Context: an optimization exercise on an open-source flow, tuned for small area. The choices shown serve that exercise and are no tape-out recipe.
RTL that was checked went through simulation tests only; none was proved equivalent to the original.
Some runs may be left out. An edit can pass the tests and still lose a function that they never use.
No functional check of the RTL was part of runs 1 and 2.

Fig. 1: run 1, routing congestion map
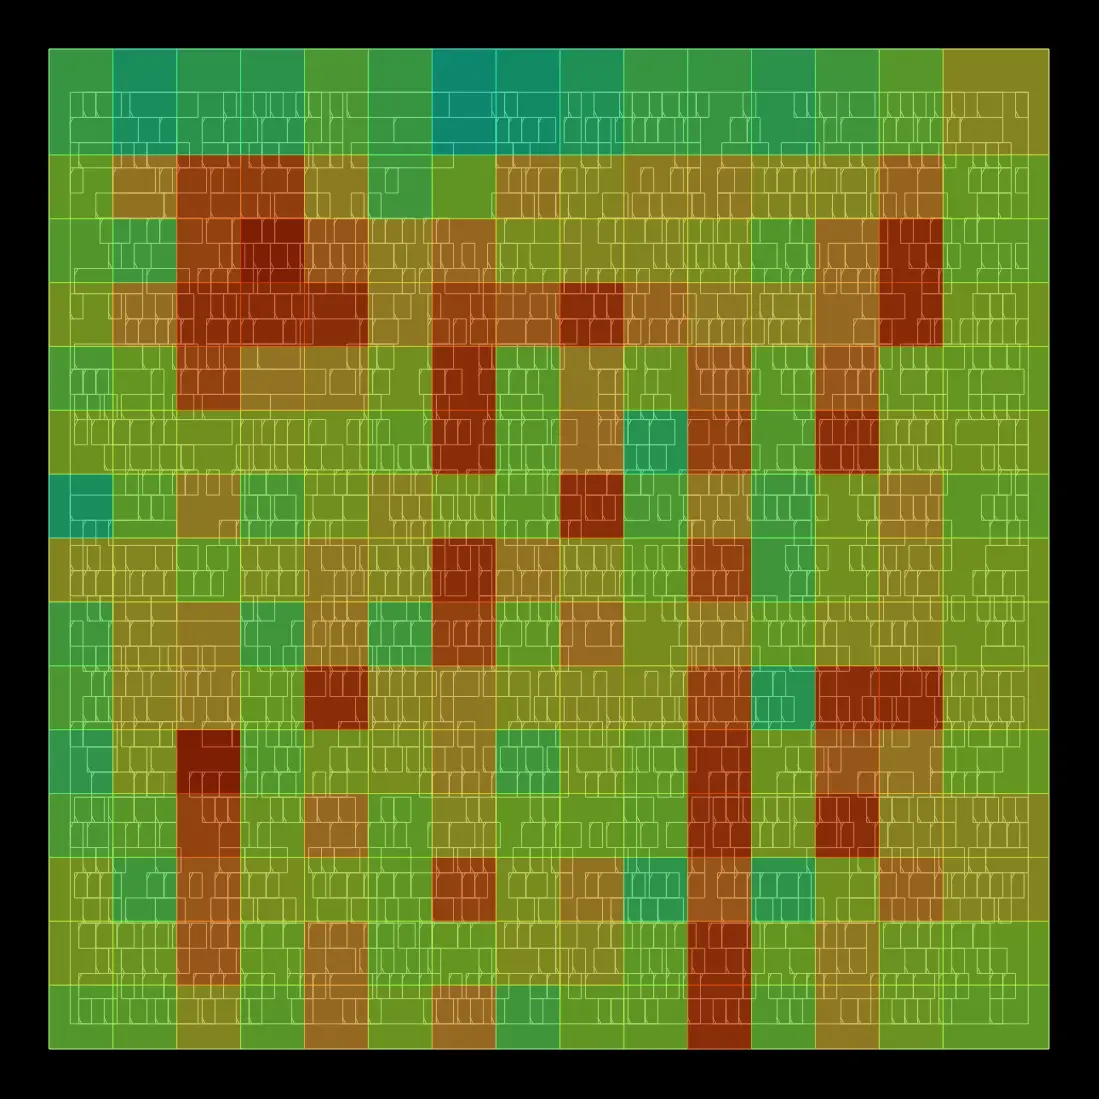
Fig. 2: run 1, sequential cells coloured by netlist name
Other cells in grey.
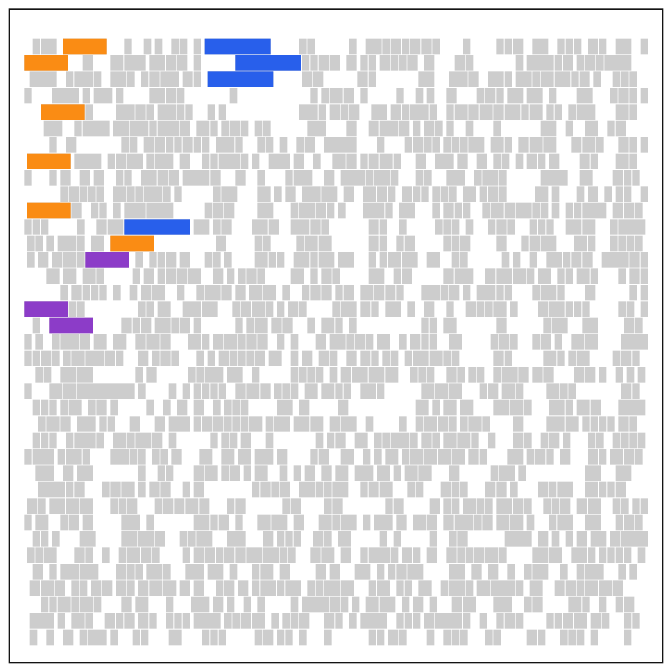
Fig. 3: run 1, placement by cell class
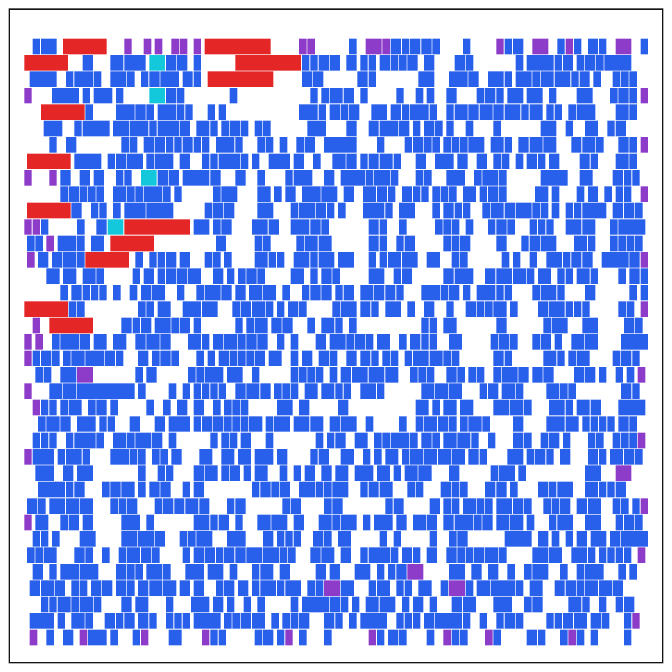
==> flow/design.v <==
module LCD_driver(
    input system_clk, rst, run,
    input [31:0] score,
    output LCD_RW, LCD_EN, LCD_RS, LCD_RST,
    output [7:0] LCD_DATA
);
    localparam S0 = 3'd2, S1 = 3'd4, S1J = 3'd0, S2A = 3'd6, S2B = 3'd3, S3 = 3'd7, S4 = 3'd5;
    reg [2:0] st;
    reg [5:0] cnt;
    reg [3:0] dreg;   
    wire [3:0] dig;
    wire [3:0] k = ~cnt[3:0];   
    LCD_conv conv(.x(score), .k(k), .d(dig));
    wire fresh = (~cnt[0] & ~cnt[1] & ~cnt[2] & ~cnt[3] & ~cnt[4] & ~cnt[5]);
    assign LCD_RS  = ~fresh;
    assign LCD_RW  = fresh;
    assign LCD_EN  = fresh | (st == S2A) | (st == S2B) | (st == S3);
    assign LCD_RST = (fresh & (st == S0)) | (st == S1J);
    wire welcome = (~cnt[5]);
    wire page_end = (~cnt[0] & ~cnt[1] & ~cnt[2] & ~cnt[3] & cnt[5]);
    wire go4 = (run & welcome) | page_end;
    always @(posedge system_clk) begin
        if (st == S1) dreg <= dig;
        if (rst) begin
            st <= S0;
            cnt <= 6'd0;
        end else begin
            case (st)
                S0:  st <= go4 ? S4 : S1;
                S1:  begin st <= S2A; cnt <= cnt + 6'd1; end
                S1J: begin st <= S2A; cnt <= 6'd33; end
                S2A: st <= S2B;
                S2B: st <= S3;
                S3:  st <= S0;
                S4:  st <= run ? S1J : S4;
                default: st <= 3'bxxx;
            endcase
        end
    end
    wire show_digit = (cnt[3] & cnt[5]) | (cnt[4] & cnt[5]) | (cnt[0] & cnt[1] & cnt[2] & cnt[5]);
    wire [6:0] tbl;
    assign tbl[0] = (cnt[3] & ~cnt[4]) | (~cnt[2] & cnt[5]) | (cnt[1] & cnt[3]) | (~cnt[0] & ~cnt[1] & cnt[4]) | (cnt[0] & ~cnt[1] & cnt[2]) | (~cnt[0] & cnt[1] & cnt[2] & ~cnt[5]) | (cnt[0] & cnt[2] & ~cnt[4]) | (~cnt[0] & cnt[1] & ~cnt[2] & ~cnt[4]) | (cnt[0] & cnt[1] & ~cnt[2] & cnt[4]);
    assign tbl[1] = (cnt[3] & ~cnt[4]) | (cnt[2] & cnt[4]) | (~cnt[0] & cnt[5]) | (cnt[0] & cnt[3]) | (~cnt[2] & cnt[5]) | (cnt[0] & cnt[2] & ~cnt[5]) | (~cnt[0] & ~cnt[3] & cnt[4]);
    assign tbl[2] = (cnt[3] & ~cnt[4]) | (cnt[0] & cnt[3]) | (cnt[0] & cnt[2] & ~cnt[4]) | (cnt[0] & cnt[1] & ~cnt[2]) | (~cnt[1] & cnt[3]) | (~cnt[0] & cnt[1] & cnt[2] & cnt[4]) | (~cnt[1] & cnt[2] & ~cnt[4] & ~cnt[5]) | (~cnt[0] & ~cnt[1] & ~cnt[2] & cnt[5]) | (cnt[1] & ~cnt[2] & ~cnt[4] & ~cnt[5]) | (~cnt[0] & ~cnt[1] & ~cnt[2] & cnt[4]);
    assign tbl[3] = (cnt[3] & ~cnt[4]) | (cnt[0] & cnt[3]) | (cnt[0] & ~cnt[4] & ~cnt[5]) | (cnt[2] & cnt[3]) | (cnt[1] & cnt[2] & cnt[5]) | (cnt[0] & cnt[1] & cnt[5]) | (~cnt[1] & cnt[2] & ~cnt[4] & ~cnt[5]) | (~cnt[0] & ~cnt[1] & ~cnt[2] & cnt[5]) | (~cnt[0] & cnt[1] & cnt[2] & cnt[4]) | (~cnt[0] & ~cnt[1] & ~cnt[2] & ~cnt[3] & cnt[4]);
    assign tbl[4] = (cnt[3] & ~cnt[4]) | (cnt[2] & cnt[4]) | (~cnt[1] & ~cnt[3] & cnt[4]) | (~cnt[0] & ~cnt[1] & cnt[5]) | (cnt[0] & cnt[1] & cnt[2]) | (~cnt[0] & ~cnt[1] & cnt[4]) | (cnt[1] & cnt[2] & cnt[5]) | (~cnt[0] & ~cnt[3] & cnt[4]) | (~cnt[1] & ~cnt[2] & cnt[5]) | (cnt[0] & cnt[1] & cnt[3]);
    assign tbl[5] = (cnt[0] & ~cnt[1] & ~cnt[2] & ~cnt[3]);
    assign tbl[6] = (~cnt[1] & cnt[2]) | (cnt[0] & cnt[1]) | (cnt[3] & ~cnt[4]) | (cnt[1] & ~cnt[2] & ~cnt[3]) | (~cnt[1] & cnt[3]) | (cnt[2] & cnt[4]) | (~cnt[0] & ~cnt[2] & cnt[5]) | (~cnt[0] & ~cnt[1] & cnt[4]);
    assign LCD_DATA = show_digit ? {4'h3, dreg} : {1'b0, tbl};
endmodule
module LCD_conv(input [31:0] x, input [3:0] k, output reg [3:0] d);
  wire [31:0] y0;
  wire [28:0] y1;
  wire [25:0] y2;
  wire [22:0] y3;
  wire [18:0] y4;
  wire [15:0] y5;
  wire [12:0] y6;
  wire [8:0] y7;
  wire [5:0] y8;
  wire [2:0] y9;
  assign y0 = x;
  wire [2:0] s_0_30;
  LCD_e5 e0(.b(y0[31:30]), .s(s_0_30));
  wire [2:0] s_0_29; wire q_0_29;
  LCD_m5 c1(.s(s_0_30), .y(y0[29]), .q(q_0_29), .o(s_0_29));
  wire [2:0] s_0_28; wire q_0_28;
  LCD_m5 c2(.s(s_0_29), .y(y0[28]), .q(q_0_28), .o(s_0_28));
  wire [2:0] s_0_27; wire q_0_27;
  LCD_m5 c3(.s(s_0_28), .y(y0[27]), .q(q_0_27), .o(s_0_27));
  wire [2:0] s_0_26; wire q_0_26;
  LCD_m5 c4(.s(s_0_27), .y(y0[26]), .q(q_0_26), .o(s_0_26));
  wire [2:0] s_0_25; wire q_0_25;
  LCD_m5 c5(.s(s_0_26), .y(y0[25]), .q(q_0_25), .o(s_0_25));
  wire [2:0] s_0_24; wire q_0_24;
  LCD_m5 c6(.s(s_0_25), .y(y0[24]), .q(q_0_24), .o(s_0_24));
  wire [2:0] s_0_23; wire q_0_23;
  LCD_m5 c7(.s(s_0_24), .y(y0[23]), .q(q_0_23), .o(s_0_23));
  wire [2:0] s_0_22; wire q_0_22;
  LCD_m5 c8(.s(s_0_23), .y(y0[22]), .q(q_0_22), .o(s_0_22));
  wire [2:0] s_0_21; wire q_0_21;
  LCD_m5 c9(.s(s_0_22), .y(y0[21]), .q(q_0_21), .o(s_0_21));
  wire [2:0] s_0_20; wire q_0_20;
  LCD_m5 c10(.s(s_0_21), .y(y0[20]), .q(q_0_20), .o(s_0_20));
  wire [2:0] s_0_19; wire q_0_19;
  LCD_m5 c11(.s(s_0_20), .y(y0[19]), .q(q_0_19), .o(s_0_19));
  wire [2:0] s_0_18; wire q_0_18;
  LCD_m5 c12(.s(s_0_19), .y(y0[18]), .q(q_0_18), .o(s_0_18));
  wire [2:0] s_0_17; wire q_0_17;
  LCD_m5 c13(.s(s_0_18), .y(y0[17]), .q(q_0_17), .o(s_0_17));
  wire [2:0] s_0_16; wire q_0_16;
  LCD_m5 c14(.s(s_0_17), .y(y0[16]), .q(q_0_16), .o(s_0_16));
  wire [2:0] s_0_15; wire q_0_15;
  LCD_m5 c15(.s(s_0_16), .y(y0[15]), .q(q_0_15), .o(s_0_15));
  wire [2:0] s_0_14; wire q_0_14;
  LCD_m5 c16(.s(s_0_15), .y(y0[14]), .q(q_0_14), .o(s_0_14));
  wire [2:0] s_0_13; wire q_0_13;
  LCD_m5 c17(.s(s_0_14), .y(y0[13]), .q(q_0_13), .o(s_0_13));
  wire [2:0] s_0_12; wire q_0_12;
  LCD_m5 c18(.s(s_0_13), .y(y0[12]), .q(q_0_12), .o(s_0_12));
  wire [2:0] s_0_11; wire q_0_11;
  LCD_m5 c19(.s(s_0_12), .y(y0[11]), .q(q_0_11), .o(s_0_11));
  wire [2:0] s_0_10; wire q_0_10;
  LCD_m5 c20(.s(s_0_11), .y(y0[10]), .q(q_0_10), .o(s_0_10));
  wire [2:0] s_0_9; wire q_0_9;
  LCD_m5 c21(.s(s_0_10), .y(y0[9]), .q(q_0_9), .o(s_0_9));
  wire [2:0] s_0_8; wire q_0_8;
  LCD_m5 c22(.s(s_0_9), .y(y0[8]), .q(q_0_8), .o(s_0_8));
  wire [2:0] s_0_7; wire q_0_7;
  LCD_m5 c23(.s(s_0_8), .y(y0[7]), .q(q_0_7), .o(s_0_7));
  wire [2:0] s_0_6; wire q_0_6;
  LCD_m5 c24(.s(s_0_7), .y(y0[6]), .q(q_0_6), .o(s_0_6));
  wire [2:0] s_0_5; wire q_0_5;
  LCD_m5 c25(.s(s_0_6), .y(y0[5]), .q(q_0_5), .o(s_0_5));
  wire [2:0] s_0_4; wire q_0_4;
  LCD_m5 c26(.s(s_0_5), .y(y0[4]), .q(q_0_4), .o(s_0_4));
  wire [2:0] s_0_3; wire q_0_3;
  LCD_m5 c27(.s(s_0_4), .y(y0[3]), .q(q_0_3), .o(s_0_3));
  wire [2:0] s_0_2; wire q_0_2;
  LCD_m5 c28(.s(s_0_3), .y(y0[2]), .q(q_0_2), .o(s_0_2));
  wire [2:0] s_0_1; wire q_0_1;
  LCD_m5 c29(.s(s_0_2), .y(y0[1]), .q(q_0_1), .o(s_0_1));
  assign y1[0] = q_0_1;
  assign y1[1] = q_0_2;
  assign y1[2] = q_0_3;
  assign y1[3] = q_0_4;
  assign y1[4] = q_0_5;
  assign y1[5] = q_0_6;
  assign y1[6] = q_0_7;
  assign y1[7] = q_0_8;
  assign y1[8] = q_0_9;
  assign y1[9] = q_0_10;
  assign y1[10] = q_0_11;
  assign y1[11] = q_0_12;
  assign y1[12] = q_0_13;
  assign y1[13] = q_0_14;
  assign y1[14] = q_0_15;
  assign y1[15] = q_0_16;
  assign y1[16] = q_0_17;
  assign y1[17] = q_0_18;
  assign y1[18] = q_0_19;
  assign y1[19] = q_0_20;
  assign y1[20] = q_0_21;
  assign y1[21] = q_0_22;
  assign y1[22] = q_0_23;
  assign y1[23] = q_0_24;
  assign y1[24] = q_0_25;
  assign y1[25] = q_0_26;
  assign y1[26] = q_0_27;
  assign y1[27] = q_0_28;
  assign y1[28] = q_0_29;
  wire [2:0] f0 = s_0_1;
  wire [2:0] s_1_27;
  LCD_e5 e1(.b(y1[28:27]), .s(s_1_27));
  wire [2:0] s_1_26; wire q_1_26;
  LCD_m5 c30(.s(s_1_27), .y(y1[26]), .q(q_1_26), .o(s_1_26));
  wire [2:0] s_1_25; wire q_1_25;
  LCD_m5 c31(.s(s_1_26), .y(y1[25]), .q(q_1_25), .o(s_1_25));
  wire [2:0] s_1_24; wire q_1_24;
  LCD_m5 c32(.s(s_1_25), .y(y1[24]), .q(q_1_24), .o(s_1_24));
  wire [2:0] s_1_23; wire q_1_23;
  LCD_m5 c33(.s(s_1_24), .y(y1[23]), .q(q_1_23), .o(s_1_23));
  wire [2:0] s_1_22; wire q_1_22;
  LCD_m5 c34(.s(s_1_23), .y(y1[22]), .q(q_1_22), .o(s_1_22));
  wire [2:0] s_1_21; wire q_1_21;
  LCD_m5 c35(.s(s_1_22), .y(y1[21]), .q(q_1_21), .o(s_1_21));
  wire [2:0] s_1_20; wire q_1_20;
  LCD_m5 c36(.s(s_1_21), .y(y1[20]), .q(q_1_20), .o(s_1_20));
  wire [2:0] s_1_19; wire q_1_19;
  LCD_m5 c37(.s(s_1_20), .y(y1[19]), .q(q_1_19), .o(s_1_19));
  wire [2:0] s_1_18; wire q_1_18;
  LCD_m5 c38(.s(s_1_19), .y(y1[18]), .q(q_1_18), .o(s_1_18));
  wire [2:0] s_1_17; wire q_1_17;
  LCD_m5 c39(.s(s_1_18), .y(y1[17]), .q(q_1_17), .o(s_1_17));
  wire [2:0] s_1_16; wire q_1_16;
  LCD_m5 c40(.s(s_1_17), .y(y1[16]), .q(q_1_16), .o(s_1_16));
  wire [2:0] s_1_15; wire q_1_15;
  LCD_m5 c41(.s(s_1_16), .y(y1[15]), .q(q_1_15), .o(s_1_15));
  wire [2:0] s_1_14; wire q_1_14;
  LCD_m5 c42(.s(s_1_15), .y(y1[14]), .q(q_1_14), .o(s_1_14));
  wire [2:0] s_1_13; wire q_1_13;
  LCD_m5 c43(.s(s_1_14), .y(y1[13]), .q(q_1_13), .o(s_1_13));
  wire [2:0] s_1_12; wire q_1_12;
  LCD_m5 c44(.s(s_1_13), .y(y1[12]), .q(q_1_12), .o(s_1_12));
  wire [2:0] s_1_11; wire q_1_11;
  LCD_m5 c45(.s(s_1_12), .y(y1[11]), .q(q_1_11), .o(s_1_11));
  wire [2:0] s_1_10; wire q_1_10;
  LCD_m5 c46(.s(s_1_11), .y(y1[10]), .q(q_1_10), .o(s_1_10));
  wire [2:0] s_1_9; wire q_1_9;
  LCD_m5 c47(.s(s_1_10), .y(y1[9]), .q(q_1_9), .o(s_1_9));
  wire [2:0] s_1_8; wire q_1_8;
  LCD_m5 c48(.s(s_1_9), .y(y1[8]), .q(q_1_8), .o(s_1_8));
  wire [2:0] s_1_7; wire q_1_7;
  LCD_m5 c49(.s(s_1_8), .y(y1[7]), .q(q_1_7), .o(s_1_7));
  wire [2:0] s_1_6; wire q_1_6;
  LCD_m5 c50(.s(s_1_7), .y(y1[6]), .q(q_1_6), .o(s_1_6));
  wire [2:0] s_1_5; wire q_1_5;
  LCD_m5 c51(.s(s_1_6), .y(y1[5]), .q(q_1_5), .o(s_1_5));
  wire [2:0] s_1_4; wire q_1_4;
  LCD_m5 c52(.s(s_1_5), .y(y1[4]), .q(q_1_4), .o(s_1_4));
  wire [2:0] s_1_3; wire q_1_3;
  LCD_m5 c53(.s(s_1_4), .y(y1[3]), .q(q_1_3), .o(s_1_3));
  wire [2:0] s_1_2; wire q_1_2;
  LCD_m5 c54(.s(s_1_3), .y(y1[2]), .q(q_1_2), .o(s_1_2));
  wire [2:0] s_1_1; wire q_1_1;
  LCD_m5 c55(.s(s_1_2), .y(y1[1]), .q(q_1_1), .o(s_1_1));
  assign y2[0] = q_1_1;
  assign y2[1] = q_1_2;
  assign y2[2] = q_1_3;
  assign y2[3] = q_1_4;
  assign y2[4] = q_1_5;
  assign y2[5] = q_1_6;
  assign y2[6] = q_1_7;
  assign y2[7] = q_1_8;
  assign y2[8] = q_1_9;
  assign y2[9] = q_1_10;
  assign y2[10] = q_1_11;
  assign y2[11] = q_1_12;
  assign y2[12] = q_1_13;
  assign y2[13] = q_1_14;
  assign y2[14] = q_1_15;
  assign y2[15] = q_1_16;
  assign y2[16] = q_1_17;
  assign y2[17] = q_1_18;
  assign y2[18] = q_1_19;
  assign y2[19] = q_1_20;
  assign y2[20] = q_1_21;
  assign y2[21] = q_1_22;
  assign y2[22] = q_1_23;
  assign y2[23] = q_1_24;
  assign y2[24] = q_1_25;
  assign y2[25] = q_1_26;
  wire [2:0] f1 = s_1_1;
  wire [2:0] s_2_24;
  LCD_e5 e2(.b(y2[25:24]), .s(s_2_24));
  wire [2:0] s_2_23; wire q_2_23;
  LCD_m5 c56(.s(s_2_24), .y(y2[23]), .q(q_2_23), .o(s_2_23));
  wire [2:0] s_2_22; wire q_2_22;
  LCD_m5 c57(.s(s_2_23), .y(y2[22]), .q(q_2_22), .o(s_2_22));
  wire [2:0] s_2_21; wire q_2_21;
  LCD_m5 c58(.s(s_2_22), .y(y2[21]), .q(q_2_21), .o(s_2_21));
  wire [2:0] s_2_20; wire q_2_20;
  LCD_m5 c59(.s(s_2_21), .y(y2[20]), .q(q_2_20), .o(s_2_20));
  wire [2:0] s_2_19; wire q_2_19;
  LCD_m5 c60(.s(s_2_20), .y(y2[19]), .q(q_2_19), .o(s_2_19));
  wire [2:0] s_2_18; wire q_2_18;
  LCD_m5 c61(.s(s_2_19), .y(y2[18]), .q(q_2_18), .o(s_2_18));
  wire [2:0] s_2_17; wire q_2_17;
  LCD_m5 c62(.s(s_2_18), .y(y2[17]), .q(q_2_17), .o(s_2_17));
  wire [2:0] s_2_16; wire q_2_16;
  LCD_m5 c63(.s(s_2_17), .y(y2[16]), .q(q_2_16), .o(s_2_16));
  wire [2:0] s_2_15; wire q_2_15;
  LCD_m5 c64(.s(s_2_16), .y(y2[15]), .q(q_2_15), .o(s_2_15));
  wire [2:0] s_2_14; wire q_2_14;
  LCD_m5 c65(.s(s_2_15), .y(y2[14]), .q(q_2_14), .o(s_2_14));
  wire [2:0] s_2_13; wire q_2_13;
  LCD_m5 c66(.s(s_2_14), .y(y2[13]), .q(q_2_13), .o(s_2_13));
  wire [2:0] s_2_12; wire q_2_12;
  LCD_m5 c67(.s(s_2_13), .y(y2[12]), .q(q_2_12), .o(s_2_12));
  wire [2:0] s_2_11; wire q_2_11;
  LCD_m5 c68(.s(s_2_12), .y(y2[11]), .q(q_2_11), .o(s_2_11));
  wire [2:0] s_2_10; wire q_2_10;
  LCD_m5 c69(.s(s_2_11), .y(y2[10]), .q(q_2_10), .o(s_2_10));
  wire [2:0] s_2_9; wire q_2_9;
  LCD_m5 c70(.s(s_2_10), .y(y2[9]), .q(q_2_9), .o(s_2_9));
  wire [2:0] s_2_8; wire q_2_8;
  LCD_m5 c71(.s(s_2_9), .y(y2[8]), .q(q_2_8), .o(s_2_8));
  wire [2:0] s_2_7; wire q_2_7;
  LCD_m5 c72(.s(s_2_8), .y(y2[7]), .q(q_2_7), .o(s_2_7));
  wire [2:0] s_2_6; wire q_2_6;
  LCD_m5 c73(.s(s_2_7), .y(y2[6]), .q(q_2_6), .o(s_2_6));
  wire [2:0] s_2_5; wire q_2_5;
  LCD_m5 c74(.s(s_2_6), .y(y2[5]), .q(q_2_5), .o(s_2_5));
  wire [2:0] s_2_4; wire q_2_4;
  LCD_m5 c75(.s(s_2_5), .y(y2[4]), .q(q_2_4), .o(s_2_4));
  wire [2:0] s_2_3; wire q_2_3;
  LCD_m5 c76(.s(s_2_4), .y(y2[3]), .q(q_2_3), .o(s_2_3));
  wire [2:0] s_2_2; wire q_2_2;
  LCD_m5 c77(.s(s_2_3), .y(y2[2]), .q(q_2_2), .o(s_2_2));
  wire [2:0] s_2_1; wire q_2_1;
  LCD_m5 c78(.s(s_2_2), .y(y2[1]), .q(q_2_1), .o(s_2_1));
  assign y3[0] = q_2_1;
  assign y3[1] = q_2_2;
  assign y3[2] = q_2_3;
  assign y3[3] = q_2_4;
  assign y3[4] = q_2_5;
  assign y3[5] = q_2_6;
  assign y3[6] = q_2_7;
  assign y3[7] = q_2_8;
  assign y3[8] = q_2_9;
  assign y3[9] = q_2_10;
  assign y3[10] = q_2_11;
  assign y3[11] = q_2_12;
  assign y3[12] = q_2_13;
  assign y3[13] = q_2_14;
  assign y3[14] = q_2_15;
  assign y3[15] = q_2_16;
  assign y3[16] = q_2_17;
  assign y3[17] = q_2_18;
  assign y3[18] = q_2_19;
  assign y3[19] = q_2_20;
  assign y3[20] = q_2_21;
  assign y3[21] = q_2_22;
  assign y3[22] = q_2_23;
  wire [2:0] f2 = s_2_1;
  wire [2:0] s_3_21;
  LCD_e5 e3(.b(y3[22:21]), .s(s_3_21));
  wire [2:0] s_3_20; wire q_3_20;
  LCD_m5 c79(.s(s_3_21), .y(y3[20]), .q(q_3_20), .o(s_3_20));
  wire [2:0] s_3_19; wire q_3_19;
  LCD_m5 c80(.s(s_3_20), .y(y3[19]), .q(q_3_19), .o(s_3_19));
  wire [2:0] s_3_18; wire q_3_18;
  LCD_m5 c81(.s(s_3_19), .y(y3[18]), .q(q_3_18), .o(s_3_18));
  wire [2:0] s_3_17; wire q_3_17;
  LCD_m5 c82(.s(s_3_18), .y(y3[17]), .q(q_3_17), .o(s_3_17));
  wire [2:0] s_3_16; wire q_3_16;
  LCD_m5 c83(.s(s_3_17), .y(y3[16]), .q(q_3_16), .o(s_3_16));
  wire [2:0] s_3_15; wire q_3_15;
  LCD_m5 c84(.s(s_3_16), .y(y3[15]), .q(q_3_15), .o(s_3_15));
  wire [2:0] s_3_14; wire q_3_14;
  LCD_m5 c85(.s(s_3_15), .y(y3[14]), .q(q_3_14), .o(s_3_14));
  wire [2:0] s_3_13; wire q_3_13;
  LCD_m5 c86(.s(s_3_14), .y(y3[13]), .q(q_3_13), .o(s_3_13));
  wire [2:0] s_3_12; wire q_3_12;
  LCD_m5 c87(.s(s_3_13), .y(y3[12]), .q(q_3_12), .o(s_3_12));
  wire [2:0] s_3_11; wire q_3_11;
  LCD_m5 c88(.s(s_3_12), .y(y3[11]), .q(q_3_11), .o(s_3_11));
  wire [2:0] s_3_10; wire q_3_10;
  LCD_m5 c89(.s(s_3_11), .y(y3[10]), .q(q_3_10), .o(s_3_10));
  wire [2:0] s_3_9; wire q_3_9;
  LCD_m5 c90(.s(s_3_10), .y(y3[9]), .q(q_3_9), .o(s_3_9));
  wire [2:0] s_3_8; wire q_3_8;
  LCD_m5 c91(.s(s_3_9), .y(y3[8]), .q(q_3_8), .o(s_3_8));
  wire [2:0] s_3_7; wire q_3_7;
  LCD_m5 c92(.s(s_3_8), .y(y3[7]), .q(q_3_7), .o(s_3_7));
  wire [2:0] s_3_6; wire q_3_6;
  LCD_m5 c93(.s(s_3_7), .y(y3[6]), .q(q_3_6), .o(s_3_6));
  wire [2:0] s_3_5; wire q_3_5;
  LCD_m5 c94(.s(s_3_6), .y(y3[5]), .q(q_3_5), .o(s_3_5));
  wire [2:0] s_3_4; wire q_3_4;
  LCD_m5 c95(.s(s_3_5), .y(y3[4]), .q(q_3_4), .o(s_3_4));
  wire [2:0] s_3_3; wire q_3_3;
  LCD_m5 c96(.s(s_3_4), .y(y3[3]), .q(q_3_3), .o(s_3_3));
  wire [2:0] s_3_2; wire q_3_2;
  LCD_m5 c97(.s(s_3_3), .y(y3[2]), .q(q_3_2), .o(s_3_2));
  wire [2:0] s_3_1; wire q_3_1;
  LCD_m5 c98(.s(s_3_2), .y(y3[1]), .q(q_3_1), .o(s_3_1));
  assign y4[0] = q_3_1;
  assign y4[1] = q_3_2;
  assign y4[2] = q_3_3;
  assign y4[3] = q_3_4;
  assign y4[4] = q_3_5;
  assign y4[5] = q_3_6;
  assign y4[6] = q_3_7;
  assign y4[7] = q_3_8;
  assign y4[8] = q_3_9;
  assign y4[9] = q_3_10;
  assign y4[10] = q_3_11;
  assign y4[11] = q_3_12;
  assign y4[12] = q_3_13;
  assign y4[13] = q_3_14;
  assign y4[14] = q_3_15;
  assign y4[15] = q_3_16;
  assign y4[16] = q_3_17;
  assign y4[17] = q_3_18;
  assign y4[18] = q_3_19;
  wire [2:0] f3 = s_3_1;
  wire [2:0] s_4_17;
  LCD_e5 e4(.b(y4[18:17]), .s(s_4_17));
  wire [2:0] s_4_16; wire q_4_16;
  LCD_m5 c99(.s(s_4_17), .y(y4[16]), .q(q_4_16), .o(s_4_16));
  wire [2:0] s_4_15; wire q_4_15;
  LCD_m5 c100(.s(s_4_16), .y(y4[15]), .q(q_4_15), .o(s_4_15));
  wire [2:0] s_4_14; wire q_4_14;
  LCD_m5 c101(.s(s_4_15), .y(y4[14]), .q(q_4_14), .o(s_4_14));
  wire [2:0] s_4_13; wire q_4_13;
  LCD_m5 c102(.s(s_4_14), .y(y4[13]), .q(q_4_13), .o(s_4_13));
  wire [2:0] s_4_12; wire q_4_12;
  LCD_m5 c103(.s(s_4_13), .y(y4[12]), .q(q_4_12), .o(s_4_12));
  wire [2:0] s_4_11; wire q_4_11;
  LCD_m5 c104(.s(s_4_12), .y(y4[11]), .q(q_4_11), .o(s_4_11));
  wire [2:0] s_4_10; wire q_4_10;
  LCD_m5 c105(.s(s_4_11), .y(y4[10]), .q(q_4_10), .o(s_4_10));
  wire [2:0] s_4_9; wire q_4_9;
  LCD_m5 c106(.s(s_4_10), .y(y4[9]), .q(q_4_9), .o(s_4_9));
  wire [2:0] s_4_8; wire q_4_8;
  LCD_m5 c107(.s(s_4_9), .y(y4[8]), .q(q_4_8), .o(s_4_8));
  wire [2:0] s_4_7; wire q_4_7;
  LCD_m5 c108(.s(s_4_8), .y(y4[7]), .q(q_4_7), .o(s_4_7));
  wire [2:0] s_4_6; wire q_4_6;
  LCD_m5 c109(.s(s_4_7), .y(y4[6]), .q(q_4_6), .o(s_4_6));
  wire [2:0] s_4_5; wire q_4_5;
  LCD_m5 c110(.s(s_4_6), .y(y4[5]), .q(q_4_5), .o(s_4_5));
  wire [2:0] s_4_4; wire q_4_4;
  LCD_m5 c111(.s(s_4_5), .y(y4[4]), .q(q_4_4), .o(s_4_4));
  wire [2:0] s_4_3; wire q_4_3;
  LCD_m5 c112(.s(s_4_4), .y(y4[3]), .q(q_4_3), .o(s_4_3));
  wire [2:0] s_4_2; wire q_4_2;
  LCD_m5 c113(.s(s_4_3), .y(y4[2]), .q(q_4_2), .o(s_4_2));
  wire [2:0] s_4_1; wire q_4_1;
  LCD_m5 c114(.s(s_4_2), .y(y4[1]), .q(q_4_1), .o(s_4_1));
  assign y5[0] = q_4_1;
  assign y5[1] = q_4_2;
  assign y5[2] = q_4_3;
  assign y5[3] = q_4_4;
  assign y5[4] = q_4_5;
  assign y5[5] = q_4_6;
  assign y5[6] = q_4_7;
  assign y5[7] = q_4_8;
  assign y5[8] = q_4_9;
  assign y5[9] = q_4_10;
  assign y5[10] = q_4_11;
  assign y5[11] = q_4_12;
  assign y5[12] = q_4_13;
  assign y5[13] = q_4_14;
  assign y5[14] = q_4_15;
  assign y5[15] = q_4_16;
  wire [2:0] f4 = s_4_1;
  wire [2:0] s_5_14;
  LCD_e5 e5(.b(y5[15:14]), .s(s_5_14));
  wire [2:0] s_5_13; wire q_5_13;
  LCD_m5 c115(.s(s_5_14), .y(y5[13]), .q(q_5_13), .o(s_5_13));
  wire [2:0] s_5_12; wire q_5_12;
  LCD_m5 c116(.s(s_5_13), .y(y5[12]), .q(q_5_12), .o(s_5_12));
  wire [2:0] s_5_11; wire q_5_11;
  LCD_m5 c117(.s(s_5_12), .y(y5[11]), .q(q_5_11), .o(s_5_11));
  wire [2:0] s_5_10; wire q_5_10;
  LCD_m5 c118(.s(s_5_11), .y(y5[10]), .q(q_5_10), .o(s_5_10));
  wire [2:0] s_5_9; wire q_5_9;
  LCD_m5 c119(.s(s_5_10), .y(y5[9]), .q(q_5_9), .o(s_5_9));
  wire [2:0] s_5_8; wire q_5_8;
  LCD_m5 c120(.s(s_5_9), .y(y5[8]), .q(q_5_8), .o(s_5_8));
  wire [2:0] s_5_7; wire q_5_7;
  LCD_m5 c121(.s(s_5_8), .y(y5[7]), .q(q_5_7), .o(s_5_7));
  wire [2:0] s_5_6; wire q_5_6;
  LCD_m5 c122(.s(s_5_7), .y(y5[6]), .q(q_5_6), .o(s_5_6));
  wire [2:0] s_5_5; wire q_5_5;
  LCD_m5 c123(.s(s_5_6), .y(y5[5]), .q(q_5_5), .o(s_5_5));
  wire [2:0] s_5_4; wire q_5_4;
  LCD_m5 c124(.s(s_5_5), .y(y5[4]), .q(q_5_4), .o(s_5_4));
  wire [2:0] s_5_3; wire q_5_3;
  LCD_m5 c125(.s(s_5_4), .y(y5[3]), .q(q_5_3), .o(s_5_3));
  wire [2:0] s_5_2; wire q_5_2;
  LCD_m5 c126(.s(s_5_3), .y(y5[2]), .q(q_5_2), .o(s_5_2));
  wire [2:0] s_5_1; wire q_5_1;
  LCD_m5 c127(.s(s_5_2), .y(y5[1]), .q(q_5_1), .o(s_5_1));
  assign y6[0] = q_5_1;
  assign y6[1] = q_5_2;
  assign y6[2] = q_5_3;
  assign y6[3] = q_5_4;
  assign y6[4] = q_5_5;
  assign y6[5] = q_5_6;
  assign y6[6] = q_5_7;
  assign y6[7] = q_5_8;
  assign y6[8] = q_5_9;
  assign y6[9] = q_5_10;
  assign y6[10] = q_5_11;
  assign y6[11] = q_5_12;
  assign y6[12] = q_5_13;
  wire [2:0] f5 = s_5_1;
  wire [2:0] s_6_11;
  LCD_e5 e6(.b(y6[12:11]), .s(s_6_11));
  wire [2:0] s_6_10; wire q_6_10;
  LCD_m5 c128(.s(s_6_11), .y(y6[10]), .q(q_6_10), .o(s_6_10));
  wire [2:0] s_6_9; wire q_6_9;
  LCD_m5 c129(.s(s_6_10), .y(y6[9]), .q(q_6_9), .o(s_6_9));
  wire [2:0] s_6_8; wire q_6_8;
  LCD_m5 c130(.s(s_6_9), .y(y6[8]), .q(q_6_8), .o(s_6_8));
  wire [2:0] s_6_7; wire q_6_7;
  LCD_m5 c131(.s(s_6_8), .y(y6[7]), .q(q_6_7), .o(s_6_7));
  wire [2:0] s_6_6; wire q_6_6;
  LCD_m5 c132(.s(s_6_7), .y(y6[6]), .q(q_6_6), .o(s_6_6));
  wire [2:0] s_6_5; wire q_6_5;
  LCD_m5 c133(.s(s_6_6), .y(y6[5]), .q(q_6_5), .o(s_6_5));
  wire [2:0] s_6_4; wire q_6_4;
  LCD_m5 c134(.s(s_6_5), .y(y6[4]), .q(q_6_4), .o(s_6_4));
  wire [2:0] s_6_3; wire q_6_3;
  LCD_m5 c135(.s(s_6_4), .y(y6[3]), .q(q_6_3), .o(s_6_3));
  wire [2:0] s_6_2; wire q_6_2;
  LCD_m5 c136(.s(s_6_3), .y(y6[2]), .q(q_6_2), .o(s_6_2));
  wire [2:0] s_6_1; wire q_6_1;
  LCD_m5 c137(.s(s_6_2), .y(y6[1]), .q(q_6_1), .o(s_6_1));
  assign y7[0] = q_6_1;
  assign y7[1] = q_6_2;
  assign y7[2] = q_6_3;
  assign y7[3] = q_6_4;
  assign y7[4] = q_6_5;
  assign y7[5] = q_6_6;
  assign y7[6] = q_6_7;
  assign y7[7] = q_6_8;
  assign y7[8] = q_6_9;
  wire [2:0] f6 = s_6_1;
  wire [2:0] s_7_7;
  LCD_e5 e7(.b(y7[8:7]), .s(s_7_7));
  wire [2:0] s_7_6; wire q_7_6;
  LCD_m5 c138(.s(s_7_7), .y(y7[6]), .q(q_7_6), .o(s_7_6));
  wire [2:0] s_7_5; wire q_7_5;
  LCD_m5 c139(.s(s_7_6), .y(y7[5]), .q(q_7_5), .o(s_7_5));
  wire [2:0] s_7_4; wire q_7_4;
  LCD_m5 c140(.s(s_7_5), .y(y7[4]), .q(q_7_4), .o(s_7_4));
  wire [2:0] s_7_3; wire q_7_3;
  LCD_m5 c141(.s(s_7_4), .y(y7[3]), .q(q_7_3), .o(s_7_3));
  wire [2:0] s_7_2; wire q_7_2;
  LCD_m5 c142(.s(s_7_3), .y(y7[2]), .q(q_7_2), .o(s_7_2));
  wire [2:0] s_7_1; wire q_7_1;
  LCD_m5 c143(.s(s_7_2), .y(y7[1]), .q(q_7_1), .o(s_7_1));
  assign y8[0] = q_7_1;
  assign y8[1] = q_7_2;
  assign y8[2] = q_7_3;
  assign y8[3] = q_7_4;
  assign y8[4] = q_7_5;
  assign y8[5] = q_7_6;
  wire [2:0] f7 = s_7_1;
  wire [2:0] s_8_4;
  LCD_e5 e8(.b(y8[5:4]), .s(s_8_4));
  wire [2:0] s_8_3; wire q_8_3;
  LCD_m5 c144(.s(s_8_4), .y(y8[3]), .q(q_8_3), .o(s_8_3));
  wire [2:0] s_8_2; wire q_8_2;
  LCD_m5 c145(.s(s_8_3), .y(y8[2]), .q(q_8_2), .o(s_8_2));
  wire [2:0] s_8_1; wire q_8_1;
  LCD_m5 c146(.s(s_8_2), .y(y8[1]), .q(q_8_1), .o(s_8_1));
  assign y9[0] = q_8_1;
  assign y9[1] = q_8_2;
  assign y9[2] = q_8_3;
  wire [2:0] f8 = s_8_1;
  reg [2:0] fs; reg fb;
  always @* begin
    case (k)
      4'd0: begin fs = f0; fb = y0[0]; end
      4'd1: begin fs = f1; fb = y1[0]; end
      4'd2: begin fs = f2; fb = y2[0]; end
      4'd3: begin fs = f3; fb = y3[0]; end
      4'd4: begin fs = f4; fb = y4[0]; end
      4'd5: begin fs = f5; fb = y5[0]; end
      4'd6: begin fs = f6; fb = y6[0]; end
      4'd7: begin fs = f7; fb = y7[0]; end
      4'd8: begin fs = f8; fb = y8[0]; end
      default: begin fs = {1'b0, y9[2:1]}; fb = y9[0]; end
    endcase
  end
  wire [2:0] fr;
  LCD_d5 dd(.c(fs), .r(fr));
  always @* d = (k == 4'd9) ? y9 : {fr, fb};
endmodule
module LCD_m5(input [2:0] s, input y, output q, output [2:0] o);
  assign q = (s[2]) | (y & s[1]);
  assign o[0] = (~y & s[2]) | (y & ~s[1] & ~s[2]);
  assign o[1] = (~y & s[0] & ~s[2]) | (y & s[0] & s[2]);
  assign o[2] = (~s[0] & s[2]) | (~y & s[1]) | (y & s[0] & ~s[2]);
endmodule
module LCD_e5(input [1:0] b, output [2:0] s);
  assign s[0] = (b[0]);
  assign s[1] = (~b[0] & b[1]);
  assign s[2] = (b[0] & b[1]);
endmodule
module LCD_d5(input [2:0] c, output [2:0] r);
  assign r[0] = (c[0]);
  assign r[1] = (c[1]) | (c[0] & c[2]);
  assign r[2] = (~c[0] & c[2]);
endmodule
==> flow/flow/run.sh <==
#!/bin/bash
set -euo pipefail
W=$(pwd)
cat > "$W/area_synth.tcl" <<EOT
proc abc {args} {
  set i [lsearch -exact \$args -script]
  if {\$i >= 0} { lset args [expr {\$i + 1}] {$W/flow/area.abc} }
  yosys abc {*}\$args
}
source {$W/synth_recipe.tcl}
EOT
bash standard.sh SYNTH_SCRIPT="$W/area_synth.tcl" "BUFFER_PORTS_ARGS=-buffer_cell sky130_fd_sc_hd__buf_1" finish > "$W/standard_flow.log" 2>&1
==> flow/flow/area.abc <==
strash
balance -l
resub -K 6 -l
rewrite -l
resub -K 6 -N 2 -l
refactor -l
resub -K 8 -l
balance -l
resub -K 8 -N 2 -l
rewrite -l
resub -K 10 -l
rewrite -z -l
resub -K 10 -N 2 -l
balance -l
resub -K 12 -l
refactor -z -l
resub -K 12 -N 2 -l
rewrite -z -l
balance -l
balance -l
resub -K 6 -l
rewrite -l
resub -K 6 -N 2 -l
refactor -l
resub -K 8 -l
balance -l
resub -K 8 -N 2 -l
rewrite -l
resub -K 10 -l
rewrite -z -l
resub -K 10 -N 2 -l
balance -l
resub -K 12 -l
refactor -z -l
resub -K 12 -N 2 -l
rewrite -z -l
balance -l
dch -f
amap
topo
==> flow/standard.sh <==
#!/bin/bash
# synth_recipe.tcl (not shown) runs the flow's synth.tcl, then flattens the netlist and writes it again
# the make line also repeats each setting of config.mk as NAME=value (left out here)
make -C /OpenROAD-flow-scripts/flow DESIGN_CONFIG=/design/flow/config.mk WORK_HOME=/design/flow/orfs CLKGATE_MAP_FILE= SYNTH_SCRIPT=/design/flow/synth_recipe.tcl "${@:-finish}"
==> flow/config.mk <==
export PLATFORM = sky130hd
export DESIGN_NAME = LCD_driver
export DESIGN_NICKNAME = LCD_driver
export VERILOG_FILES = /design/flow/design.v
export SDC_FILE = /design/flow/constraint.sdc
export NUM_CORES = 4
export LEC_CHECK = 0
export ABC_AREA = 1
export CAP_MARGIN = 20
export CORE_MARGIN = 2
export CORE_UTILIZATION = 60
export CTS_BUF_LIST = sky130_fd_sc_hd__clkbuf_4
export PLACE_DENSITY = 0.7
export SETUP_SLACK_MARGIN = -1.5
export SLEW_MARGIN = 20
==> flow/constraint.sdc <==
create_clock -name core_clock -period 30.0 [get_ports {system_clk}]
set_input_delay 6.0000 -clock core_clock [delete_from_list [all_inputs] [get_ports {system_clk}]]
set_output_delay 6.0000 -clock core_clock [all_outputs]
set_load 0.01 [all_outputs]
==> results.yml, run 1 <==
run_status:
  status: "timing/DRC/antenna clean"
floorplanning:
  ios: 47
  dieArea_mm2: 0.01167
  start_util_pct: 62.34
  die_w_um: 108.0
critical_path:
  critPathCaptureType: "register"
  cp_max_fo: 7
  slowest_stage: "o31ai_1"
  cp.required_ns: 30.04
  arrival_ns: 28.72
  cp_slowest_stage_delay_ns: 0.48
  crit_top_cell: "nor2_1"
route:
  drtIter0Drc: 548
  postRouteAntennaNets: 0
  met3WireLength_um: 559
  viasPerCell: 5.814
  drc_errors: 0
  wl_per_cell_um: 10.98
  drt_pass1_iterations: 5
  wl_met1_um: 8385
clocking:
  clock_path_buffers: 2
  cts_sinks: 13
  clk_latency_ns: 0.29
  numCtsBuffers: 3
  cts_setup_buffers: 0
  path_clk_slew_ns: 0.08
  root_buffer: "clkbuf_4"
  htree_levels: 1
  hold_buffers: 0
  ctsResizeCount: 0
yosys:
  synth_top_area_share_pct: 15.61
  synth_fa_ha_area_share_pct: 1.156
  muxShareOfSynthArea_pct: 0
  synth_top_family_by_area: "compound AO/OA/AOI/OAI gates"
  syn_inst: 1262
  synthTopCellsByArea: "nor2_1 16%, o21ai_0 14%, clkinv_1 14%, nand2_1 6.7%, a21oi_1 5.9%"
  ys_ff_latch: 13
  avgSynthCellArea_um2: 5.146
  synth_edf_count: 4
  synth_xor_area_share_pct: 0
  synth_compound_area_share_pct: 48.77
  netlist_area_mm2: 0.006494
  async_flop_share_pct: 0
  yosys.area.top_type: "nor2_1"
  synth_common_cells: "270 x nor2_1, 235 x clkinv_1, 187 x o21ai_0"
  yosysWarnings: 2
sta:
  fin_crit_ns: 28.68
  slew_headroom_pct: 48.33
  finalSetupTns_ns: 0
  setup_violations: 0
  post-route-period-util_pct: 95.60
  fin_skew_ns: 0.008577
  whs_ns: 0.5107
  worst_pin_slew_ns: 0.7670
  fmax_mhz: 34.87
place:
  port_buffers: 45
  dpl.hpwl_um: 12960
  place_congestion: 0.9924
grt:
  grt_pass1_vias: 6835
  grtUsageMet1_pct: 37.57
  grt_pass1_wl_um: 27040
  grt_usage_pct: 25.95
  overflow: 0
  grt_max_degree: 14
  antenna_found_initial: 0
flow_run:
  maxCapViolations: 0
final_layout:
  antenna_cells: 0
  fin_nets: 1360
  final_layout_size_suffix_gt1_share_pct: 2.807
  area_growth_pct: 8.420
  fillCellCount: 1094
min_path:
  worstHoldPathType: "register to register"
## Picture notes: Fig. 1
met2 Use GR: 43.98%
GR peak layer: met2
met3 Use GR: 1.145%

## Picture notes: Fig. 2
orange -> `cnt`  # flops 6, where north-west
blue -> `dreg`  # flops 4
purple -> `st`  # flops 3
FF/Latch Area: 300.3 µm²
post-layout util: 67.59%

## Picture notes: Fig. 3
red -> registers  # cells 13, share of their area 4.4%
purple -> remaining buffers and delay cells  # cells 53, share of their area 3.3%
blue -> remaining logic cells  # cells 1248, share of their area 92%
cyan -> clock drivers and dummy loads  # cells 4, share of their area 0.44%
Rows: 37
Placeable Area: 0.01042 mm²

run 1: stage by stage:
stage | instances | setup slack (ns) | utilization (%) | cell area (µm²)
6_report | 1454 | 1.320 | 67.59 | 7041
5_1_grt | 1454 | -1.819 | 67.59 | 7041
4_1_cts | 1446 | 0.3824 | 65.81 | 6855
3_5_place_dp | 1442 | 0.2239 | 65.53 | 6825
3_3_place_gp | 1442 | 0.5787 | 65.53 | 6825
2_1_floorplan | 1262 | 3.684 | - | 6494
run 1: sequential cells by signal, indices dropped and copies added, names as in the netlist:
| name | count |
|---|---|
| dreg | 4 |
| st | 3 |
| cnt | 6 |
run 1: cells in the final DEF (no fill, tap or decap), types with 5 or more instances in the layout:
cell | synthesis | layout
a21boi_0 | 6 | 6
a211oi_1 | 6 | 6
ha_1 | 6 | 6
o31ai_1 | 17 | 17
nor2_1 | 270 | 270
nand3_1 | 11 | 11
a31oi_1 | 50 | 37
nor3_1 | 35 | 35
or2_0 | 14 | 14
nor2b_1 | 22 | 22
clkinv_1 | 235 | 230
dfxtp_1 | 9 | 9
o221ai_1 | 16 | 15
o21ai_0 | 187 | 178
o21bai_1 | 12 | 12
o21ai_1 | 0 | 8
o32a_1 | 7 | 7
nand2_1 | 116 | 116
buf_4 | 1 | 8
o22a_1 | 5 | 5
a22oi_1 | 8 | 7
buf_1 | 0 | 45
o21a_1 | 23 | 23
o22ai_1 | 54 | 54
or3_1 | 12 | 12
inv_2 | 0 | 5
a31oi_2 | 0 | 13
a21oi_1 | 76 | 73
o211ai_1 | 13 | 13
run 1: cell type report:
type	count	area, µm²	share of cell area, %
Tap cell	136	170.2	2.417
Inverter	235	882.1	12.53
Clock buffer	4	30.03	0.4265
Multi-Input combinational cell	1013	5429	77.11
Sequential cell	13	300.3	4.265
Timing Repair Buffer	53	229.0	3.252
run 1: path summary, 6_finish.rpt:
kind,startpoint,end,slack (ns),depth (start not counted)
max,score[30],dreg[2]$_DFFE_PN_,1.32,120
min,st[2]$_SDFF_PP0_,st[2]$_SDFF_PP0_,0.51,1
max reg2reg,cnt[3]$_SDFFE_PP0P_,dreg[2]$_DFFE_PN_,26.92,9
min reg2reg,st[2]$_SDFF_PP0_,st[2]$_SDFF_PP0_,0.51,1
==> run 1 -> run 2 <==
--- a/flow/design.v
+++ b/flow/design.v
@@ -546,8 +546,8 @@
   assign q = (s[2]) | (y & s[1]);
-  assign o[0] = (~y & s[2]) | (y & ~s[1] & ~s[2]);
-  assign o[1] = (~y & s[0] & ~s[2]) | (y & s[0] & s[2]);
-  assign o[2] = (~s[0] & s[2]) | (~y & s[1]) | (y & s[0] & ~s[2]);
+  assign o[0] = (~s[1] & s[2]) | (y & ~s[0] & ~s[1]) | (~y & s[0] & ~s[1]);
+  assign o[1] = (~y & s[0]) | (y & s[2]);
+  assign o[2] = (~y & s[1]) | (s[1] & s[2]) | (y & s[0] & ~s[1]);
 endmodule
 module LCD_e5(input [1:0] b, output [2:0] s);
-  assign s[0] = (b[0]);
+  assign s[0] = (~b[0] & b[1]) | (b[0] & ~b[1]);
   assign s[1] = (~b[0] & b[1]);
@@ -556,5 +556,5 @@
 module LCD_d5(input [2:0] c, output [2:0] r);
-  assign r[0] = (c[0]);
-  assign r[1] = (c[1]) | (c[0] & c[2]);
-  assign r[2] = (~c[0] & c[2]);
+  assign r[0] = (~c[1] & c[2]) | (c[0] & ~c[1]);
+  assign r[1] = (~c[1] & c[2]) | (c[0] & c[1]);
+  assign r[2] = (c[1] & c[2]);
 endmodule
--- a/flow/config.mk
+++ b/flow/config.mk
@@ -13,3 +13,2 @@
 export PLACE_DENSITY = 0.7
-export SETUP_SLACK_MARGIN = -1.5
 export SLEW_MARGIN = 20
Fig. 4: run 2, sequential cells coloured by netlist name
Other cells in grey.
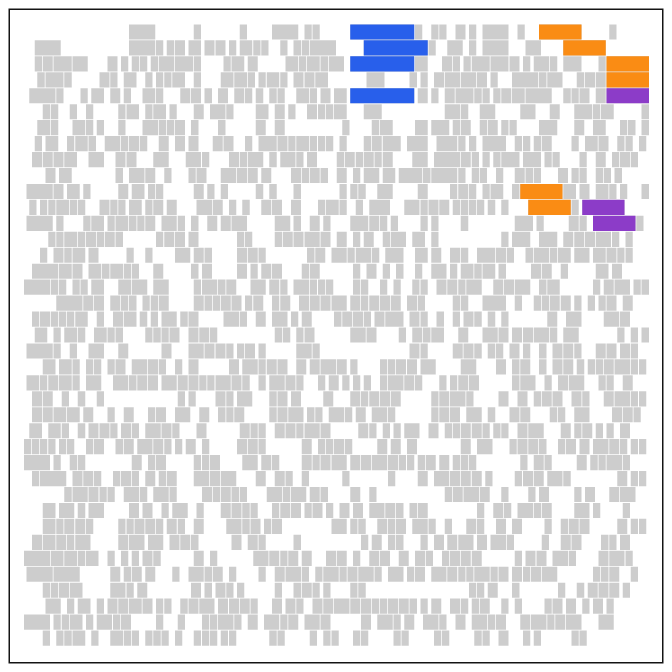
orange -> `cnt`  # flops 6, where north-east
purple -> `st`  # flops 3
blue -> `dreg`  # flops 4, where north
sequential share of cell area: 4.129%
post-layout util: 64.24%

Fig. 5: run 2, gate-type map
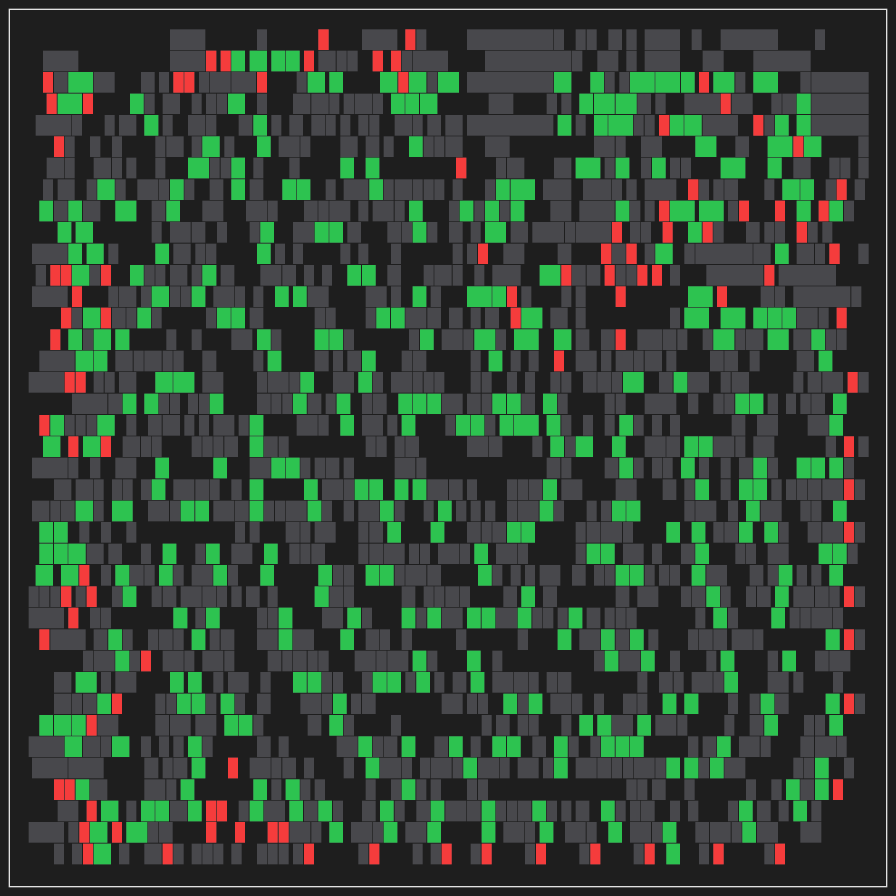
green -> aoi and oai cells  # cells 362, where spread over the die
red -> inv cells  # cells 98, where spread over the die

==> run 2 against run 1 <==
- clock-buffer cell count unchanged
- cell area up 3.3%
- via count grew 3.4%
- synthesized cell count rose by 5.4%
- core utilization decreased by 3.4 points
- synthesized area increased by 6.2%
- maximum frequency grew 50%
- wire length fell by 5.5%
- worst hold slack worse by 0.0058 ns
- non-clock buffer count down 7
- clock skew decreased by 0.0031 ns
- critical path type unchanged
- largest cell class unchanged
- highest routed layer unchanged
==> results.yml, run 2 <==
final_layout:
  fillCellCount: 1198
  largest_registers: "cnt: 6 flops, dreg: 4 flops, st: 3 flops"
  antenna_cells: 0
  multi_input_area_mm2: 0.006218
  final_common_cell: "nor2_1"
  fin_nets: 1439
  largest_reg_flops: 6
  final_layout_size_suffix_gt1_share_pct: 0.3626
  largest_register: "cnt"
  final_cell_mix: "368 x nor2_1, 251 x o21ai_0, 142 x nor3_1"
  area_growth_pct: 5.481
  finalInstanceArea_mm2: 0.007272
  ff_latch_area_um2: 300.3
  fin_cells: 1522
clocking:
  path_clk_slew_ns: 0.09
  ctsResizeCount: 0
  hold_buffers: 0
  root_buffer: "clkbuf_4"
  clock_path_buffers: 2
  tritoncts: "done"
  htree_levels: 1
  cts_setup_buffers: 0
  numCtsBuffers: 3
  cts_sinks: 13
  clk_latency_ns: 0.29
sta:
  fin_skew_ns: 0.005524
  setup_slack_ns: 10.93
  rsz0062_at_grt: "false"
  slew_headroom_pct: 60.73
  post-route-period-util_pct: 63.57
  fin_crit_ns: 19.07
  slew_viol_final: 0
  worst_pin_slew_ns: 0.5882
  whs_ns: 0.5049
  setup_violations: 0
  fmax_mhz: 52.43
  hold_viol: 0
  finalSetupTns_ns: 0
critical_path:
  reg2reg_depth: 13
  slowest_stage: "nor4_1"
  critPathKind: "primary input to register"
  critPathCaptureType: "register"
  arrival_ns: 19.12
  cp_slowest_stage_delay_ns: 0.34
  endpoint: "dreg[2]$_DFFE_PN_"
  crit_path_start: "score[30]"
  cp_max_fo: 5
  worst_setup_path_start_kind: "primary input"
  rrSetupSlack_ns: 26.74
  cp.required_ns: 30.05
  crit-reg2reg-launch: "cnt[2]$_SDFFE_PP0P_"
  r2r_end: "dreg[1]$_DFFE_PN_"
  crit_top_cell: "nor2_1"
floorplanning:
  ios: 47
  dieArea_mm2: 0.01236
  die_w_um: 111.2
  std_cell_rows: 39
  fp.dieH_um: 111.2
  core_mm2: 0.01132
  start_util_pct: 60.90
run_status:
  status: "timing/DRC/antenna clean"
route:
  viasPerCell: 5.745
  drt_pass1_iterations: 5
  postRouteAntennaNets: 0
  drtIter0Drc: 356
  num_vias: 8744
  routed_wl_um: 15080
  wl_per_cell_um: 9.910
  drc_errors: 0
yosys:
  netlist_area_mm2: 0.006894
  yosysWarnings: 2
  synth_ff_type: "dfxtp_1"
  ys_seq_area_share_pct: 4.356
  yosys.area.top_type: "nor2_1"
  synth_edf_count: 4
  ys_ff_latch: 13
  yosys.cell_count.top_type: "nor2_1"
  synth_cell_types: 44
  synth_top_area_share_pct: 20.04
  synth_nets: 1389
  synthTopCellsByArea: "nor2_1 20%, o21ai_0 18%, o21a_1 13%, nor3_1 10%, nand2_1 7.4%"
  async_flop_share_pct: 0
  syn_inst: 1330
  avgSynthCellArea_um2: 5.184
  synth_common_cells: "368 x nor2_1, 251 x o21ai_0, 142 x nor3_1"
place:
  placed_cells: 1518
  dpl-instance-area_mm2: 0.007242
  port_buffers: 45
  dp_slack_ns: 10.75
  place_congestion: 0.9483
  dpl.hpwl_um: 12980
grt:
  antenna_found_initial: 0
  grt_usage_pct: 23.79
  grt_pass1_wl_um: 27390
  grt_pass1_vias: 7393
  grt_max_degree: 18
  overflow: 0
min_path:
  worstHoldPathType: "register to register"
flow_run:
  maxCapViolations: 0
## run 2: metal layers
metal	share of wire (%)	routed length [µm]	global-route usage, %
met1	50	7508	29.41
met2	47	7115	46.18
met3	2.4	365	1.531
met4	0.63	95	2.716
met5	0	0	0
## run 2: cell type report
class	instances	share of cell area, %
sequential	13	4.129
tap	143	2.460
multi-input combinational	1218	85.51
timing repair buffer	46	2.426
clock buffer	4	0.4129
inverter	98	5.059
## run 2: logic make-up after synthesis
logic type,synth area share [%]
other,0.05439
AND/OR/NAND/NOR,42.49
buffers and inverters,5.445
adder cells (fa/ha/maj),4.356
flip-flops,4.356
AO/OA/AOI/OAI,43.30
## run 2: critical path, delay by kind of cell
family	cells	cell delay, ns
buffers and inverters	3	0.34
adders and majority gates	1	0.33
and+or+nand+nor	53	10.24
AOI/OAI and AO/OA	13	2.20
## run 2: worst min-delay path by stage
stage / slack, ns / cells past startpoint / to / from
global route: 0.54 / 1 / st[2]$_SDFF_PP0_ / st[2]$_SDFF_PP0_
global placement: 0.49 / 1 / st[2]$_SDFF_PP0_ / st[2]$_SDFF_PP0_
detailed placement: 0.49 / 1 / st[2]$_SDFF_PP0_ / st[2]$_SDFF_PP0_
CTS: 0.51 / 1 / st[2]$_SDFF_PP0_ / st[2]$_SDFF_PP0_
floorplan: 0.46 / 1 / st[2]$_SDFF_PP0_ / st[2]$_SDFF_PP0_
finish: 0.50 / 1 / st[2]$_SDFF_PP0_ / st[2]$_SDFF_PP0_
==> run 3: a larger rewrite; changed files in full <==
==> flow/design.v <==
module LCD_driver(
    input system_clk, rst, run,
    input [31:0] score,
    output LCD_RW, LCD_EN, LCD_RS, LCD_RST,
    output reg [7:0] LCD_DATA
);
    localparam S0 = 3'd0, S1 = 3'd1, S1J = 3'd5, S2A = 3'd2, S2B = 3'd3, S3 = 3'd4, S4 = 3'd6;
    reg [2:0] st;
    reg [5:0] idx;
    reg [3:0] dreg;   
    wire [3:0] dig;
    LCD_conv conv(.x(score), .k(~idx[3:0]), .d(dig));
    wire fresh = (idx == 6'd0);
    assign LCD_RS  = ~fresh;
    assign LCD_RW  = fresh;
    assign LCD_EN  = fresh | (st == S2A) | (st == S2B) | (st == S3);
    assign LCD_RST = (fresh & (st == S0)) | (st == S1J);
    wire go4 = (run & ~idx[5]) | (idx[5] & (idx[4] | (idx[3:0] == 4'd0)));
    always @(posedge system_clk) begin
        if (st == S1) dreg <= dig;
        if (rst) begin
            st <= S0;
            idx <= 6'd0;
        end else begin
            case (st)
                S0:  st <= go4 ? S4 : S1;
                S1:  begin st <= S2A; idx <= idx + 6'd1; end
                S1J: begin st <= S2A; idx <= 6'd33; end
                S2A: st <= S2B;
                S2B: st <= S3;
                S3:  st <= S0;
                S4:  st <= run ? S1J : S4;
                default: st <= 3'bxxx;
            endcase
        end
    end
    always @* begin
        case (idx)
            6'd0:  LCD_DATA = 8'h00;
            6'd1:  LCD_DATA = 8'h28;  
            6'd2:  LCD_DATA = 8'h45;  
            6'd3:  LCD_DATA = 8'h4C;  
            6'd4:  LCD_DATA = 8'h4C;  
            6'd5:  LCD_DATA = 8'h4F;  
            6'd6:  LCD_DATA = 8'h01;  
            6'd7, 6'd8, 6'd9, 6'd10, 6'd11, 6'd12, 6'd13, 6'd14, 6'd15, 6'd16:
                   LCD_DATA = 8'h5F;  
            6'd17: LCD_DATA = 8'h30;  
            6'd18: LCD_DATA = 8'h52;  
            6'd19: LCD_DATA = 8'h45;  
            6'd20: LCD_DATA = 8'h53;  
            6'd21: LCD_DATA = 8'h53;  
            6'd22: LCD_DATA = 8'h5F;  
            6'd23: LCD_DATA = 8'h52;  
            6'd24: LCD_DATA = 8'h55;  
            6'd25: LCD_DATA = 8'h4E;  
            6'd26: LCD_DATA = 8'h01;  
            6'd27, 6'd28, 6'd29, 6'd30, 6'd31, 6'd32:
                   LCD_DATA = 8'h5F;  
            6'd33: LCD_DATA = 8'h33;  
            6'd34: LCD_DATA = 8'h43;  
            6'd35: LCD_DATA = 8'h4F;  
            6'd36: LCD_DATA = 8'h52;  
            6'd37: LCD_DATA = 8'h45;  
            6'd38: LCD_DATA = 8'h1A;  
            default: LCD_DATA = {4'h3, dreg};
        endcase
    end
endmodule
module LCD_conv(input [31:0] x, input [3:0] k, output reg [3:0] d);
  wire [31:0] y0;
  wire [28:0] y1;
  wire [25:0] y2;
  wire [22:0] y3;
  wire [18:0] y4;
  wire [15:0] y5;
  wire [12:0] y6;
  wire [8:0] y7;
  wire [5:0] y8;
  wire [2:0] y9;
  assign y0 = x;
  wire [2:0] s_0_30;
  LCD_e5 e0(.b(y0[31:30]), .s(s_0_30));
  wire [2:0] s_0_29; wire q_0_29;
  LCD_m5 c0_29(.s(s_0_30), .y(y0[29]), .q(q_0_29), .o(s_0_29));
  wire [2:0] s_0_28; wire q_0_28;
  LCD_m5 c0_28(.s(s_0_29), .y(y0[28]), .q(q_0_28), .o(s_0_28));
  wire [2:0] s_0_27; wire q_0_27;
  LCD_m5 c0_27(.s(s_0_28), .y(y0[27]), .q(q_0_27), .o(s_0_27));
  wire [2:0] s_0_26; wire q_0_26;
  LCD_m5 c0_26(.s(s_0_27), .y(y0[26]), .q(q_0_26), .o(s_0_26));
  wire [2:0] s_0_25; wire q_0_25;
  LCD_m5 c0_25(.s(s_0_26), .y(y0[25]), .q(q_0_25), .o(s_0_25));
  wire [2:0] s_0_24; wire q_0_24;
  LCD_m5 c0_24(.s(s_0_25), .y(y0[24]), .q(q_0_24), .o(s_0_24));
  wire [2:0] s_0_23; wire q_0_23;
  LCD_m5 c0_23(.s(s_0_24), .y(y0[23]), .q(q_0_23), .o(s_0_23));
  wire [2:0] s_0_22; wire q_0_22;
  LCD_m5 c0_22(.s(s_0_23), .y(y0[22]), .q(q_0_22), .o(s_0_22));
  wire [2:0] s_0_21; wire q_0_21;
  LCD_m5 c0_21(.s(s_0_22), .y(y0[21]), .q(q_0_21), .o(s_0_21));
  wire [2:0] s_0_20; wire q_0_20;
  LCD_m5 c0_20(.s(s_0_21), .y(y0[20]), .q(q_0_20), .o(s_0_20));
  wire [2:0] s_0_19; wire q_0_19;
  LCD_m5 c0_19(.s(s_0_20), .y(y0[19]), .q(q_0_19), .o(s_0_19));
  wire [2:0] s_0_18; wire q_0_18;
  LCD_m5 c0_18(.s(s_0_19), .y(y0[18]), .q(q_0_18), .o(s_0_18));
  wire [2:0] s_0_17; wire q_0_17;
  LCD_m5 c0_17(.s(s_0_18), .y(y0[17]), .q(q_0_17), .o(s_0_17));
  wire [2:0] s_0_16; wire q_0_16;
  LCD_m5 c0_16(.s(s_0_17), .y(y0[16]), .q(q_0_16), .o(s_0_16));
  wire [2:0] s_0_15; wire q_0_15;
  LCD_m5 c0_15(.s(s_0_16), .y(y0[15]), .q(q_0_15), .o(s_0_15));
  wire [2:0] s_0_14; wire q_0_14;
  LCD_m5 c0_14(.s(s_0_15), .y(y0[14]), .q(q_0_14), .o(s_0_14));
  wire [2:0] s_0_13; wire q_0_13;
  LCD_m5 c0_13(.s(s_0_14), .y(y0[13]), .q(q_0_13), .o(s_0_13));
  wire [2:0] s_0_12; wire q_0_12;
  LCD_m5 c0_12(.s(s_0_13), .y(y0[12]), .q(q_0_12), .o(s_0_12));
  wire [2:0] s_0_11; wire q_0_11;
  LCD_m5 c0_11(.s(s_0_12), .y(y0[11]), .q(q_0_11), .o(s_0_11));
  wire [2:0] s_0_10; wire q_0_10;
  LCD_m5 c0_10(.s(s_0_11), .y(y0[10]), .q(q_0_10), .o(s_0_10));
  wire [2:0] s_0_9; wire q_0_9;
  LCD_m5 c0_9(.s(s_0_10), .y(y0[9]), .q(q_0_9), .o(s_0_9));
  wire [2:0] s_0_8; wire q_0_8;
  LCD_m5 c0_8(.s(s_0_9), .y(y0[8]), .q(q_0_8), .o(s_0_8));
  wire [2:0] s_0_7; wire q_0_7;
  LCD_m5 c0_7(.s(s_0_8), .y(y0[7]), .q(q_0_7), .o(s_0_7));
  wire [2:0] s_0_6; wire q_0_6;
  LCD_m5 c0_6(.s(s_0_7), .y(y0[6]), .q(q_0_6), .o(s_0_6));
  wire [2:0] s_0_5; wire q_0_5;
  LCD_m5 c0_5(.s(s_0_6), .y(y0[5]), .q(q_0_5), .o(s_0_5));
  wire [2:0] s_0_4; wire q_0_4;
  LCD_m5 c0_4(.s(s_0_5), .y(y0[4]), .q(q_0_4), .o(s_0_4));
  wire [2:0] s_0_3; wire q_0_3;
  LCD_m5 c0_3(.s(s_0_4), .y(y0[3]), .q(q_0_3), .o(s_0_3));
  wire [2:0] s_0_2; wire q_0_2;
  LCD_m5 c0_2(.s(s_0_3), .y(y0[2]), .q(q_0_2), .o(s_0_2));
  wire [2:0] last_o_0; wire q_0_1;
  LCD_m5 c0_1(.s(s_0_2), .y(y0[1]), .q(q_0_1), .o(last_o_0));
  assign y1[0] = q_0_1;
  assign y1[1] = q_0_2;
  assign y1[2] = q_0_3;
  assign y1[3] = q_0_4;
  assign y1[4] = q_0_5;
  assign y1[5] = q_0_6;
  assign y1[6] = q_0_7;
  assign y1[7] = q_0_8;
  assign y1[8] = q_0_9;
  assign y1[9] = q_0_10;
  assign y1[10] = q_0_11;
  assign y1[11] = q_0_12;
  assign y1[12] = q_0_13;
  assign y1[13] = q_0_14;
  assign y1[14] = q_0_15;
  assign y1[15] = q_0_16;
  assign y1[16] = q_0_17;
  assign y1[17] = q_0_18;
  assign y1[18] = q_0_19;
  assign y1[19] = q_0_20;
  assign y1[20] = q_0_21;
  assign y1[21] = q_0_22;
  assign y1[22] = q_0_23;
  assign y1[23] = q_0_24;
  assign y1[24] = q_0_25;
  assign y1[25] = q_0_26;
  assign y1[26] = q_0_27;
  assign y1[27] = q_0_28;
  assign y1[28] = q_0_29;
  wire [2:0] pen0 = s_0_2;
  wire [2:0] s_1_27;
  LCD_e5 e1(.b(y1[28:27]), .s(s_1_27));
  wire [2:0] s_1_26; wire q_1_26;
  LCD_m5 c1_26(.s(s_1_27), .y(y1[26]), .q(q_1_26), .o(s_1_26));
  wire [2:0] s_1_25; wire q_1_25;
  LCD_m5 c1_25(.s(s_1_26), .y(y1[25]), .q(q_1_25), .o(s_1_25));
  wire [2:0] s_1_24; wire q_1_24;
  LCD_m5 c1_24(.s(s_1_25), .y(y1[24]), .q(q_1_24), .o(s_1_24));
  wire [2:0] s_1_23; wire q_1_23;
  LCD_m5 c1_23(.s(s_1_24), .y(y1[23]), .q(q_1_23), .o(s_1_23));
  wire [2:0] s_1_22; wire q_1_22;
  LCD_m5 c1_22(.s(s_1_23), .y(y1[22]), .q(q_1_22), .o(s_1_22));
  wire [2:0] s_1_21; wire q_1_21;
  LCD_m5 c1_21(.s(s_1_22), .y(y1[21]), .q(q_1_21), .o(s_1_21));
  wire [2:0] s_1_20; wire q_1_20;
  LCD_m5 c1_20(.s(s_1_21), .y(y1[20]), .q(q_1_20), .o(s_1_20));
  wire [2:0] s_1_19; wire q_1_19;
  LCD_m5 c1_19(.s(s_1_20), .y(y1[19]), .q(q_1_19), .o(s_1_19));
  wire [2:0] s_1_18; wire q_1_18;
  LCD_m5 c1_18(.s(s_1_19), .y(y1[18]), .q(q_1_18), .o(s_1_18));
  wire [2:0] s_1_17; wire q_1_17;
  LCD_m5 c1_17(.s(s_1_18), .y(y1[17]), .q(q_1_17), .o(s_1_17));
  wire [2:0] s_1_16; wire q_1_16;
  LCD_m5 c1_16(.s(s_1_17), .y(y1[16]), .q(q_1_16), .o(s_1_16));
  wire [2:0] s_1_15; wire q_1_15;
  LCD_m5 c1_15(.s(s_1_16), .y(y1[15]), .q(q_1_15), .o(s_1_15));
  wire [2:0] s_1_14; wire q_1_14;
  LCD_m5 c1_14(.s(s_1_15), .y(y1[14]), .q(q_1_14), .o(s_1_14));
  wire [2:0] s_1_13; wire q_1_13;
  LCD_m5 c1_13(.s(s_1_14), .y(y1[13]), .q(q_1_13), .o(s_1_13));
  wire [2:0] s_1_12; wire q_1_12;
  LCD_m5 c1_12(.s(s_1_13), .y(y1[12]), .q(q_1_12), .o(s_1_12));
  wire [2:0] s_1_11; wire q_1_11;
  LCD_m5 c1_11(.s(s_1_12), .y(y1[11]), .q(q_1_11), .o(s_1_11));
  wire [2:0] s_1_10; wire q_1_10;
  LCD_m5 c1_10(.s(s_1_11), .y(y1[10]), .q(q_1_10), .o(s_1_10));
  wire [2:0] s_1_9; wire q_1_9;
  LCD_m5 c1_9(.s(s_1_10), .y(y1[9]), .q(q_1_9), .o(s_1_9));
  wire [2:0] s_1_8; wire q_1_8;
  LCD_m5 c1_8(.s(s_1_9), .y(y1[8]), .q(q_1_8), .o(s_1_8));
  wire [2:0] s_1_7; wire q_1_7;
  LCD_m5 c1_7(.s(s_1_8), .y(y1[7]), .q(q_1_7), .o(s_1_7));
  wire [2:0] s_1_6; wire q_1_6;
  LCD_m5 c1_6(.s(s_1_7), .y(y1[6]), .q(q_1_6), .o(s_1_6));
  wire [2:0] s_1_5; wire q_1_5;
  LCD_m5 c1_5(.s(s_1_6), .y(y1[5]), .q(q_1_5), .o(s_1_5));
  wire [2:0] s_1_4; wire q_1_4;
  LCD_m5 c1_4(.s(s_1_5), .y(y1[4]), .q(q_1_4), .o(s_1_4));
  wire [2:0] s_1_3; wire q_1_3;
  LCD_m5 c1_3(.s(s_1_4), .y(y1[3]), .q(q_1_3), .o(s_1_3));
  wire [2:0] s_1_2; wire q_1_2;
  LCD_m5 c1_2(.s(s_1_3), .y(y1[2]), .q(q_1_2), .o(s_1_2));
  wire [2:0] last_o_1; wire q_1_1;
  LCD_m5 c1_1(.s(s_1_2), .y(y1[1]), .q(q_1_1), .o(last_o_1));
  assign y2[0] = q_1_1;
  assign y2[1] = q_1_2;
  assign y2[2] = q_1_3;
  assign y2[3] = q_1_4;
  assign y2[4] = q_1_5;
  assign y2[5] = q_1_6;
  assign y2[6] = q_1_7;
  assign y2[7] = q_1_8;
  assign y2[8] = q_1_9;
  assign y2[9] = q_1_10;
  assign y2[10] = q_1_11;
  assign y2[11] = q_1_12;
  assign y2[12] = q_1_13;
  assign y2[13] = q_1_14;
  assign y2[14] = q_1_15;
  assign y2[15] = q_1_16;
  assign y2[16] = q_1_17;
  assign y2[17] = q_1_18;
  assign y2[18] = q_1_19;
  assign y2[19] = q_1_20;
  assign y2[20] = q_1_21;
  assign y2[21] = q_1_22;
  assign y2[22] = q_1_23;
  assign y2[23] = q_1_24;
  assign y2[24] = q_1_25;
  assign y2[25] = q_1_26;
  wire [2:0] pen1 = s_1_2;
  wire [2:0] s_2_24;
  LCD_e5 e2(.b(y2[25:24]), .s(s_2_24));
  wire [2:0] s_2_23; wire q_2_23;
  LCD_m5 c2_23(.s(s_2_24), .y(y2[23]), .q(q_2_23), .o(s_2_23));
  wire [2:0] s_2_22; wire q_2_22;
  LCD_m5 c2_22(.s(s_2_23), .y(y2[22]), .q(q_2_22), .o(s_2_22));
  wire [2:0] s_2_21; wire q_2_21;
  LCD_m5 c2_21(.s(s_2_22), .y(y2[21]), .q(q_2_21), .o(s_2_21));
  wire [2:0] s_2_20; wire q_2_20;
  LCD_m5 c2_20(.s(s_2_21), .y(y2[20]), .q(q_2_20), .o(s_2_20));
  wire [2:0] s_2_19; wire q_2_19;
  LCD_m5 c2_19(.s(s_2_20), .y(y2[19]), .q(q_2_19), .o(s_2_19));
  wire [2:0] s_2_18; wire q_2_18;
  LCD_m5 c2_18(.s(s_2_19), .y(y2[18]), .q(q_2_18), .o(s_2_18));
  wire [2:0] s_2_17; wire q_2_17;
  LCD_m5 c2_17(.s(s_2_18), .y(y2[17]), .q(q_2_17), .o(s_2_17));
  wire [2:0] s_2_16; wire q_2_16;
  LCD_m5 c2_16(.s(s_2_17), .y(y2[16]), .q(q_2_16), .o(s_2_16));
  wire [2:0] s_2_15; wire q_2_15;
  LCD_m5 c2_15(.s(s_2_16), .y(y2[15]), .q(q_2_15), .o(s_2_15));
  wire [2:0] s_2_14; wire q_2_14;
  LCD_m5 c2_14(.s(s_2_15), .y(y2[14]), .q(q_2_14), .o(s_2_14));
  wire [2:0] s_2_13; wire q_2_13;
  LCD_m5 c2_13(.s(s_2_14), .y(y2[13]), .q(q_2_13), .o(s_2_13));
  wire [2:0] s_2_12; wire q_2_12;
  LCD_m5 c2_12(.s(s_2_13), .y(y2[12]), .q(q_2_12), .o(s_2_12));
  wire [2:0] s_2_11; wire q_2_11;
  LCD_m5 c2_11(.s(s_2_12), .y(y2[11]), .q(q_2_11), .o(s_2_11));
  wire [2:0] s_2_10; wire q_2_10;
  LCD_m5 c2_10(.s(s_2_11), .y(y2[10]), .q(q_2_10), .o(s_2_10));
  wire [2:0] s_2_9; wire q_2_9;
  LCD_m5 c2_9(.s(s_2_10), .y(y2[9]), .q(q_2_9), .o(s_2_9));
  wire [2:0] s_2_8; wire q_2_8;
  LCD_m5 c2_8(.s(s_2_9), .y(y2[8]), .q(q_2_8), .o(s_2_8));
  wire [2:0] s_2_7; wire q_2_7;
  LCD_m5 c2_7(.s(s_2_8), .y(y2[7]), .q(q_2_7), .o(s_2_7));
  wire [2:0] s_2_6; wire q_2_6;
  LCD_m5 c2_6(.s(s_2_7), .y(y2[6]), .q(q_2_6), .o(s_2_6));
  wire [2:0] s_2_5; wire q_2_5;
  LCD_m5 c2_5(.s(s_2_6), .y(y2[5]), .q(q_2_5), .o(s_2_5));
  wire [2:0] s_2_4; wire q_2_4;
  LCD_m5 c2_4(.s(s_2_5), .y(y2[4]), .q(q_2_4), .o(s_2_4));
  wire [2:0] s_2_3; wire q_2_3;
  LCD_m5 c2_3(.s(s_2_4), .y(y2[3]), .q(q_2_3), .o(s_2_3));
  wire [2:0] s_2_2; wire q_2_2;
  LCD_m5 c2_2(.s(s_2_3), .y(y2[2]), .q(q_2_2), .o(s_2_2));
  wire [2:0] last_o_2; wire q_2_1;
  LCD_m5 c2_1(.s(s_2_2), .y(y2[1]), .q(q_2_1), .o(last_o_2));
  assign y3[0] = q_2_1;
  assign y3[1] = q_2_2;
  assign y3[2] = q_2_3;
  assign y3[3] = q_2_4;
  assign y3[4] = q_2_5;
  assign y3[5] = q_2_6;
  assign y3[6] = q_2_7;
  assign y3[7] = q_2_8;
  assign y3[8] = q_2_9;
  assign y3[9] = q_2_10;
  assign y3[10] = q_2_11;
  assign y3[11] = q_2_12;
  assign y3[12] = q_2_13;
  assign y3[13] = q_2_14;
  assign y3[14] = q_2_15;
  assign y3[15] = q_2_16;
  assign y3[16] = q_2_17;
  assign y3[17] = q_2_18;
  assign y3[18] = q_2_19;
  assign y3[19] = q_2_20;
  assign y3[20] = q_2_21;
  assign y3[21] = q_2_22;
  assign y3[22] = q_2_23;
  wire [2:0] pen2 = s_2_2;
  wire [2:0] s_3_21;
  LCD_e5 e3(.b(y3[22:21]), .s(s_3_21));
  wire [2:0] s_3_20; wire q_3_20;
  LCD_m5 c3_20(.s(s_3_21), .y(y3[20]), .q(q_3_20), .o(s_3_20));
  wire [2:0] s_3_19; wire q_3_19;
  LCD_m5 c3_19(.s(s_3_20), .y(y3[19]), .q(q_3_19), .o(s_3_19));
  wire [2:0] s_3_18; wire q_3_18;
  LCD_m5 c3_18(.s(s_3_19), .y(y3[18]), .q(q_3_18), .o(s_3_18));
  wire [2:0] s_3_17; wire q_3_17;
  LCD_m5 c3_17(.s(s_3_18), .y(y3[17]), .q(q_3_17), .o(s_3_17));
  wire [2:0] s_3_16; wire q_3_16;
  LCD_m5 c3_16(.s(s_3_17), .y(y3[16]), .q(q_3_16), .o(s_3_16));
  wire [2:0] s_3_15; wire q_3_15;
  LCD_m5 c3_15(.s(s_3_16), .y(y3[15]), .q(q_3_15), .o(s_3_15));
  wire [2:0] s_3_14; wire q_3_14;
  LCD_m5 c3_14(.s(s_3_15), .y(y3[14]), .q(q_3_14), .o(s_3_14));
  wire [2:0] s_3_13; wire q_3_13;
  LCD_m5 c3_13(.s(s_3_14), .y(y3[13]), .q(q_3_13), .o(s_3_13));
  wire [2:0] s_3_12; wire q_3_12;
  LCD_m5 c3_12(.s(s_3_13), .y(y3[12]), .q(q_3_12), .o(s_3_12));
  wire [2:0] s_3_11; wire q_3_11;
  LCD_m5 c3_11(.s(s_3_12), .y(y3[11]), .q(q_3_11), .o(s_3_11));
  wire [2:0] s_3_10; wire q_3_10;
  LCD_m5 c3_10(.s(s_3_11), .y(y3[10]), .q(q_3_10), .o(s_3_10));
  wire [2:0] s_3_9; wire q_3_9;
  LCD_m5 c3_9(.s(s_3_10), .y(y3[9]), .q(q_3_9), .o(s_3_9));
  wire [2:0] s_3_8; wire q_3_8;
  LCD_m5 c3_8(.s(s_3_9), .y(y3[8]), .q(q_3_8), .o(s_3_8));
  wire [2:0] s_3_7; wire q_3_7;
  LCD_m5 c3_7(.s(s_3_8), .y(y3[7]), .q(q_3_7), .o(s_3_7));
  wire [2:0] s_3_6; wire q_3_6;
  LCD_m5 c3_6(.s(s_3_7), .y(y3[6]), .q(q_3_6), .o(s_3_6));
  wire [2:0] s_3_5; wire q_3_5;
  LCD_m5 c3_5(.s(s_3_6), .y(y3[5]), .q(q_3_5), .o(s_3_5));
  wire [2:0] s_3_4; wire q_3_4;
  LCD_m5 c3_4(.s(s_3_5), .y(y3[4]), .q(q_3_4), .o(s_3_4));
  wire [2:0] s_3_3; wire q_3_3;
  LCD_m5 c3_3(.s(s_3_4), .y(y3[3]), .q(q_3_3), .o(s_3_3));
  wire [2:0] s_3_2; wire q_3_2;
  LCD_m5 c3_2(.s(s_3_3), .y(y3[2]), .q(q_3_2), .o(s_3_2));
  wire [2:0] last_o_3; wire q_3_1;
  LCD_m5 c3_1(.s(s_3_2), .y(y3[1]), .q(q_3_1), .o(last_o_3));
  assign y4[0] = q_3_1;
  assign y4[1] = q_3_2;
  assign y4[2] = q_3_3;
  assign y4[3] = q_3_4;
  assign y4[4] = q_3_5;
  assign y4[5] = q_3_6;
  assign y4[6] = q_3_7;
  assign y4[7] = q_3_8;
  assign y4[8] = q_3_9;
  assign y4[9] = q_3_10;
  assign y4[10] = q_3_11;
  assign y4[11] = q_3_12;
  assign y4[12] = q_3_13;
  assign y4[13] = q_3_14;
  assign y4[14] = q_3_15;
  assign y4[15] = q_3_16;
  assign y4[16] = q_3_17;
  assign y4[17] = q_3_18;
  assign y4[18] = q_3_19;
  wire [2:0] pen3 = s_3_2;
  wire [2:0] s_4_17;
  LCD_e5 e4(.b(y4[18:17]), .s(s_4_17));
  wire [2:0] s_4_16; wire q_4_16;
  LCD_m5 c4_16(.s(s_4_17), .y(y4[16]), .q(q_4_16), .o(s_4_16));
  wire [2:0] s_4_15; wire q_4_15;
  LCD_m5 c4_15(.s(s_4_16), .y(y4[15]), .q(q_4_15), .o(s_4_15));
  wire [2:0] s_4_14; wire q_4_14;
  LCD_m5 c4_14(.s(s_4_15), .y(y4[14]), .q(q_4_14), .o(s_4_14));
  wire [2:0] s_4_13; wire q_4_13;
  LCD_m5 c4_13(.s(s_4_14), .y(y4[13]), .q(q_4_13), .o(s_4_13));
  wire [2:0] s_4_12; wire q_4_12;
  LCD_m5 c4_12(.s(s_4_13), .y(y4[12]), .q(q_4_12), .o(s_4_12));
  wire [2:0] s_4_11; wire q_4_11;
  LCD_m5 c4_11(.s(s_4_12), .y(y4[11]), .q(q_4_11), .o(s_4_11));
  wire [2:0] s_4_10; wire q_4_10;
  LCD_m5 c4_10(.s(s_4_11), .y(y4[10]), .q(q_4_10), .o(s_4_10));
  wire [2:0] s_4_9; wire q_4_9;
  LCD_m5 c4_9(.s(s_4_10), .y(y4[9]), .q(q_4_9), .o(s_4_9));
  wire [2:0] s_4_8; wire q_4_8;
  LCD_m5 c4_8(.s(s_4_9), .y(y4[8]), .q(q_4_8), .o(s_4_8));
  wire [2:0] s_4_7; wire q_4_7;
  LCD_m5 c4_7(.s(s_4_8), .y(y4[7]), .q(q_4_7), .o(s_4_7));
  wire [2:0] s_4_6; wire q_4_6;
  LCD_m5 c4_6(.s(s_4_7), .y(y4[6]), .q(q_4_6), .o(s_4_6));
  wire [2:0] s_4_5; wire q_4_5;
  LCD_m5 c4_5(.s(s_4_6), .y(y4[5]), .q(q_4_5), .o(s_4_5));
  wire [2:0] s_4_4; wire q_4_4;
  LCD_m5 c4_4(.s(s_4_5), .y(y4[4]), .q(q_4_4), .o(s_4_4));
  wire [2:0] s_4_3; wire q_4_3;
  LCD_m5 c4_3(.s(s_4_4), .y(y4[3]), .q(q_4_3), .o(s_4_3));
  wire [2:0] s_4_2; wire q_4_2;
  LCD_m5 c4_2(.s(s_4_3), .y(y4[2]), .q(q_4_2), .o(s_4_2));
  wire [2:0] last_o_4; wire q_4_1;
  LCD_m5 c4_1(.s(s_4_2), .y(y4[1]), .q(q_4_1), .o(last_o_4));
  assign y5[0] = q_4_1;
  assign y5[1] = q_4_2;
  assign y5[2] = q_4_3;
  assign y5[3] = q_4_4;
  assign y5[4] = q_4_5;
  assign y5[5] = q_4_6;
  assign y5[6] = q_4_7;
  assign y5[7] = q_4_8;
  assign y5[8] = q_4_9;
  assign y5[9] = q_4_10;
  assign y5[10] = q_4_11;
  assign y5[11] = q_4_12;
  assign y5[12] = q_4_13;
  assign y5[13] = q_4_14;
  assign y5[14] = q_4_15;
  assign y5[15] = q_4_16;
  wire [2:0] pen4 = s_4_2;
  wire [2:0] s_5_14;
  LCD_e5 e5(.b(y5[15:14]), .s(s_5_14));
  wire [2:0] s_5_13; wire q_5_13;
  LCD_m5 c5_13(.s(s_5_14), .y(y5[13]), .q(q_5_13), .o(s_5_13));
  wire [2:0] s_5_12; wire q_5_12;
  LCD_m5 c5_12(.s(s_5_13), .y(y5[12]), .q(q_5_12), .o(s_5_12));
  wire [2:0] s_5_11; wire q_5_11;
  LCD_m5 c5_11(.s(s_5_12), .y(y5[11]), .q(q_5_11), .o(s_5_11));
  wire [2:0] s_5_10; wire q_5_10;
  LCD_m5 c5_10(.s(s_5_11), .y(y5[10]), .q(q_5_10), .o(s_5_10));
  wire [2:0] s_5_9; wire q_5_9;
  LCD_m5 c5_9(.s(s_5_10), .y(y5[9]), .q(q_5_9), .o(s_5_9));
  wire [2:0] s_5_8; wire q_5_8;
  LCD_m5 c5_8(.s(s_5_9), .y(y5[8]), .q(q_5_8), .o(s_5_8));
  wire [2:0] s_5_7; wire q_5_7;
  LCD_m5 c5_7(.s(s_5_8), .y(y5[7]), .q(q_5_7), .o(s_5_7));
  wire [2:0] s_5_6; wire q_5_6;
  LCD_m5 c5_6(.s(s_5_7), .y(y5[6]), .q(q_5_6), .o(s_5_6));
  wire [2:0] s_5_5; wire q_5_5;
  LCD_m5 c5_5(.s(s_5_6), .y(y5[5]), .q(q_5_5), .o(s_5_5));
  wire [2:0] s_5_4; wire q_5_4;
  LCD_m5 c5_4(.s(s_5_5), .y(y5[4]), .q(q_5_4), .o(s_5_4));
  wire [2:0] s_5_3; wire q_5_3;
  LCD_m5 c5_3(.s(s_5_4), .y(y5[3]), .q(q_5_3), .o(s_5_3));
  wire [2:0] s_5_2; wire q_5_2;
  LCD_m5 c5_2(.s(s_5_3), .y(y5[2]), .q(q_5_2), .o(s_5_2));
  wire [2:0] last_o_5; wire q_5_1;
  LCD_m5 c5_1(.s(s_5_2), .y(y5[1]), .q(q_5_1), .o(last_o_5));
  assign y6[0] = q_5_1;
  assign y6[1] = q_5_2;
  assign y6[2] = q_5_3;
  assign y6[3] = q_5_4;
  assign y6[4] = q_5_5;
  assign y6[5] = q_5_6;
  assign y6[6] = q_5_7;
  assign y6[7] = q_5_8;
  assign y6[8] = q_5_9;
  assign y6[9] = q_5_10;
  assign y6[10] = q_5_11;
  assign y6[11] = q_5_12;
  assign y6[12] = q_5_13;
  wire [2:0] pen5 = s_5_2;
  wire [2:0] s_6_11;
  LCD_e5 e6(.b(y6[12:11]), .s(s_6_11));
  wire [2:0] s_6_10; wire q_6_10;
  LCD_m5 c6_10(.s(s_6_11), .y(y6[10]), .q(q_6_10), .o(s_6_10));
  wire [2:0] s_6_9; wire q_6_9;
  LCD_m5 c6_9(.s(s_6_10), .y(y6[9]), .q(q_6_9), .o(s_6_9));
  wire [2:0] s_6_8; wire q_6_8;
  LCD_m5 c6_8(.s(s_6_9), .y(y6[8]), .q(q_6_8), .o(s_6_8));
  wire [2:0] s_6_7; wire q_6_7;
  LCD_m5 c6_7(.s(s_6_8), .y(y6[7]), .q(q_6_7), .o(s_6_7));
  wire [2:0] s_6_6; wire q_6_6;
  LCD_m5 c6_6(.s(s_6_7), .y(y6[6]), .q(q_6_6), .o(s_6_6));
  wire [2:0] s_6_5; wire q_6_5;
  LCD_m5 c6_5(.s(s_6_6), .y(y6[5]), .q(q_6_5), .o(s_6_5));
  wire [2:0] s_6_4; wire q_6_4;
  LCD_m5 c6_4(.s(s_6_5), .y(y6[4]), .q(q_6_4), .o(s_6_4));
  wire [2:0] s_6_3; wire q_6_3;
  LCD_m5 c6_3(.s(s_6_4), .y(y6[3]), .q(q_6_3), .o(s_6_3));
  wire [2:0] s_6_2; wire q_6_2;
  LCD_m5 c6_2(.s(s_6_3), .y(y6[2]), .q(q_6_2), .o(s_6_2));
  wire [2:0] last_o_6; wire q_6_1;
  LCD_m5 c6_1(.s(s_6_2), .y(y6[1]), .q(q_6_1), .o(last_o_6));
  assign y7[0] = q_6_1;
  assign y7[1] = q_6_2;
  assign y7[2] = q_6_3;
  assign y7[3] = q_6_4;
  assign y7[4] = q_6_5;
  assign y7[5] = q_6_6;
  assign y7[6] = q_6_7;
  assign y7[7] = q_6_8;
  assign y7[8] = q_6_9;
  wire [2:0] pen6 = s_6_2;
  wire [2:0] s_7_7;
  LCD_e5 e7(.b(y7[8:7]), .s(s_7_7));
  wire [2:0] s_7_6; wire q_7_6;
  LCD_m5 c7_6(.s(s_7_7), .y(y7[6]), .q(q_7_6), .o(s_7_6));
  wire [2:0] s_7_5; wire q_7_5;
  LCD_m5 c7_5(.s(s_7_6), .y(y7[5]), .q(q_7_5), .o(s_7_5));
  wire [2:0] s_7_4; wire q_7_4;
  LCD_m5 c7_4(.s(s_7_5), .y(y7[4]), .q(q_7_4), .o(s_7_4));
  wire [2:0] s_7_3; wire q_7_3;
  LCD_m5 c7_3(.s(s_7_4), .y(y7[3]), .q(q_7_3), .o(s_7_3));
  wire [2:0] s_7_2; wire q_7_2;
  LCD_m5 c7_2(.s(s_7_3), .y(y7[2]), .q(q_7_2), .o(s_7_2));
  wire [2:0] last_o_7; wire q_7_1;
  LCD_m5 c7_1(.s(s_7_2), .y(y7[1]), .q(q_7_1), .o(last_o_7));
  assign y8[0] = q_7_1;
  assign y8[1] = q_7_2;
  assign y8[2] = q_7_3;
  assign y8[3] = q_7_4;
  assign y8[4] = q_7_5;
  assign y8[5] = q_7_6;
  wire [2:0] pen7 = s_7_2;
  wire [2:0] s_8_4;
  LCD_e5 e8(.b(y8[5:4]), .s(s_8_4));
  wire [2:0] s_8_3; wire q_8_3;
  LCD_m5 c8_3(.s(s_8_4), .y(y8[3]), .q(q_8_3), .o(s_8_3));
  wire [2:0] s_8_2; wire q_8_2;
  LCD_m5 c8_2(.s(s_8_3), .y(y8[2]), .q(q_8_2), .o(s_8_2));
  wire [2:0] last_o_8; wire q_8_1;
  LCD_m5 c8_1(.s(s_8_2), .y(y8[1]), .q(q_8_1), .o(last_o_8));
  assign y9[0] = q_8_1;
  assign y9[1] = q_8_2;
  assign y9[2] = q_8_3;
  wire [2:0] pen8 = s_8_2;
  wire [2:0] pen9;
  LCD_e5 e9(.b({1'b0, y9[2]}), .s(pen9));
  reg [2:0] ms; reg my1, my0;
  always @* begin
    case (k)
      4'd0: begin ms = pen0; my1 = y0[1]; my0 = y0[0]; end
      4'd1: begin ms = pen1; my1 = y1[1]; my0 = y1[0]; end
      4'd2: begin ms = pen2; my1 = y2[1]; my0 = y2[0]; end
      4'd3: begin ms = pen3; my1 = y3[1]; my0 = y3[0]; end
      4'd4: begin ms = pen4; my1 = y4[1]; my0 = y4[0]; end
      4'd5: begin ms = pen5; my1 = y5[1]; my0 = y5[0]; end
      4'd6: begin ms = pen6; my1 = y6[1]; my0 = y6[0]; end
      4'd7: begin ms = pen7; my1 = y7[1]; my0 = y7[0]; end
      4'd8: begin ms = pen8; my1 = y8[1]; my0 = y8[0]; end
      4'd9: begin ms = pen9; my1 = y9[1]; my0 = y9[0]; end
      default: begin ms = 3'bxxx; my1 = 1'bx; my0 = 1'bx; end
    endcase
  end
  wire [2:0] fs, fr; wire unused_q;
  LCD_m5 cl(.s(ms), .y(my1), .q(unused_q), .o(fs));
  LCD_d5 dd(.c(fs), .r(fr));
  always @* d = {fr, my0};
endmodule
module LCD_m5(input [2:0] s, input y, output q, output [2:0] o);
  assign q = (s[2]) | (y & s[1]);
  assign o[0] = (~y & s[2]) | (y & ~s[1] & ~s[2]);
  assign o[1] = (~y & s[0] & ~s[2]) | (y & s[0] & s[2]);
  assign o[2] = (~s[0] & s[2]) | (~y & s[1]) | (y & s[0] & ~s[2]);
endmodule
module LCD_e5(input [1:0] b, output [2:0] s);
  assign s[0] = (b[0]);
  assign s[1] = (~b[0] & b[1]);
  assign s[2] = (b[0] & b[1]);
endmodule
module LCD_d5(input [2:0] c, output [2:0] r);
  assign r[0] = (c[0]);
  assign r[1] = (c[1]) | (c[0] & c[2]);
  assign r[2] = (~c[0] & c[2]);
endmodule
==> flow/config.mk <==
export PLATFORM = sky130hd
export DESIGN_NAME = LCD_driver
export DESIGN_NICKNAME = LCD_driver
export VERILOG_FILES = /design/flow/design.v
export SDC_FILE = /design/flow/constraint.sdc
export NUM_CORES = 4
export LEC_CHECK = 0
export ABC_AREA = 1
export CAP_MARGIN = 20
export CORE_MARGIN = 2
export CORE_UTILIZATION = 60
export CTS_BUF_LIST = sky130_fd_sc_hd__clkbuf_4
export PLACE_DENSITY = 0.7
export SETUP_SLACK_MARGIN = -2.0
export SLEW_MARGIN = 20
Fig. 6: run 3, pin map
The bar under the picture is 20 µm long. Pins as bars across the die edge, other pins in grey.
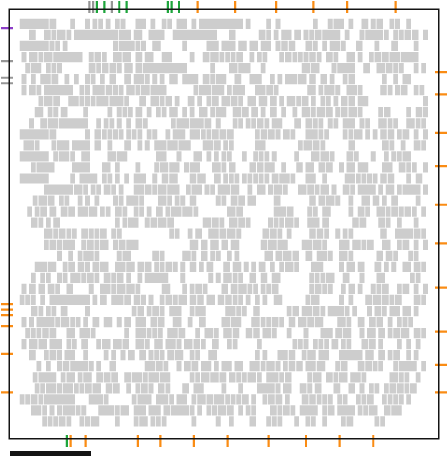
purple -> `system_clk`  # pins 1, direction input, edge west
green -> `LCD_DATA`  # pins 8, direction output, edge 7 north, 1 south
orange -> `score`  # pins 32, direction input, edge 10 east, 10 south, 6 north, 6 west
all pins by edge = 16 north, 11 south, 10 west, 10 east

Fig. 7: run 3, placement by cell class
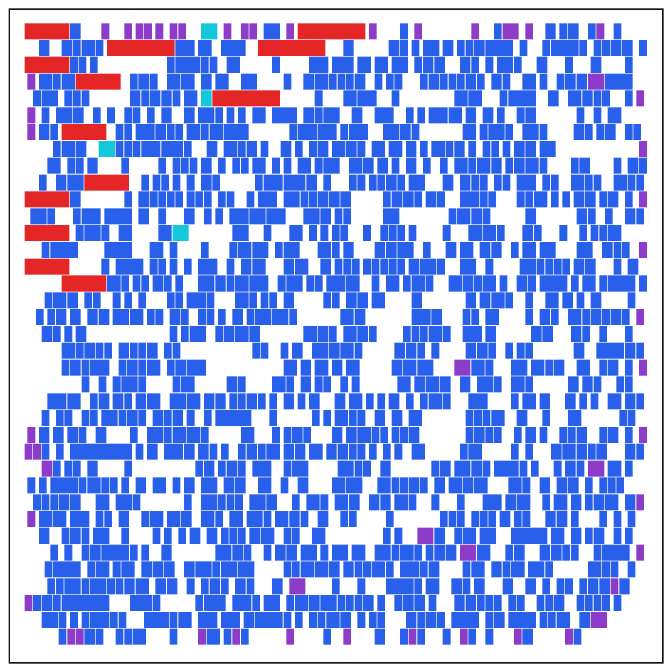
cyan -> clock drivers and dummy loads  # cells 4, share of their area 0.42%
purple -> remaining buffers and delay cells  # cells 53, share of their area 3.5%
blue -> remaining logic cells  # cells 1203, share of their area 92%
red -> registers  # cells 13, share of their area 4.6%

==> run 3 against run 2 <==
- still clean
- sequential cell count unchanged
- register-to-register slack worse by 0.36 ns
- cell area fell by 7.2%
- sequential share of layout area increased by 0.32 points
- maximum frequency shrank 34%
- critical path type unchanged
==> results.yml, run 3 <==
run_status:
  status: "timing/DRC/antenna clean"
clocking:
  cts_sinks: 13
  clk_latency_ns: 0.30
  path_clk_slew_ns: 0.09
  tritoncts: "done"
  htree_levels: 1
  root_buffer: "clkbuf_4"
  hold_buffers: 0
  numCtsBuffers: 3
final_layout:
  area_growth_pct: 9.345
  final_layout_size_suffix_gt1_share_pct: 3.064
  largest_registers: "idx: 6 flops, dreg: 4 flops, st: 3 flops"
  finalInstanceArea_mm2: 0.006749
  largest_reg_flops: 6
  largest_register: "idx"
  final_cell_mix: "279 x nor2_1, 239 x clkinv_1, 185 x o21ai_0"
  ff_latch_area_um2: 300.3
  multi_input_area_mm2: 0.005116
  fillCellCount: 1072
grt:
  antenna_found_initial: 0
  overflow: 0
  grt_max_degree: 10
  grt_pass1_vias: 6805
  grt_usage_pct: 26.48
critical_path:
  critPathKind: "primary input to register"
  reg2reg_depth: 15
  critPathCaptureType: "register"
  worst_setup_path_start_kind: "primary input"
  slowest_stage: "o41ai_2"
  cp_slowest_stage_delay_ns: 0.44
  crit_top_cell: "o21ai_0"
  arrival_ns: 28.79
sta:
  slew_viol_final: 0
  fmax_mhz: 34.78
  worst_pin_slew_ns: 0.8487
  setup_slack_ns: 1.249
  fin_skew_ns: 0.005087
  whs_ns: 0.5035
  slew_headroom_pct: 42.90
  setup_violations: 0
  fin_crit_ns: 28.75
  hold_viol: 0
  post-route-period-util_pct: 95.84
yosys:
  netlist_area_mm2: 0.006172
  synth_edf_count: 4
  synth_nets: 1256
  async_flop_share_pct: 0
  ys_ff_latch: 13
  ys_seq_area_share_pct: 4.865
  yosys.cell_count.top_type: "nor2_1"
  synth_top_area_share_pct: 17.03
  synth_common_cells: "280 x nor2_1, 241 x clkinv_1, 196 x o21ai_0"
  synthTopCellsByArea: "nor2_1 17%, o21ai_0 16%, clkinv_1 15%, nand2_1 5.7%, a21oi_1 4.8%"
  yosys.area.top_type: "nor2_1"
  avgSynthCellArea_um2: 5.072
  syn_inst: 1217
  synth_cell_types: 50
  synth_ff_type: "dfxtp_1"
floorplanning:
  ios: 47
  fp.dieH_um: 105.4
  die_w_um: 105.4
  std_cell_rows: 37
  start_util_pct: 60.88
  dieArea_mm2: 0.01111
route:
  wl_per_cell_um: 10.56
  routed_wl_um: 14880
  drt_pass1_iterations: 6
  drtIter0Drc: 416
  viasPerCell: 5.729
  drc_errors: 0
place:
  port_buffers: 45
  dp_slack_ns: 0.4531
  place_congestion: 0.9903
  dpl-instance-area_mm2: 0.006511
min_path:
  worstHoldPathType: "register to register"
  min_path_cells: 2
run 3: changes by cell type in the layout (fill, tap and decap cells not counted), moves of 20 or more:
cell,change
nand2_1,-43
nor3_1,-112
clkinv_1,+141
nor2_1,-89
ha_1,-20
a31oi_1,+26
o21ai_0,-66
o21a_1,-95
run 3: layout make-up:
type	count	share of cell area, %
multi-input combinational	962	75.81
inverter	241	13.40
sequential	13	4.449
timing repair buffer	53	3.411
tap	136	2.521
clock buffer	3	0.3337
clock inverter	1	0.07416
run 3: what timing repair did:
| item | 4_1_cts | 5_1_grt |
|---|---|---|
| setup endpoints to repair | 0 | 4 |
| resized for setup | 0 | 42 |
| setup buffers | 0 | 7 |
run 3: kinds of logic (layout without fill, tap and decap cells):
group	after synthesis	in the layout	synth area share (%)
and+or+nand+nor	501	501	34.85
AOI/OAI and AO/OA	456	456	44.64
other	1	1	0.06076
buffers and inverters	242	298	14.78
DFF	13	13	4.865
adders and majority gates	4	4	0.8109
run 3: final timing paths:
check,startpoint,endpoint,slack (ns)
worst min register to register,st[1]$_SDFF_PP0_,st[2]$_SDFF_PP0_,0.50
worst max register to register,idx[0]$_SDFFE_PP0P_,dreg[2]$_DFFE_PP_,26.38
worst max-delay path,score[29],dreg[2]$_DFFE_PP_,1.25
worst min-delay path,st[1]$_SDFF_PP0_,st[2]$_SDFF_PP0_,0.50
run 3: critical path: cells and delay by family:
kind                   cells  cell delay, ns
buffers and inverters     18            2.64
AND/OR/NAND/NOR           38            5.30
AO/OA/AOI/OAI             59           14.80
run 3: routing by layer:
metal | track usage, % | share of wire, %
met2 | 44.93 | 43
met3 | 1.546 | 3.8
met1 | 37.68 | 53
met5 | 0 | 0
met4 | 3.619 | 0.75
run 3: through the flow:
| step | utilization [%] | std cells | TNS [ns] |
|---|---|---|---|
| 2_1_floorplan | - | 1217 | 0 |
| 3_3_place_gp | 64.22 | 1398 | 0 |
| 3_5_place_dp | 64.22 | 1398 | 0 |
| 4_1_cts | 64.49 | 1402 | 0 |
| 5_1_grt | 66.57 | 1409 | -8.147 |
| 6_report | 66.57 | 1409 | 0 |
==> run 3 -> run 4 <==
--- a/flow/config.mk
+++ b/flow/config.mk
@@ -12,3 +12,3 @@
 export CTS_BUF_LIST = sky130_fd_sc_hd__clkbuf_4
-export PLACE_DENSITY = 0.7
+export PLACE_DENSITY = 0.85
 export SETUP_SLACK_MARGIN = -2.0
Fig. 8: run 4, pin map
The bar under the picture is 20 µm long. Pins as bars across the die edge, other pins in grey.
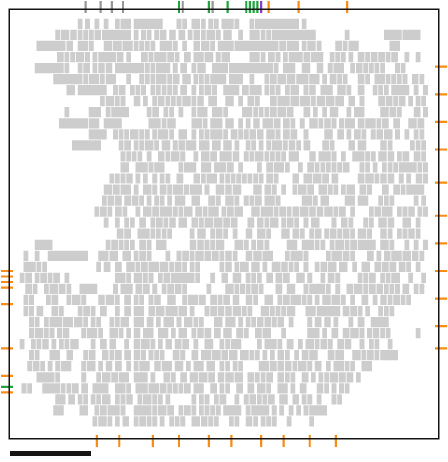
die width: 105.4 µm
die height: 105.4 µm
IO Port Bufs: 45

Fig. 9: run 4, placement by cell class
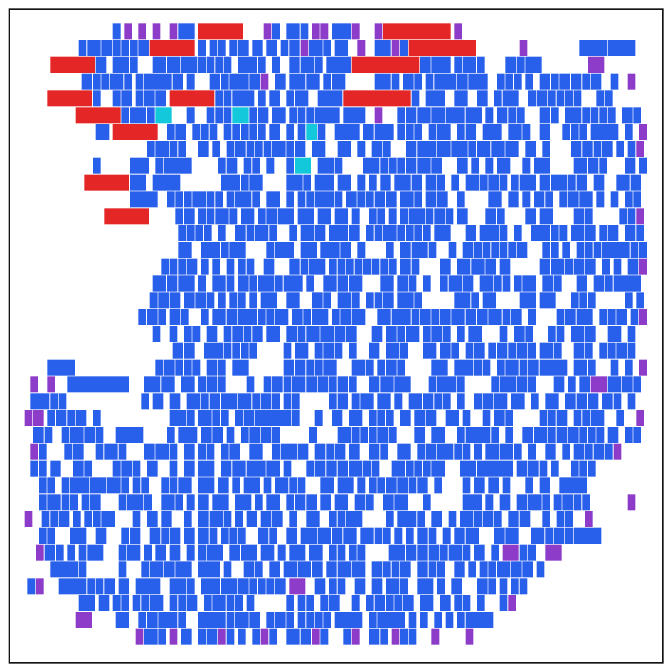
post-layout util: 66.19%
Placeable Area: 0.01014 mm²
final instance area: 0.006710 mm²

==> run 4 against run 3 <==
- critical path depth up 37
- global-route usage down 0.79 points
- non-clock buffer count down 2
- still clean
==> results.yml, run 4 <==
route:
  postRouteAntennaNets: 0
  routed_wl_um: 15200
  drc_errors: 0
  drt_pass1_iterations: 6
  drtIter0Drc: 610
  num_vias: 8262
  wl_per_cell_um: 10.81
  viasPerCell: 5.872
critical_path:
  rrSetupSlack_ns: 26.37
  crit_top_cell: "clkinv_1"
  critPathCaptureType: "register"
  reg2reg_depth: 14
  cp_slowest_stage_delay_ns: 0.39
  worst_setup_path_start_kind: "primary input"
  crit-reg2reg-launch: "idx[0]$_SDFFE_PP0P_"
  cp_max_fo: 5
  critPathKind: "primary input to register"
  slowest_stage: "o31ai_2"
  r2r_end: "dreg[2]$_DFFE_PP_"
  arrival_ns: 29.18
grt:
  grt_usage_pct: 25.70
  grt_max_degree: 10
  antenna_found_initial: 0
  overflow: 0
  grt_pass1_vias: 6892
flow_run:
  maxCapViolations: 0
min_path:
  worstHoldPathType: "register to register"
  whs_endpoint: "st[2]$_SDFF_PP0_"
  min_path_cells: 2
  worstHoldStart: "st[1]$_SDFF_PP0_"
final_layout:
  final_cell_mix: "280 x nor2_1, 241 x clkinv_1, 188 x o21ai_0"
  fin_nets: 1311
  largest_registers: "idx: 6 flops, dreg: 4 flops, st: 3 flops"
  final_common_cell: "nor2_1"
  largest_reg_flops: 6
  area_growth_pct: 8.717
  final_layout_size_suffix_gt1_share_pct: 2.439
  largest_register: "idx"
yosys:
  ys_seq_area_share_pct: 4.865
  async_flop_share_pct: 0
  synth_cell_types: 50
  avgSynthCellArea_um2: 5.072
  syn_inst: 1217
  ys_ff_latch: 13
  synthTopCellsByArea: "nor2_1 17%, o21ai_0 16%, clkinv_1 15%, nand2_1 5.7%, a21oi_1 4.8%"
  yosys.cell_count.top_type: "nor2_1"
  netlist_area_mm2: 0.006172
  synth_nets: 1256
  synth_ff_type: "dfxtp_1"
  yosys.area.top_type: "nor2_1"
  synth_top_area_share_pct: 17.03
  synth_common_cells: "280 x nor2_1, 241 x clkinv_1, 196 x o21ai_0"
  synth_edf_count: 4
clocking:
  root_buffer: "clkbuf_4"
  hold_buffers: 0
  path_clk_slew_ns: 0.09
  clk_latency_ns: 0.29
  htree_levels: 1
  tritoncts: "done"
  cts_sinks: 13
  numCtsBuffers: 3
floorplanning:
  std_cell_rows: 37
  start_util_pct: 60.88
  dieArea_mm2: 0.01111
  ios: 47
sta:
  fmax_mhz: 34.32
  post-route-period-util_pct: 97.13
  hold_viol: 0
  finalSetupTns_ns: 0
  setup_slack_ns: 0.8603
  fin_crit_ns: 29.14
  slew_viol_final: 0
  fin_skew_ns: 0.001513
  setup_violations: 0
  worst_pin_slew_ns: 0.8046
  slew_headroom_pct: 45.86
place:
  dp_slack_ns: 0.4960
  place_congestion: 1.021
  dpl-instance-area_mm2: 0.006504
run_status:
  status: "timing/DRC/antenna clean"
-- run 4: critical path: cells and delay by family --
kind                   cells  cell delay (ns)
AOI/OAI and AO/OA         75            13.97
buffers and inverters     44             5.19
and+or+nand+nor           33             4.00
-- run 4: cell families (layout without fill, tap and decap cells) --
family                   Yosys count  after routing  share of synthesized area (%)
buffers and inverters            242            296                          14.78
AO/OA/AOI/OAI                    456            456                          44.64
AND/OR/NAND/NOR                  501            501                          34.85
flip-flops                        13             13                          4.865
adder cells (fa/ha/maj)            4              4                         0.8109
other                              1              1                        0.06076
-- run 4: area by class of cell --
class	instances	area [µm²]
clock buffer	3	22.52
clock inverter	1	5.005
fill	968	3428
inverter	241	904.6
multi-input combinational	962	5092
sequential	13	300.3
tap	136	170.2
timing repair buffer	51	215.2
-- run 4: stage by stage --
stage,std cells,util [%],hold WS [ns]
3_3_place_gp,1397,64.15,0.4858
6_report,1407,66.19,0.5172
3_5_place_dp,1397,64.15,0.5069
4_1_cts,1401,64.42,0.5212
2_1_floorplan,1217,-,0.4596
5_1_grt,1407,66.19,0.5660
-- run 4: worst max path at each step --
stage | from | depth (start not counted) | slack (ns) | to
4_1_cts | score[31] | 151 | 0.68 | dreg[2]$_DFFE_PP_
6_report | score[29] | 152 | 0.86 | dreg[2]$_DFFE_PP_
5_1_grt | score[29] | 152 | -2.32 | dreg[2]$_DFFE_PP_
3_3_place_gp | score[31] | 151 | 1.09 | dreg[2]$_DFFE_PP_
3_5_place_dp | score[31] | 151 | 0.50 | dreg[2]$_DFFE_PP_
2_1_floorplan | score[29] | 150 | 4.08 | dreg[2]$_DFFE_PP_
-- run 4: timing repair --
item | 4_1_cts | 5_1_grt
buffers inserted | 0 | 6
endpoints found under the setup margin | 0 | 4
resized for setup | 0 | 31
-- run 4: per-layer routing --
metal  track usage [%]  part of all wire [%]  up-vias
li1                  -                     -     4410
met1             34.76                    48     3616
met2             45.90                    46      224
met3             2.103                   5.3       12
met4             2.381                  0.39        0
met5                 0                     0        -
==> run 4 -> run 5 <==
--- a/flow/config.mk
+++ b/flow/config.mk
@@ -12,4 +12,4 @@
 export CTS_BUF_LIST = sky130_fd_sc_hd__clkbuf_4
-export PLACE_DENSITY = 0.85
-export SETUP_SLACK_MARGIN = -2.0
+export PLACE_DENSITY = 0.7
+export SETUP_SLACK_MARGIN = -1.5
 export SLEW_MARGIN = 20
Fig. 10: run 5, pin map
The bar under the picture is 20 µm long. Pins as bars across the die edge, other pins in grey.
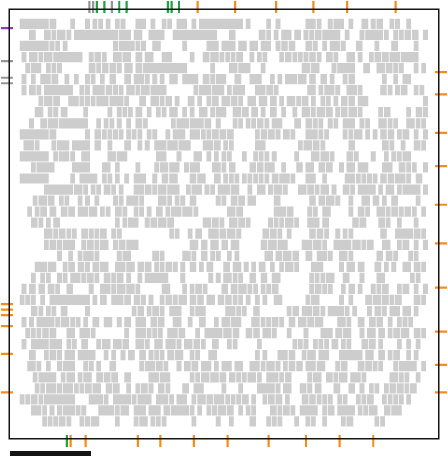
orange -> `score`  # pins 32, direction input, edge 10 east, 10 south, 6 north, 6 west
purple -> `system_clk`  # pins 1, direction input, edge west
green -> `LCD_DATA`  # pins 8, direction output, edge 7 north, 1 south
all pins by edge = 16 north, 11 south, 10 west, 10 east

Fig. 11: run 5, gate-type map
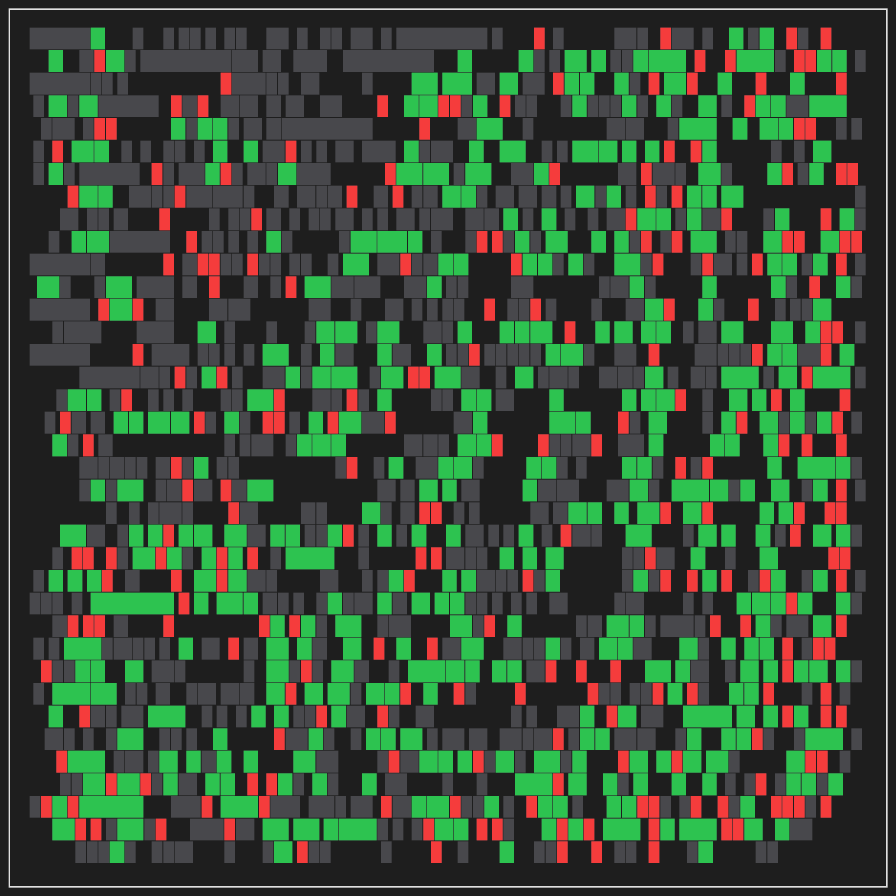
Post-Layout Cell Count: 1411
most common cell after layout, fill and taps aside: nor2_1

==> run 5 against run 4 <==
- maximum frequency grew 3.5%
- global-route usage grew 0.79 points
- synthesized cell count is the same
- final cell count grew 0.28%
- critical path type unchanged
- critical endpoint unchanged
- largest cell class unchanged
==> results.yml, run 5 <==
floorplanning:
  std_cell_rows: 37
  start_util_pct: 60.88
  core_mm2: 0.01014
  die_w_um: 105.4
  ios: 47
  dieArea_mm2: 0.01111
  fp.dieH_um: 105.4
clocking:
  path_clk_slew_ns: 0.09
  numCtsBuffers: 3
  tritoncts: "done"
  cts_sinks: 13
  root_buffer: "clkbuf_4"
  hold_buffers: 0
  clock_path_buffers: 2
  htree_levels: 1
  clk_latency_ns: 0.30
yosys:
  synth_top_area_share_pct: 17.03
  yosys.cell_count.top_type: "nor2_1"
  ys_ff_latch: 13
  async_flop_share_pct: 0
  yosysWarnings: 2
  synth_cell_types: 50
  avgSynthCellArea_um2: 5.072
  syn_inst: 1217
  synth_edf_count: 4
  synth_ff_type: "dfxtp_1"
  synthTopCellsByArea: "nor2_1 17%, o21ai_0 16%, clkinv_1 15%, nand2_1 5.7%, a21oi_1 4.8%"
  ys_seq_area_share_pct: 4.865
  synth_common_cells: "280 x nor2_1, 241 x clkinv_1, 196 x o21ai_0"
  yosys.area.top_type: "nor2_1"
  synth_nets: 1256
  netlist_area_mm2: 0.006172
final_layout:
  fin_nets: 1315
  largest_reg_flops: 6
  antenna_cells: 0
  largest_register: "idx"
  largest_registers: "idx: 6 flops, dreg: 4 flops, st: 3 flops"
  final_layout_size_suffix_gt1_share_pct: 3.843
  area_growth_pct: 10.01
  final_cell_mix: "279 x nor2_1, 236 x clkinv_1, 178 x o21ai_0"
sta:
  setup_slack_ns: 1.844
  post-route-period-util_pct: 93.85
  fin_crit_ns: 28.16
  slew_headroom_pct: 41.13
  worst_pin_slew_ns: 0.8750
  setup_violations: 0
  slew_viol_final: 0
  finalSetupTns_ns: 0
  fmax_mhz: 35.52
  fin_skew_ns: 0.003421
  hold_viol: 0
grt:
  antenna_found_initial: 0
  grt_max_degree: 10
  grt_pass1_vias: 6805
  overflow: 0
  grt_pass1_wl_um: 26710
  grt_usage_pct: 26.48
place:
  place_congestion: 0.9903
  port_buffers: 45
  dpl.hpwl_um: 12370
  dp_slack_ns: 0.4531
critical_path:
  slowest_stage: "o31ai_2"
  rrSetupSlack_ns: 26.43
  critPathCaptureType: "register"
  crit_path_start: "score[31]"
  cp_slowest_stage_delay_ns: 0.37
  crit-reg2reg-launch: "idx[0]$_SDFFE_PP0P_"
  arrival_ns: 28.19
  crit_top_cell: "clkinv_1"
  cp.required_ns: 30.04
  critPathKind: "primary input to register"
  cp_max_fo: 7
  worst_setup_path_start_kind: "primary input"
route:
  postRouteAntennaNets: 0
  wl_per_cell_um: 10.58
  num_vias: 8045
  drt_pass1_iterations: 5
  drc_errors: 0
  routed_wl_um: 14930
  viasPerCell: 5.702
  drtIter0Drc: 400
min_path:
  worstHoldPathType: "register to register"
  worstHoldStart: "st[1]$_SDFF_PP0_"
flow_run:
  maxCapViolations: 0
run_status:
  status: "timing/DRC/antenna clean"
[run 5: final timing paths]
kind / end / cells past startpoint
worst min-delay path: st[2]$_SDFF_PP0_ / 2
worst min register to register: st[2]$_SDFF_PP0_ / 2
worst max register to register: dreg[2]$_DFFE_PP_ / 14
worst max-delay path: dreg[2]$_DFFE_PP_ / 152
[run 5: cell type report]
class | count | area [µm²]
clock inverters | 1 | 5.005
clock buffers | 3 | 22.52
flip-flops and latches | 13 | 300.3
inverters | 241 | 904.6
multi-input cells | 962 | 5142
well taps | 136 | 170.2
repair buffers | 55 | 245.2
fillers | 1066 | 3348
[run 5: timing repair]
action,4_1_cts,5_1_grt
resized for setup,0,57
hold endpoints to repair,0,0
endpoints found under the setup margin,0,4
setup buffers,0,9
[run 5: metrics by stage]
step	area (µm²)	hold WS [ns]	cells	util [%]
3_5_place_dp	6511	0.4861	1398	64.22
3_3_place_gp	6511	0.4885	1398	64.22
4_1_cts	6539	0.5054	1402	64.49
6_report	6790	0.5010	1411	66.98
2_1_floorplan	6172	0.4596	1217	-
5_1_grt	6790	0.5244	1411	66.98
[run 5: kinds of logic after synthesis]
logic type      share of synthesized area, %
buf+inv                                14.78
other cells                          0.06076
simple gates                           34.85
compound gates                         44.64
fa+ha+maj                             0.8109
flops                                  4.865
[run 5: routing by layer]
layer  global-route usage [%]  up-vias  share of wire [%]
li1                         -     4413                  -
met1                    37.68     3482                 53
met2                    44.93      141                 43
met3                    1.546        9                3.6
met4                    3.619        0               0.54
met5                        0        -                  0
[run 5: critical path, delay by kind of cell]
family,cells,cell delay [ns]
simple gates,33,3.82
compound gates,75,13.48
buf+inv,44,4.88
--- run 6 (changed files replaced; the others as in run 5) ---
==> flow/design.v <==
module LCD_driver(
    input system_clk, rst, run,
    input [31:0] score,
    output LCD_RW, LCD_EN, LCD_RS, LCD_RST,
    output reg [7:0] LCD_DATA
);
    localparam S0 = 3'd0, S1 = 3'd1, S1J = 3'd5, S2A = 3'd2, S2B = 3'd3, S3 = 3'd4, S4 = 3'd6;
    reg [2:0] st;
    reg [5:0] idx;
    reg [3:0] dreg;
    wire [3:0] dig;
    wire [2:0] dhi;
    LCD_conv conv(.x(score), .k(~idx[3:0]), .d(dig));
    LCD_d5 dd(.c(dreg[3:1]), .r(dhi));
    wire fresh = (idx == 6'd0);
    assign LCD_RS  = ~fresh;
    assign LCD_RW  = fresh;
    assign LCD_EN  = fresh | (st == S2A) | (st == S2B) | (st == S3);
    assign LCD_RST = (fresh & (st == S0)) | (st == S1J);
    wire go4 = (run & ~idx[5]) | (idx[5] & (idx[4] | (idx[3:0] == 4'd0)));
    always @(posedge system_clk) begin
        if (st == S1) dreg <= dig;
        if (rst) begin
            st <= S0;
            idx <= 6'd0;
        end else begin
            case (st)
                S0:  st <= go4 ? S4 : S1;
                S1:  begin st <= S2A; idx <= idx + 6'd1; end
                S1J: begin st <= S2A; idx <= 6'd33; end
                S2A: st <= S2B;
                S2B: st <= S3;
                S3:  st <= S0;
                S4:  st <= run ? S1J : S4;
                default: st <= 3'bxxx;
            endcase
        end
    end
    always @* begin
        case (idx)
            6'd0:  LCD_DATA = 8'h00;
            6'd1:  LCD_DATA = 8'h28;  
            6'd2:  LCD_DATA = 8'h45;  
            6'd3:  LCD_DATA = 8'h4C;  
            6'd4:  LCD_DATA = 8'h4C;  
            6'd5:  LCD_DATA = 8'h4F;  
            6'd6:  LCD_DATA = 8'h01;  
            6'd7, 6'd8, 6'd9, 6'd10, 6'd11, 6'd12, 6'd13, 6'd14, 6'd15, 6'd16:
                   LCD_DATA = 8'h5F;  
            6'd17: LCD_DATA = 8'h30;  
            6'd18: LCD_DATA = 8'h52;  
            6'd19: LCD_DATA = 8'h45;  
            6'd20: LCD_DATA = 8'h53;  
            6'd21: LCD_DATA = 8'h53;  
            6'd22: LCD_DATA = 8'h5F;  
            6'd23: LCD_DATA = 8'h52;  
            6'd24: LCD_DATA = 8'h55;  
            6'd25: LCD_DATA = 8'h4E;  
            6'd26: LCD_DATA = 8'h01;  
            6'd27, 6'd28, 6'd29, 6'd30, 6'd31, 6'd32:
                   LCD_DATA = 8'h5F;  
            6'd33: LCD_DATA = 8'h33;  
            6'd34: LCD_DATA = 8'h43;  
            6'd35: LCD_DATA = 8'h4F;  
            6'd36: LCD_DATA = 8'h52;  
            6'd37: LCD_DATA = 8'h45;  
            6'd38: LCD_DATA = 8'h1A;  
            default: LCD_DATA = {4'h3, dhi, dreg[0]};
        endcase
    end
endmodule
module LCD_conv(input [31:0] x, input [3:0] k, output reg [3:0] d);
    wire [31:0] y0;
    wire [28:0] y1;
    wire [25:0] y2;
    wire [22:0] y3;
    wire [18:0] y4;
    wire [15:0] y5;
    wire [12:0] y6;
    wire [8:0] y7;
    wire [5:0] y8;
    wire [2:0] y9;
    assign y0 = x;
    wire [2:0] s_0_30;
    LCD_e5 e0(.b(y0[31:30]), .s(s_0_30));
    wire [2:0] s_0_29; wire q_0_29;
    LCD_m5 c0_29(.s(s_0_30), .y(y0[29]), .q(q_0_29), .o(s_0_29));
    wire [2:0] s_0_28; wire q_0_28;
    LCD_m5 c0_28(.s(s_0_29), .y(y0[28]), .q(q_0_28), .o(s_0_28));
    wire [2:0] s_0_27; wire q_0_27;
    LCD_m5 c0_27(.s(s_0_28), .y(y0[27]), .q(q_0_27), .o(s_0_27));
    wire [2:0] s_0_26; wire q_0_26;
    LCD_m5 c0_26(.s(s_0_27), .y(y0[26]), .q(q_0_26), .o(s_0_26));
    wire [2:0] s_0_25; wire q_0_25;
    LCD_m5 c0_25(.s(s_0_26), .y(y0[25]), .q(q_0_25), .o(s_0_25));
    wire [2:0] s_0_24; wire q_0_24;
    LCD_m5 c0_24(.s(s_0_25), .y(y0[24]), .q(q_0_24), .o(s_0_24));
    wire [2:0] s_0_23; wire q_0_23;
    LCD_m5 c0_23(.s(s_0_24), .y(y0[23]), .q(q_0_23), .o(s_0_23));
    wire [2:0] s_0_22; wire q_0_22;
    LCD_m5 c0_22(.s(s_0_23), .y(y0[22]), .q(q_0_22), .o(s_0_22));
    wire [2:0] s_0_21; wire q_0_21;
    LCD_m5 c0_21(.s(s_0_22), .y(y0[21]), .q(q_0_21), .o(s_0_21));
    wire [2:0] s_0_20; wire q_0_20;
    LCD_m5 c0_20(.s(s_0_21), .y(y0[20]), .q(q_0_20), .o(s_0_20));
    wire [2:0] s_0_19; wire q_0_19;
    LCD_m5 c0_19(.s(s_0_20), .y(y0[19]), .q(q_0_19), .o(s_0_19));
    wire [2:0] s_0_18; wire q_0_18;
    LCD_m5 c0_18(.s(s_0_19), .y(y0[18]), .q(q_0_18), .o(s_0_18));
    wire [2:0] s_0_17; wire q_0_17;
    LCD_m5 c0_17(.s(s_0_18), .y(y0[17]), .q(q_0_17), .o(s_0_17));
    wire [2:0] s_0_16; wire q_0_16;
    LCD_m5 c0_16(.s(s_0_17), .y(y0[16]), .q(q_0_16), .o(s_0_16));
    wire [2:0] s_0_15; wire q_0_15;
    LCD_m5 c0_15(.s(s_0_16), .y(y0[15]), .q(q_0_15), .o(s_0_15));
    wire [2:0] s_0_14; wire q_0_14;
    LCD_m5 c0_14(.s(s_0_15), .y(y0[14]), .q(q_0_14), .o(s_0_14));
    wire [2:0] s_0_13; wire q_0_13;
    LCD_m5 c0_13(.s(s_0_14), .y(y0[13]), .q(q_0_13), .o(s_0_13));
    wire [2:0] s_0_12; wire q_0_12;
    LCD_m5 c0_12(.s(s_0_13), .y(y0[12]), .q(q_0_12), .o(s_0_12));
    wire [2:0] s_0_11; wire q_0_11;
    LCD_m5 c0_11(.s(s_0_12), .y(y0[11]), .q(q_0_11), .o(s_0_11));
    wire [2:0] s_0_10; wire q_0_10;
    LCD_m5 c0_10(.s(s_0_11), .y(y0[10]), .q(q_0_10), .o(s_0_10));
    wire [2:0] s_0_9; wire q_0_9;
    LCD_m5 c0_9(.s(s_0_10), .y(y0[9]), .q(q_0_9), .o(s_0_9));
    wire [2:0] s_0_8; wire q_0_8;
    LCD_m5 c0_8(.s(s_0_9), .y(y0[8]), .q(q_0_8), .o(s_0_8));
    wire [2:0] s_0_7; wire q_0_7;
    LCD_m5 c0_7(.s(s_0_8), .y(y0[7]), .q(q_0_7), .o(s_0_7));
    wire [2:0] s_0_6; wire q_0_6;
    LCD_m5 c0_6(.s(s_0_7), .y(y0[6]), .q(q_0_6), .o(s_0_6));
    wire [2:0] s_0_5; wire q_0_5;
    LCD_m5 c0_5(.s(s_0_6), .y(y0[5]), .q(q_0_5), .o(s_0_5));
    wire [2:0] s_0_4; wire q_0_4;
    LCD_m5 c0_4(.s(s_0_5), .y(y0[4]), .q(q_0_4), .o(s_0_4));
    wire [2:0] s_0_3; wire q_0_3;
    LCD_m5 c0_3(.s(s_0_4), .y(y0[3]), .q(q_0_3), .o(s_0_3));
    wire [2:0] s_0_2; wire q_0_2;
    LCD_m5 c0_2(.s(s_0_3), .y(y0[2]), .q(q_0_2), .o(s_0_2));
    wire [2:0] last_o_0; wire q_0_1;   
    LCD_m5 c0_1(.s(s_0_2), .y(y0[1]), .q(q_0_1), .o(last_o_0));
    assign y1[0] = q_0_1;
    assign y1[1] = q_0_2;
    assign y1[2] = q_0_3;
    assign y1[3] = q_0_4;
    assign y1[4] = q_0_5;
    assign y1[5] = q_0_6;
    assign y1[6] = q_0_7;
    assign y1[7] = q_0_8;
    assign y1[8] = q_0_9;
    assign y1[9] = q_0_10;
    assign y1[10] = q_0_11;
    assign y1[11] = q_0_12;
    assign y1[12] = q_0_13;
    assign y1[13] = q_0_14;
    assign y1[14] = q_0_15;
    assign y1[15] = q_0_16;
    assign y1[16] = q_0_17;
    assign y1[17] = q_0_18;
    assign y1[18] = q_0_19;
    assign y1[19] = q_0_20;
    assign y1[20] = q_0_21;
    assign y1[21] = q_0_22;
    assign y1[22] = q_0_23;
    assign y1[23] = q_0_24;
    assign y1[24] = q_0_25;
    assign y1[25] = q_0_26;
    assign y1[26] = q_0_27;
    assign y1[27] = q_0_28;
    assign y1[28] = q_0_29;
    wire [2:0] pen0 = s_0_2;
    wire [2:0] s_1_27;
    LCD_e5 e1(.b(y1[28:27]), .s(s_1_27));
    wire [2:0] s_1_26; wire q_1_26;
    LCD_m5 c1_26(.s(s_1_27), .y(y1[26]), .q(q_1_26), .o(s_1_26));
    wire [2:0] s_1_25; wire q_1_25;
    LCD_m5 c1_25(.s(s_1_26), .y(y1[25]), .q(q_1_25), .o(s_1_25));
    wire [2:0] s_1_24; wire q_1_24;
    LCD_m5 c1_24(.s(s_1_25), .y(y1[24]), .q(q_1_24), .o(s_1_24));
    wire [2:0] s_1_23; wire q_1_23;
    LCD_m5 c1_23(.s(s_1_24), .y(y1[23]), .q(q_1_23), .o(s_1_23));
    wire [2:0] s_1_22; wire q_1_22;
    LCD_m5 c1_22(.s(s_1_23), .y(y1[22]), .q(q_1_22), .o(s_1_22));
    wire [2:0] s_1_21; wire q_1_21;
    LCD_m5 c1_21(.s(s_1_22), .y(y1[21]), .q(q_1_21), .o(s_1_21));
    wire [2:0] s_1_20; wire q_1_20;
    LCD_m5 c1_20(.s(s_1_21), .y(y1[20]), .q(q_1_20), .o(s_1_20));
    wire [2:0] s_1_19; wire q_1_19;
    LCD_m5 c1_19(.s(s_1_20), .y(y1[19]), .q(q_1_19), .o(s_1_19));
    wire [2:0] s_1_18; wire q_1_18;
    LCD_m5 c1_18(.s(s_1_19), .y(y1[18]), .q(q_1_18), .o(s_1_18));
    wire [2:0] s_1_17; wire q_1_17;
    LCD_m5 c1_17(.s(s_1_18), .y(y1[17]), .q(q_1_17), .o(s_1_17));
    wire [2:0] s_1_16; wire q_1_16;
    LCD_m5 c1_16(.s(s_1_17), .y(y1[16]), .q(q_1_16), .o(s_1_16));
    wire [2:0] s_1_15; wire q_1_15;
    LCD_m5 c1_15(.s(s_1_16), .y(y1[15]), .q(q_1_15), .o(s_1_15));
    wire [2:0] s_1_14; wire q_1_14;
    LCD_m5 c1_14(.s(s_1_15), .y(y1[14]), .q(q_1_14), .o(s_1_14));
    wire [2:0] s_1_13; wire q_1_13;
    LCD_m5 c1_13(.s(s_1_14), .y(y1[13]), .q(q_1_13), .o(s_1_13));
    wire [2:0] s_1_12; wire q_1_12;
    LCD_m5 c1_12(.s(s_1_13), .y(y1[12]), .q(q_1_12), .o(s_1_12));
    wire [2:0] s_1_11; wire q_1_11;
    LCD_m5 c1_11(.s(s_1_12), .y(y1[11]), .q(q_1_11), .o(s_1_11));
    wire [2:0] s_1_10; wire q_1_10;
    LCD_m5 c1_10(.s(s_1_11), .y(y1[10]), .q(q_1_10), .o(s_1_10));
    wire [2:0] s_1_9; wire q_1_9;
    LCD_m5 c1_9(.s(s_1_10), .y(y1[9]), .q(q_1_9), .o(s_1_9));
    wire [2:0] s_1_8; wire q_1_8;
    LCD_m5 c1_8(.s(s_1_9), .y(y1[8]), .q(q_1_8), .o(s_1_8));
    wire [2:0] s_1_7; wire q_1_7;
    LCD_m5 c1_7(.s(s_1_8), .y(y1[7]), .q(q_1_7), .o(s_1_7));
    wire [2:0] s_1_6; wire q_1_6;
    LCD_m5 c1_6(.s(s_1_7), .y(y1[6]), .q(q_1_6), .o(s_1_6));
    wire [2:0] s_1_5; wire q_1_5;
    LCD_m5 c1_5(.s(s_1_6), .y(y1[5]), .q(q_1_5), .o(s_1_5));
    wire [2:0] s_1_4; wire q_1_4;
    LCD_m5 c1_4(.s(s_1_5), .y(y1[4]), .q(q_1_4), .o(s_1_4));
    wire [2:0] s_1_3; wire q_1_3;
    LCD_m5 c1_3(.s(s_1_4), .y(y1[3]), .q(q_1_3), .o(s_1_3));
    wire [2:0] s_1_2; wire q_1_2;
    LCD_m5 c1_2(.s(s_1_3), .y(y1[2]), .q(q_1_2), .o(s_1_2));
    wire [2:0] last_o_1; wire q_1_1;   
    LCD_m5 c1_1(.s(s_1_2), .y(y1[1]), .q(q_1_1), .o(last_o_1));
    assign y2[0] = q_1_1;
    assign y2[1] = q_1_2;
    assign y2[2] = q_1_3;
    assign y2[3] = q_1_4;
    assign y2[4] = q_1_5;
    assign y2[5] = q_1_6;
    assign y2[6] = q_1_7;
    assign y2[7] = q_1_8;
    assign y2[8] = q_1_9;
    assign y2[9] = q_1_10;
    assign y2[10] = q_1_11;
    assign y2[11] = q_1_12;
    assign y2[12] = q_1_13;
    assign y2[13] = q_1_14;
    assign y2[14] = q_1_15;
    assign y2[15] = q_1_16;
    assign y2[16] = q_1_17;
    assign y2[17] = q_1_18;
    assign y2[18] = q_1_19;
    assign y2[19] = q_1_20;
    assign y2[20] = q_1_21;
    assign y2[21] = q_1_22;
    assign y2[22] = q_1_23;
    assign y2[23] = q_1_24;
    assign y2[24] = q_1_25;
    assign y2[25] = q_1_26;
    wire [2:0] pen1 = s_1_2;
    wire [2:0] s_2_24;
    LCD_e5 e2(.b(y2[25:24]), .s(s_2_24));
    wire [2:0] s_2_23; wire q_2_23;
    LCD_m5 c2_23(.s(s_2_24), .y(y2[23]), .q(q_2_23), .o(s_2_23));
    wire [2:0] s_2_22; wire q_2_22;
    LCD_m5 c2_22(.s(s_2_23), .y(y2[22]), .q(q_2_22), .o(s_2_22));
    wire [2:0] s_2_21; wire q_2_21;
    LCD_m5 c2_21(.s(s_2_22), .y(y2[21]), .q(q_2_21), .o(s_2_21));
    wire [2:0] s_2_20; wire q_2_20;
    LCD_m5 c2_20(.s(s_2_21), .y(y2[20]), .q(q_2_20), .o(s_2_20));
    wire [2:0] s_2_19; wire q_2_19;
    LCD_m5 c2_19(.s(s_2_20), .y(y2[19]), .q(q_2_19), .o(s_2_19));
    wire [2:0] s_2_18; wire q_2_18;
    LCD_m5 c2_18(.s(s_2_19), .y(y2[18]), .q(q_2_18), .o(s_2_18));
    wire [2:0] s_2_17; wire q_2_17;
    LCD_m5 c2_17(.s(s_2_18), .y(y2[17]), .q(q_2_17), .o(s_2_17));
    wire [2:0] s_2_16; wire q_2_16;
    LCD_m5 c2_16(.s(s_2_17), .y(y2[16]), .q(q_2_16), .o(s_2_16));
    wire [2:0] s_2_15; wire q_2_15;
    LCD_m5 c2_15(.s(s_2_16), .y(y2[15]), .q(q_2_15), .o(s_2_15));
    wire [2:0] s_2_14; wire q_2_14;
    LCD_m5 c2_14(.s(s_2_15), .y(y2[14]), .q(q_2_14), .o(s_2_14));
    wire [2:0] s_2_13; wire q_2_13;
    LCD_m5 c2_13(.s(s_2_14), .y(y2[13]), .q(q_2_13), .o(s_2_13));
    wire [2:0] s_2_12; wire q_2_12;
    LCD_m5 c2_12(.s(s_2_13), .y(y2[12]), .q(q_2_12), .o(s_2_12));
    wire [2:0] s_2_11; wire q_2_11;
    LCD_m5 c2_11(.s(s_2_12), .y(y2[11]), .q(q_2_11), .o(s_2_11));
    wire [2:0] s_2_10; wire q_2_10;
    LCD_m5 c2_10(.s(s_2_11), .y(y2[10]), .q(q_2_10), .o(s_2_10));
    wire [2:0] s_2_9; wire q_2_9;
    LCD_m5 c2_9(.s(s_2_10), .y(y2[9]), .q(q_2_9), .o(s_2_9));
    wire [2:0] s_2_8; wire q_2_8;
    LCD_m5 c2_8(.s(s_2_9), .y(y2[8]), .q(q_2_8), .o(s_2_8));
    wire [2:0] s_2_7; wire q_2_7;
    LCD_m5 c2_7(.s(s_2_8), .y(y2[7]), .q(q_2_7), .o(s_2_7));
    wire [2:0] s_2_6; wire q_2_6;
    LCD_m5 c2_6(.s(s_2_7), .y(y2[6]), .q(q_2_6), .o(s_2_6));
    wire [2:0] s_2_5; wire q_2_5;
    LCD_m5 c2_5(.s(s_2_6), .y(y2[5]), .q(q_2_5), .o(s_2_5));
    wire [2:0] s_2_4; wire q_2_4;
    LCD_m5 c2_4(.s(s_2_5), .y(y2[4]), .q(q_2_4), .o(s_2_4));
    wire [2:0] s_2_3; wire q_2_3;
    LCD_m5 c2_3(.s(s_2_4), .y(y2[3]), .q(q_2_3), .o(s_2_3));
    wire [2:0] s_2_2; wire q_2_2;
    LCD_m5 c2_2(.s(s_2_3), .y(y2[2]), .q(q_2_2), .o(s_2_2));
    wire [2:0] last_o_2; wire q_2_1;   
    LCD_m5 c2_1(.s(s_2_2), .y(y2[1]), .q(q_2_1), .o(last_o_2));
    assign y3[0] = q_2_1;
    assign y3[1] = q_2_2;
    assign y3[2] = q_2_3;
    assign y3[3] = q_2_4;
    assign y3[4] = q_2_5;
    assign y3[5] = q_2_6;
    assign y3[6] = q_2_7;
    assign y3[7] = q_2_8;
    assign y3[8] = q_2_9;
    assign y3[9] = q_2_10;
    assign y3[10] = q_2_11;
    assign y3[11] = q_2_12;
    assign y3[12] = q_2_13;
    assign y3[13] = q_2_14;
    assign y3[14] = q_2_15;
    assign y3[15] = q_2_16;
    assign y3[16] = q_2_17;
    assign y3[17] = q_2_18;
    assign y3[18] = q_2_19;
    assign y3[19] = q_2_20;
    assign y3[20] = q_2_21;
    assign y3[21] = q_2_22;
    assign y3[22] = q_2_23;
    wire [2:0] pen2 = s_2_2;
    wire [2:0] s_3_21;
    LCD_e5 e3(.b(y3[22:21]), .s(s_3_21));
    wire [2:0] s_3_20; wire q_3_20;
    LCD_m5 c3_20(.s(s_3_21), .y(y3[20]), .q(q_3_20), .o(s_3_20));
    wire [2:0] s_3_19; wire q_3_19;
    LCD_m5 c3_19(.s(s_3_20), .y(y3[19]), .q(q_3_19), .o(s_3_19));
    wire [2:0] s_3_18; wire q_3_18;
    LCD_m5 c3_18(.s(s_3_19), .y(y3[18]), .q(q_3_18), .o(s_3_18));
    wire [2:0] s_3_17; wire q_3_17;
    LCD_m5 c3_17(.s(s_3_18), .y(y3[17]), .q(q_3_17), .o(s_3_17));
    wire [2:0] s_3_16; wire q_3_16;
    LCD_m5 c3_16(.s(s_3_17), .y(y3[16]), .q(q_3_16), .o(s_3_16));
    wire [2:0] s_3_15; wire q_3_15;
    LCD_m5 c3_15(.s(s_3_16), .y(y3[15]), .q(q_3_15), .o(s_3_15));
    wire [2:0] s_3_14; wire q_3_14;
    LCD_m5 c3_14(.s(s_3_15), .y(y3[14]), .q(q_3_14), .o(s_3_14));
    wire [2:0] s_3_13; wire q_3_13;
    LCD_m5 c3_13(.s(s_3_14), .y(y3[13]), .q(q_3_13), .o(s_3_13));
    wire [2:0] s_3_12; wire q_3_12;
    LCD_m5 c3_12(.s(s_3_13), .y(y3[12]), .q(q_3_12), .o(s_3_12));
    wire [2:0] s_3_11; wire q_3_11;
    LCD_m5 c3_11(.s(s_3_12), .y(y3[11]), .q(q_3_11), .o(s_3_11));
    wire [2:0] s_3_10; wire q_3_10;
    LCD_m5 c3_10(.s(s_3_11), .y(y3[10]), .q(q_3_10), .o(s_3_10));
    wire [2:0] s_3_9; wire q_3_9;
    LCD_m5 c3_9(.s(s_3_10), .y(y3[9]), .q(q_3_9), .o(s_3_9));
    wire [2:0] s_3_8; wire q_3_8;
    LCD_m5 c3_8(.s(s_3_9), .y(y3[8]), .q(q_3_8), .o(s_3_8));
    wire [2:0] s_3_7; wire q_3_7;
    LCD_m5 c3_7(.s(s_3_8), .y(y3[7]), .q(q_3_7), .o(s_3_7));
    wire [2:0] s_3_6; wire q_3_6;
    LCD_m5 c3_6(.s(s_3_7), .y(y3[6]), .q(q_3_6), .o(s_3_6));
    wire [2:0] s_3_5; wire q_3_5;
    LCD_m5 c3_5(.s(s_3_6), .y(y3[5]), .q(q_3_5), .o(s_3_5));
    wire [2:0] s_3_4; wire q_3_4;
    LCD_m5 c3_4(.s(s_3_5), .y(y3[4]), .q(q_3_4), .o(s_3_4));
    wire [2:0] s_3_3; wire q_3_3;
    LCD_m5 c3_3(.s(s_3_4), .y(y3[3]), .q(q_3_3), .o(s_3_3));
    wire [2:0] s_3_2; wire q_3_2;
    LCD_m5 c3_2(.s(s_3_3), .y(y3[2]), .q(q_3_2), .o(s_3_2));
    wire [2:0] last_o_3; wire q_3_1;   
    LCD_m5 c3_1(.s(s_3_2), .y(y3[1]), .q(q_3_1), .o(last_o_3));
    assign y4[0] = q_3_1;
    assign y4[1] = q_3_2;
    assign y4[2] = q_3_3;
    assign y4[3] = q_3_4;
    assign y4[4] = q_3_5;
    assign y4[5] = q_3_6;
    assign y4[6] = q_3_7;
    assign y4[7] = q_3_8;
    assign y4[8] = q_3_9;
    assign y4[9] = q_3_10;
    assign y4[10] = q_3_11;
    assign y4[11] = q_3_12;
    assign y4[12] = q_3_13;
    assign y4[13] = q_3_14;
    assign y4[14] = q_3_15;
    assign y4[15] = q_3_16;
    assign y4[16] = q_3_17;
    assign y4[17] = q_3_18;
    assign y4[18] = q_3_19;
    wire [2:0] pen3 = s_3_2;
    wire [2:0] s_4_17;
    LCD_e5 e4(.b(y4[18:17]), .s(s_4_17));
    wire [2:0] s_4_16; wire q_4_16;
    LCD_m5 c4_16(.s(s_4_17), .y(y4[16]), .q(q_4_16), .o(s_4_16));
    wire [2:0] s_4_15; wire q_4_15;
    LCD_m5 c4_15(.s(s_4_16), .y(y4[15]), .q(q_4_15), .o(s_4_15));
    wire [2:0] s_4_14; wire q_4_14;
    LCD_m5 c4_14(.s(s_4_15), .y(y4[14]), .q(q_4_14), .o(s_4_14));
    wire [2:0] s_4_13; wire q_4_13;
    LCD_m5 c4_13(.s(s_4_14), .y(y4[13]), .q(q_4_13), .o(s_4_13));
    wire [2:0] s_4_12; wire q_4_12;
    LCD_m5 c4_12(.s(s_4_13), .y(y4[12]), .q(q_4_12), .o(s_4_12));
    wire [2:0] s_4_11; wire q_4_11;
    LCD_m5 c4_11(.s(s_4_12), .y(y4[11]), .q(q_4_11), .o(s_4_11));
    wire [2:0] s_4_10; wire q_4_10;
    LCD_m5 c4_10(.s(s_4_11), .y(y4[10]), .q(q_4_10), .o(s_4_10));
    wire [2:0] s_4_9; wire q_4_9;
    LCD_m5 c4_9(.s(s_4_10), .y(y4[9]), .q(q_4_9), .o(s_4_9));
    wire [2:0] s_4_8; wire q_4_8;
    LCD_m5 c4_8(.s(s_4_9), .y(y4[8]), .q(q_4_8), .o(s_4_8));
    wire [2:0] s_4_7; wire q_4_7;
    LCD_m5 c4_7(.s(s_4_8), .y(y4[7]), .q(q_4_7), .o(s_4_7));
    wire [2:0] s_4_6; wire q_4_6;
    LCD_m5 c4_6(.s(s_4_7), .y(y4[6]), .q(q_4_6), .o(s_4_6));
    wire [2:0] s_4_5; wire q_4_5;
    LCD_m5 c4_5(.s(s_4_6), .y(y4[5]), .q(q_4_5), .o(s_4_5));
    wire [2:0] s_4_4; wire q_4_4;
    LCD_m5 c4_4(.s(s_4_5), .y(y4[4]), .q(q_4_4), .o(s_4_4));
    wire [2:0] s_4_3; wire q_4_3;
    LCD_m5 c4_3(.s(s_4_4), .y(y4[3]), .q(q_4_3), .o(s_4_3));
    wire [2:0] s_4_2; wire q_4_2;
    LCD_m5 c4_2(.s(s_4_3), .y(y4[2]), .q(q_4_2), .o(s_4_2));
    wire [2:0] last_o_4; wire q_4_1;   
    LCD_m5 c4_1(.s(s_4_2), .y(y4[1]), .q(q_4_1), .o(last_o_4));
    assign y5[0] = q_4_1;
    assign y5[1] = q_4_2;
    assign y5[2] = q_4_3;
    assign y5[3] = q_4_4;
    assign y5[4] = q_4_5;
    assign y5[5] = q_4_6;
    assign y5[6] = q_4_7;
    assign y5[7] = q_4_8;
    assign y5[8] = q_4_9;
    assign y5[9] = q_4_10;
    assign y5[10] = q_4_11;
    assign y5[11] = q_4_12;
    assign y5[12] = q_4_13;
    assign y5[13] = q_4_14;
    assign y5[14] = q_4_15;
    assign y5[15] = q_4_16;
    wire [2:0] pen4 = s_4_2;
    wire [2:0] s_5_14;
    LCD_e5 e5(.b(y5[15:14]), .s(s_5_14));
    wire [2:0] s_5_13; wire q_5_13;
    LCD_m5 c5_13(.s(s_5_14), .y(y5[13]), .q(q_5_13), .o(s_5_13));
    wire [2:0] s_5_12; wire q_5_12;
    LCD_m5 c5_12(.s(s_5_13), .y(y5[12]), .q(q_5_12), .o(s_5_12));
    wire [2:0] s_5_11; wire q_5_11;
    LCD_m5 c5_11(.s(s_5_12), .y(y5[11]), .q(q_5_11), .o(s_5_11));
    wire [2:0] s_5_10; wire q_5_10;
    LCD_m5 c5_10(.s(s_5_11), .y(y5[10]), .q(q_5_10), .o(s_5_10));
    wire [2:0] s_5_9; wire q_5_9;
    LCD_m5 c5_9(.s(s_5_10), .y(y5[9]), .q(q_5_9), .o(s_5_9));
    wire [2:0] s_5_8; wire q_5_8;
    LCD_m5 c5_8(.s(s_5_9), .y(y5[8]), .q(q_5_8), .o(s_5_8));
    wire [2:0] s_5_7; wire q_5_7;
    LCD_m5 c5_7(.s(s_5_8), .y(y5[7]), .q(q_5_7), .o(s_5_7));
    wire [2:0] s_5_6; wire q_5_6;
    LCD_m5 c5_6(.s(s_5_7), .y(y5[6]), .q(q_5_6), .o(s_5_6));
    wire [2:0] s_5_5; wire q_5_5;
    LCD_m5 c5_5(.s(s_5_6), .y(y5[5]), .q(q_5_5), .o(s_5_5));
    wire [2:0] s_5_4; wire q_5_4;
    LCD_m5 c5_4(.s(s_5_5), .y(y5[4]), .q(q_5_4), .o(s_5_4));
    wire [2:0] s_5_3; wire q_5_3;
    LCD_m5 c5_3(.s(s_5_4), .y(y5[3]), .q(q_5_3), .o(s_5_3));
    wire [2:0] s_5_2; wire q_5_2;
    LCD_m5 c5_2(.s(s_5_3), .y(y5[2]), .q(q_5_2), .o(s_5_2));
    wire [2:0] last_o_5; wire q_5_1;   
    LCD_m5 c5_1(.s(s_5_2), .y(y5[1]), .q(q_5_1), .o(last_o_5));
    assign y6[0] = q_5_1;
    assign y6[1] = q_5_2;
    assign y6[2] = q_5_3;
    assign y6[3] = q_5_4;
    assign y6[4] = q_5_5;
    assign y6[5] = q_5_6;
    assign y6[6] = q_5_7;
    assign y6[7] = q_5_8;
    assign y6[8] = q_5_9;
    assign y6[9] = q_5_10;
    assign y6[10] = q_5_11;
    assign y6[11] = q_5_12;
    assign y6[12] = q_5_13;
    wire [2:0] pen5 = s_5_2;
    wire [2:0] s_6_11;
    LCD_e5 e6(.b(y6[12:11]), .s(s_6_11));
    wire [2:0] s_6_10; wire q_6_10;
    LCD_m5 c6_10(.s(s_6_11), .y(y6[10]), .q(q_6_10), .o(s_6_10));
    wire [2:0] s_6_9; wire q_6_9;
    LCD_m5 c6_9(.s(s_6_10), .y(y6[9]), .q(q_6_9), .o(s_6_9));
    wire [2:0] s_6_8; wire q_6_8;
    LCD_m5 c6_8(.s(s_6_9), .y(y6[8]), .q(q_6_8), .o(s_6_8));
    wire [2:0] s_6_7; wire q_6_7;
    LCD_m5 c6_7(.s(s_6_8), .y(y6[7]), .q(q_6_7), .o(s_6_7));
    wire [2:0] s_6_6; wire q_6_6;
    LCD_m5 c6_6(.s(s_6_7), .y(y6[6]), .q(q_6_6), .o(s_6_6));
    wire [2:0] s_6_5; wire q_6_5;
    LCD_m5 c6_5(.s(s_6_6), .y(y6[5]), .q(q_6_5), .o(s_6_5));
    wire [2:0] s_6_4; wire q_6_4;
    LCD_m5 c6_4(.s(s_6_5), .y(y6[4]), .q(q_6_4), .o(s_6_4));
    wire [2:0] s_6_3; wire q_6_3;
    LCD_m5 c6_3(.s(s_6_4), .y(y6[3]), .q(q_6_3), .o(s_6_3));
    wire [2:0] s_6_2; wire q_6_2;
    LCD_m5 c6_2(.s(s_6_3), .y(y6[2]), .q(q_6_2), .o(s_6_2));
    wire [2:0] last_o_6; wire q_6_1;   
    LCD_m5 c6_1(.s(s_6_2), .y(y6[1]), .q(q_6_1), .o(last_o_6));
    assign y7[0] = q_6_1;
    assign y7[1] = q_6_2;
    assign y7[2] = q_6_3;
    assign y7[3] = q_6_4;
    assign y7[4] = q_6_5;
    assign y7[5] = q_6_6;
    assign y7[6] = q_6_7;
    assign y7[7] = q_6_8;
    assign y7[8] = q_6_9;
    wire [2:0] pen6 = s_6_2;
    wire [2:0] s_7_7;
    LCD_e5 e7(.b(y7[8:7]), .s(s_7_7));
    wire [2:0] s_7_6; wire q_7_6;
    LCD_m5 c7_6(.s(s_7_7), .y(y7[6]), .q(q_7_6), .o(s_7_6));
    wire [2:0] s_7_5; wire q_7_5;
    LCD_m5 c7_5(.s(s_7_6), .y(y7[5]), .q(q_7_5), .o(s_7_5));
    wire [2:0] s_7_4; wire q_7_4;
    LCD_m5 c7_4(.s(s_7_5), .y(y7[4]), .q(q_7_4), .o(s_7_4));
    wire [2:0] s_7_3; wire q_7_3;
    LCD_m5 c7_3(.s(s_7_4), .y(y7[3]), .q(q_7_3), .o(s_7_3));
    wire [2:0] s_7_2; wire q_7_2;
    LCD_m5 c7_2(.s(s_7_3), .y(y7[2]), .q(q_7_2), .o(s_7_2));
    wire [2:0] last_o_7; wire q_7_1;   
    LCD_m5 c7_1(.s(s_7_2), .y(y7[1]), .q(q_7_1), .o(last_o_7));
    assign y8[0] = q_7_1;
    assign y8[1] = q_7_2;
    assign y8[2] = q_7_3;
    assign y8[3] = q_7_4;
    assign y8[4] = q_7_5;
    assign y8[5] = q_7_6;
    wire [2:0] pen7 = s_7_2;
    wire [2:0] s_8_4;
    LCD_e5 e8(.b(y8[5:4]), .s(s_8_4));
    wire [2:0] s_8_3; wire q_8_3;
    LCD_m5 c8_3(.s(s_8_4), .y(y8[3]), .q(q_8_3), .o(s_8_3));
    wire [2:0] s_8_2; wire q_8_2;
    LCD_m5 c8_2(.s(s_8_3), .y(y8[2]), .q(q_8_2), .o(s_8_2));
    wire [2:0] last_o_8; wire q_8_1;   
    LCD_m5 c8_1(.s(s_8_2), .y(y8[1]), .q(q_8_1), .o(last_o_8));
    assign y9[0] = q_8_1;
    assign y9[1] = q_8_2;
    assign y9[2] = q_8_3;
    wire [2:0] pen8 = s_8_2;
    wire [2:0] pen9;
    LCD_e5 e9(.b({1'b0, y9[2]}), .s(pen9));
    reg [2:0] ms; reg my1, my0;
    always @* begin
        case (k)
            4'd0: begin ms = pen0; my1 = y0[1]; my0 = y0[0]; end
            4'd1: begin ms = pen1; my1 = y1[1]; my0 = y1[0]; end
            4'd2: begin ms = pen2; my1 = y2[1]; my0 = y2[0]; end
            4'd3: begin ms = pen3; my1 = y3[1]; my0 = y3[0]; end
            4'd4: begin ms = pen4; my1 = y4[1]; my0 = y4[0]; end
            4'd5: begin ms = pen5; my1 = y5[1]; my0 = y5[0]; end
            4'd6: begin ms = pen6; my1 = y6[1]; my0 = y6[0]; end
            4'd7: begin ms = pen7; my1 = y7[1]; my0 = y7[0]; end
            4'd8: begin ms = pen8; my1 = y8[1]; my0 = y8[0]; end
            4'd9: begin ms = pen9; my1 = y9[1]; my0 = y9[0]; end
            default: begin ms = 3'bxxx; my1 = 1'bx; my0 = 1'bx; end
        endcase
    end
    wire [2:0] fs; wire unused_q;
    LCD_m5 cl(.s(ms), .y(my1), .q(unused_q), .o(fs));
    always @* d = {fs, my0};
endmodule
module LCD_m5(input [2:0] s, input y, output q, output [2:0] o);
    assign q = (s[2]) | (y & s[1]);
    assign o[0] = (~y & s[2]) | (y & ~s[1] & ~s[2]);
    assign o[1] = (~y & s[0] & ~s[2]) | (y & s[0] & s[2]);
    assign o[2] = (~s[0] & s[2]) | (~y & s[1]) | (y & s[0] & ~s[2]);
endmodule
module LCD_e5(input [1:0] b, output [2:0] s);
    assign s[0] = (b[0]);
    assign s[1] = (~b[0] & b[1]);
    assign s[2] = (b[0] & b[1]);
endmodule
module LCD_d5(input [2:0] c, output [2:0] r);
    assign r[0] = (c[0]);
    assign r[1] = (c[1]) | (c[0] & c[2]);
    assign r[2] = (~c[0] & c[2]);
endmodule
==> flow/config.mk <==
export PLATFORM = sky130hd
export DESIGN_NAME = LCD_driver
export DESIGN_NICKNAME = LCD_driver
export VERILOG_FILES = /design/flow/design.v
export SDC_FILE = /design/flow/constraint.sdc
export NUM_CORES = 4
export LEC_CHECK = 0
export ABC_AREA = 1
export CAP_MARGIN = 20
export CORE_MARGIN = 2
export CORE_UTILIZATION = 60
export CTS_BUF_LIST = sky130_fd_sc_hd__clkbuf_4
export PLACE_DENSITY = 0.7
export SETUP_SLACK_MARGIN = -2.0
export SLEW_MARGIN = 20
Fig. 12: run 6, sequential cells coloured by netlist name
Other cells in grey.
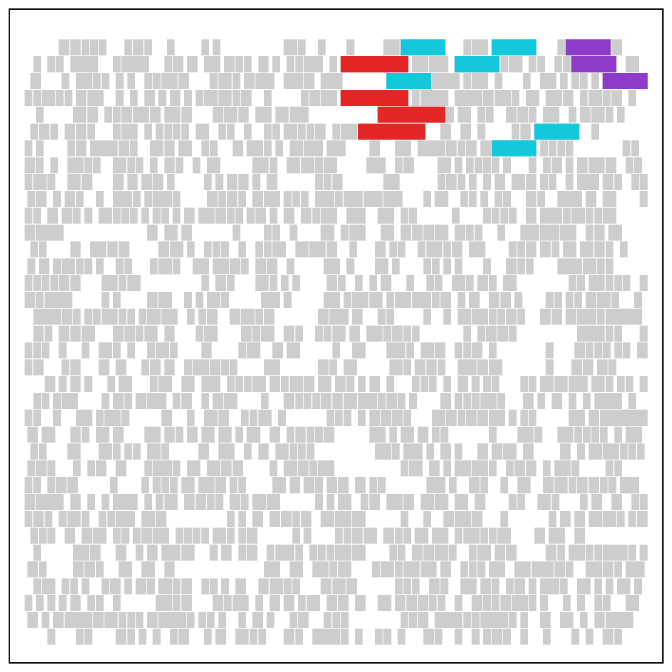
red -> `dreg`  # flops 4, where north
cyan -> `idx`  # flops 6, where north-east
purple -> `st`  # flops 3
post-layout util: 68.01%
sequential share of cell area: 4.476%

Fig. 13: run 6, placement by cell class
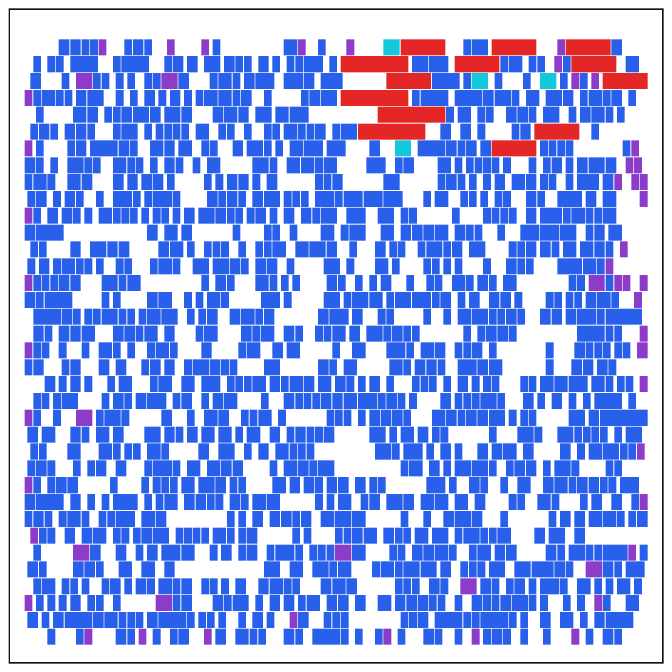
Placeable Area: 0.009864 mm²
final instance area: 0.006709 mm²
Rows: 36

==> run 6 against run 5 <==
- worst hold slack gained 0.018 ns
- wire length shrank 0.98%
- sequential share of layout area grew 0.054 points
- synthesized cell count is the same
- first-iteration DRC count shrank 5.5%
- non-clock buffer count shrank 1
- clock-buffer cell count grew 1
- clock skew grew 0.0033 ns
- setup slack lost 0.65 ns
- critical path type unchanged
- highest routed layer unchanged
==> results.yml, run 6 <==
route:
  postRouteAntennaNets: 0
  drc_errors: 0
  viasPerCell: 5.655
  wl_per_cell_um: 10.51
  routed_wl_um: 14780
  drtIter0Drc: 378
  drt_pass1_iterations: 5
  num_vias: 7957
grt:
  antenna_found_initial: 0
  grt_pass1_vias: 6863
  overflow: 0
  grt_pass1_wl_um: 26210
  grt_usage_pct: 25.61
critical_path:
  critPathKind: "primary input to register"
  rrSetupSlack_ns: 26.74
  cp.required_ns: 30.03
  r2r_end: "dreg[3]$_DFFE_PP_"
  cp_slowest_stage_delay_ns: 0.58
  crit-reg2reg-launch: "idx[2]$_SDFFE_PP0P_"
  arrival_ns: 28.84
  slowest_stage: "o41ai_1"
  reg2reg_depth: 12
  worst_setup_path_start_kind: "primary input"
  cp_max_fo: 5
floorplanning:
  dieArea_mm2: 0.01109
  start_util_pct: 62.43
clocking:
  root_buffer: "clkbuf_4"
  cts_sinks: 13
  clock_path_buffers: 2
  clk_latency_ns: 0.28
  hold_buffers: 0
  path_clk_slew_ns: 0.08
final_layout:
  area_growth_pct: 8.939
  multi_input_area_mm2: 0.005081
  largest_registers: "idx: 6 flops, dreg: 4 flops, st: 3 flops"
  largest_reg_flops: 6
  final_cell_mix: "285 x nor2_1, 237 x clkinv_1, 190 x o21ai_0"
  largest_register: "idx"
  final_common_cell: "nor2_1"
  final_layout_size_suffix_gt1_share_pct: 2.747
  ff_latch_area_um2: 300.3
  fin_cells: 1407
min_path:
  worstHoldStart: "st[1]$_SDFF_PP0_"
  whs_endpoint: "st[2]$_SDFF_PP0_"
  worstHoldPathType: "register to register"
place:
  place_congestion: 0.9164
  dp_slack_ns: 0.2855
  dpl.hpwl_um: 12230
  dpl-instance-area_mm2: 0.006486
sta:
  slew_viol_final: 0
  whs_ns: 0.5192
  fmax_mhz: 34.71
  setup_violations: 0
  slew_headroom_pct: 43.79
  fin_skew_ns: 0.006744
yosys:
  syn_inst: 1217
  ys_ff_latch: 13
  async_flop_share_pct: 0
  synth_cell_types: 48
  synth_ff_type: "dfxtp_1"
  yosys.cell_count.top_type: "nor2_1"
  yosys.area.top_type: "nor2_1"
  synth_nets: 1256
run_status:
  status: "timing/DRC/antenna clean"
[run 6: changes by cell type after synthesis, sizes merged, moves of 3 or more]
cell / change
nor3: +7
nor2: +5
nand2: -4
clkinv: -3
o31ai: +3
[run 6: how the worst max path moves through the flow]
stage	slack, ns	start	cells past startpoint	endpoint
CTS	0.42	score[31]	151	dreg[3]$_DFFE_PP_
global route	-2.26	score[29]	152	dreg[3]$_DFFE_PP_
global placement	0.74	score[31]	151	dreg[3]$_DFFE_PP_
floorplan	4.10	score[29]	150	dreg[3]$_DFFE_PP_
finish	1.19	score[29]	121	dreg[3]$_DFFE_PP_
detailed placement	0.29	score[31]	151	dreg[3]$_DFFE_PP_
[run 6: routing by layer]
metal | wire length [µm] | GRT usage (%) | share of wire, %
met1 | 7991 | 35.21 | 54
met2 | 6316 | 45.39 | 43
met3 | 422 | 1.670 | 2.9
met4 | 49 | 2.190 | 0.33
met5 | 0 | 0 | 0
[run 6: critical path, delay by kind of cell]
kind	cells	cell delay (ns)
simple gates	42	6.58
compound gates	56	13.21
buf+inv	23	3.01
[run 6: cells by family after synthesis]
logic type / synth area share, %
adder cells (fa/ha/maj): 0.8127
buffers and inverters: 14.63
AND/OR/NAND/NOR: 35.51
flip-flops: 4.876
other: 0.06089
AO/OA/AOI/OAI: 44.11
[run 6: final cells by class]
type,count,area share (%)
inverter,238,13.32
multi-input combinational,965,75.74
tap,133,2.480
clock buffer,4,0.4476
timing repair buffer,54,3.543
sequential,13,4.476
[run 6: timing repair]
item | in CTS | in global routing
buffers inserted | 0 | 9
gates resized for setup | 0 | 29
endpoints found under the setup margin | 0 | 4
==> run 6 -> run 7 <==
--- a/flow/flow/run.sh
+++ b/flow/flow/run.sh
@@ -11,2 +11,2 @@
 EOT
-bash standard.sh SYNTH_SCRIPT="$W/area_synth.tcl" "BUFFER_PORTS_ARGS=-buffer_cell sky130_fd_sc_hd__buf_1" finish > "$W/standard_flow.log" 2>&1
+bash standard.sh SYNTH_SCRIPT="$W/area_synth.tcl" "BUFFER_PORTS_ARGS=-buffer_cell sky130_fd_sc_hd__buf_1" SETUP_SLACK_MARGIN=-2.5 finish > "$W/standard_flow.log" 2>&1
--- a/flow/config.mk
+++ b/flow/config.mk
@@ -13,3 +13,2 @@
 export PLACE_DENSITY = 0.7
-export SETUP_SLACK_MARGIN = -2.0
 export SLEW_MARGIN = 20
Fig. 14: run 7, routing congestion map
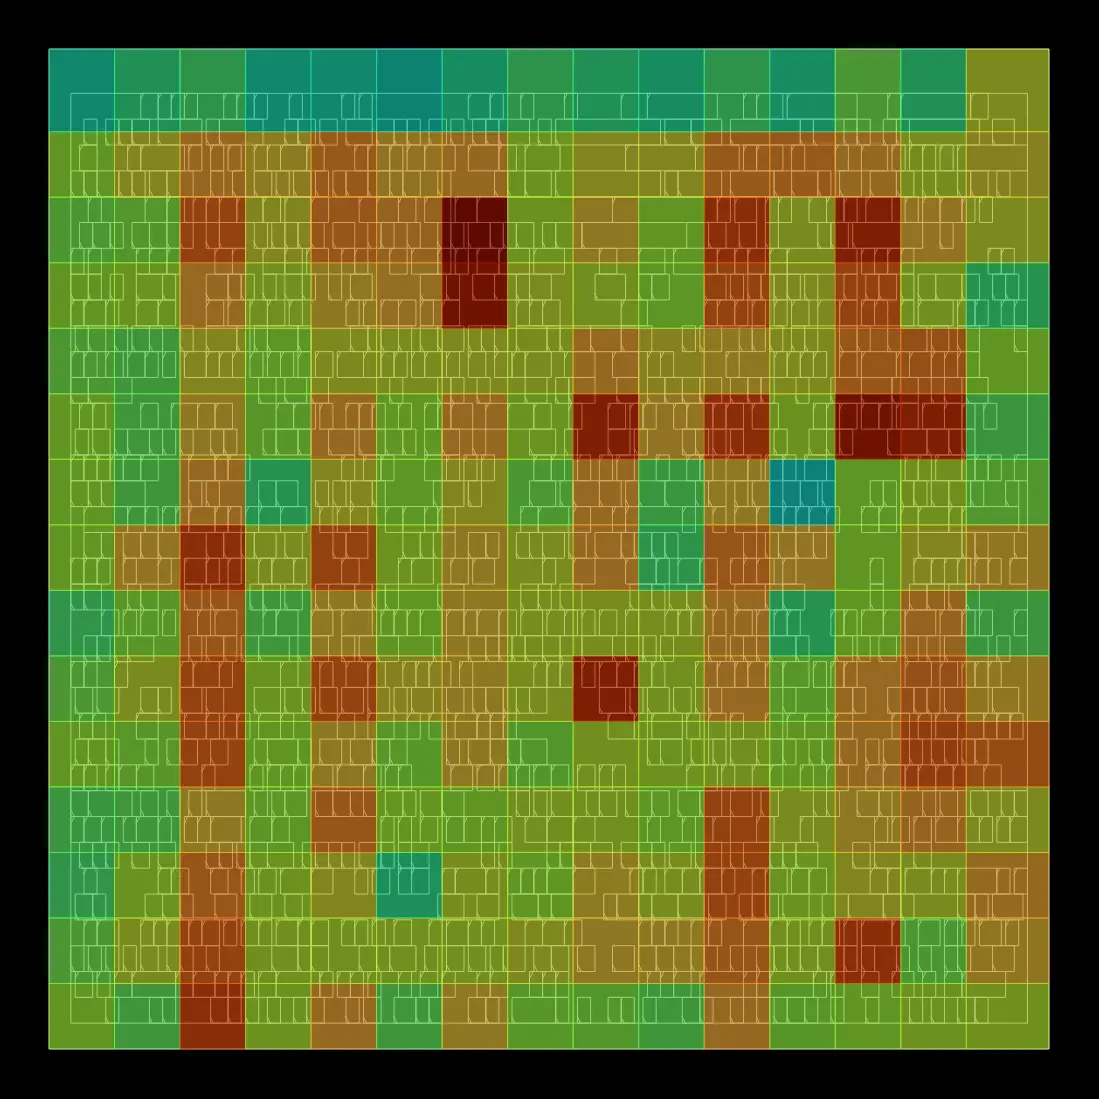
GRT met1 Usage: 35.21%
wire per inst: 10.46 µm
met2 Use GR: 45.39%
met3 Use GR: 1.670%

Fig. 15: run 7, gate-type map
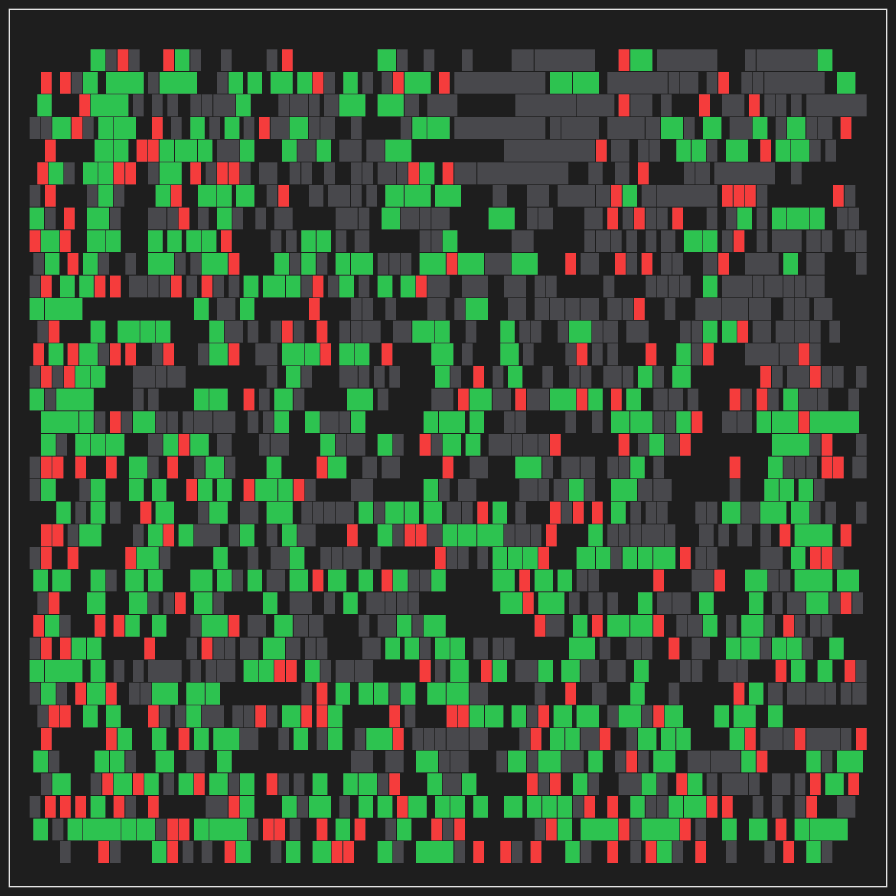
red -> inv cells  # cells 238, where spread over the die
green -> aoi and oai cells  # cells 412, where spread over the die
share of cell area taken by multi-input logic gates: 76.12%
Post-Layout Cell Count: 1402

==> run 7 against run 6 <==
- core utilization is 0.51 points lower
- via count is 0.45% lower
- final cell count is 0.36% lower
- synthesized area stayed put
- synthesized cell count stayed put
- clock skew hardly changed
- critical path type unchanged
- critical endpoint unchanged
- highest routed layer unchanged
==> results.yml, run 7 <==
route:
  routed_wl_um: 14660
  drt_pass1_iterations: 5
  viasPerCell: 5.650
  drtIter0Drc: 399
  postRouteAntennaNets: 0
  drc_errors: 0
  num_vias: 7921
grt:
  antenna_found_initial: 0
  grt_usage_pct: 25.61
  grt_max_degree: 10
  grt_pass1_wl_um: 26210
  overflow: 0
  grt_pass1_vias: 6863
yosys:
  synth_nets: 1256
  yosys.area.top_type: "nor2_1"
  syn_inst: 1217
  netlist_area_mm2: 0.006158
  synth_cell_types: 48
  ys_ff_latch: 13
  yosysWarnings: 2
  async_flop_share_pct: 0
  yosys.cell_count.top_type: "nor2_1"
  synth_ff_type: "dfxtp_1"
floorplanning:
  die_w_um: 105.3
  std_cell_rows: 36
  start_util_pct: 62.43
  dieArea_mm2: 0.01109
  core_mm2: 0.009864
critical_path:
  crit_path_start: "score[29]"
  critPathKind: "primary input to register"
  r2r_end: "dreg[3]$_DFFE_PP_"
  cp_max_fo: 5
  cp.required_ns: 30.03
  worst_setup_path_start_kind: "primary input"
  reg2reg_depth: 12
  rrSetupSlack_ns: 26.73
  cp_slowest_stage_delay_ns: 0.38
  crit_top_cell: "clkinv_1"
  crit-reg2reg-launch: "idx[3]$_SDFFE_PP0P_"
  slowest_stage: "o31ai_2"
  arrival_ns: 29.04
place:
  dp_slack_ns: 0.2855
  dpl.hpwl_um: 12230
  placed_cells: 1394
  dpl-instance-area_mm2: 0.006486
  place_congestion: 0.9164
sta:
  setup_slack_ns: 0.9853
  fmax_mhz: 34.47
  fin_skew_ns: 0.006600
  slew_viol_final: 0
  setup_violations: 0
  slew_headroom_pct: 44.56
final_layout:
  largest_reg_flops: 6
  largest_registers: "idx: 6 flops, dreg: 4 flops, st: 3 flops"
  finalInstanceArea_mm2: 0.006659
  final_layout_size_suffix_gt1_share_pct: 2.206
  area_growth_pct: 8.127
  final_cell_mix: "285 x nor2_1, 238 x clkinv_1, 192 x o21ai_0"
  final_common_cell: "nor2_1"
  largest_register: "idx"
clocking:
  hold_buffers: 0
  cts_sinks: 13
  clock_path_buffers: 2
  root_buffer: "clkbuf_4"
  clk_latency_ns: 0.28
  numCtsBuffers: 3
  path_clk_slew_ns: 0.08
min_path:
  worstHoldPathType: "register to register"
  whs_endpoint: "st[2]$_SDFF_PP0_"
  worstHoldStart: "st[1]$_SDFF_PP0_"
flow_run:
  maxCapViolations: 0
run_status:
  status: "timing/DRC/antenna clean"
run 7: final cells by class:
| type | instances | area, µm² |
|---|---|---|
| inverters | 238 | 893.4 |
| well taps | 133 | 166.4 |
| repair buffers | 49 | 200.2 |
| flip-flops and latches | 13 | 300.3 |
| fillers | 1023 | 3206 |
| multi-input cells | 965 | 5069 |
| clock buffers | 4 | 30.03 |
run 7: worst max path at each step:
stage | end | slack, ns | cells past startpoint
2_1_floorplan | dreg[3]$_DFFE_PP_ | 4.10 | 150
3_3_place_gp | dreg[3]$_DFFE_PP_ | 0.74 | 151
3_5_place_dp | dreg[3]$_DFFE_PP_ | 0.29 | 151
4_1_cts | dreg[3]$_DFFE_PP_ | 0.42 | 151
5_1_grt | dreg[3]$_DFFE_PP_ | -2.60 | 152
6_report | dreg[3]$_DFFE_PP_ | 0.99 | 152
run 7: critical path: cells and delay by family:
kind / cells / cell delay (ns)
and+or+nand+nor: 34 / 4.07
buffers and inverters: 44 / 5.22
AOI/OAI and AO/OA: 74 / 13.75
run 7: cell families (layout without fill, tap and decap cells):
kind of cell / after synthesis / after routing / synth area share (%)
other: 1 / 1 / 0.06089
AO/OA/AOI/OAI: 451 / 451 / 44.11
AND/OR/NAND/NOR: 509 / 509 / 35.51
buffers and inverters: 239 / 291 / 14.63
flip-flops: 13 / 13 / 4.876
adder cells (fa/ha/maj): 4 / 4 / 0.8127
run 7: timing repair:
| item | 4_1_cts | 5_1_grt |
|---|---|---|
| setup buffers | 0 | 4 |
| resized for setup | 0 | 24 |
| endpoints found under the setup margin | 0 | 4 |
run 7: routing by layer:
metal	global-route usage (%)	wire length, µm	vias up
li1	-	-	4396
met1	35.21	7908	3401
met2	45.39	6259	116
met3	1.670	444	8
met4	2.190	49	0
met5	0	0	-
run 7: through the flow:
stage,hold WS (ns),util [%]
2_1_floorplan,0.4596,-
3_3_place_gp,0.5005,65.75
3_5_place_dp,0.4970,65.75
4_1_cts,0.5115,66.06
5_1_grt,0.5307,67.50
6_report,0.5191,67.50
==> run 7 -> run 8 <==
--- a/flow/flow/area.abc
+++ b/flow/flow/area.abc
@@ -38,3 +38,3 @@
 dch -f
-amap
+amap -x
 topo
Fig. 16: run 8, sequential cells coloured by netlist name
Other cells in grey.
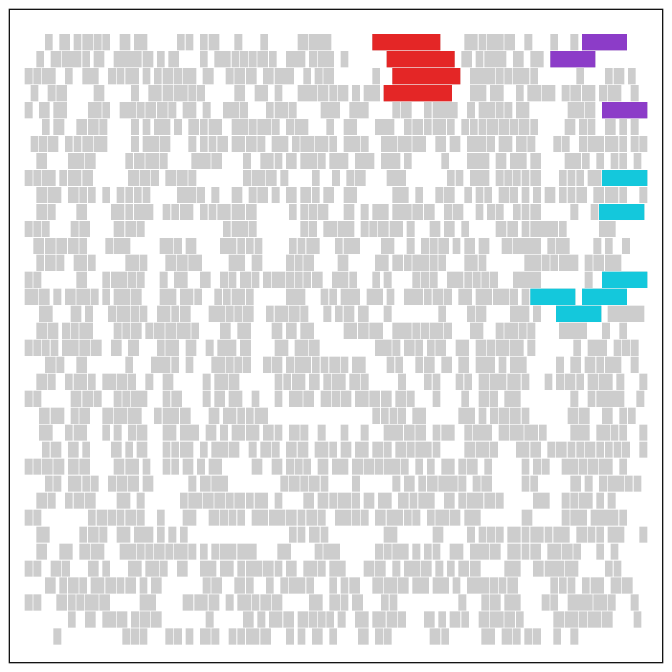
red -> `dreg`  # flops 4
cyan -> `idx`  # flops 6, where east
purple -> `st`  # flops 3
sequential share of cell area: 4.665%
post-layout util: 65.86%

Fig. 17: run 8, routing congestion map
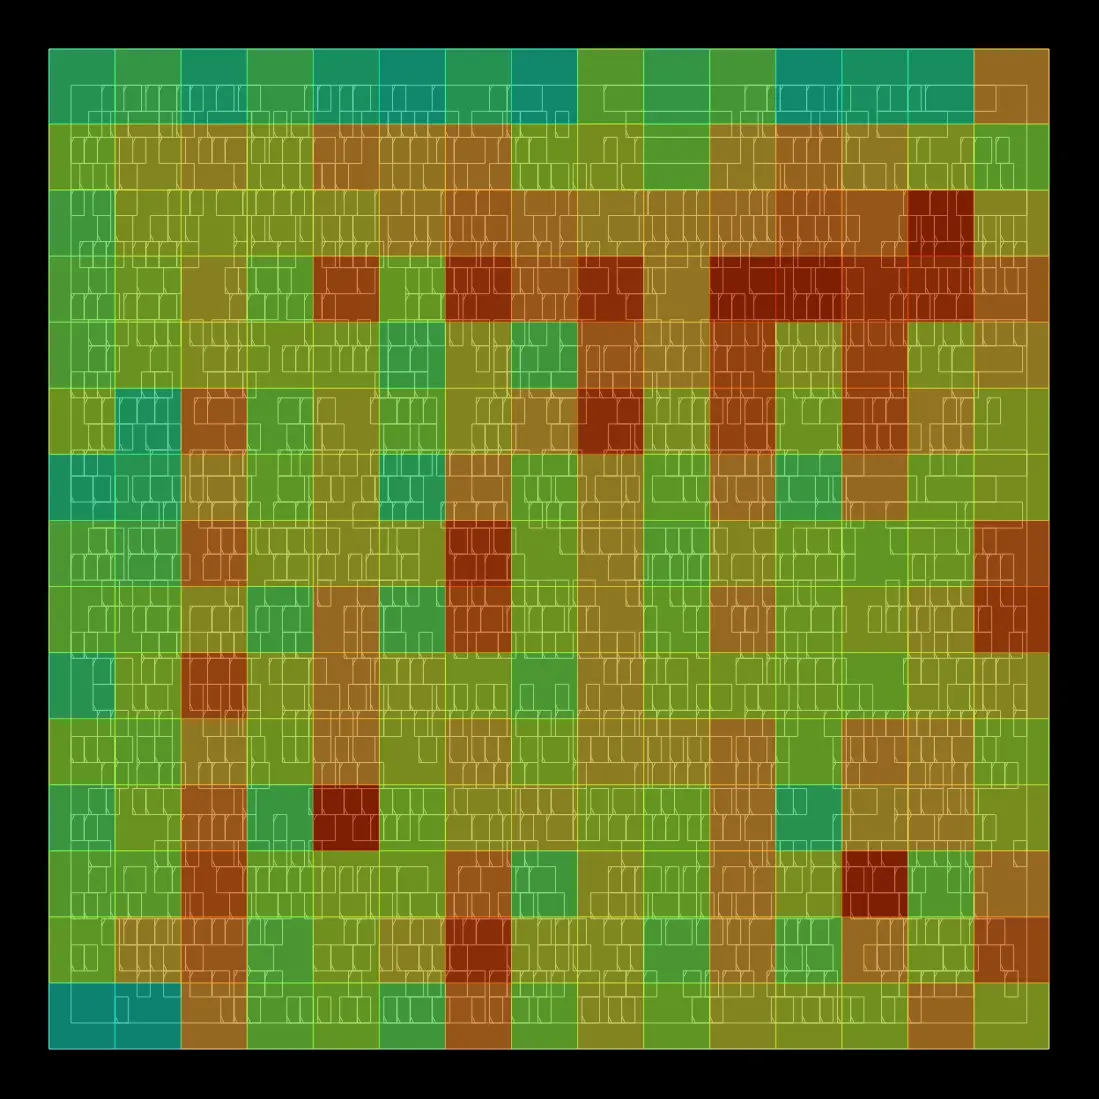
GRT met1 Usage: 36.99%
wire per inst: 10.27 µm
met3 Use GR: 0.6892%
Total GRT Usage: 25.55%

==> run 8 against run 7 <==
- critical path depth down 40
- largest cell class unchanged
- cell area fell by 3.3%
- first-iteration DRC count is 9.3% higher
- still clean on timing, DRC and antenna
- critical endpoint unchanged
- wire length decreased by 4.8%
- non-clock buffer count down 4
- synthesized cell count is 3.1% lower
- setup slack improved by 0.30 ns
- die area decreased by 1.7%
- global-route usage decreased by 0.058 points
==> results.yml, run 8 <==
clocking:
  clock_path_buffers: 2
  htree_levels: 1
  ctsResizeCount: 0
  cts_setup_buffers: 0
  hold_buffers: 0
  cts_sinks: 13
  path_clk_slew_ns: 0.08
  clk_latency_ns: 0.29
  root_buffer: "clkbuf_4"
  numCtsBuffers: 3
place:
  place_congestion: 0.9173
  port_buffers: 45
  dpl.hpwl_um: 11640
  placed_cells: 1356
  dpl-instance-area_mm2: 0.006380
run_status:
  status: "timing/DRC/antenna clean"
critical_path:
  critPathCaptureType: "register"
  cp.required_ns: 30.04
  worst_setup_path_start_kind: "primary input"
  arrival_ns: 28.76
  cp_max_fo: 7
  r2r_end: "dreg[3]$_DFFE_PP_"
  rrSetupSlack_ns: 26.66
  crit_top_cell: "o21ai_0"
  crit-reg2reg-launch: "idx[2]$_SDFFE_PP0P_"
  critPathKind: "primary input to register"
  crit_path_start: "score[31]"
  reg2reg_depth: 12
  slowest_stage: "o41ai_1"
  cp_slowest_stage_delay_ns: 0.60
grt:
  grt_pass1_vias: 6481
  overflow: 0
  antenna_found_initial: 0
  grt_pass1_wl_um: 25800
  grt_max_degree: 11
final_layout:
  final_layout_size_suffix_gt1_share_pct: 0.7335
  final_cell_mix: "249 x nor2_1, 197 x clkinv_1, 173 x o21ai_0"
  final_common_cell: "nor2_1"
  fillCellCount: 1020
  largest_reg_flops: 6
  antenna_cells: 0
  area_growth_pct: 6.368
  largest_register: "idx"
  fin_cells: 1360
  fin_nets: 1267
  largest_registers: "idx: 6 flops, dreg: 4 flops, st: 3 flops"
  finalInstanceArea_mm2: 0.006437
sta:
  fmax_mhz: 34.83
  slew_headroom_pct: 40.06
  hold_viol: 0
  fin_crit_ns: 28.71
  fin_skew_ns: 0.001916
  post-route-period-util_pct: 95.72
  slew_viol_final: 0
  worst_pin_slew_ns: 0.8875
  setup_violations: 0
floorplanning:
  dieArea_mm2: 0.01091
  std_cell_rows: 36
  start_util_pct: 61.92
  fp.dieH_um: 104.4
  ios: 47
  die_w_um: 104.4
  core_mm2: 0.009774
yosys:
  yosysWarnings: 2
  netlist_area_mm2: 0.006052
  synthTopCellsByArea: "nor2_1 15%, o21ai_0 15%, clkinv_1 12%, nand2_1 7.0%, a21oi_1 6.2%"
  yosys.area.top_type: "nor2_1"
  syn_inst: 1179
  muxShareOfSynthArea_pct: 0
  synth_top_area_share_pct: 15.44
  synth_ff_type: "dfxtp_1"
  synth_compound_area_share_pct: 45.28
  synth_cell_types: 48
  synth_common_cells: "249 x nor2_1, 197 x clkinv_1, 185 x o21ai_0"
  synth_xor_area_share_pct: 0
  yosys.cell_count.top_type: "nor2_1"
  synth_fa_ha_area_share_pct: 0.8270
  synth-simple-area-share_pct: 36.53
  ys_ff_latch: 13
  synth_nets: 1218
  ys_seq_area_share_pct: 4.962
  synth_top_family_by_area: "compound AO/OA/AOI/OAI gates"
  synth_edf_count: 4
  avgSynthCellArea_um2: 5.133
  async_flop_share_pct: 0
min_path:
  whs_endpoint: "st[2]$_SDFF_PP0_"
  worstHoldStart: "st[1]$_SDFF_PP0_"
  worstHoldPathType: "register to register"
  min_path_cells: 2
route:
  viasPerCell: 5.643
  postRouteAntennaNets: 0
  num_vias: 7674
  drtIter0Drc: 436
  routed_wl_um: 13960
  drt_pass1_iterations: 5
  drc_errors: 0
flow_run:
  maxCapViolations: 0
-- run 8: cell count changes in the layout (fill, tap and decap cells not counted), moves of 3 or more --
cell / previous run / this run
nor2b_1: 30 / 34
nand2_1: 89 / 113
clkinv_1: 238 / 197
o21ai_1: 2 / 12
o21ai_0: 192 / 173
o21a_1: 21 / 26
a31oi_2: 13 / 1
or2_0: 24 / 31
buf_4: 4 / 0
nor2_1: 285 / 249
a31oi_1: 29 / 32
a21oi_1: 58 / 74
-- run 8: worst max-delay path: cells and delay by family --
family	cells	cell delay, ns
compound gates	60	15.05
buf+inv	16	2.37
simple gates	36	5.32
-- run 8: per-stage QoR --
step	setup WS, ns	setup TNS, ns	hold WS (ns)
2_1_floorplan	3.793	0	0.4596
3_3_place_gp	0.3729	0	0.4908
3_5_place_dp	-0.2071	-0.3351	0.4903
4_1_cts	0.05248	0	0.4975
5_1_grt	-2.543	-9.658	0.5466
6_report	1.285	0	0.5034
-- run 8: how the worst max path moves through the flow --
stage,endpoint,depth (start not counted)
2_1_floorplan,dreg[3]$_DFFE_PP_,107
3_3_place_gp,dreg[3]$_DFFE_PP_,108
3_5_place_dp,dreg[3]$_DFFE_PP_,108
4_1_cts,dreg[3]$_DFFE_PP_,108
5_1_grt,dreg[3]$_DFFE_PP_,126
6_report,dreg[3]$_DFFE_PP_,112
-- run 8: layer usage --
| metal | up-vias | wire length [µm] | global-route usage, % |
|---|---|---|---|
| li1 | 4273 | - | - |
| met3 | 6 | 457 | 0.6892 |
| met4 | 0 | 51 | 2.317 |
| met1 | 3262 | 7467 | 36.99 |
| met2 | 133 | 5988 | 43.65 |
| met5 | - | 0 | 0 |
-- run 8: layout make-up --
class	instances	area (µm²)	share of cell area, %
clock buffers	4	30.03	0.4665
inverters	197	739.5	11.49
multi-input cells	968	5032	78.17
flip-flops and latches	13	300.3	4.665
well taps	133	166.4	2.585
repair buffers	45	168.9	2.624
==> run 8 -> run 9 <==
--- a/flow/flow/run.sh
+++ b/flow/flow/run.sh
@@ -1,2 +1,3 @@
 #!/bin/bash
+
 set -euo pipefail
Fig. 18: run 9, placement by cell class
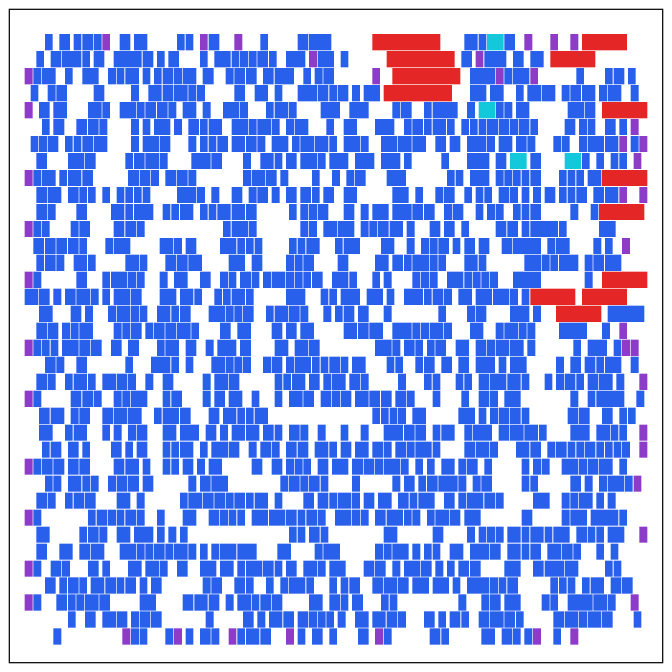
blue -> remaining logic cells  # cells 1165, share of their area 92%
red -> registers  # cells 13, share of their area 4.8%
cyan -> clock drivers and dummy loads  # cells 4, share of their area 0.48%
purple -> remaining buffers and delay cells  # cells 45, share of their area 2.7%
final instance area: 0.006437 mm²
Placeable Area: 0.009774 mm²

Fig. 19: run 9, pin map
The bar under the picture is 20 µm long. Pins as bars across the die edge, other pins in grey.
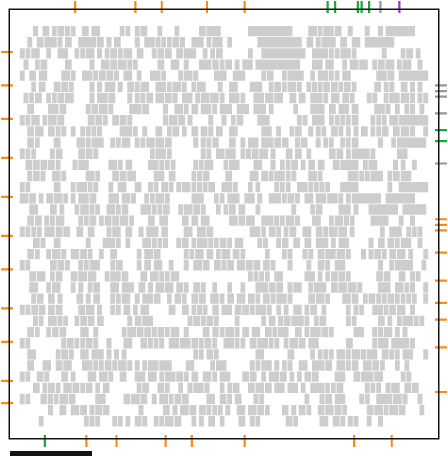
orange -> `score`  # pins 32, direction input, edge 11 west, 9 east, 7 south, 5 north
purple -> `system_clk`  # pins 1, direction input, edge north
green -> `LCD_DATA`  # pins 8, direction output, edge 5 north, 2 east, 1 south
all pins by edge = 16 east, 12 north, 11 west, 8 south
die height: 104.4 µm
die width: 104.4 µm

==> run 9 against run 8 <==
- sequential share of layout area is the same
- via count is the same
- cell area is the same
- critical endpoint unchanged
- non-clock buffer count is the same
- clock skew is the same
- clock-buffer cell count is the same
- global-route usage is the same
- still clean on timing, DRC and antenna
- wire length is the same
- die area is the same
==> results.yml, run 9 <==
floorplanning:
  std_cell_rows: 36
  dieArea_mm2: 0.01091
  ios: 47
  start_util_pct: 61.92
route:
  viasPerCell: 5.643
  wl_per_cell_um: 10.27
  met3WireLength_um: 457
  top_layer: "met4"
  wl_met1_um: 7467
  drtIter0Drc: 436
  routed_wl_um: 13960
  drt_pass1_iterations: 5
  postRouteAntennaNets: 0
  wl_met2_um: 5988
  drc_errors: 0
  num_vias: 7674
clocking:
  cts_sinks: 13
  cts_setup_buffers: 0
  tritoncts: "done"
  clock_path_buffers: 2
  clk_latency_ns: 0.29
  ctsResizeCount: 0
  numCtsBuffers: 3
  hold_buffers: 0
  root_buffer: "clkbuf_4"
  htree_levels: 1
  path_clk_slew_ns: 0.08
final_layout:
  final_cell_mix: "249 x nor2_1, 197 x clkinv_1, 173 x o21ai_0"
  antenna_cells: 0
  fin_nets: 1267
  final_common_cell: "nor2_1"
  area_growth_pct: 6.368
  final_layout_size_suffix_gt1_share_pct: 0.7335
  largest_registers: "idx: 6 flops, dreg: 4 flops, st: 3 flops"
  largest_reg_flops: 6
  largest_register: "idx"
yosys:
  synth_cell_types: 48
  syn_inst: 1179
  yosys.cell_count.top_type: "nor2_1"
  synth_ff_type: "dfxtp_1"
  yosysWarnings: 2
  async_flop_share_pct: 0
  synth_nets: 1218
  synth_edf_count: 4
  avgSynthCellArea_um2: 5.133
  netlist_area_mm2: 0.006052
  synth_top_area_share_pct: 15.44
  ys_ff_latch: 13
  ys_seq_area_share_pct: 4.962
  synthTopCellsByArea: "nor2_1 15%, o21ai_0 15%, clkinv_1 12%, nand2_1 7.0%, a21oi_1 6.2%"
  synth_common_cells: "249 x nor2_1, 197 x clkinv_1, 185 x o21ai_0"
  yosys.area.top_type: "nor2_1"
critical_path:
  arrival_ns: 28.76
  critPathKind: "primary input to register"
  worst_setup_path_start_kind: "primary input"
  cp.required_ns: 30.04
  crit_buf_inv: 16
  crit_top_cell: "o21ai_0"
  cp_max_fo: 7
  slowest_stage: "o41ai_1"
  cp_slowest_stage_delay_ns: 0.60
  path_delay_family: "compound AO/OA/AOI/OAI gates"
  critPathCaptureType: "register"
sta:
  setup_violations: 0
  hold_viol: 0
  fin_skew_ns: 0.001916
  post-route-period-util_pct: 95.72
  worst_pin_slew_ns: 0.8875
  slew_headroom_pct: 40.06
  setup_slack_ns: 1.285
  slew_viol_final: 0
  fin_crit_ns: 28.71
  fmax_mhz: 34.83
grt:
  overflow: 0
  grt_max_degree: 11
  grt_pass1_wl_um: 25800
  grt_usage_pct: 25.55
  antenna_found_initial: 0
  grt_pass1_vias: 6481
run_status:
  status: "timing/DRC/antenna clean"
place:
  dp_slack_ns: -0.2071
  dpl.hpwl_um: 11640
  place_congestion: 0.9173
  port_buffers: 45
min_path:
  worstHoldPathType: "register to register"
flow_run:
  maxCapViolations: 0
run 9: cell counts after synthesis:
Identical to the previous run, type by type.
run 9: per-stage QoR:
step / cells / hold slack (ns) / setup TNS [ns] / instance area (µm²) / util, %
floorplan: 1179 / 0.4596 / 0 / 6052 / -
global placement: 1356 / 0.4908 / 0 / 6380 / 65.27
CTS: 1360 / 0.4975 / 0 / 6410 / 65.58
global route: 1360 / 0.5466 / -9.658 / 6437 / 65.86
finish: 1360 / 0.5034 / 0 / 6437 / 65.86
detailed placement: 1356 / 0.4903 / -0.3351 / 6380 / 65.27
run 9: cells by family (layout without fill, tap and decap cells):
family                   after synthesis  count (layout)  share of synthesized area (%)
AO/OA/AOI/OAI                        455             455                          45.28
adder cells (fa/ha/maj)                4               4                         0.8270
buffers and inverters                198             246                          12.34
flip-flops                            13              13                          4.962
other                                  1               1                        0.06196
AND/OR/NAND/NOR                      508             508                          36.53
run 9: final cells by class:
cell class                      instances  area, µm²
Fill cell                            1020       3337
Multi-Input combinational cell        968       5032
Tap cell                              133      166.4
Clock buffer                            4      30.03
Sequential cell                        13      300.3
Inverter                              197      739.5
Timing Repair Buffer                   45      168.9
run 9: path summary, 6_finish.rpt:
| path | startpoint | end | slack (ns) | cells after the start |
|---|---|---|---|---|
| worst min-delay path | st[1]$_SDFF_PP0_ | st[2]$_SDFF_PP0_ | 0.50 | 2 |
| worst max-delay path | score[31] | dreg[3]$_DFFE_PP_ | 1.29 | 112 |
| worst max register to register | idx[2]$_SDFFE_PP0P_ | dreg[3]$_DFFE_PP_ | 26.66 | 12 |
| worst min register to register | st[1]$_SDFF_PP0_ | st[2]$_SDFF_PP0_ | 0.50 | 2 |
run 9: worst register-to-register path, delay by kind of cell (launching register included):
family          cells  cell delay [ns]
buf+inv             2             0.49
simple gates        6             1.05
flops               1             0.46
compound gates      4             1.09
run 9: layer usage:
layer / vias up / GRT usage [%]
met5: - / 0
met4: 0 / 2.317
met3: 6 / 0.6892
met2: 133 / 43.65
met1: 3262 / 36.99
li1: 4273 / -
==> run 9 -> run 10 <==
==> flow/flow/run.sh (replaced) <==
#!/bin/bash
set -euo pipefail
W=$(pwd)
cat > "$W/area_synth.tcl" <<EOT
proc abc {args} {
  set i [lsearch -exact \$args -script]
  if {\$i >= 0} { lset args [expr {\$i + 1}] {$W/flow/area.abc} }
  yosys abc {*}\$args
}
source {$W/synth_recipe.tcl}
EOT
bash standard.sh SYNTH_SCRIPT="$W/area_synth.tcl" "BUFFER_PORTS_ARGS=-buffer_cell sky130_fd_sc_hd__buf_1" SETUP_SLACK_MARGIN=-2.0 finish > "$W/standard_flow.log" 2>&1
Fig. 20: run 10, pin map
The bar under the picture is 20 µm long. Pins as bars across the die edge, other pins in grey.
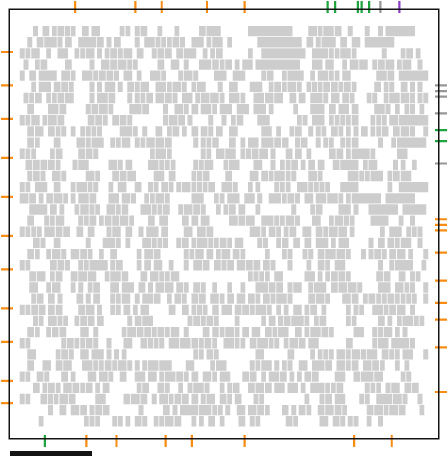
purple -> `system_clk`  # pins 1, direction input, edge north
green -> `LCD_DATA`  # pins 8, direction output, edge 5 north, 2 east, 1 south
orange -> `score`  # pins 32, direction input, edge 11 west, 9 east, 7 south, 5 north
all pins by edge = 16 east, 12 north, 11 west, 8 south

Fig. 21: run 10, gate-type map
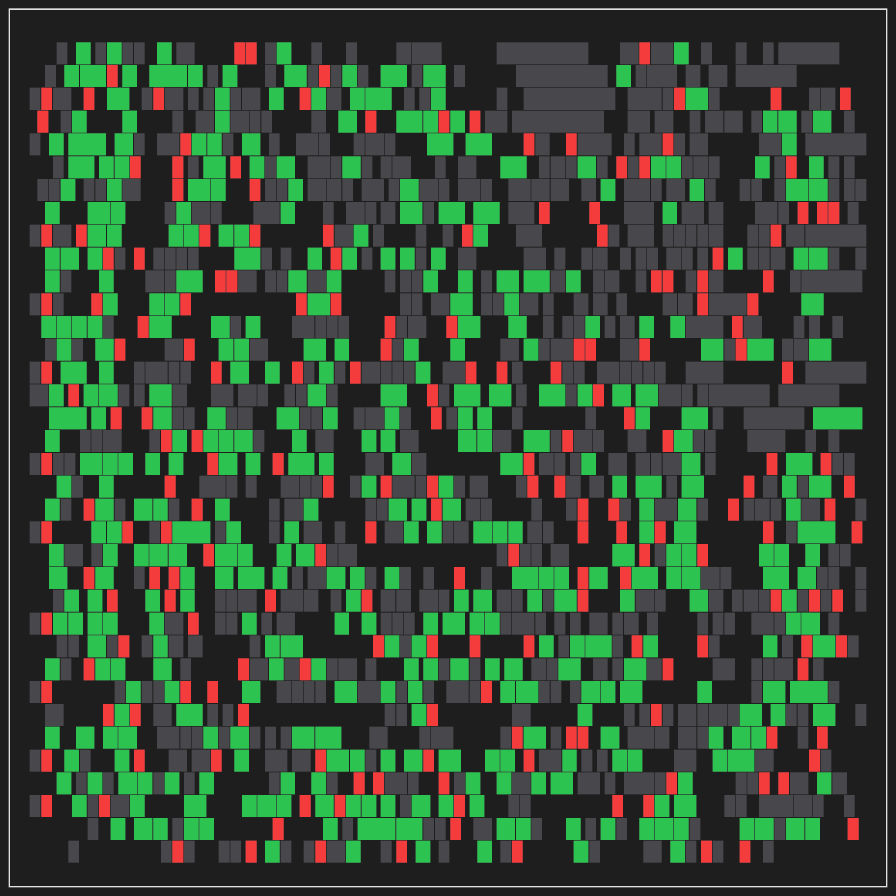
green -> aoi and oai cells  # cells 413, where spread over the die
red -> inv cells  # cells 197, where spread over the die
share of cell area taken by multi-input logic gates: 78.29%
Post-Layout Cell Count: 1360

==> run 10 against run 9 <==
- still clean on timing, DRC and antenna
- clock-buffer cell count unchanged
- synthesized area unchanged
- cell area increased by 0.54%
- first-iteration DRC count increased by 2.3%
- via count is 0.59% higher
- core utilization increased by 0.36 points
- setup slack better by 0.23 ns
- wire length grew 0.29%
- critical path depth rose by 12
- sequential cell count unchanged
- sequential share of layout area about the same
- die area unchanged
==> results.yml, run 10 <==
run_status:
  status: "timing/DRC/antenna clean"
clocking:
  numCtsBuffers: 3
  ctsResizeCount: 0
  cts_sinks: 13
  clock_path_buffers: 2
  tritoncts: "done"
  htree_levels: 1
  hold_buffers: 0
  cts_setup_buffers: 0
  clk_latency_ns: 0.28
  path_clk_slew_ns: 0.08
  root_buffer: "clkbuf_4"
route:
  postRouteAntennaNets: 0
  viasPerCell: 5.676
  wl_per_cell_um: 10.30
  drt_pass1_iterations: 5
  drc_errors: 0
  num_vias: 7719
  drtIter0Drc: 446
  routed_wl_um: 14000
yosys:
  netlist_area_mm2: 0.006052
  syn_inst: 1179
  yosysWarnings: 2
  synth_common_cells: "249 x nor2_1, 197 x clkinv_1, 185 x o21ai_0"
  synth_nets: 1218
  synth_ff_type: "dfxtp_1"
  synthTopCellsByArea: "nor2_1 15%, o21ai_0 15%, clkinv_1 12%, nand2_1 7.0%, a21oi_1 6.2%"
  yosys.area.top_type: "nor2_1"
  ys_seq_area_share_pct: 4.962
  synth_top_area_share_pct: 15.44
  yosys.cell_count.top_type: "nor2_1"
  synth_edf_count: 4
  ys_ff_latch: 13
  async_flop_share_pct: 0
  avgSynthCellArea_um2: 5.133
  synth_cell_types: 48
min_path:
  whs_endpoint: "st[2]$_SDFF_PP0_"
  worstHoldStart: "st[1]$_SDFF_PP0_"
  min_path_cells: 2
  worstHoldPathType: "register to register"
grt:
  grt_usage_pct: 25.55
  grt_pass1_wl_um: 25800
  overflow: 0
  antenna_found_initial: 0
  grt_pass1_vias: 6481
  grt_max_degree: 11
critical_path:
  arrival_ns: 28.53
  worst_setup_path_start_kind: "primary input"
  r2r_end: "dreg[3]$_DFFE_PP_"
  crit_buf_inv: 24
  path_delay_family: "compound AO/OA/AOI/OAI gates"
  cp_slowest_stage_delay_ns: 0.61
  reg2reg_depth: 12
  cp_max_fo: 7
  crit_top_cell: "clkinv_1"
  rrSetupSlack_ns: 26.66
  crit-reg2reg-launch: "idx[3]$_SDFFE_PP0P_"
  crit_path_start: "score[31]"
  critPathKind: "primary input to register"
  slowest_stage: "o41ai_1"
  critPathCaptureType: "register"
  cp.required_ns: 30.04
final_layout:
  largest_registers: "idx: 6 flops, dreg: 4 flops, st: 3 flops"
  final_layout_size_suffix_gt1_share_pct: 1.304
  antenna_cells: 0
  final_cell_mix: "249 x nor2_1, 197 x clkinv_1, 167 x o21ai_0"
  area_growth_pct: 6.947
  final_util_pct: 66.22
  fin_nets: 1267
  largest_register: "idx"
  final_common_cell: "nor2_1"
  largest_reg_flops: 6
sta:
  post-route-period-util_pct: 94.95
  setup_slack_ns: 1.515
  fin_skew_ns: 0.001865
  slew_viol_final: 0
  setup_violations: 0
  hold_viol: 0
  fin_crit_ns: 28.49
  worst_pin_slew_ns: 0.8153
  fmax_mhz: 35.11
  slew_headroom_pct: 44.93
flow_run:
  maxCapViolations: 0
floorplanning:
  start_util_pct: 61.92
  dieArea_mm2: 0.01091
  die_w_um: 104.4
  fp.dieH_um: 104.4
  core_mm2: 0.009774
  std_cell_rows: 36
  ios: 47
place:
  place_congestion: 0.9173
  port_buffers: 45
  dp_slack_ns: -0.2071
  dpl.hpwl_um: 11640
[run 10: logic make-up after synthesis]
kind of cell | Yosys count | synth area share, %
and+or+nand+nor | 508 | 36.53
AOI/OAI and AO/OA | 455 | 45.28
buffers and inverters | 198 | 12.34
DFF | 13 | 4.962
adders and majority gates | 4 | 0.8270
other | 1 | 0.06196
[run 10: per-layer routing]
layer	vias to the layer above	share of wire, %	global-route usage, %	wire length [µm]
met4	0	0.38	2.317	53
met1	3296	53	36.99	7488
li1	4286	-	-	-
met5	-	0	0	0
met3	8	3.1	0.6892	438
met2	129	43	43.65	6024
[run 10: per-stage QoR]
step	std cells	setup TNS [ns]	area [µm²]	hold WS, ns
floorplan	1179	0	6052	0.4596
global placement	1356	0	6380	0.4908
detailed placement	1356	-0.3351	6380	0.4903
CTS	1360	0	6410	0.4975
global route	1360	-7.661	6472	0.5466
finish	1360	0	6472	0.5035
[run 10: tightest hold or removal path: stages (launching register included)]
cell and delay [ns]:
dfxtp_1 0.32, nand3_1 0.06, a31oi_1 0.08
[run 10: worst max-delay path by stage]
stage,to,slack (ns),cells past startpoint
floorplan,dreg[3]$_DFFE_PP_,3.79,107
global placement,dreg[3]$_DFFE_PP_,0.37,108
detailed placement,dreg[3]$_DFFE_PP_,-0.21,108
CTS,dreg[3]$_DFFE_PP_,0.05,108
global route,dreg[3]$_DFFE_PP_,-2.05,126
finish,dreg[3]$_DFFE_PP_,1.51,124
[run 10: area by class of cell]
type                            count  area (µm²)
Tap cell                          133       166.4
Sequential cell                    13       300.3
Clock buffer                        4       30.03
Fill cell                        1017        3302
Multi-Input combinational cell    968        5067
Inverter                          197       739.5
Timing Repair Buffer               45       168.9
==> run 10 -> run 11 <==
==> flow/flow/run.sh (replaced) <==
#!/bin/bash

set -euo pipefail
W=$(pwd)
cat > "$W/area_synth.tcl" <<EOT
proc abc {args} {
  set i [lsearch -exact \$args -script]
  if {\$i >= 0} { lset args [expr {\$i + 1}] {$W/flow/area.abc} }
  yosys abc {*}\$args
}
source {$W/synth_recipe.tcl}
EOT
bash standard.sh SYNTH_SCRIPT="$W/area_synth.tcl" "BUFFER_PORTS_ARGS=-buffer_cell sky130_fd_sc_hd__buf_1" SKIP_INCREMENTAL_REPAIR=1 finish > "$W/standard_flow.log" 2>&1
Fig. 22: run 11, placement by cell class
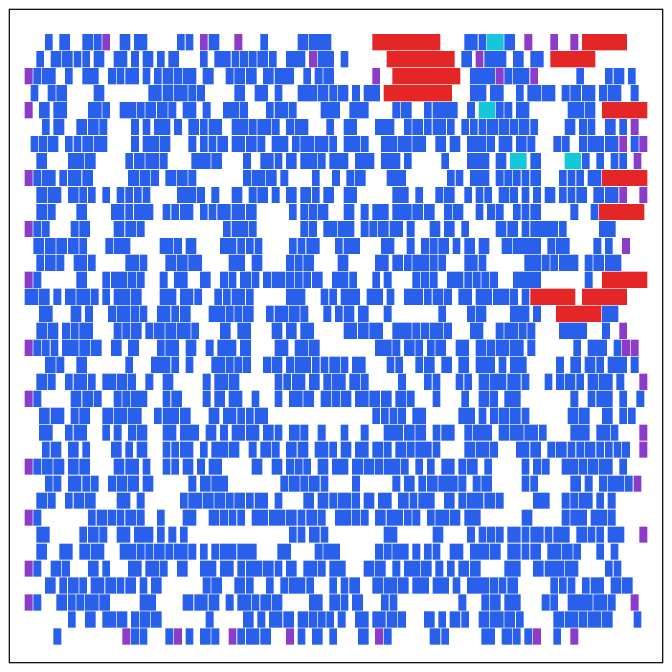
cyan -> clock drivers and dummy loads  # cells 4, share of their area 0.48%
blue -> remaining logic cells  # cells 1165, share of their area 92%
purple -> remaining buffers and delay cells  # cells 45, share of their area 2.7%
red -> registers  # cells 13, share of their area 4.8%
post-layout util: 65.58%
sequential share of cell area: 4.685%
final instance area: 0.006410 mm²

Fig. 23: run 11, sequential cells coloured by netlist name
Other cells in grey.
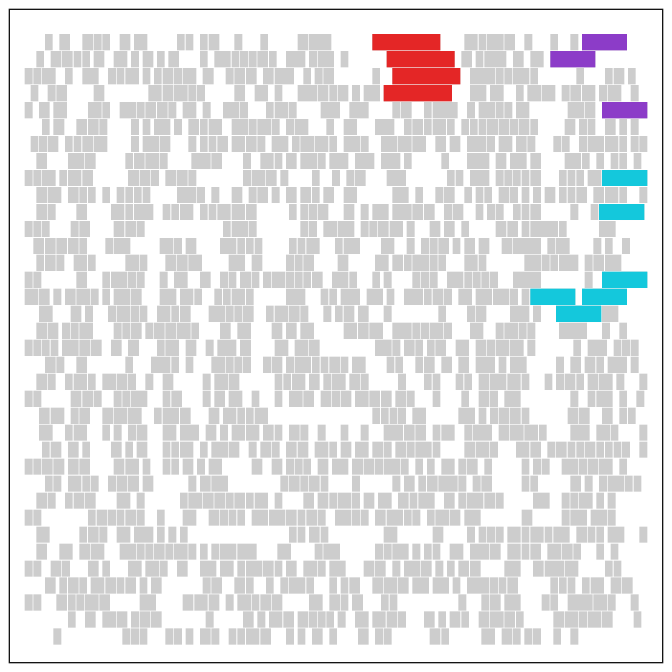

==> run 11 against run 10 <==
- now fails the layout checks on negative setup slack
- final cell count stayed put
- first-iteration DRC count is 7.4% higher
- critical path depth is 16 lower
- clock skew is 0.0015 ns lower
- global-route usage stayed put
- via count is 1.1% lower
- sequential cell count stayed put
- register-to-register slack better by 0.02 ns
- wire length is 1.2% lower
- sequential share of layout area hardly changed
- critical path type unchanged
- highest routed layer unchanged
==> results.yml, run 11 <==
run_status:
  so_faults: "negative setup slack"
  status: "failed layout checks"
critical_path:
  slowest_stage: "o21ai_0"
  crit-reg2reg-launch: "idx[3]$_SDFFE_PP0P_"
  crit_path_start: "score[31]"
  rrSetupSlack_ns: 26.68
  cp_max_fo: 7
  cp.required_ns: 30.04
  critPathCaptureType: "register"
clocking:
  tritoncts: "done"
  ctsResizeCount: 0
  numCtsBuffers: 3
  hold_buffers: 0
  clk_latency_ns: 0.28
  root_buffer: "clkbuf_4"
  cts_setup_buffers: 0
route:
  wl_per_cell_um: 10.17
  postRouteAntennaNets: 0
  routed_wl_um: 13830
  viasPerCell: 5.615
  num_vias: 7636
  drc_errors: 0
place:
  dpl-instance-area_mm2: 0.006380
  place_congestion: 0.9173
  dp_slack_ns: -0.2071
  placed_cells: 1356
  port_buffers: 45
grt:
  grt_max_degree: 11
  antenna_found_initial: 0
  overflow: 0
sta:
  slew_headroom_pct: 40.04
  fmax_mhz: 33.32
  worst_pin_slew_ns: 0.8878
  slew_viol_final: 0
  setup_slack_ns: -0.01072
  setup_violations: 1
final_layout:
  final_cell_mix: "249 x nor2_1, 197 x clkinv_1, 185 x o21ai_0"
  final_common_cell: "nor2_1"
  final_layout_size_suffix_gt1_share_pct: 0.3260
  largest_reg_flops: 6
floorplanning:
  fp.dieH_um: 104.4
  ios: 47
yosys:
  synth_edf_count: 4
  yosysWarnings: 2
  yosys.cell_count.top_type: "nor2_1"
  netlist_area_mm2: 0.006052
  async_flop_share_pct: 0
flow_run:
  maxCapViolations: 0
min_path:
  worstHoldStart: "st[1]$_SDFF_PP0_"
run 11: layer usage:
metal	up-vias	wire, µm	GRT usage (%)
li1	4277	-	-
met4	0	36	2.317
met1	3239	7463	36.99
met2	116	5895	43.65
met5	-	0	0
met3	4	435	0.6892
run 11: layout make-up:
class                      count  area (µm²)
fill                        1022        3364
clock buffer                   4       30.03
multi-input combinational    968        5005
sequential                    13       300.3
tap                          133       166.4
timing repair buffer          45       168.9
inverter                     197       739.5
run 11: final timing paths:
check                                         end  cells past startpoint
worst max-delay path            dreg[3]$_DFFE_PP_                    108
worst max register to register  dreg[3]$_DFFE_PP_                     12
worst min register to register   st[2]$_SDFF_PP0_                      2
worst min-delay path             st[2]$_SDFF_PP0_                      2
run 11: logic make-up after synthesis:
group / count (synthesis) / synth area share [%]
AOI/OAI and AO/OA: 455 / 45.28
adders and majority gates: 4 / 0.8270
buffers and inverters: 198 / 12.34
DFF: 13 / 4.962
other: 1 / 0.06196
and+or+nand+nor: 508 / 36.53
run 11: critical path, delay by kind of cell:
kind | cells | cell delay (ns)
AOI/OAI and AO/OA | 65 | 16.29
and+or+nand+nor | 25 | 5.12
buffers and inverters | 18 | 2.60
run 11: metrics by stage:
stage	TNS, ns
after global placement	0
after floorplan	0
after CTS	0
after detailed placement	-0.3351
after global routing	-16.62
final	-0.01072
==> run 11 -> run 12 <==
--- a/flow/flow/run.sh
+++ b/flow/flow/run.sh
@@ -12,2 +12,2 @@
 EOT
-bash standard.sh SYNTH_SCRIPT="$W/area_synth.tcl" "BUFFER_PORTS_ARGS=-buffer_cell sky130_fd_sc_hd__buf_1" SKIP_INCREMENTAL_REPAIR=1 finish > "$W/standard_flow.log" 2>&1
+bash standard.sh SYNTH_SCRIPT="$W/area_synth.tcl" "BUFFER_PORTS_ARGS=-buffer_cell sky130_fd_sc_hd__buf_1" SETUP_SLACK_MARGIN=-3.0 finish > "$W/standard_flow.log" 2>&1
Fig. 24: run 12, placement by cell class
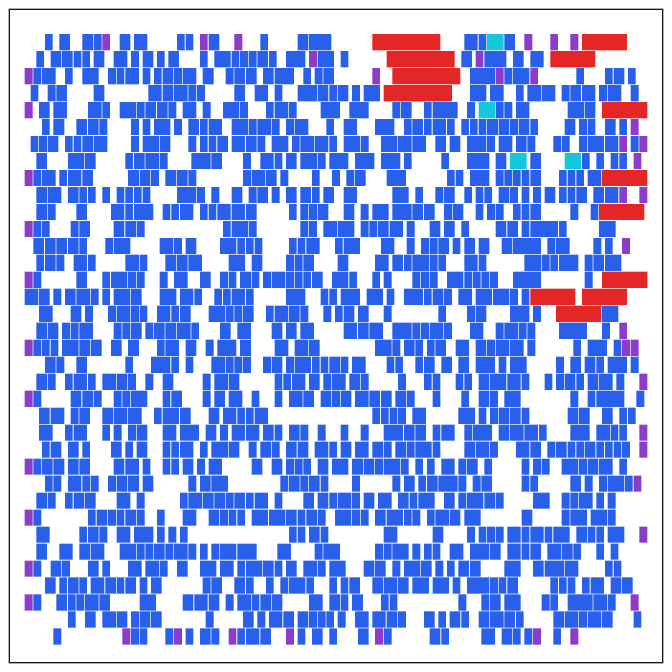
final instance area: 0.006415 mm²
post-layout util: 65.63%
sequential share of cell area: 4.681%

Fig. 25: run 12, pin map
The bar under the picture is 20 µm long. Pins as bars across the die edge, other pins in grey.
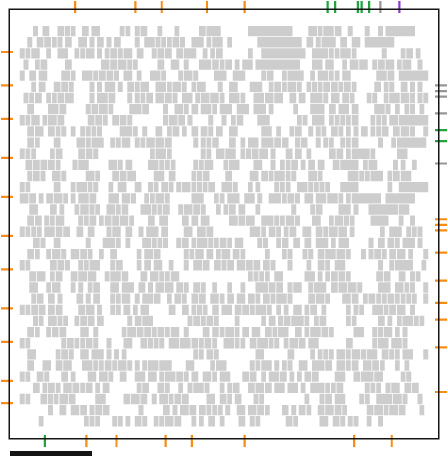

==> run 12 against run 11 <==
- the run now finishes clean
- die area unchanged
- sequential share of layout area about the same
- sequential cell count unchanged
- non-clock buffer count unchanged
- clock-buffer cell count unchanged
- largest cell class unchanged
==> results.yml, run 12 <==
run_status:
  status: "timing/DRC/antenna clean"
route:
  drtIter0Drc: 517
  num_vias: 7650
  drc_errors: 0
  routed_wl_um: 13860
  wl_per_cell_um: 10.19
  drt_pass1_iterations: 5
  postRouteAntennaNets: 0
  viasPerCell: 5.625
clocking:
  htree_levels: 1
  clk_latency_ns: 0.28
  root_buffer: "clkbuf_4"
  path_clk_slew_ns: 0.08
  cts_setup_buffers: 0
  numCtsBuffers: 3
  clock_path_buffers: 2
  cts_sinks: 13
  tritoncts: "done"
place:
  placed_cells: 1356
  dp_slack_ns: -0.2071
  port_buffers: 45
  dpl.hpwl_um: 11640
  place_congestion: 0.9173
floorplanning:
  core_mm2: 0.009774
  fp.dieH_um: 104.4
  dieArea_mm2: 0.01091
  die_w_um: 104.4
  ios: 47
  std_cell_rows: 36
  start_util_pct: 61.92
critical_path:
  worst_setup_path_start_kind: "primary input"
  crit_top_cell: "o21ai_0"
  critPathKind: "primary input to register"
  slowest_stage: "o31ai_1"
  cp_slowest_stage_delay_ns: 0.39
  cp.required_ns: 30.04
  critPathCaptureType: "register"
  arrival_ns: 28.92
  rrSetupSlack_ns: 26.64
  cp_max_fo: 7
final_layout:
  largest_register: "idx"
  final_layout_size_suffix_gt1_share_pct: 0.4075
  multi_input_area_mm2: 0.005010
  largest_registers: "idx: 6 flops, dreg: 4 flops, st: 3 flops"
  ff_latch_area_um2: 300.3
  antenna_cells: 0
  fin_cells: 1360
  largest_reg_flops: 6
  fillCellCount: 1020
  final_cell_mix: "249 x nor2_1, 197 x clkinv_1, 176 x o21ai_0"
  final_common_cell: "nor2_1"
  area_growth_pct: 5.995
  fin_nets: 1267
yosys:
  synth_nets: 1218
  synth_ff_type: "dfxtp_1"
  synth_edf_count: 4
  synth_top_area_share_pct: 15.44
  yosys.area.top_type: "nor2_1"
  ys_ff_latch: 13
  synth_common_cells: "249 x nor2_1, 197 x clkinv_1, 185 x o21ai_0"
  avgSynthCellArea_um2: 5.133
  async_flop_share_pct: 0
  synth_cell_types: 48
  syn_inst: 1179
  yosysWarnings: 2
  synthTopCellsByArea: "nor2_1 15%, o21ai_0 15%, clkinv_1 12%, nand2_1 7.0%, a21oi_1 6.2%"
  netlist_area_mm2: 0.006052
  yosys.cell_count.top_type: "nor2_1"
  ys_seq_area_share_pct: 4.962
grt:
  use_met3_pct: 0.6892
  overflow: 0
  antenna_found_initial: 0
  gr-usage-met2_pct: 43.65
  grt-busiest-layer: "met2"
  grt_max_degree: 11
  grt_pass1_wl_um: 25800
  grt_usage_pct: 25.55
  grtUsageMet1_pct: 36.99
  grt_pass1_vias: 6481
sta:
  slew_headroom_pct: 40.22
  hold_viol: 0
  fin_skew_ns: 0.0004456
  fmax_mhz: 34.63
  setup_slack_ns: 1.123
  setup_violations: 0
  post-route-period-util_pct: 96.26
  finalSetupTns_ns: 0
  slew_viol_final: 0
  fin_crit_ns: 28.88
  worst_pin_slew_ns: 0.8851
  whs_ns: 0.5056
flow_run:
  maxCapViolations: 0
min_path:
  worstHoldPathType: "register to register"
-- run 12: changes by cell type in the layout (fill, tap and decap cells not counted) --
cell and delta:
o21ai_0 -9, o21ai_1 +9, o31ai_1 -1, o31ai_2 +1
-- run 12: cell families (layout without fill, tap and decap cells) --
kind of cell               Yosys count  in the layout  synth area share [%]
buffers and inverters              198            246                 12.34
adders and majority gates            4              4                0.8270
other                                1              1               0.06196
DFF                                 13             13                 4.962
and+or+nand+nor                    508            508                 36.53
AOI/OAI and AO/OA                  455            455                 45.28
-- run 12: through the flow --
step	instance area, µm²
after global placement	6380
after CTS	6410
after floorplan	6052
after global routing	6415
after detailed placement	6380
final	6415
-- run 12: repair_timing --
| item | CTS | global route |
|---|---|---|
| gates resized for setup | 0 | 10 |
| hold buffers | 0 | 0 |
| setup endpoints to repair | 0 | 4 |
-- run 12: layer usage --
layer	vias to the layer above	wire, µm
met4	0	59
met2	136	5923
li1	4273	-
met1	3233	7394
met5	-	0
met3	8	482
-- run 12: final timing paths --
kind | cells past startpoint | end | from
max reg2reg | 12 | dreg[3]$_DFFE_PP_ | idx[3]$_SDFFE_PP0P_
max | 116 | dreg[3]$_DFFE_PP_ | score[31]
min | 2 | st[2]$_SDFF_PP0_ | st[1]$_SDFF_PP0_
min reg2reg | 2 | st[2]$_SDFF_PP0_ | st[1]$_SDFF_PP0_
-- run 12: area by class of cell --
class | instances | area share [%]
Tap cell | 133 | 2.594
Multi-Input combinational cell | 968 | 78.10
Clock buffer | 4 | 0.4681
Timing Repair Buffer | 45 | 2.633
Inverter | 197 | 11.53
Sequential cell | 13 | 4.681
-- run 12: critical path, delay by kind of cell --
family                 cells  cell delay [ns]
AO/OA/AOI/OAI             65            14.29
buffers and inverters     18             2.62
AND/OR/NAND/NOR           33             5.98

==> gallery <==
Pin map.
The bar under the picture is 20 µm long. Pins as bars across the die edge, other pins in grey.
Plate I
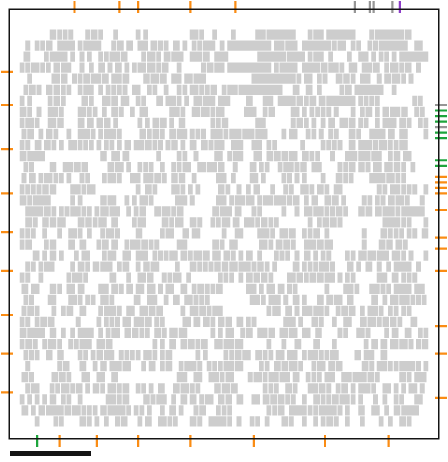
Plate II
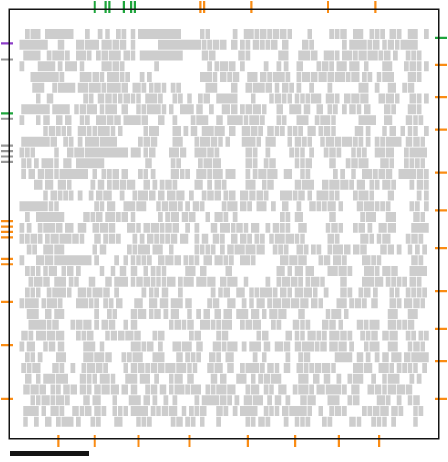
Plate III
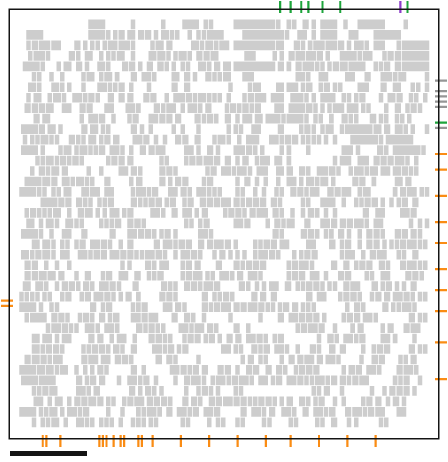
- Plate II = run 1
- Plate III = run 2
- Plate I = run 7

Key to Plate III:
purple -> `system_clk`  # pins 1, direction input, edge north
orange -> `score`  # pins 32, direction input, edge 20 south, 10 east, 2 west
green -> `LCD_DATA`  # pins 8, direction output, edge 7 north, 1 east
all pins by edge = 20 south, 17 east, 8 north, 2 west

[re-timing with driven ports]
In the flow no input, the clock included, has a driving cell. The finished layouts below were timed again as built, in two steps.
Step 1: set_driving_cell puts a clkbuf_16 on system_clk and a buf_2 on each other input, an assumption about the parent block.
Step 2, shift: input delay + t, output delay - t, t = (earliest + latest rising clock arrival at the registers) / 2. This alone moves slack from input paths to output paths.
a / b / c = no drivers / after step 1 / after step 2; a / b = the first two.
| run | t, ns | setup WS [ns] | hold slack, ns | worst register clock-pin slew, ns |
|---|---|---|---|---|
| run 1 | 0.304 | 1.320 / 1.320 / 1.016 | 0.511 / 0.511 / 0.511 | 0.08 / 0.08 |
| run 2 | 0.304 | 10.928 / 10.927 / 10.622 | 0.505 / 0.505 / 0.505 | 0.09 / 0.09 |
| run 3 | 0.322 | 1.249 / 1.254 / 0.933 | 0.504 / 0.504 / 0.504 | 0.09 / 0.09 |
| run 4 | 0.313 | 0.860 / 0.855 / 0.542 | 0.517 / 0.517 / 0.517 | 0.09 / 0.09 |
| run 5 | 0.322 | 1.844 / 1.846 / 1.524 | 0.501 / 0.501 / 0.501 | 0.09 / 0.09 |
| run 6 | 0.296 | 1.192 / 1.188 / 0.891 | 0.519 / 0.519 / 0.519 | 0.08 / 0.08 |
| run 7 | 0.296 | 0.985 / 0.982 / 0.685 | 0.519 / 0.519 / 0.519 | 0.08 / 0.08 |
| run 8 | 0.306 | 1.285 / 1.285 / 0.979 | 0.503 / 0.503 / 0.503 | 0.08 / 0.08 |
| run 9 | 0.306 | 1.285 / 1.285 / 0.979 | 0.503 / 0.503 / 0.503 | 0.08 / 0.08 |
| run 10 | 0.304 | 1.515 / 1.515 / 1.211 | 0.503 / 0.503 / 0.503 | 0.08 / 0.08 |
| run 11 | 0.304 | -0.011 / -0.010 / -0.314 | 0.506 / 0.506 / 0.506 | 0.08 / 0.08 |
| run 12 | 0.303 | 1.123 / 1.124 / 0.820 | 0.506 / 0.506 / 0.506 | 0.08 / 0.08 |
The setup slack of run 5, which loses most, moves by +0.002 ns with the drivers and by -0.320 ns with both steps.
